Context: an optimization exercise on an open-source flow, tuned for small area. The choices shown serve that exercise and are no tape-out recipe.
In this exercise RTL edits were held to simulation tests only and were not proved equivalent to the original.
Power figures rest on the tool's default switching activity, not on a simulated workload.

==> images/clock_wires.png <==
(1 px per um)
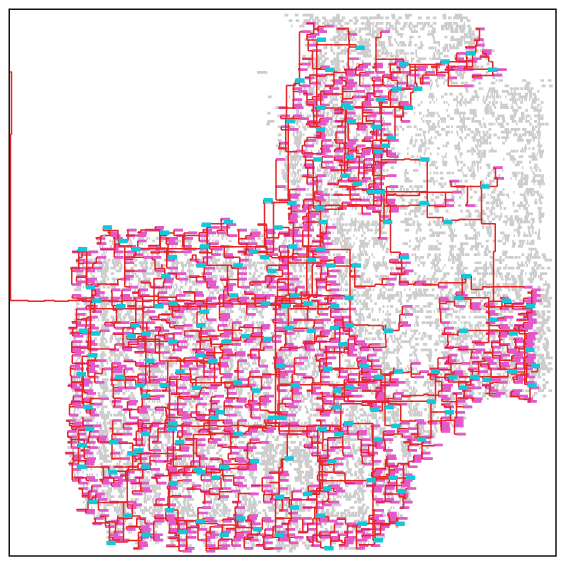
==> images/class_map.png <==
(1.5 px per um) Fill, decap, tap and diode cells in grey.
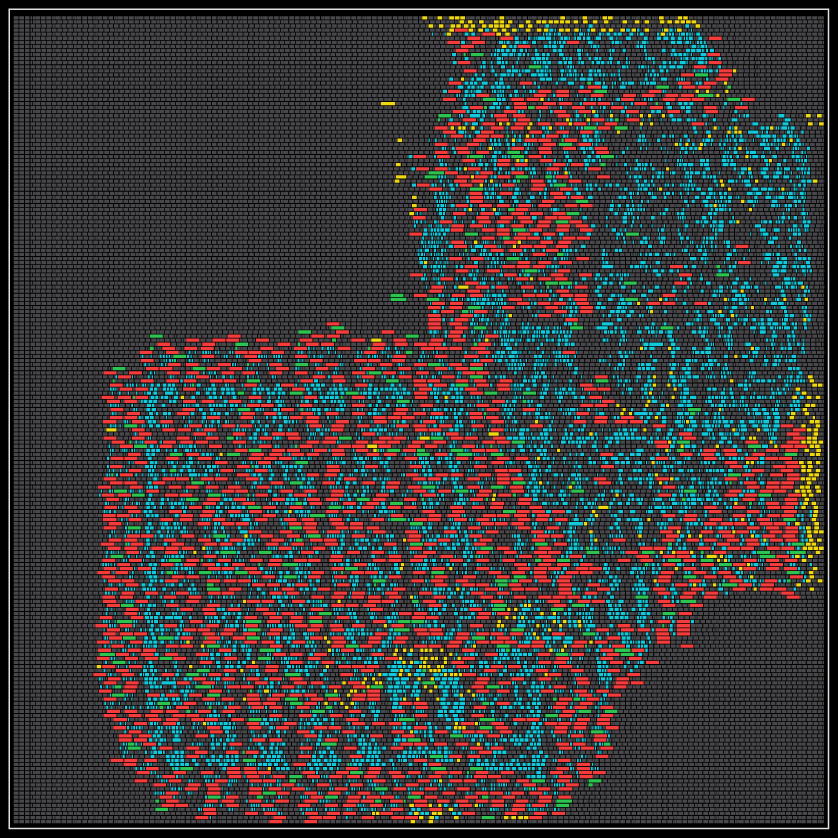
==> images/util_map.png <==
The die is cut into 27 by 27 equal tiles; black is low, pale yellow is high, 0 to 100% covered.
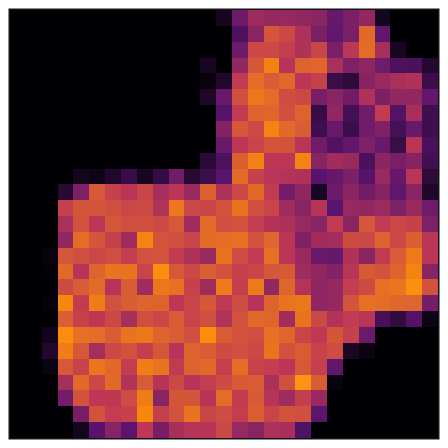
==> images/closeup.png <==
Window x 396 to 421, y 396 to 421 um. Cells in grey, sequential cells in the stronger grey; small squares are vias.
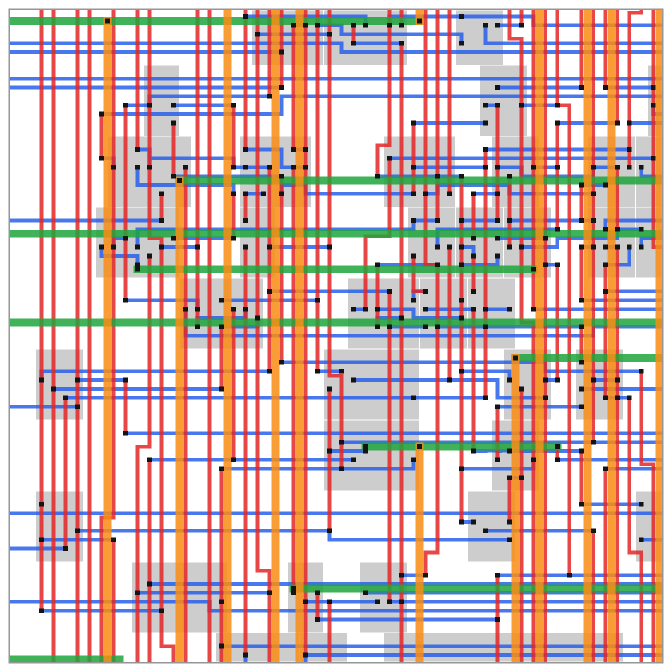
## flow/config.mk

```make
export PLATFORM = sky130hd
export DESIGN_NAME = Mips
export DESIGN_NICKNAME = Mips
export VERILOG_FILES = /design/flow/design.v
export SDC_FILE = /design/flow/constraint.sdc
export NUM_CORES = 8
export LEC_CHECK = 0
export CAP_MARGIN = 20
export CORE_MARGIN = 2
export CORE_UTILIZATION = 30
export SLEW_MARGIN = 20
```

## flow/constraint.sdc

```tcl
create_clock -name core_clock -period 17.0 [get_ports {clk}]
set_input_delay 3.4000 -clock core_clock [delete_from_list [all_inputs] [get_ports {clk}]]
set_output_delay 3.4000 -clock core_clock [all_outputs]
set_load 0.01 [all_outputs]
```

## flow/design.v

```verilog
module Mux2T1(s, y, d0, d1);
	parameter width = 32, signWidth = 1;
	input [signWidth - 1:0] s;
	input [width - 1:0] d0;
	input [width - 1:0] d1;
	output reg [width - 1:0] y;
	always@(*)
		begin
		case(s)
			0:
				begin
				y = d0;
				end
			1:
				begin
				y = d1;
				end
			default:
				begin
				y = 0;
				end
		endcase
		end
endmodule
module Mux3T1(s, y, d0, d1, d2);
	parameter width = 32, signWidth = 2;
	input [signWidth - 1:0] s;
	input [width - 1:0] d0;
	input [width - 1:0] d1;
	input [width - 1:0] d2;
	output reg [width - 1:0] y;
	always@(*)
		begin
		case(s)
			0:
				begin
				y = d0;
				end
			1:
				begin
				y = d1;
				end
			2:
				begin
				y = d2;
				end
			default:
				begin
				y = 0;
				end
		endcase
		end
endmodule
module Mux4T1(s, y, d0, d1, d2, d3);
	parameter width = 32, signWidth = 2;
	input [signWidth - 1:0] s;
	input [width - 1:0] d0;
	input [width - 1:0] d1;
	input [width - 1:0] d2;
	input [width - 1:0] d3;
	output reg [width - 1:0] y;
	always@(*)
		begin
		case(s)
			0:
				begin
				y = d0;
				end
			1:
				begin
				y = d1;
				end
			2:
				begin
				y = d2;
				end
			3:
				begin
				y = d3;
				end
			default:
				begin
				y = 0;
				end
		endcase
		end
endmodule
module Mux5T1(s, y, d0, d1, d2, d3, d4);
	parameter width = 32, signWidth = 3;
	input [signWidth - 1:0] s;
	input [width - 1:0] d0;
	input [width - 1:0] d1;
	input [width - 1:0] d2;
	input [width - 1:0] d3;
	input [width - 1:0] d4;
	output reg [width - 1:0] y;
	always@(*)
		begin
		case(s)
			0:
				begin
				y = d0;
				end
			1:
				begin
				y = d1;
				end
			2:
				begin
				y = d2;
				end
			3:
				begin
				y = d3;
				end
			4:
				begin
				y = d4;
				end
			default:
				begin
				y = 0;
				end
		endcase
		end
endmodule
module Mux6T1(s, y, d0, d1, d2, d3, d4, d5);
	parameter width = 32, signWidth = 3;
	input [signWidth - 1:0] s;
	input [width - 1:0] d0;
	input [width - 1:0] d1;
	input [width - 1:0] d2;
	input [width - 1:0] d3;
	input [width - 1:0] d4;
	input [width - 1:0] d5;
	output reg [width - 1:0] y;
	always@(*)
		begin
		case(s)
			0:
				begin
				y = d0;
				end
			1:
				begin
				y = d1;
				end
			2:
				begin
				y = d2;
				end
			3:
				begin
				y = d3;
				end
			4:
				begin
				y = d4;
				end
			5:
				begin
				y = d5;
				end
			default:
				begin
				y = 0;
				end
		endcase
		end
endmodule
module Mux8T1(s, y, d0, d1, d2, d3, d4, d5, d6, d7);
	parameter width = 32, signWidth = 3;
	input [signWidth - 1:0] s;
	input [width - 1:0] d0;
	input [width - 1:0] d1;
	input [width - 1:0] d2;
	input [width - 1:0] d3;
	input [width - 1:0] d4;
	input [width - 1:0] d5;
	input [width - 1:0] d6;
	input [width - 1:0] d7;
	output reg [width - 1:0] y;
	always@(*)
		begin
		case(s)
			0:
				begin
				y = d0;
				end
			1:
				begin
				y = d1;
				end
			2:
				begin
				y = d2;
				end
			3:
				begin
				y = d3;
				end
			4:
				begin
				y = d4;
				end
			5:
				begin
				y = d5;
				end
			6:
				begin
				y = d6;
				end
			7:
				begin
				y = d7;
				end
			default:
				begin
				y = 0;
				end
		endcase
		end
endmodule
module Mux16T1(s, y, d0, d1, d2, d3, d4, d5, d6, d7, d8, d9, d10, d11, d12, d13, d14, d15);
	parameter width = 32, signWidth = 4;
	input [signWidth - 1:0] s;
	input [width - 1:0] d0;
	input [width - 1:0] d1;
	input [width - 1:0] d2;
	input [width - 1:0] d3;
	input [width - 1:0] d4;
	input [width - 1:0] d5;
	input [width - 1:0] d6;
	input [width - 1:0] d7;
	input [width - 1:0] d8;
	input [width - 1:0] d9;
	input [width - 1:0] d10;
	input [width - 1:0] d11;
	input [width - 1:0] d12;
	input [width - 1:0] d13;
	input [width - 1:0] d14;
	input [width - 1:0] d15;
	output reg [width - 1:0] y;
	always@(*)
		begin
		case(s)
			0:
				begin
				y = d0;
				end
			1:
				begin
				y = d1;
				end
			2:
				begin
				y = d2;
				end
			3:
				begin
				y = d3;
				end
			4:
				begin
				y = d4;
				end
			5:
				begin
				y = d5;
				end
			6:
				begin
				y = d6;
				end
			7:
				begin
				y = d7;
				end
			8:
				begin
				y = d8;
				end
			9:
				begin
				y = d9;
				end
			10:
				begin
				y = d10;
				end
			11:
				begin
				y = d11;
				end
			12:
				begin
				y = d12;
				end
			13:
				begin
				y = d13;
				end
			14:
				begin
				y = d14;
				end
			15:
				begin
				y = d15;
				end
			default:
				begin
				y = 0;
				end
		endcase
		end
endmodule
module flopr(clk, reset, stall, flush, d, q);
	parameter width = 32;
	input clk;
	input reset;
	input stall;
	input flush;
	input [width - 1:0] d;
	output reg [width - 1:0] q;
	always@(negedge clk or negedge reset)
		begin
		if(!reset)
			begin
			q <= {width{1'b0}};
			end
		else if(!stall)
			begin
			if(flush)
				begin
				q <= {width{1'b0}};
				end
			else
				begin
				q <= d;
				end
			end
		end
endmodule
module EXT(EXTOp, Imm16, Imm32);
	input [1:0] EXTOp;
	input [15:0] Imm16;
	output reg [31:0] Imm32;
	always@(*)
		begin
		case(EXTOp)
			2'd0:
				begin
				Imm32 = {16'b0, Imm16};
				end
			2'd1:
				begin
				Imm32 = (Imm16[15] == 1) ? {16'hFFFF, Imm16} : {16'b0, Imm16};
				end
			2'd2:
				begin
				Imm32 = {Imm16, 16'b0};
				end
			default:
				begin
				Imm32 = {16'b0, Imm16};
				end
		endcase
		end
endmodule
module PC(clk, reset, write_next, PC_i, PC_o);
	input clk;
	input reset;
	input write_next;
	input [31:0] PC_i;
	output reg [31:0] PC_o;
	always@(negedge clk or negedge reset)
		begin
		if(!reset)
			begin
			PC_o <= 32'h0000_0000;
			end
		else if(write_next)
			begin
			PC_o <= PC_i;
			end
		else
			begin
			PC_o <= PC_o;
			end
		end
endmodule
module PCIncrement(PC_o, PCplus4);
	input [31:0] PC_o;
	output reg [31:0] PCplus4;
	always@(*)
		begin
		PCplus4 = PC_o + 32'd4;
		end
endmodule
module BranchAdd(PCplus4, signEXTOffset, branchPC);
	input [31:0] PCplus4;
	input [31:0] signEXTOffset;
	output reg [31:0] branchPC;
	always@(*)
		begin
		branchPC = PCplus4 + (signEXTOffset << 2);
		end
endmodule
module IF_ID_REG(clk, reset, IF_ID_Stall, IF_ID_Flush, PCplus4, IF_ID_PCplus4_data, Instruction, IF_ID_Instruction_data);
	input clk;
	input reset;
	input IF_ID_Stall;
	input IF_ID_Flush;
	input [31:0] PCplus4;
	output [31:0] IF_ID_PCplus4_data;
	input [31:0] Instruction;
	output [31:0] IF_ID_Instruction_data;
	flopr #(32) m_IF_ID_PCplus4(.clk(clk), .reset(reset), .stall(IF_ID_Stall), .flush(IF_ID_Flush), .d(PCplus4), .q(IF_ID_PCplus4_data));
	flopr #(32) m_IF_ID_Instruction(.clk(clk), .reset(reset), .stall(IF_ID_Stall), .flush(IF_ID_Flush), .d(Instruction), .q(IF_ID_Instruction_data));
endmodule
module ID_EX_REG(clk, reset, ID_EX_Stall, ID_EX_Flush, Instruction, ID_EX_Instruction_data, PCplus4, ID_EX_PCplus4_data, Read_data1, ID_EX_Read_data1_data, Read_data2, ID_EX_Read_data2_data, Sign_Extend, ID_EX_Sign_Extend_data, Logic_Extend, ID_EX_Logic_Extend_data, RegDst, ID_EX_RegDst_data, RegWrite, ID_EX_RegWrite_data, ALUSrcA, ID_EX_ALUSrcA_data, ALUSrcB, ID_EX_ALUSrcB_data, ALUOp, ID_EX_ALUOp_data, ChangeType, ID_EX_ChangeType_data, MemRead, ID_EX_MemRead_data, MemWrite, ID_EX_MemWrite_data, MemtoReg, ID_EX_MemtoReg_data, StoreType, ID_EX_StoreType_data, LoadType, ID_EX_LoadType_data, Reverse, ID_EX_Reverse_data, syscall, ID_EX_syscall_data, eret, ID_EX_eret_data, RI, ID_EX_RI_data, CR_Read, ID_EX_CR_Read_data, CR_Write, ID_EX_CR_Write_data);
	input clk;
	input reset;
	input ID_EX_Stall;
	input ID_EX_Flush;
	input [31:0] Instruction;
	output [31:0] ID_EX_Instruction_data;
	input [31:0] PCplus4;
	output [31:0] ID_EX_PCplus4_data;
	input [31:0] Read_data1;
	output [31:0] ID_EX_Read_data1_data;
	input [31:0] Read_data2;
	output [31:0] ID_EX_Read_data2_data;
	input [31:0] Sign_Extend;
	output [31:0] ID_EX_Sign_Extend_data;
	input [31:0] Logic_Extend;
	output [31:0] ID_EX_Logic_Extend_data;
	input [1:0] RegDst;
	output [1:0] ID_EX_RegDst_data;
	input RegWrite;
	output ID_EX_RegWrite_data;
	input [1:0] ALUSrcA;
	output [1:0] ID_EX_ALUSrcA_data;
	input [2:0] ALUSrcB;
	output [2:0] ID_EX_ALUSrcB_data;
	input [5:0] ALUOp;
	output [5:0] ID_EX_ALUOp_data;
	input [1:0] ChangeType;
	output [1:0] ID_EX_ChangeType_data;
	input MemRead;
	output ID_EX_MemRead_data;
	input MemWrite;
	output ID_EX_MemWrite_data;
	input [1:0] MemtoReg;
	output [1:0] ID_EX_MemtoReg_data;
	input [1:0] StoreType;
	output [1:0] ID_EX_StoreType_data;
	input [2:0] LoadType;
	output [2:0] ID_EX_LoadType_data;
	input Reverse;
	output ID_EX_Reverse_data;
	input syscall;
	output ID_EX_syscall_data;
	input eret;
	output ID_EX_eret_data;
	input RI;
	output ID_EX_RI_data;
	input CR_Read;
	output ID_EX_CR_Read_data;
	input CR_Write;
	output ID_EX_CR_Write_data;
	flopr #(32) m_ID_EX_Instruction(.clk(clk), .reset(reset), .stall(ID_EX_Stall), .flush(ID_EX_Flush), .d(Instruction), .q(ID_EX_Instruction_data));
	flopr #(32) m_ID_EX_PCplus4(.clk(clk), .reset(reset), .stall(ID_EX_Stall), .flush(ID_EX_Flush), .d(PCplus4), .q(ID_EX_PCplus4_data));
	flopr #(32) m_ID_EX_Read_data1(.clk(clk), .reset(reset), .stall(ID_EX_Stall), .flush(ID_EX_Flush), .d(Read_data1), .q(ID_EX_Read_data1_data));
	flopr #(32) m_ID_EX_Read_data2(.clk(clk), .reset(reset), .stall(ID_EX_Stall), .flush(ID_EX_Flush), .d(Read_data2), .q(ID_EX_Read_data2_data));
	flopr #(32) m_ID_EX_Sign_Extend(.clk(clk), .reset(reset), .stall(ID_EX_Stall), .flush(ID_EX_Flush), .d(Sign_Extend), .q(ID_EX_Sign_Extend_data));
	flopr #(32) m_ID_EX_Logic_Extend(.clk(clk), .reset(reset), .stall(ID_EX_Stall), .flush(ID_EX_Flush), .d(Logic_Extend), .q(ID_EX_Logic_Extend_data));
	flopr #(2) m_ID_EX_RegDst(.clk(clk), .reset(reset), .stall(ID_EX_Stall), .flush(ID_EX_Flush), .d(RegDst), .q(ID_EX_RegDst_data));
	flopr #(1) m_ID_EX_RegWrite(.clk(clk), .reset(reset), .stall(ID_EX_Stall), .flush(ID_EX_Flush), .d(RegWrite), .q(ID_EX_RegWrite_data));
	flopr #(2) m_ID_EX_ALUSrcA(.clk(clk), .reset(reset), .stall(ID_EX_Stall), .flush(ID_EX_Flush), .d(ALUSrcA), .q(ID_EX_ALUSrcA_data));
	flopr #(3) m_ID_EX_ALUSrcB(.clk(clk), .reset(reset), .stall(ID_EX_Stall), .flush(ID_EX_Flush), .d(ALUSrcB), .q(ID_EX_ALUSrcB_data));
	flopr #(6) m_ID_EX_ALUOp(.clk(clk), .reset(reset), .stall(ID_EX_Stall), .flush(ID_EX_Flush), .d(ALUOp), .q(ID_EX_ALUOp_data));
	flopr #(2) m_ID_EX_ChangeType(.clk(clk), .reset(reset), .stall(ID_EX_Stall), .flush(ID_EX_Flush), .d(ChangeType), .q(ID_EX_ChangeType_data));
	flopr #(1) m_ID_EX_MemRead(.clk(clk), .reset(reset), .stall(ID_EX_Stall), .flush(ID_EX_Flush), .d(MemRead), .q(ID_EX_MemRead_data));
	flopr #(1) m_ID_EX_MemWrite(.clk(clk), .reset(reset), .stall(ID_EX_Stall), .flush(ID_EX_Flush), .d(MemWrite), .q(ID_EX_MemWrite_data));
	flopr #(2) m_ID_EX_MemtoReg(.clk(clk), .reset(reset), .stall(ID_EX_Stall), .flush(ID_EX_Flush), .d(MemtoReg), .q(ID_EX_MemtoReg_data));
	flopr #(2) m_ID_EX_StoreType(.clk(clk), .reset(reset), .stall(ID_EX_Stall), .flush(ID_EX_Flush), .d(StoreType), .q(ID_EX_StoreType_data));
	flopr #(3) m_ID_EX_LoadType(.clk(clk), .reset(reset), .stall(ID_EX_Stall), .flush(ID_EX_Flush), .d(LoadType), .q(ID_EX_LoadType_data));
	flopr #(1) m_ID_EX_Reverse(.clk(clk), .reset(reset), .stall(ID_EX_Stall), .flush(ID_EX_Flush), .d(Reverse), .q(ID_EX_Reverse_data));
	flopr #(1) m_ID_EX_syscall(.clk(clk), .reset(reset), .stall(ID_EX_Stall), .flush(ID_EX_Flush), .d(syscall), .q(ID_EX_syscall_data));
	flopr #(1) m_ID_EX_eret(.clk(clk), .reset(reset), .stall(ID_EX_Stall), .flush(ID_EX_Flush), .d(eret), .q(ID_EX_eret_data));
	flopr #(1) m_ID_EX_RI(.clk(clk), .reset(reset), .stall(ID_EX_Stall), .flush(ID_EX_Flush), .d(RI), .q(ID_EX_RI_data));
	flopr #(1) m_ID_EX_CR_Read(.clk(clk), .reset(reset), .stall(ID_EX_Stall), .flush(ID_EX_Flush), .d(CR_Read), .q(ID_EX_CR_Read_data));
	flopr #(1) m_ID_EX_CR_Write(.clk(clk), .reset(reset), .stall(ID_EX_Stall), .flush(ID_EX_Flush), .d(CR_Write), .q(ID_EX_CR_Write_data));
endmodule
module EX_MEM_REG(clk, reset, EX_MEM_Stall, EX_MEM_Flush, Instruction, EX_MEM_Instruction_data, PCplus4, EX_MEM_PCplus4_data, Memory_Write_data, EX_MEM_Memory_Write_data_data, ALU_result, EX_MEM_ALU_result_data, RegDst, EX_MEM_RegDst_data, RegWrite, EX_MEM_RegWrite_data, MemRead, EX_MEM_MemRead_data, MemWrite, EX_MEM_MemWrite_data, MemtoReg, EX_MEM_MemtoReg_data, StoreType, EX_MEM_StoreType_data, LoadType, EX_MEM_LoadType_data, ExcCode, EX_MEM_ExcCode_data);
	input clk;
	input reset;
	input EX_MEM_Stall;
	input EX_MEM_Flush;
	input [31:0] Instruction;
	output [31:0] EX_MEM_Instruction_data;
	input [31:0] PCplus4;
	output [31:0] EX_MEM_PCplus4_data;
	input [31:0] Memory_Write_data;
	output [31:0] EX_MEM_Memory_Write_data_data;
	input [31:0] ALU_result;
	output [31:0] EX_MEM_ALU_result_data;
	input [1:0] RegDst;
	output [1:0] EX_MEM_RegDst_data;
	input RegWrite;
	output EX_MEM_RegWrite_data;
	input MemRead;
	output EX_MEM_MemRead_data;
	input MemWrite;
	output EX_MEM_MemWrite_data;
	input [1:0] MemtoReg;
	output [1:0] EX_MEM_MemtoReg_data;
	input [1:0] StoreType;
	output [1:0] EX_MEM_StoreType_data;
	input [2:0] LoadType;
	output [2:0] EX_MEM_LoadType_data;
	input [1:0] ExcCode;
	output [1:0] EX_MEM_ExcCode_data;
	flopr #(32) m_EX_MEM_Instruction(.clk(clk), .reset(reset), .stall(EX_MEM_Stall), .flush(EX_MEM_Flush), .d(Instruction), .q(EX_MEM_Instruction_data));
	flopr #(32) m_EX_MEM_PCplus4(.clk(clk), .reset(reset), .stall(EX_MEM_Stall), .flush(EX_MEM_Flush), .d(PCplus4), .q(EX_MEM_PCplus4_data));
	flopr #(32) m_EX_MEM_Memory_Write_data(.clk(clk), .reset(reset), .stall(EX_MEM_Stall), .flush(EX_MEM_Flush), .d(Memory_Write_data), .q(EX_MEM_Memory_Write_data_data));
	flopr #(32) m_EX_MEM_ALU_result(.clk(clk), .reset(reset), .stall(EX_MEM_Stall), .flush(EX_MEM_Flush), .d(ALU_result), .q(EX_MEM_ALU_result_data));
	flopr #(2) m_EX_MEM_RegDst(.clk(clk), .reset(reset), .stall(EX_MEM_Stall), .flush(EX_MEM_Flush), .d(RegDst), .q(EX_MEM_RegDst_data));
	flopr #(1) m_EX_MEM_RegWrite(.clk(clk), .reset(reset), .stall(EX_MEM_Stall), .flush(EX_MEM_Flush), .d(RegWrite), .q(EX_MEM_RegWrite_data));
	flopr #(1) m_EX_MEM_MemRead(.clk(clk), .reset(reset), .stall(EX_MEM_Stall), .flush(EX_MEM_Flush), .d(MemRead), .q(EX_MEM_MemRead_data));
	flopr #(1) m_EX_MEM_MemWrite(.clk(clk), .reset(reset), .stall(EX_MEM_Stall), .flush(EX_MEM_Flush), .d(MemWrite), .q(EX_MEM_MemWrite_data));
	flopr #(2) m_EX_MEM_MemtoReg(.clk(clk), .reset(reset), .stall(EX_MEM_Stall), .flush(EX_MEM_Flush), .d(MemtoReg), .q(EX_MEM_MemtoReg_data));
	flopr #(2) m_EX_MEM_StoreType(.clk(clk), .reset(reset), .stall(EX_MEM_Stall), .flush(EX_MEM_Flush), .d(StoreType), .q(EX_MEM_StoreType_data));
	flopr #(3) m_EX_MEM_LoadType(.clk(clk), .reset(reset), .stall(EX_MEM_Stall), .flush(EX_MEM_Flush), .d(LoadType), .q(EX_MEM_LoadType_data));
	flopr #(2) m_EX_MEM_ExcCode(.clk(clk), .reset(reset), .stall(EX_MEM_Stall), .flush(EX_MEM_Flush), .d(ExcCode), .q(EX_MEM_ExcCode_data));
endmodule
module MEM_WB_REG(clk, reset, MEM_WB_Stall, MEM_WB_Flush, Instruction, MEM_WB_Instruction_data, PCplus4, MEM_WB_PCplus4_data, ALU_result, MEM_WB_ALU_result_data, MemData, MEM_WB_MemData_data, RegDst, MEM_WB_RegDst_data, RegWrite, MEM_WB_RegWrite_data, MemtoReg, MEM_WB_MemtoReg_data);
	input clk;
	input reset;
	input MEM_WB_Stall;
	input MEM_WB_Flush;
	input [31:0] Instruction;
	output [31:0] MEM_WB_Instruction_data;
	input [31:0] PCplus4;
	output [31:0] MEM_WB_PCplus4_data;
	input [31:0] ALU_result;
	output [31:0] MEM_WB_ALU_result_data;
	input [31:0] MemData;
	output [31:0] MEM_WB_MemData_data;
	input [1:0] RegDst;
	output [1:0] MEM_WB_RegDst_data;
	input RegWrite;
	output MEM_WB_RegWrite_data;
	input [1:0] MemtoReg;
	output [1:0] MEM_WB_MemtoReg_data;
	flopr #(32) m_MEM_WB_Instruction(.clk(clk), .reset(reset), .stall(MEM_WB_Stall), .flush(MEM_WB_Flush), .d(Instruction), .q(MEM_WB_Instruction_data));
	flopr #(32) m_MEM_WB_PCplus4(.clk(clk), .reset(reset), .stall(MEM_WB_Stall), .flush(MEM_WB_Flush), .d(PCplus4), .q(MEM_WB_PCplus4_data));
	flopr #(32) m_MEM_WB_ALU_result(.clk(clk), .reset(reset), .stall(MEM_WB_Stall), .flush(MEM_WB_Flush), .d(ALU_result), .q(MEM_WB_ALU_result_data));
	flopr #(32) m_MEM_WB_MemData(.clk(clk), .reset(reset), .stall(MEM_WB_Stall), .flush(MEM_WB_Flush), .d(MemData), .q(MEM_WB_MemData_data));
	flopr #(2) m_MEM_WB_RegDst(.clk(clk), .reset(reset), .stall(MEM_WB_Stall), .flush(MEM_WB_Flush), .d(RegDst), .q(MEM_WB_RegDst_data));
	flopr #(1) m_MEM_WB_RegWrite(.clk(clk), .reset(reset), .stall(MEM_WB_Stall), .flush(MEM_WB_Flush), .d(RegWrite), .q(MEM_WB_RegWrite_data));
	flopr #(2) m_MEM_WB_MemtoReg(.clk(clk), .reset(reset), .stall(MEM_WB_Stall), .flush(MEM_WB_Flush), .d(MemtoReg), .q(MEM_WB_MemtoReg_data));
endmodule
module Registers(clk, reset, RegWrite, Read_register1, Read_register2, Write_register, Write_data, Read_data1, Read_data2, CPU_MIO, DEBUG_SW32, DEBUG_BTN, DEBUG_RFINFO);
	parameter width = 32, AddrWidth = 5, num = 32;
	input clk;
	input reset;
	input RegWrite;
	input [AddrWidth - 1:0] Read_register1;
	input [AddrWidth - 1:0] Read_register2;
	input [AddrWidth - 1:0] Write_register;
	input [width - 1:0] Write_data;
	output [width - 1:0] Read_data1;
	output [width - 1:0] Read_data2;
	output [31:0] CPU_MIO;
	input[1:0] DEBUG_SW32;
	input[3:0] DEBUG_BTN;
	output[width - 1:0] DEBUG_RFINFO;
	reg [width - 1:0] registers[num - 1:0];
	integer i;
	assign Read_data1 = registers[Read_register1];
	assign Read_data2 = registers[Read_register2];
	always@(posedge clk or negedge reset)
		begin
		if(!reset)
			begin
			for(i = 0;i < num;i = i + 1)
				registers[i] <= 0;
			registers[28] <= 32'h00001800;
			registers[29] <= 32'h00002ffe;
			end
		else if(RegWrite)
			begin
			registers[Write_register] <= (Write_register != 0) ? Write_data : 0;
			end
		end
	assign CPU_MIO = registers[17] + 32'h00000020;
	assign DEBUG_RFINFO = registers[8];
endmodule
module ALU(clk, reset, ALU_control, src0, src1, Zero, ALU_result, Ov);
	input clk;
	input reset;
	input [5:0] ALU_control;
	input [31:0] src0;
	input [31:0] src1;
	output Zero;
	output reg [31:0] ALU_result;
	output reg Ov;
	wire signed [31:0] src1_s = $signed(src1);
	assign Zero = (ALU_result == 32'b0) ? 1'b1 : 1'b0;
	always@(posedge clk or negedge reset)
		begin
		if(!reset)
			begin
			ALU_result <= 32'b0;
			end
		else
			begin
			case(ALU_control)
				6'd1,
				6'd1:
					begin
					ALU_result <= src0 + src1;
					end
				6'd2,
				6'd2:
					begin
					ALU_result <= src0 - src1;
					end
				6'd7,
				6'd7:
					begin
					ALU_result <= src1 << (src0 % 32);
					end
				6'd8,
				6'd8:
					begin
					ALU_result <= src1_s << (src0 % 32);
					end
				6'd9,
				6'd9:
					begin
					ALU_result <= src1 >> (src0 % 32);
					end
				6'd10:
					begin
					ALU_result <= src0 & src1;
					end
				6'd11:
					begin
					ALU_result <= src0 | src1;
					end
				6'd12:
					begin
					ALU_result <= src0 ^ src1;
					end
				6'd13:
					begin
					ALU_result <= ~(src0 | src1);
					end
				6'd14:
					begin
					ALU_result <= (((src0 >= src1) && (src0[31] == src1[31])) || (src0[31] < src1[31])) ? 32'd0 : 32'd1;
					end
				6'd15:
					begin
					ALU_result <= (src0 >= src1) ? 32'd0 : 32'd1;
					end
				6'd16:
					begin
					ALU_result <= (((src1 >= src0) && (src1[31] == src0[31])) || (src1[31] < src0[31])) ? 32'd0 : 32'd1;
					end
				6'd17:
					begin
					ALU_result <= (src1 >= src0) ? 32'd0 : 32'd1;
					end
				6'd18:
					begin
					ALU_result <= {src1[15:0], 16'd0};
					end
				6'd19:
					begin
					ALU_result <= {src0[31:28], src1[27:0]};
					end
				default:
					begin
					ALU_result <= 32'b0;
					end
			endcase
			end
		end
	always@(*)
		begin
		if(!reset)
			begin
			Ov <= 1'b0;
			end
		else
			begin
			case(ALU_control)
				6'd1:
					begin
					if(((src0[31] == 1'b1) && (src1[31] == 1'b1) && (ALU_result[31] == 1'b0)) || ((src0[31] == 1'b0) && (src1[31] == 1'b0) && (ALU_result[31] == 1'b1)))
						begin
						Ov <= 1'b1;
						end
					else
						begin
						Ov <= 1'b0;
						end
					end
				6'd2:
					begin
					if(((src0[31] == 1'b1) && (src1[31] == 1'b0) && (ALU_result[31] == 1'b0)) || ((src0[31] == 1'b0) && (src1[31] == 1'b1) && (ALU_result[31] == 1'b1)))
						begin
						Ov <= 1'b1;
						end
					else
						begin
						Ov <= 1'b0;
						end
					end
				default:
					begin
					Ov <= 1'b0;
					end
			endcase
			end
		end
endmodule
module Exc_Detector(RI, Ov, ExcCode);
	input RI;
	input Ov;
	output reg [1:0] ExcCode;
	always@(*)
		begin
		if(Ov)
			begin
			ExcCode = 2'd3;
			end
		else if(RI)
			begin
			ExcCode = 2'd2;
			end
		else
			begin
			ExcCode = 2'd0;
			end
		end
endmodule
module Branch_Or_Jump(Reverse, branchZero, ChangeType, branch_Or_Jump);
	input Reverse;
	input branchZero;
	input [1:0] ChangeType;
	output reg [1:0] branch_Or_Jump;
	always@(*)
		begin
		case(ChangeType)
			2'd0:
				begin
				branch_Or_Jump <= 2'd0;
				end
			2'd1:
				begin
				if(Reverse ^ branchZero)
					begin
					branch_Or_Jump <= 2'd1;
					end
				else
					begin
					branch_Or_Jump <= 2'd2;
					end
				end
			2'd3:
				begin
				branch_Or_Jump <= 2'd3;
				end
			default:
				begin
				branch_Or_Jump <= 2'd0;
				end
		endcase
		end
endmodule
module BE(StoreType, ALUOut, be);
	input [1:0] StoreType;
	input [1:0] ALUOut;
	output reg [3:0] be;
	always@(*)
		begin
		case(StoreType)
			2'd0:
				begin
				be = 4'b1111;
				end
			2'd1:
				begin
				case(ALUOut)
					2'b00,
					2'b01:
						begin
						be = 4'b0011;
						end
					2'b10,
					2'b11:
						begin
						be = 4'b1100;
						end
					default:
						begin
						be = be;
						end
				endcase
				end
			2'd2:
				begin
				case(ALUOut)
					2'b00:
						begin
						be = 4'b0001;
						end
					2'b01:
						begin
						be = 4'b0010;
						end
					2'b10:
						begin
						be = 4'b0100;
						end
					2'b11:
						begin
						be = 4'b1000;
						end
					default:
						begin
						be = be;
						end
				endcase
				end
			default:
				begin
				be = 4'b0000;
				end
		endcase
		end
endmodule
module LoadBE(LoadType, ALUOut, MemData_i, MemData_o);
	input [2:0] LoadType;
	input [1:0] ALUOut;
	input [31:0] MemData_i;
	output reg [31:0] MemData_o;
	always@(*)
		begin
		case(LoadType)
			3'd0:
				begin
				MemData_o = MemData_i;
				end
			3'd1:
				begin
				case(ALUOut)
					2'b00:
						begin
						MemData_o = {{16{MemData_i[15]}}, MemData_i[15:0]};
						end
					2'b10:
						begin
						MemData_o = {{16{MemData_i[31]}}, MemData_i[31:16]};
						end
					default:
						begin
						MemData_o = 32'b0;
						end
				endcase
				end
			3'd2:
				begin
				case(ALUOut)
					2'b00:
						begin
						MemData_o = {16'b0, MemData_i[15:0]};
						end
					2'b10:
						begin
						MemData_o = {16'b0, MemData_i[31:16]};
						end
					default:
						begin
						MemData_o = 32'b0;
						end
				endcase
				end
			3'd3:
				begin
				case(ALUOut)
					2'b00:
						begin
						MemData_o = {{24{MemData_i[7]}}, MemData_i[7:0]};
						end
					2'b01:
						begin
						MemData_o = {{24{MemData_i[15]}}, MemData_i[15:8]};
						end
					2'b10:
						begin
						MemData_o = {{24{MemData_i[23]}}, MemData_i[23:16]};
						end
					2'b11:
						begin
						MemData_o = {{24{MemData_i[31]}}, MemData_i[31:24]};
						end
					default:
						begin
						MemData_o = 32'b0;
						end
				endcase
				end
			3'd4:
				begin
				case(ALUOut)
					2'b00:
						begin
						MemData_o = {24'b0, MemData_i[7:0]};
						end
					2'b01:
						begin
						MemData_o = {24'b0, MemData_i[15:8]};
						end
					2'b10:
						begin
						MemData_o = {24'b0, MemData_i[23:16]};
						end
					2'b11:
						begin
						MemData_o = {24'b0, MemData_i[31:24]};
						end
					default:
						begin
						MemData_o = 32'b0;
						end
				endcase
				end
			default:
				begin
				MemData_o = MemData_i;
				end
		endcase
		end
endmodule
module Control(clk, reset, Op, Funct, Rs, Rt, RegDst, RegWrite, ALUSrcA, ALUSrcB, ALUOp, ChangeType, MemRead, MemWrite, MemtoReg, StoreType, LoadType, Reverse, IMPC_Mux_select, syscall, eret, RI, CR_Read, CR_Write);
	input clk;
	input reset;
	input [5:0] Op;
	input [5:0] Funct;
	input [4:0] Rs;
	input [4:0] Rt;
	output reg [1:0] RegDst;
	output reg RegWrite;
	output reg [1:0] ALUSrcA;
	output reg [2:0] ALUSrcB;
	output reg [5:0] ALUOp;
	output reg [1:0] ChangeType;
	output reg MemRead;
	output reg MemWrite;
	output reg [1:0] MemtoReg;
	output reg [1:0] StoreType;
	output reg [2:0] LoadType;
	output reg Reverse;
	output reg IMPC_Mux_select;
	output reg syscall;
	output reg eret;
	output reg RI;
	output reg CR_Read;
	output reg CR_Write;
	always@(posedge clk or negedge reset)		 
		begin
		if(!reset)
			begin
			RegDst <= 2'b0;
			RegWrite <= 1'b0;
			ALUSrcA <= 2'b0;
			ALUSrcB <= 3'b0;
			ALUOp <= 6'b0;
			ChangeType <= 2'b0;
			MemRead <= 1'b0;
			MemWrite <= 1'b0;
			MemtoReg <= 2'b0;
			StoreType <= 2'b0;
			LoadType <= 3'b0;
			Reverse <= 1'b0;
			IMPC_Mux_select <= 1'b0;
			syscall <= 1'b0;
			eret <= 1'b0;
			RI <= 1'b0;
			CR_Read <= 1'b0;
			CR_Write <= 1'b0;
			end
		else
			begin
			case(Op)
				6'h0,
				6'h0,
				6'h0:
					begin
					case(Funct)
						6'h9:
							begin
							RegDst <= 2'b01;
							RegWrite <= 1'b1;
							ChangeType <= 2'd3;
							MemRead <= 1'b0;
							MemWrite <= 1'b0;
							MemtoReg <= 2'b10;
							IMPC_Mux_select <= 1'b0;
							ALUSrcA <= 2'b01;
							ALUSrcB <= 3'b101;
							ALUOp <= 6'd1;
							syscall <= 1'b0;
							RI <= 1'b0;
							end
						6'h8:
							begin
							RegWrite <= 1'b0;
							ChangeType <= 2'd3;
							MemRead <= 1'b0;
							MemWrite <= 1'b0;
							IMPC_Mux_select <= 1'b0;
							ALUSrcA <= 2'b01;
							ALUSrcB <= 3'b101;
							ALUOp <= 6'd1;
							syscall <= 1'b0;
							RI <= 1'b0;
							end
						6'h20:
							begin
							ALUOp <= 6'd1;
							ALUSrcA <= 2'b01;
							ALUSrcB <= 3'b000;
							RegDst <= 2'b01;
							RegWrite <= 1'b1;
							ChangeType <= 2'd0;
							MemRead <= 1'b0;
							MemWrite <= 1'b0;
							MemtoReg <= 2'b00;
							IMPC_Mux_select <= 1'b0;
							syscall <= 1'b0;
							RI <= 1'b0;
							end
						6'h21:
							begin
							ALUOp <= 6'd1;
							ALUSrcA <= 2'b01;
							ALUSrcB <= 3'b000;
							RegDst <= 2'b01;
							RegWrite <= 1'b1;
							ChangeType <= 2'd0;
							MemRead <= 1'b0;
							MemWrite <= 1'b0;
							MemtoReg <= 2'b00;
							IMPC_Mux_select <= 1'b0;
							syscall <= 1'b0;
							RI <= 1'b0;
							end
						6'h22:
							begin
							ALUOp <= 6'd2;
							ALUSrcA <= 2'b01;
							ALUSrcB <= 3'b000;
							RegDst <= 2'b01;
							RegWrite <= 1'b1;
							ChangeType <= 2'd0;
							MemRead <= 1'b0;
							MemWrite <= 1'b0;
							MemtoReg <= 2'b00;
							IMPC_Mux_select <= 1'b0;
							syscall <= 1'b0;
							RI <= 1'b0;
							end
						6'h23:
							begin
							ALUOp <= 6'd2;
							ALUSrcA <= 2'b01;
							ALUSrcB <= 3'b000;
							RegDst <= 2'b01;
							RegWrite <= 1'b1;
							ChangeType <= 2'd0;
							MemRead <= 1'b0;
							MemWrite <= 1'b0;
							MemtoReg <= 2'b00;
							IMPC_Mux_select <= 1'b0;
							syscall <= 1'b0;
							RI <= 1'b0;
							end
						6'h0:
							begin
							ALUOp <= 6'd7;
							ALUSrcA <= 2'b10;
							ALUSrcB <= 3'b000;
							RegDst <= 2'b01;
							RegWrite <= 1'b1;
							ChangeType <= 2'd0;
							MemRead <= 1'b0;
							MemWrite <= 1'b0;
							MemtoReg <= 2'b00;
							IMPC_Mux_select <= 1'b0;
							syscall <= 1'b0;
							RI <= 1'b0;
							end
						6'h4:
							begin
							ALUOp <= 6'd7;
							ALUSrcA <= 2'b01;
							ALUSrcB <= 3'b000;
							RegDst <= 2'b01;
							RegWrite <= 1'b1;
							ChangeType <= 2'd0;
							MemRead <= 1'b0;
							MemWrite <= 1'b0;
							MemtoReg <= 2'b00;
							IMPC_Mux_select <= 1'b0;
							syscall <= 1'b0;
							RI <= 1'b0;
							end
						6'h3:
							begin
							ALUOp <= 6'd8;
							ALUSrcA <= 2'b10;
							ALUSrcB <= 3'b000;
							RegDst <= 2'b01;
							RegWrite <= 1'b1;
							ChangeType <= 2'd0;
							MemRead <= 1'b0;
							MemWrite <= 1'b0;
							MemtoReg <= 2'b00;
							IMPC_Mux_select <= 1'b0;
							syscall <= 1'b0;
							RI <= 1'b0;
							end
						6'h7:
							begin
							ALUOp <= 6'd8;
							ALUSrcA <= 2'b01;
							ALUSrcB <= 3'b000;
							RegDst <= 2'b01;
							RegWrite <= 1'b1;
							ChangeType <= 2'd0;
							MemRead <= 1'b0;
							MemWrite <= 1'b0;
							MemtoReg <= 2'b00;
							IMPC_Mux_select <= 1'b0;
							syscall <= 1'b0;
							RI <= 1'b0;
							end
						6'h2:
							begin
							ALUOp <= 6'd9;
							ALUSrcA <= 2'b10;
							ALUSrcB <= 3'b000;
							RegDst <= 2'b01;
							RegWrite <= 1'b1;
							ChangeType <= 2'd0;
							MemRead <= 1'b0;
							MemWrite <= 1'b0;
							MemtoReg <= 2'b00;
							IMPC_Mux_select <= 1'b0;
							syscall <= 1'b0;
							RI <= 1'b0;
							end
						6'h6:
							begin
							ALUOp <= 6'd9;
							ALUSrcA <= 2'b01;
							ALUSrcB <= 3'b000;
							RegDst <= 2'b01;
							RegWrite <= 1'b1;
							ChangeType <= 2'd0;
							MemRead <= 1'b0;
							MemWrite <= 1'b0;
							MemtoReg <= 2'b00;
							IMPC_Mux_select <= 1'b0;
							syscall <= 1'b0;
							RI <= 1'b0;
							end
						6'h24:
							begin
							ALUOp <= 6'd10;
							ALUSrcA <= 2'b01;
							ALUSrcB <= 3'b000;
							RegDst <= 2'b01;
							RegWrite <= 1'b1;
							ChangeType <= 2'd0;
							MemRead <= 1'b0;
							MemWrite <= 1'b0;
							MemtoReg <= 2'b00;
							IMPC_Mux_select <= 1'b0;
							syscall <= 1'b0;
							RI <= 1'b0;
							end
						6'h25:
							begin
							ALUOp <= 6'd11;
							ALUSrcA <= 2'b01;
							ALUSrcB <= 3'b000;
							RegDst <= 2'b01;
							RegWrite <= 1'b1;
							ChangeType <= 2'd0;
							MemRead <= 1'b0;
							MemWrite <= 1'b0;
							MemtoReg <= 2'b00;
							IMPC_Mux_select <= 1'b0;
							syscall <= 1'b0;
							RI <= 1'b0;
							end
						6'h26:
							begin
							ALUOp <= 6'd12;
							ALUSrcA <= 2'b01;
							ALUSrcB <= 3'b000;
							RegDst <= 2'b01;
							RegWrite <= 1'b1;
							ChangeType <= 2'd0;
							MemRead <= 1'b0;
							MemWrite <= 1'b0;
							MemtoReg <= 2'b00;
							IMPC_Mux_select <= 1'b0;
							syscall <= 1'b0;
							RI <= 1'b0;
							end
						6'h27:
							begin
							ALUOp <= 6'd13;
							ALUSrcA <= 2'b01;
							ALUSrcB <= 3'b000;
							RegDst <= 2'b01;
							RegWrite <= 1'b1;
							ChangeType <= 2'd0;
							MemRead <= 1'b0;
							MemWrite <= 1'b0;
							MemtoReg <= 2'b00;
							IMPC_Mux_select <= 1'b0;
							syscall <= 1'b0;
							RI <= 1'b0;
							end
						6'h2a:
							begin
							ALUOp <= 6'd14;
							ALUSrcA <= 2'b01;
							ALUSrcB <= 3'b000;
							RegDst <= 2'b01;
							RegWrite <= 1'b1;
							ChangeType <= 2'd0;
							MemRead <= 1'b0;
							MemWrite <= 1'b0;
							MemtoReg <= 2'b00;
							IMPC_Mux_select <= 1'b0;
							syscall <= 1'b0;
							RI <= 1'b0;
							end
						6'h2b:
							begin
							ALUOp <= 6'd15;
							ALUSrcA <= 2'b01;
							ALUSrcB <= 3'b000;
							RegDst <= 2'b01;
							RegWrite <= 1'b1;
							ChangeType <= 2'd0;
							MemRead <= 1'b0;
							MemWrite <= 1'b0;
							MemtoReg <= 2'b00;
							IMPC_Mux_select <= 1'b0;
							syscall <= 1'b0;
							RI <= 1'b0;
							end
						6'hc:		 
							begin
							RegDst <= 2'b0;
							RegWrite <= 1'b0;
							ALUSrcA <= 2'b0;
							ALUSrcB <= 3'b0;
							ALUOp <= 6'b0;
							ChangeType <= 2'b0;
							MemRead <= 1'b0;
							MemWrite <= 1'b0;
							MemtoReg <= 2'b0;
							StoreType <= 2'b0;
							LoadType <= 3'b0;
							Reverse <= 1'b0;
							IMPC_Mux_select <= 1'b0;
							syscall <= 1'b1;
							RI <= 1'b0;
							end
						default:		 
							begin
							RegDst <= 2'b0;
							RegWrite <= 1'b0;
							ALUSrcA <= 2'b0;
							ALUSrcB <= 3'b0;
							ALUOp <= 6'b0;
							ChangeType <= 2'b0;
							MemRead <= 1'b0;
							MemWrite <= 1'b0;
							MemtoReg <= 2'b0;
							StoreType <= 2'b0;
							LoadType <= 3'b0;
							Reverse <= 1'b0;
							IMPC_Mux_select <= 1'b0;
							RI <= 1'b1;
							end
					endcase
					eret <= 1'b0;
					CR_Read <= 1'b0;
					CR_Write <= 1'b0;
					end
				6'h8,
				6'h9,
				6'hc,
				6'hd,
				6'he,
				6'hf,
				6'ha,
				6'hb:
					begin
					RegDst <= 2'b00;
					RegWrite <= 1'b1;
					ChangeType <= 2'd0;
					MemRead <= 1'b0;
					MemWrite <= 1'b0;
					MemtoReg <= 2'b00;
					IMPC_Mux_select <= 1'b0;
					syscall <= 1'b0;
					eret <= 1'b0;
					CR_Read <= 1'b0;
					CR_Write <= 1'b0;
					case(Op)
						6'h8:
							begin
							ALUOp <= 6'd1;
							ALUSrcA <= 2'b01;
							ALUSrcB <= 3'b010;
							RI <= 1'b0;
							end
						6'h9:
							begin
							ALUOp <= 6'd1;
							ALUSrcA <= 2'b01;
							ALUSrcB <= 3'b010;
							RI <= 1'b0;
							end
						6'hc:
							begin
							ALUOp <= 6'd10;
							ALUSrcA <= 2'b01;
							ALUSrcB <= 3'b100;
							RI <= 1'b0;
							end
						6'hd:
							begin
							ALUOp <= 6'd11;
							ALUSrcA <= 2'b01;
							ALUSrcB <= 3'b100;
							RI <= 1'b0;
							end
						6'he:
							begin
							ALUOp <= 6'd12;
							ALUSrcA <= 2'b01;
							ALUSrcB <= 3'b100;
							RI <= 1'b0;
							end
						6'hf:
							begin
							ALUOp <= 6'd18;
							ALUSrcB <= 3'b100;
							RI <= 1'b0;
							end
						6'ha:
							begin
							ALUOp <= 6'd14;
							ALUSrcA <= 2'b01;
							ALUSrcB <= 3'b010;
							RI <= 1'b0;
							end
						6'hb:
							begin
							ALUOp <= 6'd15;
							ALUSrcA <= 2'b01;
							ALUSrcB <= 3'b100;
							RI <= 1'b0;
							end
						default:		 
							begin
							RI <= 1'b1;
							end
					endcase
					end
				6'h20,
				6'h24,
				6'h21,
				6'h25,
				6'h23:
					begin
					RegDst <= 2'b00;
					RegWrite <= 1'b1;
					ALUSrcA <= 2'b01;
					ALUSrcB <= 3'b010;
					ALUOp <= 6'd1;
					ChangeType <= 2'b0;
					MemRead <= 1'b1;
					MemWrite <= 1'b0;
					MemtoReg <= 2'b01;
					IMPC_Mux_select <= 1'b0;
					syscall <= 1'b0;
					eret <= 1'b0;
					CR_Read <= 1'b0;
					CR_Write <= 1'b0;
					case(Op)
						6'h20:
							begin 
							LoadType <= 3'd3;
							RI <= 1'b0;
							end
						6'h24:
							begin 
							LoadType <= 3'd4;
							RI <= 1'b0;
							end
						6'h21:
							begin 
							LoadType <= 3'd1;
							RI <= 1'b0;
							end
						6'h25:
							begin 
							LoadType <= 3'd2;
							RI <= 1'b0;
							end
						6'h23:
							begin 
							LoadType <= 3'd0;
							RI <= 1'b0;
							end
						default:		 
							begin
							RI <= 1'b1;
							end
					endcase
					end
				6'h28,
				6'h29,
				6'h2b:
					begin
					RegWrite <= 1'b0;
					ALUSrcA <= 2'b01;
					ALUSrcB <= 3'b010;
					ALUOp <= 6'd1;
					ChangeType <= 2'b0;
					MemRead <= 1'b0;
					MemWrite <= 1'b1;
					IMPC_Mux_select <= 1'b0;
					syscall <= 1'b0;
					eret <= 1'b0;
					CR_Read <= 1'b0;
					CR_Write <= 1'b0;
					case(Op)	
						6'h28:
							begin
							StoreType <= 2'd2;
							RI <= 1'b0;
							end
						6'h29:
							begin
							StoreType <= 2'd1;
							RI <= 1'b0;
							end
						6'h2b:
							begin
							StoreType <= 2'd0;
							RI <= 1'b0;
							end
						default:		 
							begin
							RI <= 1'b1;
							end
					endcase
					end
				6'h4,
				6'h1,
				6'h1,
				6'h7,
				6'h6,
				6'h5:
					begin
					RegWrite <= 1'b0;
					ALUSrcA <= 2'b01;
					ChangeType <= 2'd1;
					MemRead <= 1'b0;
					MemWrite <= 1'b0;
					IMPC_Mux_select <= 1'b1;
					syscall <= 1'b0;
					eret <= 1'b0;
					CR_Read <= 1'b0;
					CR_Write <= 1'b0;
					case(Op)
						6'h4:
							begin
							ALUSrcB <= 3'b000;
							ALUOp <= 6'd2;
							Reverse <= 1'b0;
							RI <= 1'b0;
							end
						6'h1,
						6'h1:
							begin
							case(Rt)
								5'b1:
									begin
									ALUSrcB <= 3'b101;
									ALUOp <= 6'd14;
									Reverse <= 1'b0;
									RI <= 1'b0;
									end
								5'b0:
									begin
									ALUSrcB <= 3'b101;
									ALUOp <= 6'd14;
									Reverse <= 1'b1;
									RI <= 1'b0;
									end
								default:		 
									begin
									ALUOp <= 6'd0;
									Reverse <= 1'b1;
									RI <= 1'b1;
									end
							endcase
							end
						6'h7:
							begin
							ALUSrcB <= 3'b101;
							ALUOp <= 6'd16;
							Reverse <= 1'b1;
							RI <= 1'b0;
							end
						6'h6:
							begin
							ALUSrcB <= 3'b101;
							ALUOp <= 6'd16;
							Reverse <= 1'b0;
							RI <= 1'b0;
							end
						6'h5:
							begin
							ALUSrcB <= 3'b000;
							ALUOp <= 6'd2;
							Reverse <= 1'b1;
							RI <= 1'b0;
							end
						default:		 
							begin
							ALUOp <= 6'd0;
							Reverse <= 1'b1;
							RI <= 1'b1;
							end
					endcase
					end
				6'h2,
				6'h3:
					begin
					ChangeType <= 2'd3;
					MemRead <= 1'b0;
					IMPC_Mux_select <= 1'b0;
					ALUSrcA <= 2'b11;
					ALUSrcB <= 3'b110;
					ALUOp <= 6'd19;
					syscall <= 1'b0;
					eret <= 1'b0;
					CR_Read <= 1'b0;
					CR_Write <= 1'b0;
					case(Op)
						6'h2:
							begin
							RegWrite <= 1'b0;
							MemWrite <= 1'b0;
							RI <= 1'b0;
							end
						6'h3:
							begin
							RegDst <= 2'b10;							
							MemtoReg <= 2'b10;
							RegWrite <= 1'b1;
							MemWrite <= 1'b0;
							RI <= 1'b0;
							end
						default:		 
							begin
							RegWrite <= 1'b0;
							MemWrite <= 1'b0;
							RI <= 1'b1;
							end
					endcase
					end
				6'h10,
				6'h10,
				6'h10:
					begin
					ALUSrcA <= 2'b0;
					ALUSrcB <= 3'b0;
					ALUOp <= 6'b0;
					ChangeType <= 2'b0;
					MemRead <= 1'b0;
					MemWrite <= 1'b0;
					StoreType <= 2'b0;
					LoadType <= 3'b0;
					Reverse <= 1'b0;
					IMPC_Mux_select <= 1'b0;
					case(Rs)
						5'h10:
							begin
							if(Funct == 6'h18)
								begin
								RegDst <= 2'b0;
								RegWrite <= 1'b0;
								MemtoReg <= 2'b0;
								syscall <= 1'b0;
								eret <= 1'b1;
								RI <= 1'b0;
								CR_Read <= 1'b0;
								CR_Write <= 1'b0;
								end
							else		 
								begin
								RegDst <= 2'b0;
								RegWrite <= 1'b0;
								MemtoReg <= 2'b0;
								syscall <= 1'b0;
								eret <= 1'b0;
								RI <= 1'b1;
								CR_Read <= 1'b0;
								CR_Write <= 1'b0;
								end
							end
						5'h4:
							begin
							RegDst <= 2'b0;
							RegWrite <= 1'b0;
							MemtoReg <= 2'b0;
							syscall <= 1'b0;
							eret <= 1'b0;
							RI <= 1'b0;
							CR_Read <= 1'b0;
							CR_Write <= 1'b1;
							end
						5'h0:
							begin
							RegDst <= 2'b0;
							RegWrite <= 1'b1;
							MemtoReg <= 2'b0;
							syscall <= 1'b0;
							eret <= 1'b0;
							RI <= 1'b0;
							CR_Read <= 1'b1;
							CR_Write <= 1'b0;
							end
						default:		 
							begin
							RegDst <= 2'b0;
							RegWrite <= 1'b0;
							MemtoReg <= 2'b0;
							syscall <= 1'b0;
							eret <= 1'b0;
							RI <= 1'b1;
							CR_Read <= 1'b0;
							CR_Write <= 1'b0;
							end
					endcase
					end
				default:		 
					begin
					RegDst <= 2'b0;
					RegWrite <= 1'b0;
					ALUSrcA <= 2'b0;
					ALUSrcB <= 3'b0;
					ALUOp <= 6'b0;
					ChangeType <= 2'b0;
					MemRead <= 1'b0;
					MemWrite <= 1'b0;
					MemtoReg <= 2'b0;
					StoreType <= 2'b0;
					LoadType <= 3'b0;
					Reverse <= 1'b0;
					IMPC_Mux_select <= 1'b0;
					syscall <= 1'b0;
					eret <= 1'b0;
					RI <= 1'b1;
					CR_Read <= 1'b0;
					CR_Write <= 1'b0;
					end
			endcase
			end
		end
endmodule
module Hazard_detection_unit(reset, branch_Or_Jump, ID_EX_MemRead, ID_EX_Rt, IF_ID_Rs, IF_ID_Rt, IF_ID_Stall, PC_Write, PC_Mux_select, IF_ID_Flush, ID_EX_Flush, EPC_Selected);
	input reset;
	input [1:0] branch_Or_Jump;
	input ID_EX_MemRead;
	input [4:0] ID_EX_Rt;
	input [4:0] IF_ID_Rs;
	input [4:0] IF_ID_Rt;
	output reg IF_ID_Stall;
	output reg PC_Write;
	output reg [1:0] PC_Mux_select;
	output reg IF_ID_Flush;
	output reg ID_EX_Flush;
	input EPC_Selected;
	always@(*)
		begin
		if(!reset)
			begin
			IF_ID_Stall = 1'b0;
			PC_Write = 1'b1;
			PC_Mux_select = 2'b00;
			IF_ID_Flush = 1'b0;
			ID_EX_Flush = 1'b0;
			end
		else if(ID_EX_MemRead && ((ID_EX_Rt == IF_ID_Rs) || (ID_EX_Rt == IF_ID_Rt)))
			begin
			PC_Write = EPC_Selected ? 1'b1 : 1'b0;
			IF_ID_Stall = 1'b1;
			PC_Mux_select = 2'b00;
			IF_ID_Flush = 1'b0;
			ID_EX_Flush = 1'b1;
			end
		else
			begin
			case(branch_Or_Jump)
				2'd0:
					begin
					PC_Write = 1'b1;
					IF_ID_Stall = 1'b0;
					PC_Mux_select = 2'b00;
					IF_ID_Flush = 1'b0;
					ID_EX_Flush = 1'b0;
					end
				2'd1:
					begin
					PC_Write = 1'b1;
					IF_ID_Stall = 1'b0;
					PC_Mux_select = 2'b00;
					IF_ID_Flush = 1'b0;
					ID_EX_Flush = 1'b0;
					end
				2'd2:
					begin
					PC_Write = 1'b1;
					IF_ID_Stall = 1'b0;
					PC_Mux_select = 2'b01;
					IF_ID_Flush = 1'b1;
					ID_EX_Flush = 1'b1;
					end
				2'd3:
					begin
					PC_Write = 1'b1;
					IF_ID_Stall = 1'b0;
					PC_Mux_select = 2'b10;
					IF_ID_Flush = 1'b1;
					ID_EX_Flush = 1'b1;
					end
				default:
					begin
					PC_Write = 1'b0;
					IF_ID_Stall = 1'b1;
					PC_Mux_select = 2'b00;
					IF_ID_Flush = 1'b0;
					ID_EX_Flush = 1'b0;
					end
			endcase
			end
		end
endmodule
module Forwarding_unit(ID_EX_Instruction, EX_MEM_Instruction, MEM_WB_Instruction, ForwardA, ForwardB, ForwardC, ForwardD);
	input [31:0] ID_EX_Instruction;
	input [31:0] EX_MEM_Instruction;
	input [31:0] MEM_WB_Instruction;
	output reg [1:0] ForwardA;
	output reg [1:0] ForwardB;
	output reg [1:0] ForwardC;
	output reg [1:0] ForwardD;
	always@(*)		 
		begin
		case(ID_EX_Instruction[31:26])
			6'h0,
			6'h0,
			6'h0:
				begin
				case(ID_EX_Instruction[5:0])
					6'h0,
					6'h3,
					6'h2:
						begin
						ForwardA = 2'b00;
						end
					default:
						begin
						case(EX_MEM_Instruction[31:26])
							6'h0,
							6'h0,
							6'h0:
								begin
								case(EX_MEM_Instruction[5:0])
									6'h8:
										begin
										ForwardA = 2'b00;		
										end
									default:
										begin
										if((EX_MEM_Instruction[15:11] != 5'd0) && (EX_MEM_Instruction[15:11] == ID_EX_Instruction[25:21]))
											begin
											ForwardA = 2'b10;
											end
										else
											begin
											case(MEM_WB_Instruction[31:26])
												6'h0,
												6'h0,
												6'h0:
													begin
													case(MEM_WB_Instruction[5:0])
														6'h8:
															begin
															ForwardA = 2'b00;
															end
														default:
															begin
															if((MEM_WB_Instruction[15:11] != 5'd0) && (MEM_WB_Instruction[15:11] == ID_EX_Instruction[25:21]))
																begin
																ForwardA = 2'b01;
																end
															else
																begin
																ForwardA = 2'b00;
																end
															end
													endcase
													end
												6'h8,
												6'h9,
												6'hc,
												6'hd,
												6'he,
												6'hf,
												6'ha,
												6'hb:
													begin
													if((MEM_WB_Instruction[20:16] != 5'd0) && (MEM_WB_Instruction[20:16] == ID_EX_Instruction[25:21]))
														begin
														ForwardA = 2'b01;
														end
													else
														begin
														ForwardA = 2'b00;
														end
													end
												6'h20,
												6'h24,
												6'h21,
												6'h25,
												6'h23:
													begin
													if((MEM_WB_Instruction[20:16] != 5'd0) && (MEM_WB_Instruction[20:16] == ID_EX_Instruction[25:21]))
														begin
														ForwardA = 2'b01;
														end
													else
														begin
														ForwardA = 2'b00;
														end
													end
												6'h10:
													begin
													case(MEM_WB_Instruction[25:21])
														5'h0:
															begin
															if((MEM_WB_Instruction[20:16] != 5'd0) && (MEM_WB_Instruction[20:16] == ID_EX_Instruction[25:21]))
																begin
																ForwardA = 2'b01;
																end
															else
																begin
																ForwardA = 2'b00;
																end
															end
														default:
															begin
															ForwardA = 2'b00;
															end
													endcase
													end
												default:
													begin
													ForwardA = 2'b00;
													end
											endcase
											end
										end
								endcase
								end
							6'h8,
							6'h9,
							6'hc,
							6'hd,
							6'he,
							6'hf,
							6'ha,
							6'hb:
								begin
								if((EX_MEM_Instruction[20:16] != 5'd0) && (EX_MEM_Instruction[20:16] == ID_EX_Instruction[25:21]))
									begin
									ForwardA = 2'b10;
									end
								else
									begin
									case(MEM_WB_Instruction[31:26])
										6'h0,
										6'h0,
										6'h0:
											begin
											case(MEM_WB_Instruction[5:0])
												6'h8:
													begin
													ForwardA = 2'b00;
													end
												default:
													begin
													if((MEM_WB_Instruction[15:11] != 5'd0) && (MEM_WB_Instruction[15:11] == ID_EX_Instruction[25:21]))
														begin
														ForwardA = 2'b01;
														end
													else
														begin
														ForwardA = 2'b00;
														end
													end
											endcase
											end
										6'h8,
										6'h9,
										6'hc,
										6'hd,
										6'he,
										6'hf,
										6'ha,
										6'hb:
											begin
											if((MEM_WB_Instruction[20:16] != 5'd0) && (MEM_WB_Instruction[20:16] == ID_EX_Instruction[25:21]))
												begin
												ForwardA = 2'b01;
												end
											else
												begin
												ForwardA = 2'b00;
												end
											end
										6'h20,
										6'h24,
										6'h21,
										6'h25,
										6'h23:
											begin
											if((MEM_WB_Instruction[20:16] != 5'd0) && (MEM_WB_Instruction[20:16] == ID_EX_Instruction[25:21]))
												begin
												ForwardA = 2'b01;
												end
											else
												begin
												ForwardA = 2'b00;
												end
											end
										6'h10:
											begin
											case(MEM_WB_Instruction[25:21])
												5'h0:
													begin
													if((MEM_WB_Instruction[20:16] != 5'd0) && (MEM_WB_Instruction[20:16] == ID_EX_Instruction[25:21]))
														begin
														ForwardA = 2'b01;
														end
													else
														begin
														ForwardA = 2'b00;
														end
													end
												default:
													begin
													ForwardA = 2'b00;
													end
											endcase
											end
										default:
											begin
											ForwardA = 2'b00;
											end
									endcase
									end
								end
							6'h10:
								begin
								case(EX_MEM_Instruction[25:21])
									5'h0:
										begin
										if((EX_MEM_Instruction[20:16] != 5'd0) && (EX_MEM_Instruction[20:16] == ID_EX_Instruction[25:21]))
											begin
											ForwardA = 2'b10;
											end
										else
											begin
											case(MEM_WB_Instruction[31:26])
												6'h0,
												6'h0,
												6'h0:
													begin
													case(MEM_WB_Instruction[5:0])
														6'h8:
															begin
															ForwardA = 2'b00;
															end
														default:
															begin
															if((MEM_WB_Instruction[15:11] != 5'd0) && (MEM_WB_Instruction[15:11] == ID_EX_Instruction[25:21]))
																begin
																ForwardA = 2'b01;
																end
															else
																begin
																ForwardA = 2'b00;
																end
															end
													endcase
													end
												6'h8,
												6'h9,
												6'hc,
												6'hd,
												6'he,
												6'hf,
												6'ha,
												6'hb:
													begin
													if((MEM_WB_Instruction[20:16] != 5'd0) && (MEM_WB_Instruction[20:16] == ID_EX_Instruction[25:21]))
														begin
														ForwardA = 2'b01;
														end
													else
														begin
														ForwardA = 2'b00;
														end
													end
												6'h20,
												6'h24,
												6'h21,
												6'h25,
												6'h23:
													begin
													if((MEM_WB_Instruction[20:16] != 5'd0) && (MEM_WB_Instruction[20:16] == ID_EX_Instruction[25:21]))
														begin
														ForwardA = 2'b01;
														end
													else
														begin
														ForwardA = 2'b00;
														end
													end
												6'h10:
													begin
													case(MEM_WB_Instruction[25:21])
														5'h0:
															begin
															if((MEM_WB_Instruction[20:16] != 5'd0) && (MEM_WB_Instruction[20:16] == ID_EX_Instruction[25:21]))
																begin
																ForwardA = 2'b01;
																end
															else
																begin
																ForwardA = 2'b00;
																end
															end
														default:
															begin
															ForwardA = 2'b00;
															end
													endcase
													end
												default:
													begin
													ForwardA = 2'b00;
													end
											endcase
											end
										end
									default:
										begin
										case(MEM_WB_Instruction[31:26])
											6'h0,
											6'h0,
											6'h0:
												begin
												case(MEM_WB_Instruction[5:0])
													6'h8:
														begin
														ForwardA = 2'b00;
														end
													default:
														begin
														if((MEM_WB_Instruction[15:11] != 5'd0) && (MEM_WB_Instruction[15:11] == ID_EX_Instruction[25:21]))
															begin
															ForwardA = 2'b01;
															end
														else
															begin
															ForwardA = 2'b00;
															end
														end
												endcase
												end
											6'h8,
											6'h9,
											6'hc,
											6'hd,
											6'he,
											6'hf,
											6'ha,
											6'hb:
												begin
												if((MEM_WB_Instruction[20:16] != 5'd0) && (MEM_WB_Instruction[20:16] == ID_EX_Instruction[25:21]))
													begin
													ForwardA = 2'b01;
													end
												else
													begin
													ForwardA = 2'b00;
													end
												end
											6'h20,
											6'h24,
											6'h21,
											6'h25,
											6'h23:
												begin
												if((MEM_WB_Instruction[20:16] != 5'd0) && (MEM_WB_Instruction[20:16] == ID_EX_Instruction[25:21]))
													begin
													ForwardA = 2'b01;
													end
												else
													begin
													ForwardA = 2'b00;
													end
												end
											6'h10:
												begin
												case(MEM_WB_Instruction[25:21])
													5'h0:
														begin
														if((MEM_WB_Instruction[20:16] != 5'd0) && (MEM_WB_Instruction[20:16] == ID_EX_Instruction[25:21]))
															begin
															ForwardA = 2'b01;
															end
														else
															begin
															ForwardA = 2'b00;
															end
														end
													default:
														begin
														ForwardA = 2'b00;
														end
												endcase
												end
											default:
												begin
												ForwardA = 2'b00;
												end
										endcase
										end
								endcase
								end
							default:
								begin
								case(MEM_WB_Instruction[31:26])
									6'h0,
									6'h0,
									6'h0:
										begin
										case(MEM_WB_Instruction[5:0])
											6'h8:
												begin
												ForwardA = 2'b00;
												end
											default:
												begin
												if((MEM_WB_Instruction[15:11] != 5'd0) && (MEM_WB_Instruction[15:11] == ID_EX_Instruction[25:21]))
													begin
													ForwardA = 2'b01;
													end
												else
													begin
													ForwardA = 2'b00;
													end
												end
										endcase
										end
									6'h8,
									6'h9,
									6'hc,
									6'hd,
									6'he,
									6'hf,
									6'ha,
									6'hb:
										begin
										if((MEM_WB_Instruction[20:16] != 5'd0) && (MEM_WB_Instruction[20:16] == ID_EX_Instruction[25:21]))
											begin
											ForwardA = 2'b01;
											end
										else
											begin
											ForwardA = 2'b00;
											end
										end
									6'h20,
									6'h24,
									6'h21,
									6'h25,
									6'h23:
										begin
										if((MEM_WB_Instruction[20:16] != 5'd0) && (MEM_WB_Instruction[20:16] == ID_EX_Instruction[25:21]))
											begin
											ForwardA = 2'b01;
											end
										else
											begin
											ForwardA = 2'b00;
											end
										end
									6'h10:
										begin
										case(MEM_WB_Instruction[25:21])
											5'h0:
												begin
												if((MEM_WB_Instruction[20:16] != 5'd0) && (MEM_WB_Instruction[20:16] == ID_EX_Instruction[25:21]))
													begin
													ForwardA = 2'b01;
													end
												else
													begin
													ForwardA = 2'b00;
													end
												end
											default:
												begin
												ForwardA = 2'b00;
												end
										endcase
										end
									default:
										begin
										ForwardA = 2'b00;
										end
								endcase
								end
						endcase
						end
				endcase
				end
			6'h8,
			6'h9,
			6'hc,
			6'hd,
			6'he,
			6'hf,
			6'ha,
			6'hb,
			6'h4,
			6'h1,
			6'h7,
			6'h6,
			6'h1,
			6'h5:
				begin
				case(EX_MEM_Instruction[31:26])
					6'h0,
					6'h0,
					6'h0:
						begin
						case(EX_MEM_Instruction[5:0])
							6'h8:
								begin
								ForwardA = 2'b00;
								end
							default:
								begin
								if((EX_MEM_Instruction[15:11] != 5'd0) && (EX_MEM_Instruction[15:11] == ID_EX_Instruction[25:21]))
									begin
									ForwardA = 2'b10;
									end
								else
									begin
									case(MEM_WB_Instruction[31:26])
										6'h0,
										6'h0,
										6'h0:
											begin
											case(MEM_WB_Instruction[5:0])
												6'h8:
													begin
													ForwardA = 2'b00;
													end
												default:
													begin
													if((MEM_WB_Instruction[15:11] != 5'd0) && (MEM_WB_Instruction[15:11] == ID_EX_Instruction[25:21]))
														begin
														ForwardA = 2'b01;
														end
													else
														begin
														ForwardA = 2'b00;
														end
													end
											endcase
											end
										6'h8,
										6'h9,
										6'hc,
										6'hd,
										6'he,
										6'hf,
										6'ha,
										6'hb:
											begin
											if((MEM_WB_Instruction[20:16] != 5'd0) && (MEM_WB_Instruction[20:16] == ID_EX_Instruction[25:21]))
												begin
												ForwardA = 2'b01;
												end
											else
												begin
												ForwardA = 2'b00;
												end
											end
										6'h20,
										6'h24,
										6'h21,
										6'h25,
										6'h23:
											begin
											if((MEM_WB_Instruction[20:16] != 5'd0) && (MEM_WB_Instruction[20:16] == ID_EX_Instruction[25:21]))
												begin
												ForwardA = 2'b01;
												end
											else
												begin
												ForwardA = 2'b00;
												end
											end
										6'h10:
											begin
											case(MEM_WB_Instruction[25:21])
												5'h0:
													begin
													if((MEM_WB_Instruction[20:16] != 5'd0) && (MEM_WB_Instruction[20:16] == ID_EX_Instruction[25:21]))
														begin
														ForwardA = 2'b01;
														end
													else
														begin
														ForwardA = 2'b00;
														end
													end
												default:
													begin
													ForwardA = 2'b00;
													end
											endcase
											end
										default:
											begin
											ForwardA = 2'b00;
											end
									endcase
									end
								end
						endcase
						end
					6'h8,
					6'h9,
					6'hc,
					6'hd,
					6'he,
					6'hf,
					6'ha,
					6'hb:
						begin
						if((EX_MEM_Instruction[20:16] != 5'd0) && (EX_MEM_Instruction[20:16] == ID_EX_Instruction[25:21]))
							begin
							ForwardA = 2'b10;
							end
						else
							begin
							case(MEM_WB_Instruction[31:26])
								6'h0,
								6'h0,
								6'h0:
									begin
									case(MEM_WB_Instruction[5:0])
										6'h8:
											begin
											ForwardA = 2'b00;
											end
										default:
											begin
											if((MEM_WB_Instruction[15:11] != 5'd0) && (MEM_WB_Instruction[15:11] == ID_EX_Instruction[25:21]))
												begin
												ForwardA = 2'b01;
												end
											else
												begin
												ForwardA = 2'b00;
												end
											end
									endcase
									end
								6'h8,
								6'h9,
								6'hc,
								6'hd,
								6'he,
								6'hf,
								6'ha,
								6'hb:
									begin
									if((MEM_WB_Instruction[20:16] != 5'd0) && (MEM_WB_Instruction[20:16] == ID_EX_Instruction[25:21]))
										begin
										ForwardA = 2'b01;
										end
									else
										begin
										ForwardA = 2'b00;
										end
									end
								6'h20,
								6'h24,
								6'h21,
								6'h25,
								6'h23:
									begin
									if((MEM_WB_Instruction[20:16] != 5'd0) && (MEM_WB_Instruction[20:16] == ID_EX_Instruction[25:21]))
										begin
										ForwardA = 2'b01;
										end
									else
										begin
										ForwardA = 2'b00;
										end
									end
								6'h10:
									begin
									case(MEM_WB_Instruction[25:21])
										5'h0:
											begin
											if((MEM_WB_Instruction[20:16] != 5'd0) && (MEM_WB_Instruction[20:16] == ID_EX_Instruction[25:21]))
												begin
												ForwardA = 2'b01;
												end
											else
												begin
												ForwardA = 2'b00;
												end
											end
										default:
											begin
											ForwardA = 2'b00;
											end
									endcase
									end
								default:
									begin
									ForwardA = 2'b00;
									end
							endcase
							end
						end
					6'h10:
						begin
						case(EX_MEM_Instruction[25:21])
							5'h0:
								begin
								if((EX_MEM_Instruction[20:16] != 5'd0) && (EX_MEM_Instruction[20:16] == ID_EX_Instruction[25:21]))
									begin
									ForwardA = 2'b10;
									end
								else
									begin
									case(MEM_WB_Instruction[31:26])
										6'h0,
										6'h0,
										6'h0:
											begin
											case(MEM_WB_Instruction[5:0])
												6'h8:
													begin
													ForwardA = 2'b00;
													end
												default:
													begin
													if((MEM_WB_Instruction[15:11] != 5'd0) && (MEM_WB_Instruction[15:11] == ID_EX_Instruction[25:21]))
														begin
														ForwardA = 2'b01;
														end
													else
														begin
														ForwardA = 2'b00;
														end
													end
											endcase
											end
										6'h8,
										6'h9,
										6'hc,
										6'hd,
										6'he,
										6'hf,
										6'ha,
										6'hb:
											begin
											if((MEM_WB_Instruction[20:16] != 5'd0) && (MEM_WB_Instruction[20:16] == ID_EX_Instruction[25:21]))
												begin
												ForwardA = 2'b01;
												end
											else
												begin
												ForwardA = 2'b00;
												end
											end
										6'h20,
										6'h24,
										6'h21,
										6'h25,
										6'h23:
											begin
											if((MEM_WB_Instruction[20:16] != 5'd0) && (MEM_WB_Instruction[20:16] == ID_EX_Instruction[25:21]))
												begin
												ForwardA = 2'b01;
												end
											else
												begin
												ForwardA = 2'b00;
												end
											end
										6'h10:
											begin
											case(MEM_WB_Instruction[25:21])
												5'h0:
													begin
													if((MEM_WB_Instruction[20:16] != 5'd0) && (MEM_WB_Instruction[20:16] == ID_EX_Instruction[25:21]))
														begin
														ForwardA = 2'b01;
														end
													else
														begin
														ForwardA = 2'b00;
														end
													end
												default:
													begin
													ForwardA = 2'b00;
													end
											endcase
											end
										default:
											begin
											ForwardA = 2'b00;
											end
									endcase
									end
								end
							default:
								begin
								case(MEM_WB_Instruction[31:26])
									6'h0,
									6'h0,
									6'h0:
										begin
										case(MEM_WB_Instruction[5:0])
											6'h8:
												begin
												ForwardA = 2'b00;
												end
											default:
												begin
												if((MEM_WB_Instruction[15:11] != 5'd0) && (MEM_WB_Instruction[15:11] == ID_EX_Instruction[25:21]))
													begin
													ForwardA = 2'b01;
													end
												else
													begin
													ForwardA = 2'b00;
													end
												end
										endcase
										end
									6'h8,
									6'h9,
									6'hc,
									6'hd,
									6'he,
									6'hf,
									6'ha,
									6'hb:
										begin
										if((MEM_WB_Instruction[20:16] != 5'd0) && (MEM_WB_Instruction[20:16] == ID_EX_Instruction[25:21]))
											begin
											ForwardA = 2'b01;
											end
										else
											begin
											ForwardA = 2'b00;
											end
										end
									6'h20,
									6'h24,
									6'h21,
									6'h25,
									6'h23:
										begin
										if((MEM_WB_Instruction[20:16] != 5'd0) && (MEM_WB_Instruction[20:16] == ID_EX_Instruction[25:21]))
											begin
											ForwardA = 2'b01;
											end
										else
											begin
											ForwardA = 2'b00;
											end
										end
									6'h10:
										begin
										case(MEM_WB_Instruction[25:21])
											5'h0:
												begin
												if((MEM_WB_Instruction[20:16] != 5'd0) && (MEM_WB_Instruction[20:16] == ID_EX_Instruction[25:21]))
													begin
													ForwardA = 2'b01;
													end
												else
													begin
													ForwardA = 2'b00;
													end
												end
											default:
												begin
												ForwardA = 2'b00;
												end
										endcase
										end
									default:
										begin
										ForwardA = 2'b00;
										end
								endcase
								end
						endcase
						end
					default:
						begin
						case(MEM_WB_Instruction[31:26])
							6'h0,
							6'h0,
							6'h0:
								begin
								case(MEM_WB_Instruction[5:0])
									6'h8:
										begin
										ForwardA = 2'b00;
										end
									default:
										begin
										if((MEM_WB_Instruction[15:11] != 5'd0) && (MEM_WB_Instruction[15:11] == ID_EX_Instruction[25:21]))
											begin
											ForwardA = 2'b01;
											end
										else
											begin
											ForwardA = 2'b00;
											end
										end
								endcase
								end
							6'h8,
							6'h9,
							6'hc,
							6'hd,
							6'he,
							6'hf,
							6'ha,
							6'hb:
								begin
								if((MEM_WB_Instruction[20:16] != 5'd0) && (MEM_WB_Instruction[20:16] == ID_EX_Instruction[25:21]))
									begin
									ForwardA = 2'b01;
									end
								else
									begin
									ForwardA = 2'b00;
									end
								end
							6'h20,
							6'h24,
							6'h21,
							6'h25,
							6'h23:
								begin
								if((MEM_WB_Instruction[20:16] != 5'd0) && (MEM_WB_Instruction[20:16] == ID_EX_Instruction[25:21]))
									begin
									ForwardA = 2'b01;
									end
								else
									begin
									ForwardA = 2'b00;
									end
								end
							6'h10:
								begin
								case(MEM_WB_Instruction[25:21])
									5'h0:
										begin
										if((MEM_WB_Instruction[20:16] != 5'd0) && (MEM_WB_Instruction[20:16] == ID_EX_Instruction[25:21]))
											begin
											ForwardA = 2'b01;
											end
										else
											begin
											ForwardA = 2'b00;
											end
										end
									default:
										begin
										ForwardA = 2'b00;
										end
								endcase
								end
							default:
								begin
								ForwardA = 2'b00;
								end
						endcase
						end
				endcase
				end
			6'h20,
			6'h24,
			6'h21,
			6'h25,
			6'h23,
			6'h28,
			6'h29,
			6'h2b:
				begin
				case(EX_MEM_Instruction[31:26])
					6'h0,
					6'h0,
					6'h0:
						begin
						case(EX_MEM_Instruction[5:0])
							6'h8:
								begin
								ForwardA = 2'b00;
								end
							default:
								begin
								if((EX_MEM_Instruction[15:11] != 5'd0) && (EX_MEM_Instruction[15:11] == ID_EX_Instruction[25:21]))
									begin
									ForwardA = 2'b10;
									end
								else
									begin
									case(MEM_WB_Instruction[31:26])
										6'h0,
										6'h0,
										6'h0:
											begin
											case(MEM_WB_Instruction[5:0])
												6'h8:
													begin
													ForwardA = 2'b00;
													end
												default:
													begin
													if((MEM_WB_Instruction[15:11] != 5'd0) && (MEM_WB_Instruction[15:11] == ID_EX_Instruction[25:21]))
														begin
														ForwardA = 2'b01;
														end
													else
														begin
														ForwardA = 2'b00;
														end
													end
											endcase
											end
										6'h8,
										6'h9,
										6'hc,
										6'hd,
										6'he,
										6'hf,
										6'ha,
										6'hb:
											begin
											if((MEM_WB_Instruction[20:16] != 5'd0) && (MEM_WB_Instruction[20:16] == ID_EX_Instruction[25:21]))
												begin
												ForwardA = 2'b01;
												end
											else
												begin
												ForwardA = 2'b00;
												end
											end
										6'h20,
										6'h24,
										6'h21,
										6'h25,
										6'h23:
											begin
											if((MEM_WB_Instruction[20:16] != 5'd0) && (MEM_WB_Instruction[20:16] == ID_EX_Instruction[25:21]))
												begin
												ForwardA = 2'b01;
												end
											else
												begin
												ForwardA = 2'b00;
												end
											end
										6'h10:
											begin
											case(MEM_WB_Instruction[25:21])
												5'h0:
													begin
													if((MEM_WB_Instruction[20:16] != 5'd0) && (MEM_WB_Instruction[20:16] == ID_EX_Instruction[25:21]))
														begin
														ForwardA = 2'b01;
														end
													else
														begin
														ForwardA = 2'b00;
														end
													end
												default:
													begin
													ForwardA = 2'b00;
													end
											endcase
											end
										default:
											begin
											ForwardA = 2'b00;
											end
									endcase
									end
								end
						endcase
						end
					6'h8,
					6'h9,
					6'hc,
					6'hd,
					6'he,
					6'hf,
					6'ha,
					6'hb:
						begin
						if((EX_MEM_Instruction[20:16] != 5'd0) && (EX_MEM_Instruction[20:16] == ID_EX_Instruction[25:21]))
							begin
							ForwardA = 2'b10;
							end
						else
							begin
							case(MEM_WB_Instruction[31:26])
								6'h0,
								6'h0,
								6'h0:
									begin
									case(MEM_WB_Instruction[5:0])
										6'h8:
											begin
											ForwardA = 2'b00;
											end
										default:
											begin
											if((MEM_WB_Instruction[15:11] != 5'd0) && (MEM_WB_Instruction[15:11] == ID_EX_Instruction[25:21]))
												begin
												ForwardA = 2'b01;
												end
											else
												begin
												ForwardA = 2'b00;
												end
											end
									endcase
									end
								6'h8,
								6'h9,
								6'hc,
								6'hd,
								6'he,
								6'hf,
								6'ha,
								6'hb:
									begin
									if((MEM_WB_Instruction[20:16] != 5'd0) && (MEM_WB_Instruction[20:16] == ID_EX_Instruction[25:21]))
										begin
										ForwardA = 2'b01;
										end
									else
										begin
										ForwardA = 2'b00;
										end
									end
								6'h20,
								6'h24,
								6'h21,
								6'h25,
								6'h23:
									begin
									if((MEM_WB_Instruction[20:16] != 5'd0) && (MEM_WB_Instruction[20:16] == ID_EX_Instruction[25:21]))
										begin
										ForwardA = 2'b01;
										end
									else
										begin
										ForwardA = 2'b00;
										end
									end
								6'h10:
									begin
									case(MEM_WB_Instruction[25:21])
										5'h0:
											begin
											if((MEM_WB_Instruction[20:16] != 5'd0) && (MEM_WB_Instruction[20:16] == ID_EX_Instruction[25:21]))
												begin
												ForwardA = 2'b01;
												end
											else
												begin
												ForwardA = 2'b00;
												end
											end
										default:
											begin
											ForwardA = 2'b00;
											end
									endcase
									end
								default:
									begin
									ForwardA = 2'b00;
									end
							endcase
							end
						end
					6'h10:
						begin
						case(EX_MEM_Instruction[25:21])
							5'h0:
								begin
								if((EX_MEM_Instruction[20:16] != 5'd0) && (EX_MEM_Instruction[20:16] == ID_EX_Instruction[25:21]))
									begin
									ForwardA = 2'b10;
									end
								else
									begin
									case(MEM_WB_Instruction[31:26])
										6'h0,
										6'h0,
										6'h0:
											begin
											case(MEM_WB_Instruction[5:0])
												6'h8:
													begin
													ForwardA = 2'b00;
													end
												default:
													begin
													if((MEM_WB_Instruction[15:11] != 5'd0) && (MEM_WB_Instruction[15:11] == ID_EX_Instruction[25:21]))
														begin
														ForwardA = 2'b01;
														end
													else
														begin
														ForwardA = 2'b00;
														end
													end
											endcase
											end
										6'h8,
										6'h9,
										6'hc,
										6'hd,
										6'he,
										6'hf,
										6'ha,
										6'hb:
											begin
											if((MEM_WB_Instruction[20:16] != 5'd0) && (MEM_WB_Instruction[20:16] == ID_EX_Instruction[25:21]))
												begin
												ForwardA = 2'b01;
												end
											else
												begin
												ForwardA = 2'b00;
												end
											end
										6'h20,
										6'h24,
										6'h21,
										6'h25,
										6'h23:
											begin
											if((MEM_WB_Instruction[20:16] != 5'd0) && (MEM_WB_Instruction[20:16] == ID_EX_Instruction[25:21]))
												begin
												ForwardA = 2'b01;
												end
											else
												begin
												ForwardA = 2'b00;
												end
											end
										6'h10:
											begin
											case(MEM_WB_Instruction[25:21])
												5'h0:
													begin
													if((MEM_WB_Instruction[20:16] != 5'd0) && (MEM_WB_Instruction[20:16] == ID_EX_Instruction[25:21]))
														begin
														ForwardA = 2'b01;
														end
													else
														begin
														ForwardA = 2'b00;
														end
													end
												default:
													begin
													ForwardA = 2'b00;
													end
											endcase
											end
										default:
											begin
											ForwardA = 2'b00;
											end
									endcase
									end
								end
							default:
								begin
								case(MEM_WB_Instruction[31:26])
									6'h0,
									6'h0,
									6'h0:
										begin
										case(MEM_WB_Instruction[5:0])
											6'h8:
												begin
												ForwardA = 2'b00;
												end
											default:
												begin
												if((MEM_WB_Instruction[15:11] != 5'd0) && (MEM_WB_Instruction[15:11] == ID_EX_Instruction[25:21]))
													begin
													ForwardA = 2'b01;
													end
												else
													begin
													ForwardA = 2'b00;
													end
												end
										endcase
										end
									6'h8,
									6'h9,
									6'hc,
									6'hd,
									6'he,
									6'hf,
									6'ha,
									6'hb:
										begin
										if((MEM_WB_Instruction[20:16] != 5'd0) && (MEM_WB_Instruction[20:16] == ID_EX_Instruction[25:21]))
											begin
											ForwardA = 2'b01;
											end
										else
											begin
											ForwardA = 2'b00;
											end
										end
									6'h20,
									6'h24,
									6'h21,
									6'h25,
									6'h23:
										begin
										if((MEM_WB_Instruction[20:16] != 5'd0) && (MEM_WB_Instruction[20:16] == ID_EX_Instruction[25:21]))
											begin
											ForwardA = 2'b01;
											end
										else
											begin
											ForwardA = 2'b00;
											end
										end
									6'h10:
										begin
										case(MEM_WB_Instruction[25:21])
											5'h0:
												begin
												if((MEM_WB_Instruction[20:16] != 5'd0) && (MEM_WB_Instruction[20:16] == ID_EX_Instruction[25:21]))
													begin
													ForwardA = 2'b01;
													end
												else
													begin
													ForwardA = 2'b00;
													end
												end
											default:
												begin
												ForwardA = 2'b00;
												end
										endcase
										end
									default:
										begin
										ForwardA = 2'b00;
										end
								endcase
								end
						endcase
						end
					default:
						begin
						case(MEM_WB_Instruction[31:26])
							6'h0,
							6'h0,
							6'h0:
								begin
								case(MEM_WB_Instruction[5:0])
									6'h8:
										begin
										ForwardA = 2'b00;
										end
									default:
										begin
										if((MEM_WB_Instruction[15:11] != 5'd0) && (MEM_WB_Instruction[15:11] == ID_EX_Instruction[25:21]))
											begin
											ForwardA = 2'b01;
											end
										else
											begin
											ForwardA = 2'b00;
											end
										end
								endcase
								end
							6'h8,
							6'h9,
							6'hc,
							6'hd,
							6'he,
							6'hf,
							6'ha,
							6'hb:
								begin
								if((MEM_WB_Instruction[20:16] != 5'd0) && (MEM_WB_Instruction[20:16] == ID_EX_Instruction[25:21]))
									begin
									ForwardA = 2'b01;
									end
								else
									begin
									ForwardA = 2'b00;
									end
								end
							6'h20,
							6'h24,
							6'h21,
							6'h25,
							6'h23:
								begin
								if((MEM_WB_Instruction[20:16] != 5'd0) && (MEM_WB_Instruction[20:16] == ID_EX_Instruction[25:21]))
									begin
									ForwardA = 2'b01;
									end
								else
									begin
									ForwardA = 2'b00;
									end
								end
							6'h10:
								begin
								case(MEM_WB_Instruction[25:21])
									5'h0:
										begin
										if((MEM_WB_Instruction[20:16] != 5'd0) && (MEM_WB_Instruction[20:16] == ID_EX_Instruction[25:21]))
											begin
											ForwardA = 2'b01;
											end
										else
											begin
											ForwardA = 2'b00;
											end
										end
									default:
										begin
										ForwardA = 2'b00;
										end
								endcase
								end
							default:
								begin
								ForwardA = 2'b00;
								end
						endcase
						end
				endcase
				end
			default:
				begin
				ForwardA = 2'b00;
				end
		endcase
		end
	always@(*)		 
		begin
		case(ID_EX_Instruction[31:26])
			6'h0,
			6'h0,
			6'h0:
				begin
				case(ID_EX_Instruction[5:0])
					6'h8,
					6'h9:
						begin
						ForwardB = 2'b00;
						end
					default:
						begin
						case(EX_MEM_Instruction[31:26])
							6'h0,
							6'h0,
							6'h0:
								begin
								case(EX_MEM_Instruction[5:0])
									6'h8:
										begin
										ForwardB = 2'b00;
										end
									default:
										begin
										if((EX_MEM_Instruction[15:11] != 5'd0) && (EX_MEM_Instruction[15:11] == ID_EX_Instruction[20:16]))
											begin
											ForwardB = 2'b10;
											end
										else
											begin
											case(MEM_WB_Instruction[31:26])
												6'h0,
												6'h0,
												6'h0:
													begin
													case(MEM_WB_Instruction[5:0])
														6'h8:
															begin
															ForwardB = 2'b00;
															end
														default:
															begin
															if((MEM_WB_Instruction[15:11] != 5'd0) && (MEM_WB_Instruction[15:11] == ID_EX_Instruction[20:16]))
																begin
																ForwardB = 2'b01;
																end
															else
																begin
																ForwardB = 2'b00;
																end
															end
													endcase
													end
												6'h8,
												6'h9,
												6'hc,
												6'hd,
												6'he,
												6'hf,
												6'ha,
												6'hb:
													begin
													if((MEM_WB_Instruction[20:16] != 5'd0) && (MEM_WB_Instruction[20:16] == ID_EX_Instruction[20:16]))
														begin
														ForwardB = 2'b01;
														end
													else
														begin
														ForwardB = 2'b00;
														end
													end
												6'h20,
												6'h24,
												6'h21,
												6'h25,
												6'h23:
													begin
													if((MEM_WB_Instruction[20:16] != 5'd0) && (MEM_WB_Instruction[20:16] == ID_EX_Instruction[20:16]))
														begin
														ForwardB = 2'b01;
														end
													else
														begin
														ForwardB = 2'b00;
														end
													end
												6'h10:
													begin
													case(MEM_WB_Instruction[25:21])
														5'h0:
															begin
															if((MEM_WB_Instruction[20:16] != 5'd0) && (MEM_WB_Instruction[20:16] == ID_EX_Instruction[20:16]))
																begin
																ForwardB = 2'b01;
																end
															else
																begin
																ForwardB = 2'b00;
																end
															end
														default:
															begin
															ForwardB = 2'b00;
															end
													endcase
													end
												default:
													begin
													ForwardB = 2'b00;
													end
											endcase
											end
										end
								endcase
								end
							6'h8,
							6'h9,
							6'hc,
							6'hd,
							6'he,
							6'hf,
							6'ha,
							6'hb:
								begin
								if((EX_MEM_Instruction[20:16] != 5'd0) && (EX_MEM_Instruction[20:16] == ID_EX_Instruction[20:16]))
									begin
									ForwardB = 2'b10;
									end
								else
									begin
									case(MEM_WB_Instruction[31:26])
										6'h0,
										6'h0,
										6'h0:
											begin
											case(MEM_WB_Instruction[5:0])
												6'h8:
													begin
													ForwardB = 2'b00;
													end
												default:
													begin
													if((MEM_WB_Instruction[15:11] != 5'd0) && (MEM_WB_Instruction[15:11] == ID_EX_Instruction[20:16]))
														begin
														ForwardB = 2'b01;
														end
													else
														begin
														ForwardB = 2'b00;
														end
													end
											endcase
											end
										6'h8,
										6'h9,
										6'hc,
										6'hd,
										6'he,
										6'hf,
										6'ha,
										6'hb:
											begin
											if((MEM_WB_Instruction[20:16] != 5'd0) && (MEM_WB_Instruction[20:16] == ID_EX_Instruction[20:16]))
												begin
												ForwardB = 2'b01;
												end
											else
												begin
												ForwardB = 2'b00;
												end
											end
										6'h20,
										6'h24,
										6'h21,
										6'h25,
										6'h23:
											begin
											if((MEM_WB_Instruction[20:16] != 5'd0) && (MEM_WB_Instruction[20:16] == ID_EX_Instruction[20:16]))
												begin
												ForwardB = 2'b01;
												end
											else
												begin
												ForwardB = 2'b00;
												end
											end
										6'h10:
											begin
											case(MEM_WB_Instruction[25:21])
												5'h0:
													begin
													if((MEM_WB_Instruction[20:16] != 5'd0) && (MEM_WB_Instruction[20:16] == ID_EX_Instruction[20:16]))
														begin
														ForwardB = 2'b01;
														end
													else
														begin
														ForwardB = 2'b00;
														end
													end
												default:
													begin
													ForwardB = 2'b00;
													end
											endcase
											end
										default:
											begin
											ForwardB = 2'b00;
											end
									endcase
									end
								end
							6'h10:
								begin
								case(EX_MEM_Instruction[25:21])
									5'h0:
										begin
										if((EX_MEM_Instruction[20:16] != 5'd0) && (EX_MEM_Instruction[20:16] == ID_EX_Instruction[20:16]))
											begin
											ForwardB = 2'b10;
											end
										else
											begin
											case(MEM_WB_Instruction[31:26])
												6'h0,
												6'h0,
												6'h0:
													begin
													case(MEM_WB_Instruction[5:0])
														6'h8:
															begin
															ForwardB = 2'b00;
															end
														default:
															begin
															if((MEM_WB_Instruction[15:11] != 5'd0) && (MEM_WB_Instruction[15:11] == ID_EX_Instruction[20:16]))
																begin
																ForwardB = 2'b01;
																end
															else
																begin
																ForwardB = 2'b00;
																end
															end
													endcase
													end
												6'h8,
												6'h9,
												6'hc,
												6'hd,
												6'he,
												6'hf,
												6'ha,
												6'hb:
													begin
													if((MEM_WB_Instruction[20:16] != 5'd0) && (MEM_WB_Instruction[20:16] == ID_EX_Instruction[20:16]))
														begin
														ForwardB = 2'b01;
														end
													else
														begin
														ForwardB = 2'b00;
														end
													end
												6'h20,
												6'h24,
												6'h21,
												6'h25,
												6'h23:
													begin
													if((MEM_WB_Instruction[20:16] != 5'd0) && (MEM_WB_Instruction[20:16] == ID_EX_Instruction[20:16]))
														begin
														ForwardB = 2'b01;
														end
													else
														begin
														ForwardB = 2'b00;
														end
													end
												6'h10:
													begin
													case(MEM_WB_Instruction[25:21])
														5'h0:
															begin
															if((MEM_WB_Instruction[20:16] != 5'd0) && (MEM_WB_Instruction[20:16] == ID_EX_Instruction[20:16]))
																begin
																ForwardB = 2'b01;
																end
															else
																begin
																ForwardB = 2'b00;
																end
															end
														default:
															begin
															ForwardB = 2'b00;
															end
													endcase
													end
												default:
													begin
													ForwardB = 2'b00;
													end
											endcase
											end
										end
									default:
										begin
										case(MEM_WB_Instruction[31:26])
											6'h0,
											6'h0,
											6'h0:
												begin
												case(MEM_WB_Instruction[5:0])
													6'h8:
														begin
														ForwardB = 2'b00;
														end
													default:
														begin
														if((MEM_WB_Instruction[15:11] != 5'd0) && (MEM_WB_Instruction[15:11] == ID_EX_Instruction[20:16]))
															begin
															ForwardB = 2'b01;
															end
														else
															begin
															ForwardB = 2'b00;
															end
														end
												endcase
												end
											6'h8,
											6'h9,
											6'hc,
											6'hd,
											6'he,
											6'hf,
											6'ha,
											6'hb:
												begin
												if((MEM_WB_Instruction[20:16] != 5'd0) && (MEM_WB_Instruction[20:16] == ID_EX_Instruction[20:16]))
													begin
													ForwardB = 2'b01;
													end
												else
													begin
													ForwardB = 2'b00;
													end
												end
											6'h20,
											6'h24,
											6'h21,
											6'h25,
											6'h23:
												begin
												if((MEM_WB_Instruction[20:16] != 5'd0) && (MEM_WB_Instruction[20:16] == ID_EX_Instruction[20:16]))
													begin
													ForwardB = 2'b01;
													end
												else
													begin
													ForwardB = 2'b00;
													end
												end
											6'h10:
												begin
												case(MEM_WB_Instruction[25:21])
													5'h0:
														begin
														if((MEM_WB_Instruction[20:16] != 5'd0) && (MEM_WB_Instruction[20:16] == ID_EX_Instruction[20:16]))
															begin
															ForwardB = 2'b01;
															end
														else
															begin
															ForwardB = 2'b00;
															end
														end
													default:
														begin
														ForwardB = 2'b00;
														end
												endcase
												end
											default:
												begin
												ForwardB = 2'b00;
												end
										endcase
										end
								endcase
								end
							default:
								begin
								ForwardB = 2'b00;
								end
						endcase
						end
				endcase
				end
			6'h4,
			6'h5:
				begin
				case(ID_EX_Instruction[5:0])
					6'h8,
					6'h9:
						begin
						ForwardB = 2'b00;
						end
					default:
						begin
						case(EX_MEM_Instruction[31:26])
							6'h0,
							6'h0,
							6'h0:
								begin
								case(EX_MEM_Instruction[5:0])
									6'h8:
										begin
										ForwardB = 2'b00;
										end
									default:
										begin
										if((EX_MEM_Instruction[15:11] != 5'd0) && (EX_MEM_Instruction[15:11] == ID_EX_Instruction[20:16]))
											begin
											ForwardB = 2'b10;
											end
										else
											begin
											case(MEM_WB_Instruction[31:26])
												6'h0,
												6'h0,
												6'h0:
													begin
													case(MEM_WB_Instruction[5:0])
														6'h8:
															begin
															ForwardB = 2'b00;
															end
														default:
															begin
															if((MEM_WB_Instruction[15:11] != 5'd0) && (MEM_WB_Instruction[15:11] == ID_EX_Instruction[20:16]))
																begin
																ForwardB = 2'b01;
																end
															else
																begin
																ForwardB = 2'b00;
																end
															end
													endcase
													end
												6'h8,
												6'h9,
												6'hc,
												6'hd,
												6'he,
												6'hf,
												6'ha,
												6'hb:
													begin
													if((MEM_WB_Instruction[20:16] != 5'd0) && (MEM_WB_Instruction[20:16] == ID_EX_Instruction[20:16]))
														begin
														ForwardB = 2'b01;
														end
													else
														begin
														ForwardB = 2'b00;
														end
													end
												6'h20,
												6'h24,
												6'h21,
												6'h25,
												6'h23:
													begin
													if((MEM_WB_Instruction[20:16] != 5'd0) && (MEM_WB_Instruction[20:16] == ID_EX_Instruction[20:16]))
														begin
														ForwardB = 2'b01;
														end
													else
														begin
														ForwardB = 2'b00;
														end
													end
												6'h10:
													begin
													case(MEM_WB_Instruction[25:21])
														5'h0:
															begin
															if((MEM_WB_Instruction[20:16] != 5'd0) && (MEM_WB_Instruction[20:16] == ID_EX_Instruction[20:16]))
																begin
																ForwardB = 2'b01;
																end
															else
																begin
																ForwardB = 2'b00;
																end
															end
														default:
															begin
															ForwardB = 2'b00;
															end
													endcase
													end
												default:
													begin
													ForwardB = 2'b00;
													end
											endcase
											end
										end
								endcase
								end
							6'h8,
							6'h9,
							6'hc,
							6'hd,
							6'he,
							6'hf,
							6'ha,
							6'hb:
								begin
								if((EX_MEM_Instruction[20:16] != 5'd0) && (EX_MEM_Instruction[20:16] == ID_EX_Instruction[20:16]))
									begin
									ForwardB = 2'b10;
									end
								else
									begin
									case(MEM_WB_Instruction[31:26])
										6'h0,
										6'h0,
										6'h0:
											begin
											case(MEM_WB_Instruction[5:0])
												6'h8:
													begin
													ForwardB = 2'b00;
													end
												default:
													begin
													if((MEM_WB_Instruction[15:11] != 5'd0) && (MEM_WB_Instruction[15:11] == ID_EX_Instruction[20:16]))
														begin
														ForwardB = 2'b01;
														end
													else
														begin
														ForwardB = 2'b00;
														end
													end
											endcase
											end
										6'h8,
										6'h9,
										6'hc,
										6'hd,
										6'he,
										6'hf,
										6'ha,
										6'hb:
											begin
											if((MEM_WB_Instruction[20:16] != 5'd0) && (MEM_WB_Instruction[20:16] == ID_EX_Instruction[20:16]))
												begin
												ForwardB = 2'b01;
												end
											else
												begin
												ForwardB = 2'b00;
												end
											end
										6'h20,
										6'h24,
										6'h21,
										6'h25,
										6'h23:
											begin
											if((MEM_WB_Instruction[20:16] != 5'd0) && (MEM_WB_Instruction[20:16] == ID_EX_Instruction[20:16]))
												begin
												ForwardB = 2'b01;
												end
											else
												begin
												ForwardB = 2'b00;
												end
											end
										6'h10:
											begin
											case(MEM_WB_Instruction[25:21])
												5'h0:
													begin
													if((MEM_WB_Instruction[20:16] != 5'd0) && (MEM_WB_Instruction[20:16] == ID_EX_Instruction[20:16]))
														begin
														ForwardB = 2'b01;
														end
													else
														begin
														ForwardB = 2'b00;
														end
													end
												default:
													begin
													ForwardB = 2'b00;
													end
											endcase
											end
										default:
											begin
											ForwardB = 2'b00;
											end
									endcase
									end
								end
							6'h10:
								begin
								case(EX_MEM_Instruction[25:21])
									5'h0:
										begin
										if((EX_MEM_Instruction[20:16] != 5'd0) && (EX_MEM_Instruction[20:16] == ID_EX_Instruction[20:16]))
											begin
											ForwardB = 2'b10;
											end
										else
											begin
											case(MEM_WB_Instruction[31:26])
												6'h0,
												6'h0,
												6'h0:
													begin
													case(MEM_WB_Instruction[5:0])
														6'h8:
															begin
															ForwardB = 2'b00;
															end
														default:
															begin
															if((MEM_WB_Instruction[15:11] != 5'd0) && (MEM_WB_Instruction[15:11] == ID_EX_Instruction[20:16]))
																begin
																ForwardB = 2'b01;
																end
															else
																begin
																ForwardB = 2'b00;
																end
															end
													endcase
													end
												6'h8,
												6'h9,
												6'hc,
												6'hd,
												6'he,
												6'hf,
												6'ha,
												6'hb:
													begin
													if((MEM_WB_Instruction[20:16] != 5'd0) && (MEM_WB_Instruction[20:16] == ID_EX_Instruction[20:16]))
														begin
														ForwardB = 2'b01;
														end
													else
														begin
														ForwardB = 2'b00;
														end
													end
												6'h20,
												6'h24,
												6'h21,
												6'h25,
												6'h23:
													begin
													if((MEM_WB_Instruction[20:16] != 5'd0) && (MEM_WB_Instruction[20:16] == ID_EX_Instruction[20:16]))
														begin
														ForwardB = 2'b01;
														end
													else
														begin
														ForwardB = 2'b00;
														end
													end
												6'h10:
													begin
													case(MEM_WB_Instruction[25:21])
														5'h0:
															begin
															if((MEM_WB_Instruction[20:16] != 5'd0) && (MEM_WB_Instruction[20:16] == ID_EX_Instruction[20:16]))
																begin
																ForwardB = 2'b01;
																end
															else
																begin
																ForwardB = 2'b00;
																end
															end
														default:
															begin
															ForwardB = 2'b00;
															end
													endcase
													end
												default:
													begin
													ForwardB = 2'b00;
													end
											endcase
											end
										end
									default:
										begin
										case(MEM_WB_Instruction[31:26])
											6'h0,
											6'h0,
											6'h0:
												begin
												case(MEM_WB_Instruction[5:0])
													6'h8:
														begin
														ForwardB = 2'b00;
														end
													default:
														begin
														if((MEM_WB_Instruction[15:11] != 5'd0) && (MEM_WB_Instruction[15:11] == ID_EX_Instruction[20:16]))
															begin
															ForwardB = 2'b01;
															end
														else
															begin
															ForwardB = 2'b00;
															end
														end
												endcase
												end
											6'h8,
											6'h9,
											6'hc,
											6'hd,
											6'he,
											6'hf,
											6'ha,
											6'hb:
												begin
												if((MEM_WB_Instruction[20:16] != 5'd0) && (MEM_WB_Instruction[20:16] == ID_EX_Instruction[20:16]))
													begin
													ForwardB = 2'b01;
													end
												else
													begin
													ForwardB = 2'b00;
													end
												end
											6'h20,
											6'h24,
											6'h21,
											6'h25,
											6'h23:
												begin
												if((MEM_WB_Instruction[20:16] != 5'd0) && (MEM_WB_Instruction[20:16] == ID_EX_Instruction[20:16]))
													begin
													ForwardB = 2'b01;
													end
												else
													begin
													ForwardB = 2'b00;
													end
												end
											6'h10:
												begin
												case(MEM_WB_Instruction[25:21])
													5'h0:
														begin
														if((MEM_WB_Instruction[20:16] != 5'd0) && (MEM_WB_Instruction[20:16] == ID_EX_Instruction[20:16]))
															begin
															ForwardB = 2'b01;
															end
														else
															begin
															ForwardB = 2'b00;
															end
														end
													default:
														begin
														ForwardB = 2'b00;
														end
												endcase
												end
											default:
												begin
												ForwardB = 2'b00;
												end
										endcase
										end
								endcase
								end
							default:
								begin
								ForwardB = 2'b00;
								end
						endcase
						end
				endcase
				end
			6'h8,
			6'h9,
			6'hc,
			6'hd,
			6'he,
			6'hf,
			6'ha,
			6'hb:
				begin
				ForwardB = 2'b00;
				end
			6'h20,
			6'h24,
			6'h21,
			6'h25,
			6'h23,
			6'h28,
			6'h29,
			6'h2b:
				begin
				ForwardB = 2'b00;
				end
			default:
				begin
				ForwardB = 2'b00;
				end
		endcase
		end
	always@(*)		 
		begin
		case(ID_EX_Instruction[31:26])
			6'h28,
			6'h29,
			6'h2b:
				begin
				case(EX_MEM_Instruction[31:26])
					6'h0,
					6'h0,
					6'h0:
						begin
						case(EX_MEM_Instruction[5:0])
							6'h8:
								begin
								ForwardC = 2'b00;
								end
							default:
								begin
								if((EX_MEM_Instruction[15:11] != 5'd0) && (EX_MEM_Instruction[15:11] == ID_EX_Instruction[20:16]))
									begin
									ForwardC = 2'b10;
									end
								else
									begin
									case(MEM_WB_Instruction[31:26])
										6'h0,
										6'h0,
										6'h0:
											begin
											case(MEM_WB_Instruction[5:0])
												6'h8:
													begin
													ForwardC = 2'b00;
													end
												default:
													begin
													if((MEM_WB_Instruction[15:11] != 5'd0) && (MEM_WB_Instruction[15:11] == ID_EX_Instruction[20:16]))
														begin
														ForwardC = 2'b01;
														end
													else
														begin
														ForwardC = 2'b00;
														end
													end
											endcase
											end
										6'h8,
										6'h9,
										6'hc,
										6'hd,
										6'he,
										6'hf,
										6'ha,
										6'hb:
											begin
											if((MEM_WB_Instruction[20:16] != 5'd0) && (MEM_WB_Instruction[20:16] == ID_EX_Instruction[20:16]))
												begin
												ForwardC = 2'b01;
												end
											else
												begin
												ForwardC = 2'b00;
												end
											end
										6'h20,
										6'h24,
										6'h21,
										6'h25,
										6'h23:
											begin
											if((MEM_WB_Instruction[20:16] != 5'd0) && (MEM_WB_Instruction[20:16] == ID_EX_Instruction[20:16]))
												begin
												ForwardC = 2'b01;
												end
											else
												begin
												ForwardC = 2'b00;
												end
											end
										6'h10:
											begin
											case(MEM_WB_Instruction[25:21])
												5'h0:
													begin
													if((MEM_WB_Instruction[20:16] != 5'd0) && (MEM_WB_Instruction[20:16] == ID_EX_Instruction[20:16]))
														begin
														ForwardC = 2'b01;
														end
													else
														begin
														ForwardC = 2'b00;
														end
													end
												default:
													begin
													ForwardC = 2'b00;
													end
											endcase
											end
										default:
											begin
											ForwardC = 2'b00;
											end
									endcase
									end
								end
						endcase
						end
					6'h8,
					6'h9,
					6'hc,
					6'hd,
					6'he,
					6'hf,
					6'ha,
					6'hb:
						begin
						if((EX_MEM_Instruction[20:16] != 5'd0) && (EX_MEM_Instruction[20:16] == ID_EX_Instruction[20:16]))
							begin
							ForwardC = 2'b10;
							end
						else
							begin
							case(MEM_WB_Instruction[31:26])
								6'h0,
								6'h0,
								6'h0:
								begin
									case(MEM_WB_Instruction[5:0])
										6'h8:
											begin
											ForwardC = 2'b00;
											end
										default:
											begin
											if((MEM_WB_Instruction[15:11] != 5'd0) && (MEM_WB_Instruction[15:11] == ID_EX_Instruction[20:16]))
												begin
												ForwardC = 2'b01;
												end
											else
												begin
												ForwardC = 2'b00;
												end
											end
									endcase
									end
								6'h8,
								6'h9,
								6'hc,
								6'hd,
								6'he,
								6'hf,
								6'ha,
								6'hb:
									begin
									if((MEM_WB_Instruction[20:16] != 5'd0) && (MEM_WB_Instruction[20:16] == ID_EX_Instruction[20:16]))
										begin
										ForwardC = 2'b01;
										end
									else
										begin
										ForwardC = 2'b00;
										end
									end
								6'h20,
								6'h24,
								6'h21,
								6'h25,
								6'h23:
									begin
									if((MEM_WB_Instruction[20:16] != 5'd0) && (MEM_WB_Instruction[20:16] == ID_EX_Instruction[20:16]))
										begin
										ForwardC = 2'b01;
										end
									else
										begin
										ForwardC = 2'b00;
										end
									end
								6'h10:
									begin
									case(MEM_WB_Instruction[25:21])
										5'h0:
											begin
											if((MEM_WB_Instruction[20:16] != 5'd0) && (MEM_WB_Instruction[20:16] == ID_EX_Instruction[20:16]))
												begin
												ForwardC = 2'b01;
												end
											else
												begin
												ForwardC = 2'b00;
												end
											end
										default:
											begin
											ForwardC = 2'b00;
											end
									endcase
									end
								default:
									begin
									ForwardC = 2'b00;
									end
							endcase
							end
						end
					6'h10:
						begin
						case(EX_MEM_Instruction[25:21])
							5'h0:
								begin
								if((EX_MEM_Instruction[20:16] != 5'd0) && (EX_MEM_Instruction[20:16] == ID_EX_Instruction[20:16]))
									begin
									ForwardC = 2'b10;
									end
								else
									begin
									case(MEM_WB_Instruction[31:26])
										6'h0,
										6'h0,
										6'h0:
										begin
											case(MEM_WB_Instruction[5:0])
												6'h8:
													begin
													ForwardC = 2'b00;
													end
												default:
													begin
													if((MEM_WB_Instruction[15:11] != 5'd0) && (MEM_WB_Instruction[15:11] == ID_EX_Instruction[20:16]))
														begin
														ForwardC = 2'b01;
														end
													else
														begin
														ForwardC = 2'b00;
														end
													end
											endcase
											end
										6'h8,
										6'h9,
										6'hc,
										6'hd,
										6'he,
										6'hf,
										6'ha,
										6'hb:
											begin
											if((MEM_WB_Instruction[20:16] != 5'd0) && (MEM_WB_Instruction[20:16] == ID_EX_Instruction[20:16]))
												begin
												ForwardC = 2'b01;
												end
											else
												begin
												ForwardC = 2'b00;
												end
											end
										6'h20,
										6'h24,
										6'h21,
										6'h25,
										6'h23:
											begin
											if((MEM_WB_Instruction[20:16] != 5'd0) && (MEM_WB_Instruction[20:16] == ID_EX_Instruction[20:16]))
												begin
												ForwardC = 2'b01;
												end
											else
												begin
												ForwardC = 2'b00;
												end
											end
										6'h10:
											begin
											case(MEM_WB_Instruction[25:21])
												5'h0:
													begin
													if((MEM_WB_Instruction[20:16] != 5'd0) && (MEM_WB_Instruction[20:16] == ID_EX_Instruction[20:16]))
														begin
														ForwardC = 2'b01;
														end
													else
														begin
														ForwardC = 2'b00;
														end
													end
												default:
													begin
													ForwardC = 2'b00;
													end
											endcase
											end
										default:
											begin
											ForwardC = 2'b00;
											end
									endcase
									end
								end
							default:
								begin
								case(MEM_WB_Instruction[31:26])
									6'h0,
									6'h0,
									6'h0:
									begin
										case(MEM_WB_Instruction[5:0])
											6'h8:
												begin
												ForwardC = 2'b00;
												end
											default:
												begin
												if((MEM_WB_Instruction[15:11] != 5'd0) && (MEM_WB_Instruction[15:11] == ID_EX_Instruction[20:16]))
													begin
													ForwardC = 2'b01;
													end
												else
													begin
													ForwardC = 2'b00;
													end
												end
										endcase
										end
									6'h8,
									6'h9,
									6'hc,
									6'hd,
									6'he,
									6'hf,
									6'ha,
									6'hb:
										begin
										if((MEM_WB_Instruction[20:16] != 5'd0) && (MEM_WB_Instruction[20:16] == ID_EX_Instruction[20:16]))
											begin
											ForwardC = 2'b01;
											end
										else
											begin
											ForwardC = 2'b00;
											end
										end
									6'h20,
									6'h24,
									6'h21,
									6'h25,
									6'h23:
										begin
										if((MEM_WB_Instruction[20:16] != 5'd0) && (MEM_WB_Instruction[20:16] == ID_EX_Instruction[20:16]))
											begin
											ForwardC = 2'b01;
											end
										else
											begin
											ForwardC = 2'b00;
											end
										end
									6'h10:
										begin
										case(MEM_WB_Instruction[25:21])
											5'h0:
												begin
												if((MEM_WB_Instruction[20:16] != 5'd0) && (MEM_WB_Instruction[20:16] == ID_EX_Instruction[20:16]))
													begin
													ForwardC = 2'b01;
													end
												else
													begin
													ForwardC = 2'b00;
													end
												end
											default:
												begin
												ForwardC = 2'b00;
												end
										endcase
										end
									default:
										begin
										ForwardC = 2'b00;
										end
								endcase
								end
						endcase
						end
					default:
						begin
						ForwardC = 2'b00;
						end
				endcase
				end
			default:
				begin
				ForwardC = 2'b00;
				end
		endcase
		end
	always@(*)		 
		begin
		case(ID_EX_Instruction[31:26])
			6'h10:
				begin
				case(EX_MEM_Instruction[31:26])
					6'h0,
					6'h0,
					6'h0:
						begin
						case(EX_MEM_Instruction[5:0])
							6'h8:
								begin
								ForwardD = 2'b00;
								end
							default:
								begin
								if((EX_MEM_Instruction[15:11] != 5'd0) && (EX_MEM_Instruction[15:11] == ID_EX_Instruction[20:16]))
									begin
									ForwardD = 2'b10;
									end
								else
									begin
									case(MEM_WB_Instruction[31:26])
										6'h0,
										6'h0,
										6'h0:
											begin
											case(MEM_WB_Instruction[5:0])
												6'h8:
													begin
													ForwardD = 2'b00;
													end
												default:
													begin
													if((MEM_WB_Instruction[15:11] != 5'd0) && (MEM_WB_Instruction[15:11] == ID_EX_Instruction[20:16]))
														begin
														ForwardD = 2'b01;
														end
													else
														begin
														ForwardD = 2'b00;
														end
													end
											endcase
											end
										6'h8,
										6'h9,
										6'hc,
										6'hd,
										6'he,
										6'hf,
										6'ha,
										6'hb:
											begin
											if((MEM_WB_Instruction[20:16] != 5'd0) && (MEM_WB_Instruction[20:16] == ID_EX_Instruction[20:16]))
												begin
												ForwardD = 2'b01;
												end
											else
												begin
												ForwardD = 2'b00;
												end
											end
										6'h20,
										6'h24,
										6'h21,
										6'h25,
										6'h23:
											begin
											if((MEM_WB_Instruction[20:16] != 5'd0) && (MEM_WB_Instruction[20:16] == ID_EX_Instruction[20:16]))
												begin
												ForwardD = 2'b01;
												end
											else
												begin
												ForwardD = 2'b00;
												end
											end
										6'h10:
											begin
											case(MEM_WB_Instruction[25:21])
												5'h0:
													begin
													if((MEM_WB_Instruction[20:16] != 5'd0) && (MEM_WB_Instruction[20:16] == ID_EX_Instruction[20:16]))
														begin
														ForwardD = 2'b01;
														end
													else
														begin
														ForwardD = 2'b00;
														end
													end
												default:
													begin
													ForwardD = 2'b00;
													end
											endcase
											end
										default:
											begin
											ForwardD = 2'b00;
											end
									endcase
									end
								end
						endcase
						end
					6'h8,
					6'h9,
					6'hc,
					6'hd,
					6'he,
					6'hf,
					6'ha,
					6'hb:
						begin
						if((EX_MEM_Instruction[20:16] != 5'd0) && (EX_MEM_Instruction[20:16] == ID_EX_Instruction[20:16]))
							begin
							ForwardD = 2'b10;
							end
						else
							begin
							case(MEM_WB_Instruction[31:26])
								6'h0,
								6'h0,
								6'h0:
									begin
									case(MEM_WB_Instruction[5:0])
										6'h8:
											begin
											ForwardD = 2'b00;
											end
										default:
											begin
											if((MEM_WB_Instruction[15:11] != 5'd0) && (MEM_WB_Instruction[15:11] == ID_EX_Instruction[20:16]))
												begin
												ForwardD = 2'b01;
												end
											else
												begin
												ForwardD = 2'b00;
												end
											end
									endcase
									end
								6'h8,
								6'h9,
								6'hc,
								6'hd,
								6'he,
								6'hf,
								6'ha,
								6'hb:
									begin
									if((MEM_WB_Instruction[20:16] != 5'd0) && (MEM_WB_Instruction[20:16] == ID_EX_Instruction[20:16]))
										begin
										ForwardD = 2'b01;
										end
									else
										begin
										ForwardD = 2'b00;
										end
									end
								6'h20,
								6'h24,
								6'h21,
								6'h25,
								6'h23:
									begin
									if((MEM_WB_Instruction[20:16] != 5'd0) && (MEM_WB_Instruction[20:16] == ID_EX_Instruction[20:16]))
										begin
										ForwardD = 2'b01;
										end
									else
										begin
										ForwardD = 2'b00;
										end
									end
								6'h10:
									begin
									case(MEM_WB_Instruction[25:21])
										5'h0:
											begin
											if((MEM_WB_Instruction[20:16] != 5'd0) && (MEM_WB_Instruction[20:16] == ID_EX_Instruction[20:16]))
												begin
												ForwardD = 2'b01;
												end
											else
												begin
												ForwardD = 2'b00;
												end
											end
										default:
											begin
											ForwardD = 2'b00;
											end
									endcase
									end
								default:
									begin
									ForwardD = 2'b00;
									end
							endcase
							end
						end
					6'h10:
						begin
						case(EX_MEM_Instruction[25:21])
							5'h0:
								begin
								if((EX_MEM_Instruction[20:16] != 5'd0) && (EX_MEM_Instruction[20:16] == ID_EX_Instruction[20:16]))
									begin
									ForwardD = 2'b10;
									end
								else
									begin
									case(MEM_WB_Instruction[31:26])
										6'h0,
										6'h0,
										6'h0:
											begin
											case(MEM_WB_Instruction[5:0])
												6'h8:
													begin
													ForwardD = 2'b00;
													end
												default:
													begin
													if((MEM_WB_Instruction[15:11] != 5'd0) && (MEM_WB_Instruction[15:11] == ID_EX_Instruction[20:16]))
														begin
														ForwardD = 2'b01;
														end
													else
														begin
														ForwardD = 2'b00;
														end
													end
											endcase
											end
										6'h8,
										6'h9,
										6'hc,
										6'hd,
										6'he,
										6'hf,
										6'ha,
										6'hb:
											begin
											if((MEM_WB_Instruction[20:16] != 5'd0) && (MEM_WB_Instruction[20:16] == ID_EX_Instruction[20:16]))
												begin
												ForwardD = 2'b01;
												end
											else
												begin
												ForwardD = 2'b00;
												end
											end
										6'h20,
										6'h24,
										6'h21,
										6'h25,
										6'h23:
											begin
											if((MEM_WB_Instruction[20:16] != 5'd0) && (MEM_WB_Instruction[20:16] == ID_EX_Instruction[20:16]))
												begin
												ForwardD = 2'b01;
												end
											else
												begin
												ForwardD = 2'b00;
												end
											end
										6'h10:
											begin
											case(MEM_WB_Instruction[25:21])
												5'h0:
													begin
													if((MEM_WB_Instruction[20:16] != 5'd0) && (MEM_WB_Instruction[20:16] == ID_EX_Instruction[20:16]))
														begin
														ForwardD = 2'b01;
														end
													else
														begin
														ForwardD = 2'b00;
														end
													end
												default:
													begin
													ForwardD = 2'b00;
													end
											endcase
											end
										default:
											begin
											ForwardD = 2'b00;
											end
									endcase
									end
								end
							default:
								begin
								case(MEM_WB_Instruction[31:26])
									6'h0,
									6'h0,
									6'h0:
										begin
										case(MEM_WB_Instruction[5:0])
											6'h8:
												begin
												ForwardD = 2'b00;
												end
											default:
												begin
												if((MEM_WB_Instruction[15:11] != 5'd0) && (MEM_WB_Instruction[15:11] == ID_EX_Instruction[20:16]))
													begin
													ForwardD = 2'b01;
													end
												else
													begin
													ForwardD = 2'b00;
													end
												end
										endcase
										end
									6'h8,
									6'h9,
									6'hc,
									6'hd,
									6'he,
									6'hf,
									6'ha,
									6'hb:
										begin
										if((MEM_WB_Instruction[20:16] != 5'd0) && (MEM_WB_Instruction[20:16] == ID_EX_Instruction[20:16]))
											begin
											ForwardD = 2'b01;
											end
										else
											begin
											ForwardD = 2'b00;
											end
										end
									6'h20,
									6'h24,
									6'h21,
									6'h25,
									6'h23:
										begin
										if((MEM_WB_Instruction[20:16] != 5'd0) && (MEM_WB_Instruction[20:16] == ID_EX_Instruction[20:16]))
											begin
											ForwardD = 2'b01;
											end
										else
											begin
											ForwardD = 2'b00;
											end
										end
									6'h10:
										begin
										case(MEM_WB_Instruction[25:21])
											5'h0:
												begin
												if((MEM_WB_Instruction[20:16] != 5'd0) && (MEM_WB_Instruction[20:16] == ID_EX_Instruction[20:16]))
													begin
													ForwardD = 2'b01;
													end
												else
													begin
													ForwardD = 2'b00;
													end
												end
											default:
												begin
												ForwardD = 2'b00;
												end
										endcase
										end
									default:
										begin
										ForwardD = 2'b00;
										end
								endcase
								end
						endcase
						end
					default:
						begin
						case(MEM_WB_Instruction[31:26])
							6'h0,
							6'h0,
							6'h0:
								begin
								case(MEM_WB_Instruction[5:0])
									6'h8:
										begin
										ForwardD = 2'b00;
										end
									default:
										begin
										if((MEM_WB_Instruction[15:11] != 5'd0) && (MEM_WB_Instruction[15:11] == ID_EX_Instruction[20:16]))
											begin
											ForwardD = 2'b01;
											end
										else
											begin
											ForwardD = 2'b00;
											end
										end
								endcase
								end
							6'h8,
							6'h9,
							6'hc,
							6'hd,
							6'he,
							6'hf,
							6'ha,
							6'hb:
								begin
								if((MEM_WB_Instruction[20:16] != 5'd0) && (MEM_WB_Instruction[20:16] == ID_EX_Instruction[20:16]))
									begin
									ForwardD = 2'b01;
									end
								else
									begin
									ForwardD = 2'b00;
									end
								end
							6'h20,
							6'h24,
							6'h21,
							6'h25,
							6'h23:
								begin
								if((MEM_WB_Instruction[20:16] != 5'd0) && (MEM_WB_Instruction[20:16] == ID_EX_Instruction[20:16]))
									begin
									ForwardD = 2'b01;
									end
								else
									begin
									ForwardD = 2'b00;
									end
								end
							6'h10:
								begin
								case(MEM_WB_Instruction[25:21])
									5'h0:
										begin
										if((MEM_WB_Instruction[20:16] != 5'd0) && (MEM_WB_Instruction[20:16] == ID_EX_Instruction[20:16]))
											begin
											ForwardD = 2'b01;
											end
										else
											begin
											ForwardD = 2'b00;
											end
										end
									default:
										begin
										ForwardD = 2'b00;
										end
								endcase
								end
							default:
								begin
								ForwardD = 2'b00;
								end
						endcase
						end
				endcase
				end
			default:
				begin
				ForwardD = 2'b00;
				end
		endcase
		end
endmodule		
module CoPR0(clk, reset, INT, INT_ACK, CR_Read, CR_Write, CR_Addr, syscall, eret, ExcCode, PCPluse4, CR_Write_Data, CR_Read_Data, EPC_Selected, Data_Selected, IF_ID_Flush, ID_EX_Flush, EX_MEM_Flush, MEM_WB_Flush, DEBUG_BTN, DEBUG_SW3, DEBUG_CoPRINFO, INT_MASK);
	input clk;
	input reset;
	input INT;
	output reg INT_ACK;
	input CR_Read;
	input CR_Write;
	input [4:0] CR_Addr;
	input syscall;
	input eret;
	input [1:0] ExcCode;
	input [31:0] PCPluse4;
	input [31:0] CR_Write_Data;
	output reg [31:0] CR_Read_Data;
	output reg EPC_Selected;
	output reg Data_Selected;
	output reg IF_ID_Flush;
	output reg ID_EX_Flush;
	output reg EX_MEM_Flush;
	output reg MEM_WB_Flush;
	input [3:0] DEBUG_BTN;
	input DEBUG_SW3;
	output reg [15:0] DEBUG_CoPRINFO;
	output INT_MASK;
	reg [1:0] CR_Cause;
	reg [3:0] CR_Status;
	reg [3:0] CR_Pre_Status;
	reg [31:0] CR_EPC;
	wire [31:0] CR_Exc_Vector = 32'h0000_0008;
	assign INT_MASK = CR_Status[0];
	always@(*)
		begin
		DEBUG_CoPRINFO = {22'b0, CR_Pre_Status, CR_Status, CR_Cause};
		end
	always@(posedge clk or negedge reset)
		begin
		if(!reset)
			begin
			CR_Cause <= 2'd0;
			CR_Status <= 4'b1110;
			CR_Pre_Status <= 4'b1111;
			CR_EPC <= 32'b0;
			CR_Read_Data <= 32'b0;
			INT_ACK <= 1'b0;
			EPC_Selected <= 1'b0;
			Data_Selected <= 1'b0;
			IF_ID_Flush <= 1'b0;
			ID_EX_Flush <= 1'b0;
			EX_MEM_Flush <= 1'b0;
			MEM_WB_Flush <= 1'b0;
			end
		else
			begin
			if((ExcCode != 2'd0) && (((4'b1 << ExcCode) & CR_Status) !=4'b0))		 
				begin
				CR_EPC <= PCPluse4 - 32'd8;			 
				CR_Pre_Status <= CR_Status;
				CR_Status <= 4'b0000;
				CR_Cause <= ExcCode;
				INT_ACK <= 1'b0;
				CR_Read_Data <= CR_Exc_Vector;
				EPC_Selected <= 1'b1;
				Data_Selected <= 1'b0;
				if(ExcCode != 2'd1)
					begin
					IF_ID_Flush <= 1'b1;
					ID_EX_Flush <= 1'b1;
					EX_MEM_Flush <= 1'b1;
					MEM_WB_Flush <= 1'b1;			 
					end
				end
			else if(syscall && ((CR_Status & ~(4'b1101)) != 4'b0))	 
				begin										
				CR_EPC <= PCPluse4 - 32'd4;		 
				CR_Pre_Status <= CR_Status;
				CR_Status <= 4'b0000;
				CR_Cause <= 2'd1;
				INT_ACK <= 1'b0;
				CR_Read_Data <= CR_Exc_Vector;
				EPC_Selected <= 1'b1;
				Data_Selected <= 1'b0;
				IF_ID_Flush <= 1'b1;
				ID_EX_Flush <= 1'b1;
				EX_MEM_Flush <= 1'b0;
				MEM_WB_Flush <= 1'b0;		 
				end
			else if(eret)		 
				begin
				CR_EPC <= 32'b0;
				CR_Pre_Status <= 4'b0;
				CR_Status <= CR_Pre_Status;
				CR_Cause <= 2'd0;
				INT_ACK <= 1'b0;
				CR_Read_Data <= CR_EPC;
				EPC_Selected <= 1'b1;
				Data_Selected <= 1'b0;
				IF_ID_Flush <= 1'b1;
				ID_EX_Flush <= 1'b1;		 
				EX_MEM_Flush <= 1'b0;
				MEM_WB_Flush <= 1'b0;
				end
			else if(INT && ((CR_Status & ~(4'b1110)) != 4'b0))		 
				begin
				CR_Pre_Status <= CR_Status;
				CR_Status <= 4'b0000;
				CR_Cause <= 2'd0;
				INT_ACK <= 1'b1;
				CR_Read_Data <= CR_Exc_Vector;
				EPC_Selected <= 1'b1;
				Data_Selected <= 1'b0;
				IF_ID_Flush <= 1'b1;
				ID_EX_Flush <= 1'b1;
				if(!CR_Write)
					begin
					CR_EPC <= PCPluse4 - 32'd4;			 
					EX_MEM_Flush <= 1'b0;
					end
				else
					begin
					CR_EPC <= PCPluse4 - 4;	 
					EX_MEM_Flush <= 1'b1;
					end
				MEM_WB_Flush <= 1'b0;
				end
			else if(CR_Write)		 
				begin
				case(CR_Addr)
					5'd12:
						begin
						CR_Cause <= CR_Write_Data[3:2];
						end
					5'd13:
						begin
						CR_Pre_Status <= CR_Write_Data[7:4];
						CR_Status <= CR_Write_Data[3:0];
						end
					5'd14:
						begin
						CR_EPC <= CR_Write_Data;
						end
					default:;
				endcase
				INT_ACK <= 1'b0;
				CR_Read_Data <= 32'b0;
				EPC_Selected <= 1'b0;
				Data_Selected <= 1'b0;
				IF_ID_Flush <= 1'b0;
				ID_EX_Flush <= 1'b0;
				EX_MEM_Flush <= 1'b0;
				MEM_WB_Flush <= 1'b0;
				end
			else if(CR_Read)		 
				begin
				case(CR_Addr)
					5'd12:
						begin
						CR_Read_Data <= {28'b0, CR_Cause, 2'b0};
						end
					5'd13:
						begin
						CR_Read_Data <= {24'b0, CR_Pre_Status, CR_Status};
						end
					5'd14:
						begin
						CR_Read_Data <= CR_EPC;
						end
					default:
						begin
						CR_Read_Data <= 32'b0;
						end
				endcase
				INT_ACK <= 1'b0;
				EPC_Selected <= 1'b0;
				Data_Selected <= 1'b1;
				IF_ID_Flush <= 1'b0;
				ID_EX_Flush <= 1'b0;
				EX_MEM_Flush <= 1'b0;
				MEM_WB_Flush <= 1'b0;
				end
			else
				begin
				CR_Cause <= CR_Cause;
				CR_Status <= CR_Status;
				CR_Pre_Status <= CR_Pre_Status;
				CR_EPC <= CR_EPC;
				CR_Read_Data <= 32'b0;
				INT_ACK <= 1'b0;
				EPC_Selected <= 1'b0;
				Data_Selected <= 1'b0;
				IF_ID_Flush <= 1'b0;
				ID_EX_Flush <= 1'b0;
				EX_MEM_Flush <= 1'b0;
				MEM_WB_Flush <= 1'b0;
				end
			end
		end
endmodule
module Mips(clk, reset, MIO_ready, inst_in, Data_in, mem_w, PC_out, Addr_out, Data_out, CPU_MIO, INT, INT_ACK, DEBUG_SW, DEBUG_BTN, DEBUG_INFO);
	input clk;
	input reset;
	input MIO_ready;
	input[31:0] inst_in;
	input[31:0] Data_in;	
	output mem_w;
	output[31:0] PC_out;
	output[31:0] Addr_out;
	output[31:0] Data_out;
	output CPU_MIO;
	input INT;
	output INT_ACK;
	input[3:0] DEBUG_SW;
	input[3:0] DEBUG_BTN;
	output[31:0] DEBUG_INFO;
	wire [1:0] PC_Mux_select;
	wire [31:0] ID_EX_PCplus4_data;
	wire [31:0] ALU_result;
	wire [31:0] PC_Mux_data;
	wire [31:0] PCplus4;
	Mux3T1 #(32, 2) m_PC_Mux(
		.s(PC_Mux_select), 
		.y(PC_Mux_data), 
		.d0(PCplus4), 
		.d1(ID_EX_PCplus4_data), 
		.d2(ALU_result)
	);	 
	wire [31:0] CR_Read_Data;
	wire EPC_Selected;
	wire [31:0] PC_i;
	Mux2T1 #(32, 1) m_EPC_Mux(
		.s(EPC_Selected), 
		.y(PC_i), 
		.d0(PC_Mux_data), 
		.d1(CR_Read_Data)
	);		 
	wire [31:0] PC_o;
	wire PC_Write;
	PC m_PC(
		.clk(clk), 
		.reset(reset), 
		.write_next(PC_Write), 
		.PC_i(PC_i), 
		.PC_o(PC_o)
	);
	wire [31:0] branchPC;
	wire IMPC_Mux_select;
	wire [31:0] IMPC_Mux_data;
	Mux2T1 #(32, 1) m_IMPC_Mux(
		.s(IMPC_Mux_select), 
		.y(IMPC_Mux_data), 
		.d0(PC_o), 
		.d1(branchPC)
	);	 
	assign PC_out = IMPC_Mux_data;
	wire [31:0] Instruction;
	assign Instruction = inst_in;
	PCIncrement m_PCIncrement(
		.PC_o(IMPC_Mux_data), 
		.PCplus4(PCplus4)
	);
	wire IF_ID_Stall_Hazard;
	wire IF_ID_Stall;
	assign IF_ID_Stall = IF_ID_Stall_Hazard;
	wire IF_ID_Flush_Hazard;
	wire IF_ID_Flush;
	wire IF_ID_Flush_CoPR0;
	assign IF_ID_Flush = IF_ID_Flush_Hazard || IF_ID_Flush_CoPR0;
	wire [31:0] IF_ID_PCplus4_data;
	wire [31:0] IF_ID_Instruction_data;
	IF_ID_REG m_IF_ID_REG(
		.clk(clk), 
		.reset(reset), 
		.IF_ID_Stall(IF_ID_Stall), 
		.IF_ID_Flush(IF_ID_Flush), 
		.PCplus4(PCplus4), 
		.IF_ID_PCplus4_data(IF_ID_PCplus4_data), 
		.Instruction(Instruction), 
		.IF_ID_Instruction_data(IF_ID_Instruction_data)
	);
	wire [1:0] RegDst;
	wire RegWrite;
	wire [1:0] ALUSrcA;
	wire [2:0] ALUSrcB;
	wire [5:0] ALUOp;
	wire [1:0] ChangeType;
	wire MemRead;
	wire MemWrite;
	wire [1:0] MemtoReg;
	wire [1:0] StoreType;
	wire [2:0] LoadType;
	wire Reverse;
	wire syscall;
	wire eret;
	wire RI;
	wire CR_Read;
	wire CR_Write;
	wire [31:0] DEBUG_RFINFO;
	wire [15:0] DEBUG_CoPRINFO;
	Control m_Control(
		.clk(clk), 
		.reset(reset), 
		.Op(IF_ID_Instruction_data[31:26]), 
		.Funct(IF_ID_Instruction_data[5:0]), 
		.Rs(IF_ID_Instruction_data[25:21]), 
		.Rt(IF_ID_Instruction_data[20:16]), 
		.RegDst(RegDst), 
		.RegWrite(RegWrite), 
		.ALUSrcA(ALUSrcA), 
		.ALUSrcB(ALUSrcB), 
		.ALUOp(ALUOp), 
		.ChangeType(ChangeType),
		.MemRead(MemRead), 
		.MemWrite(MemWrite), 
		.MemtoReg(MemtoReg), 
		.StoreType(StoreType), 
		.LoadType(LoadType), 
		.Reverse(Reverse), 
		.IMPC_Mux_select(IMPC_Mux_select), 
		.syscall(syscall), 
		.eret(eret), 
		.RI(RI),
		.CR_Read(CR_Read),
		.CR_Write(CR_Write)
	);
	assign DEBUG_INFO = PC_o;
	wire [31:0] signExtendedOffset;
	EXT m_Sign_Extend(
		.EXTOp(2'd1), 
		.Imm16(IF_ID_Instruction_data[15:0]), 
		.Imm32(signExtendedOffset)
	);
	wire [31:0] logicExtendedOffset;
	EXT m_Logic_Extend(
		.EXTOp(2'd0), 
		.Imm16(IF_ID_Instruction_data[15:0]), 
		.Imm32(logicExtendedOffset)
	);
	BranchAdd m_BranchAdd(
		.PCplus4(IF_ID_PCplus4_data), 
		.signEXTOffset(signExtendedOffset), 
		.branchPC(branchPC)
	);
	wire MEM_WB_RegWrite_data;
	wire [4:0] Write_register;
	wire [31:0] Write_data;
	wire [31:0] Read_data1;
	wire [31:0] Read_data2;
	Registers m_Registers(
		.clk(clk), 
		.reset(reset),
		.RegWrite(MEM_WB_RegWrite_data), 
		.Read_register1(IF_ID_Instruction_data[25:21]), 
		.Read_register2(IF_ID_Instruction_data[20:16]), 
		.Write_register(Write_register), 
		.Write_data(Write_data), 
		.Read_data1(Read_data1), 
		.Read_data2(Read_data2), 
		.CPU_MIO(CPU_MIO), 
		.DEBUG_SW32(DEBUG_SW[3:2]), 
		.DEBUG_BTN(DEBUG_BTN), 
		.DEBUG_RFINFO(DEBUG_RFINFO)
	);
	wire [1:0] branch_Or_Jump;
	wire ID_EX_MemRead_data;
	wire [31:0] ID_EX_Instruction_data;
	wire ID_EX_Flush_Hazard;
	Hazard_detection_unit m_Hazard_detection_unit(
		.reset(reset),
		.branch_Or_Jump(branch_Or_Jump), 
		.ID_EX_MemRead(ID_EX_MemRead_data), 
		.ID_EX_Rt(ID_EX_Instruction_data[20:16]), 
		.IF_ID_Rs(IF_ID_Instruction_data[25:21]), 
		.IF_ID_Rt(IF_ID_Instruction_data[20:16]), 
		.IF_ID_Stall(IF_ID_Stall_Hazard), 
		.PC_Write(PC_Write), 
		.PC_Mux_select(PC_Mux_select), 
		.IF_ID_Flush(IF_ID_Flush_Hazard), 
		.ID_EX_Flush(ID_EX_Flush_Hazard),
		.EPC_Selected(EPC_Selected)
	);
	wire ID_EX_Stall;
	assign ID_EX_Stall = 1'b0;
	wire ID_EX_Flush;
	wire ID_EX_Flush_CoPR0;
	wire INT_MASK;
	assign ID_EX_Flush = (INT && INT_MASK) ? 1'b0 : (ID_EX_Flush_Hazard || ID_EX_Flush_CoPR0);
	wire [31:0] ID_EX_Read_data1_data;
	wire [31:0] ID_EX_Read_data2_data;
	wire [31:0] ID_EX_Sign_Extend_data;
	wire [31:0] ID_EX_Logic_Extend_data;
	wire [1:0] ID_EX_RegDst_data;
	wire ID_EX_RegWrite_data;
	wire [1:0] ID_EX_ALUSrcA_data;
	wire [2:0] ID_EX_ALUSrcB_data;
	wire [5:0] ID_EX_ALUOp_data;
	wire [1:0] ID_EX_ChangeType_data;
	wire ID_EX_MemWrite_data;
	wire [1:0] ID_EX_MemtoReg_data;
	wire [1:0] ID_EX_StoreType_data;
	wire [2:0] ID_EX_LoadType_data;
	wire ID_EX_Reverse_data;
	wire ID_EX_syscall_data;
	wire ID_EX_eret_data;
	wire ID_EX_RI_data;
	wire ID_EX_CR_Read_data;
	wire ID_EX_CR_Write_data;
	ID_EX_REG m_ID_EX_REG(
		.clk(clk), 
		.reset(reset), 
		.ID_EX_Stall(ID_EX_Stall), 
		.ID_EX_Flush(ID_EX_Flush), 
		.Instruction(IF_ID_Instruction_data), 
		.ID_EX_Instruction_data(ID_EX_Instruction_data), 
		.PCplus4(IF_ID_PCplus4_data), 
		.ID_EX_PCplus4_data(ID_EX_PCplus4_data), 
		.Read_data1(Read_data1), 
		.ID_EX_Read_data1_data(ID_EX_Read_data1_data), 
		.Read_data2(Read_data2), 
		.ID_EX_Read_data2_data(ID_EX_Read_data2_data), 
		.Sign_Extend(signExtendedOffset), 
		.ID_EX_Sign_Extend_data(ID_EX_Sign_Extend_data), 
		.Logic_Extend(logicExtendedOffset), 
		.ID_EX_Logic_Extend_data(ID_EX_Logic_Extend_data), 
		.RegDst(RegDst), 
		.ID_EX_RegDst_data(ID_EX_RegDst_data), 
		.RegWrite(RegWrite), 
		.ID_EX_RegWrite_data(ID_EX_RegWrite_data), 
		.ALUSrcA(ALUSrcA), 
		.ID_EX_ALUSrcA_data(ID_EX_ALUSrcA_data), 
		.ALUSrcB(ALUSrcB), 
		.ID_EX_ALUSrcB_data(ID_EX_ALUSrcB_data), 
		.ALUOp(ALUOp), 
		.ID_EX_ALUOp_data(ID_EX_ALUOp_data), 
		.ChangeType(ChangeType), 
		.ID_EX_ChangeType_data(ID_EX_ChangeType_data), 
		.MemRead(MemRead), 
		.ID_EX_MemRead_data(ID_EX_MemRead_data), 
		.MemWrite(MemWrite), 
		.ID_EX_MemWrite_data(ID_EX_MemWrite_data), 
		.MemtoReg(MemtoReg), 
		.ID_EX_MemtoReg_data(ID_EX_MemtoReg_data), 
		.StoreType(StoreType), 
		.ID_EX_StoreType_data(ID_EX_StoreType_data), 
		.LoadType(LoadType), 
		.ID_EX_LoadType_data(ID_EX_LoadType_data), 
		.Reverse(Reverse), 
		.ID_EX_Reverse_data(ID_EX_Reverse_data), 
		.syscall(syscall), 
		.ID_EX_syscall_data(ID_EX_syscall_data), 
		.eret(eret), 
		.ID_EX_eret_data(ID_EX_eret_data), 
		.RI(RI), 
		.ID_EX_RI_data(ID_EX_RI_data),
		.CR_Read(CR_Read),
		.ID_EX_CR_Read_data(ID_EX_CR_Read_data),
		.CR_Write(CR_Write),
		.ID_EX_CR_Write_data(ID_EX_CR_Write_data)
	);
	wire [31:0] ALUSrcA_Mux_data;
	Mux4T1 #(32, 2) m_ALUSrcA_Mux(
		.s(ID_EX_ALUSrcA_data), 
		.y(ALUSrcA_Mux_data), 
		.d0(32'b0), 
		.d1(ID_EX_Read_data1_data), 
		.d2({27'b0, ID_EX_Instruction_data[10:6]}), 
		.d3(ID_EX_PCplus4_data)
	);
	wire [31:0] targetPCPre;
	wire [31:0] ALUSrcB_Mux_data;
	assign targetPCPre = {4'b0, (ID_EX_Instruction_data[25:0] << 2)};
	Mux8T1 #(32, 3) m_ALUSrcB_Mux(
		.s(ID_EX_ALUSrcB_data), 
		.y(ALUSrcB_Mux_data), 
		.d0(ID_EX_Read_data2_data), 
		.d1(32'd4), 
		.d2(ID_EX_Sign_Extend_data), 
		.d3((ID_EX_Sign_Extend_data << 2)), 
		.d4(ID_EX_Logic_Extend_data), 
		.d5(32'b0), 
		.d6(targetPCPre), 
		.d7(32'b0)
	);
	wire [1:0] ForwardA;
	wire [31:0] src0;
	wire [31:0] EX_MEM_ALU_result_data;
	Mux3T1 #(32, 2) m_ForwardA_Mux(
		.s(ForwardA), 
		.y(src0), 
		.d0(ALUSrcA_Mux_data), 
		.d1(Write_data), 
		.d2(EX_MEM_ALU_result_data)
	);
	wire [1:0] ForwardB;
	wire [31:0] src1;
	Mux3T1 #(32, 2) m_ForwardB_Mux(
		.s(ForwardB), 
		.y(src1), 
		.d0(ALUSrcB_Mux_data), 
		.d1(Write_data), 
		.d2(EX_MEM_ALU_result_data)
	);
	wire [1:0] ForwardC;
	wire [31:0] ForwardC_data;
	Mux3T1 #(32, 2) m_ForwardC_Mux(
		.s(ForwardC), 
		.y(ForwardC_data), 
		.d0(ID_EX_Read_data2_data), 
		.d1(Write_data), 
		.d2(EX_MEM_ALU_result_data)
	);
	wire [1:0] ForwardD;
	wire [31:0] ForwardD_data;
	Mux3T1 #(32, 2) m_ForwardD_Mux(
		.s(ForwardD), 
		.y(ForwardD_data), 
		.d0(ID_EX_Read_data2_data), 
		.d1(Write_data), 
		.d2(EX_MEM_ALU_result_data)
	);
	wire Ov;
	wire Zero;
	ALU m_ALU(
		.clk(clk), 
		.reset(reset),
		.ALU_control(ID_EX_ALUOp_data), 
		.src0(src0), 
		.src1(src1), 
		.Zero(Zero), 
		.ALU_result(ALU_result), 
		.Ov(Ov)
	);
	wire [1:0] ExcCode;
	Exc_Detector m_Exc_Detector(
		.RI(ID_EX_RI_data), 
		.Ov(Ov), 
		.ExcCode(ExcCode)
	);
	Branch_Or_Jump m_Branch_Or_Jump(
		.Reverse(ID_EX_Reverse_data), 
		.branchZero(Zero), 
		.ChangeType(ID_EX_ChangeType_data), 
		.branch_Or_Jump(branch_Or_Jump)
	);
	wire [1:0] EX_MEM_RegDst_data;
	wire EX_MEM_RegWrite_data;
	wire [1:0] MEM_WB_RegDst_data;
	wire [31:0] EX_MEM_Instruction_data;
	wire [31:0] MEM_WB_Instruction_data;
	Forwarding_unit m_Forwarding_unit(
		.ID_EX_Instruction(ID_EX_Instruction_data), 
		.EX_MEM_Instruction(EX_MEM_Instruction_data), 
		.MEM_WB_Instruction(MEM_WB_Instruction_data), 
		.ForwardA(ForwardA), 
		.ForwardB(ForwardB), 
		.ForwardC(ForwardC),
		.ForwardD(ForwardD)
	);
	wire [1:0] EX_MEM_ExcCode_data;
	wire Data_Selected;
	wire EX_MEM_Flush_CoPR0;
	wire MEM_WB_Flush_CoPR0;
	CoPR0 m_CoPR0(
		.clk(clk), 
		.reset(reset), 
		.INT(INT), 
		.INT_ACK(INT_ACK), 
		.CR_Read(ID_EX_CR_Read_data), 
		.CR_Write(ID_EX_CR_Write_data), 
		.CR_Addr(ID_EX_Instruction_data[15:11]), 
		.syscall(syscall), 
		.eret(eret), 
		.ExcCode(EX_MEM_ExcCode_data), 
		.PCPluse4(ID_EX_PCplus4_data), 
		.CR_Write_Data(ForwardD_data), 
		.CR_Read_Data(CR_Read_Data), 
		.EPC_Selected(EPC_Selected), 
		.Data_Selected(Data_Selected), 
		.IF_ID_Flush(IF_ID_Flush_CoPR0), 
		.ID_EX_Flush(ID_EX_Flush_CoPR0), 
		.EX_MEM_Flush(EX_MEM_Flush_CoPR0), 
		.MEM_WB_Flush(MEM_WB_Flush_CoPR0),
		.DEBUG_BTN(DEBUG_BTN),
		.DEBUG_SW3(DEBUG_SW[3]),
		.DEBUG_CoPRINFO(DEBUG_CoPRINFO),
		.INT_MASK(INT_MASK)
	);
	wire [31:0] CR_Read_data_Mux_data;
	Mux2T1 m_CR_Read_data_Mux(
		.s(Data_Selected), 
		.y(CR_Read_data_Mux_data), 
		.d0(ALU_result), 
		.d1(CR_Read_Data)
	);
	wire EX_MEM_Stall;
	assign EX_MEM_Stall = 1'b0;
	wire EX_MEM_Flush;
	assign EX_MEM_Flush = EX_MEM_Flush_CoPR0;
	wire [31:0] EX_MEM_PCplus4_data;
	wire [31:0] EX_MEM_Memory_Write_data_data;
	wire EX_MEM_MemRead_data;
	wire EX_MEM_MemWrite_data;
	wire [1:0] EX_MEM_MemtoReg_data;
	wire [1:0] EX_MEM_StoreType_data;
	wire [2:0] EX_MEM_LoadType_data;
	EX_MEM_REG m_EX_MEM_REG(
		.clk(clk), 
		.reset(reset), 
		.EX_MEM_Stall(EX_MEM_Stall), 
		.EX_MEM_Flush(EX_MEM_Flush), 
		.Instruction(ID_EX_Instruction_data), 
		.EX_MEM_Instruction_data(EX_MEM_Instruction_data), 
		.PCplus4(ID_EX_PCplus4_data), 
		.EX_MEM_PCplus4_data(EX_MEM_PCplus4_data), 
		.Memory_Write_data(ForwardC_data), 
		.EX_MEM_Memory_Write_data_data(EX_MEM_Memory_Write_data_data), 
		.ALU_result(CR_Read_data_Mux_data),				 
		.EX_MEM_ALU_result_data(EX_MEM_ALU_result_data), 
		.RegDst(ID_EX_RegDst_data), 
		.EX_MEM_RegDst_data(EX_MEM_RegDst_data), 
		.RegWrite(ID_EX_RegWrite_data), 
		.EX_MEM_RegWrite_data(EX_MEM_RegWrite_data), 
		.MemRead(ID_EX_MemRead_data), 
		.EX_MEM_MemRead_data(EX_MEM_MemRead_data), 
		.MemWrite(ID_EX_MemWrite_data), 
		.EX_MEM_MemWrite_data(EX_MEM_MemWrite_data), 
		.MemtoReg(ID_EX_MemtoReg_data), 
		.EX_MEM_MemtoReg_data(EX_MEM_MemtoReg_data), 
		.StoreType(ID_EX_StoreType_data), 
		.EX_MEM_StoreType_data(EX_MEM_StoreType_data), 
		.LoadType(ID_EX_LoadType_data), 
		.EX_MEM_LoadType_data(EX_MEM_LoadType_data), 
		.ExcCode(ExcCode), 
		.EX_MEM_ExcCode_data(EX_MEM_ExcCode_data)
	);
	wire [3:0] be;
	BE m_BE(
		.StoreType(EX_MEM_StoreType_data), 
		.ALUOut(EX_MEM_ALU_result_data[1:0]), 
		.be(be)
	);
	wire [31:0] MemData;
	assign MemData = Data_in;
	assign Addr_out = EX_MEM_ALU_result_data;
	assign mem_w = EX_MEM_MemWrite_data;
	assign Data_out = EX_MEM_Memory_Write_data_data;
	wire [31:0] LoadBE_data;
	LoadBE m_LoadBE(
		.LoadType(EX_MEM_LoadType_data), 
		.ALUOut(EX_MEM_ALU_result_data[1:0]), 
		.MemData_i(MemData), 
		.MemData_o(LoadBE_data)
	);
	wire MEM_WB_Stall;
	assign MEM_WB_Stall = 1'b0;
	wire MEM_WB_Flush;
	assign MEM_WB_Flush = MEM_WB_Flush_CoPR0;
	wire [31:0] MEM_WB_PCplus4_data;
	wire [31:0] MEM_WB_ALU_result_data;
	wire [31:0] MEM_WB_MemData_data;
	wire [1:0] MEM_WB_MemtoReg_data;
	MEM_WB_REG m_MEM_WB_REG(
		.clk(clk), 
		.reset(reset), 
		.MEM_WB_Stall(MEM_WB_Stall), 
		.MEM_WB_Flush(MEM_WB_Flush), 
		.Instruction(EX_MEM_Instruction_data), 
		.MEM_WB_Instruction_data(MEM_WB_Instruction_data), 
		.PCplus4(EX_MEM_PCplus4_data), 
		.MEM_WB_PCplus4_data(MEM_WB_PCplus4_data), 
		.ALU_result(EX_MEM_ALU_result_data), 
		.MEM_WB_ALU_result_data(MEM_WB_ALU_result_data), 
		.MemData(MemData), 
		.MEM_WB_MemData_data(MEM_WB_MemData_data), 
		.RegDst(EX_MEM_RegDst_data), 
		.MEM_WB_RegDst_data(MEM_WB_RegDst_data), 
		.RegWrite(EX_MEM_RegWrite_data), 
		.MEM_WB_RegWrite_data(MEM_WB_RegWrite_data), 
		.MemtoReg(EX_MEM_MemtoReg_data), 
		.MEM_WB_MemtoReg_data(MEM_WB_MemtoReg_data)
	);
	Mux3T1 #(32, 2) m_MemtoReg_Mux(
		.s(MEM_WB_MemtoReg_data), 
		.y(Write_data), 
		.d0(MEM_WB_ALU_result_data), 
		.d1(MEM_WB_MemData_data), 
		.d2(MEM_WB_PCplus4_data)
	);
	Mux3T1 #(5, 2) m_RegDst_Mux(
		.s(MEM_WB_RegDst_data), 
		.y(Write_register), 
		.d0(MEM_WB_Instruction_data[20:16]), 
		.d1(MEM_WB_Instruction_data[15:11]), 
		.d2(5'b11111)
	);
endmodule
```

## flow/run.sh

```bash
#!/bin/bash
# synth_recipe.tcl (not shown) runs the flow's synth.tcl, then flattens the netlist and writes it again
# the make line also repeats each setting of config.mk as NAME=value (left out here)
make -C /OpenROAD-flow-scripts/flow DESIGN_CONFIG=/design/flow/config.mk WORK_HOME=/design/flow/orfs CLKGATE_MAP_FILE= SYNTH_SCRIPT=/design/flow/synth_recipe.tcl finish
```

==> results.json <==
{
  "outcome": "timing/DRC/antenna clean",
  "nFlopsAndLatches": 1668,
  "taps": 3900,
  "holdCritPathClass": "reg -> reg",
  "drt-total-wl_um": 476200,
  "whs_ps": 366.5,
  "crit_path_end_kind": "output port",
  "drc": 0,
  "seq_area_frac": 0.4127,
  "ctsRootBufferMaster": "clkbuf_16",
  "viasPerCell": 6.539,
  "fin_setup_tns_ps": 0,
  "synthSimpleGateAreaFrac": 0.1552,
  "grt_pass1_wl_um": 655500,
  "nonClkBufAreaFrac": 0.04360,
  "ys_types": 107,
  "top_register": "m_Registers.registers",
  "yosysTopAreaCell": "dfrtp_1",
  "muxShareOfSynthArea": 0.02470,
  "dpl_cell_area_sq_um": 94540,
  "maxCapViolations": 0,
  "cp_cell_sequence": "ha_1 > fa_1 > a211o_1 > a211oi_2 > o21a_1 > o21ai_0 > a311oi_1 > o31ai_1 > a21oi_1 > xnor2_1 > mux2i_1 > inv_1 > clkdlybuf4s50_1",
  "cp_data_arrival_time_ps": 13280,
  "critical_path.top_delay_family": "compound AO/OA/AOI/OAI gates",
  "yosys-top-cells-area": "dfrtp_1 (33%), dfrtn_1 (14%), o21ai_0 (7.4%), nand2_1 (6.2%), a221oi_1 (4.4%)",
  "final-max-slew-violation-count": 0,
  "antenna_found_initial": 58,
  "die_x_um": 545.2,
  "boundaryPins": 207,
  "vdd_drop_max_uv": 95.36,
  "crit_buf_inv": 2,
  "n_clock_buffer": 246,
  "worst-path-max-fanout": 5,
  "wl_per_cell_um": 35.28,
  "crit_required_ps": 13600,
  "multiInputGateArea_sq_um": 43020,
  "io_buffers": 197,
  "mostFrequentLayoutCells": "nand2_1 (1432), o21ai_0 (1285), dfrtp_1 (1137)",
  "power.total_w": 0.01402,
  "vias": 88270,
  "path_class": "reg -> out",
  "synth_top_area_share": 0.3250,
  "layout.cells.non_filler": 13500,
  "layout_commonest_cell": "nand2_1",
  "syn_inst": 9581,
  "grt_pass1_vias": 81990,
  "nets": 9629,
  "max_stage_delay_ps": 560,
  "cts_tree": "built",
  "multi_input_comb_cells": 6905,
  "ys.flop_type": "dfrtp_1",
  "cts_resized": 0,
  "nNonClkBuffers": 505,
  "maxSlewHeadroom": 0.1290,
  "worst_r2r_path_depth": 24,
  "ys_async_sr_fraction": 1.000,
  "timing.rr.end": "m_ALU.ALU_result[0]",
  "ff_latch_area_sq_um": 41780,
  "ys_seq_area_frac": 0.4754,
  "hold_buffers": 0,
  "ys_ff_latch": 1668,
  "grt_overflow": 0,
  "area_delta_synth_final_pct": 15.21,
  "yosysWarnings": 27,
  "post_cts_buffers": 0,
  "drt_first_pass_iters": 15,
  "synthTopCellsByCount": "nand2_1 (1452), o21ai_0 (1294), dfrtp_1 (1141), clkbuf_1 (757), dfrtn_1 (506)",
  "htreeDepth": 4,
  "r2r_slack_ps": 960,
  "n_all_inverters": 145,
  "synth_top_family_by_area": "compound AO/OA/AOI/OAI gates",
  "grt_max_degree": 179,
  "largest_class": "multi-input combinational cells",
  "largest_reg_flops": 1024,
  "die_area_sq_um": 297200,
  "num-fill-cells": 29460,
  "crit_path_top_delay_cell": "clkdlybuf4s50_1",
  "place_ws_ps": 1060,
  "syn_avg_cell_area_sq_um": 9.170,
  "hpwl_um": 304400,
  "p_per_area_nw_per_um2": 138.5,
  "synth_edf_count": 0,
  "setup_viol": 0,
  "min_delay_path_depth": 1,
  "path_clk_slew_ps": 50,
  "synth_nets": 9799,
  "synth-adder-area-share": 0.02048,
  "final-hold-violation-count": 0,
  "cts-buffers-inserted": 186,
  "hold-path-endpoint": "m_EX_MEM_REG.m_EX_MEM_ExcCode.q[1]",
  "rsz0062_at_grt": "no",
  "clk_share": 0.06396,
  "synth_most_common_cell": "nand2_1",
  "place_congestion": 1.060,
  "cts.path.max_buffers": 4,
  "drt_iter0_drc": 15830,
  "setup_ws_ps": 323.8,
  "drive_gt1_frac": 0.09448,
  "worst_hold_startpoint": "m_ID_EX_REG.m_ID_EX_RI.q",
  "cp-start-kind": "register"
}
-- clock_wires.png (at the start) --
[magenta] flip-flops | count: 1668
[cyan] clock-net drivers | count: 186
[red] clock wires | length: 22.5 mm
flops lie: spread over the die
Final Skew: 160.2 ps
worst skew pair latency: 960 ps
Clk pwr share: 0.311
P_clk: 0.00436 W

-- class_map.png (at the start) --
[green] clock drivers and dummy loads | cells: 335 | share of their area: 6.7%
[red] sequential cells | cells: 1668 | share of their area: 43%
[yellow] remaining buffers and delay cells | cells: 505 | share of their area: 4.6%
[cyan] remaining logic cells | cells: 7050 | share of their area: 45%

-- util_map.png (at the start) --
tiles over 75% full: 0.70%
emptiest ninth of the die: north-west
nearly empty tiles: 31%
mean over tiles: 32%
densest ninth of the die: south
Core ar.: 291100 sq um
Initial Utilization: 0.3018
Final Util: 0.3477

-- closeup.png (at the start) --
[orange] M4
[red] M2
[green] M3
[blue] M1
sequential cells in the window: 0
cells with their middle in the window: 34
most frequent: nor3_1 (8), o21ai_0 (6), a21oi_1 (5)

==> power breakdown <==
group          switching (W)  total, W  internal, W
sequential          0.000955   0.00570      0.00474
clock                0.00181   0.00436      0.00255
combinational        0.00271   0.00397      0.00126
==> per-layer routing <==
layer	global-route usage	share of wire	vias up
met5	0.01106	0.0014	-
met4	0.2213	0.093	34
met3	0.1487	0.15	2551
met2	0.4284	0.40	7853
met1	0.3654	0.35	42890
li1	-	-	34940
==> worst max path at each step <==
stage | slack (ps) | end | depth (start not counted) | from
after detailed placement | 1060 | PC_out[30] | 12 | m_IF_ID_REG.m_IF_ID_Instruction.q[2]
after global routing | 70 | PC_out[30] | 13 | m_IF_ID_REG.m_IF_ID_PCplus4.q[2]
after global placement | 1050 | PC_out[30] | 12 | m_IF_ID_REG.m_IF_ID_Instruction.q[2]
final | 320 | PC_out[30] | 13 | m_IF_ID_REG.m_IF_ID_PCplus4.q[2]
after floorplan | 2300 | PC_out[28] | 11 | m_IF_ID_REG.m_IF_ID_Instruction.q[0]
after CTS | 190 | PC_out[30] | 12 | m_IF_ID_REG.m_IF_ID_Instruction.q[2]
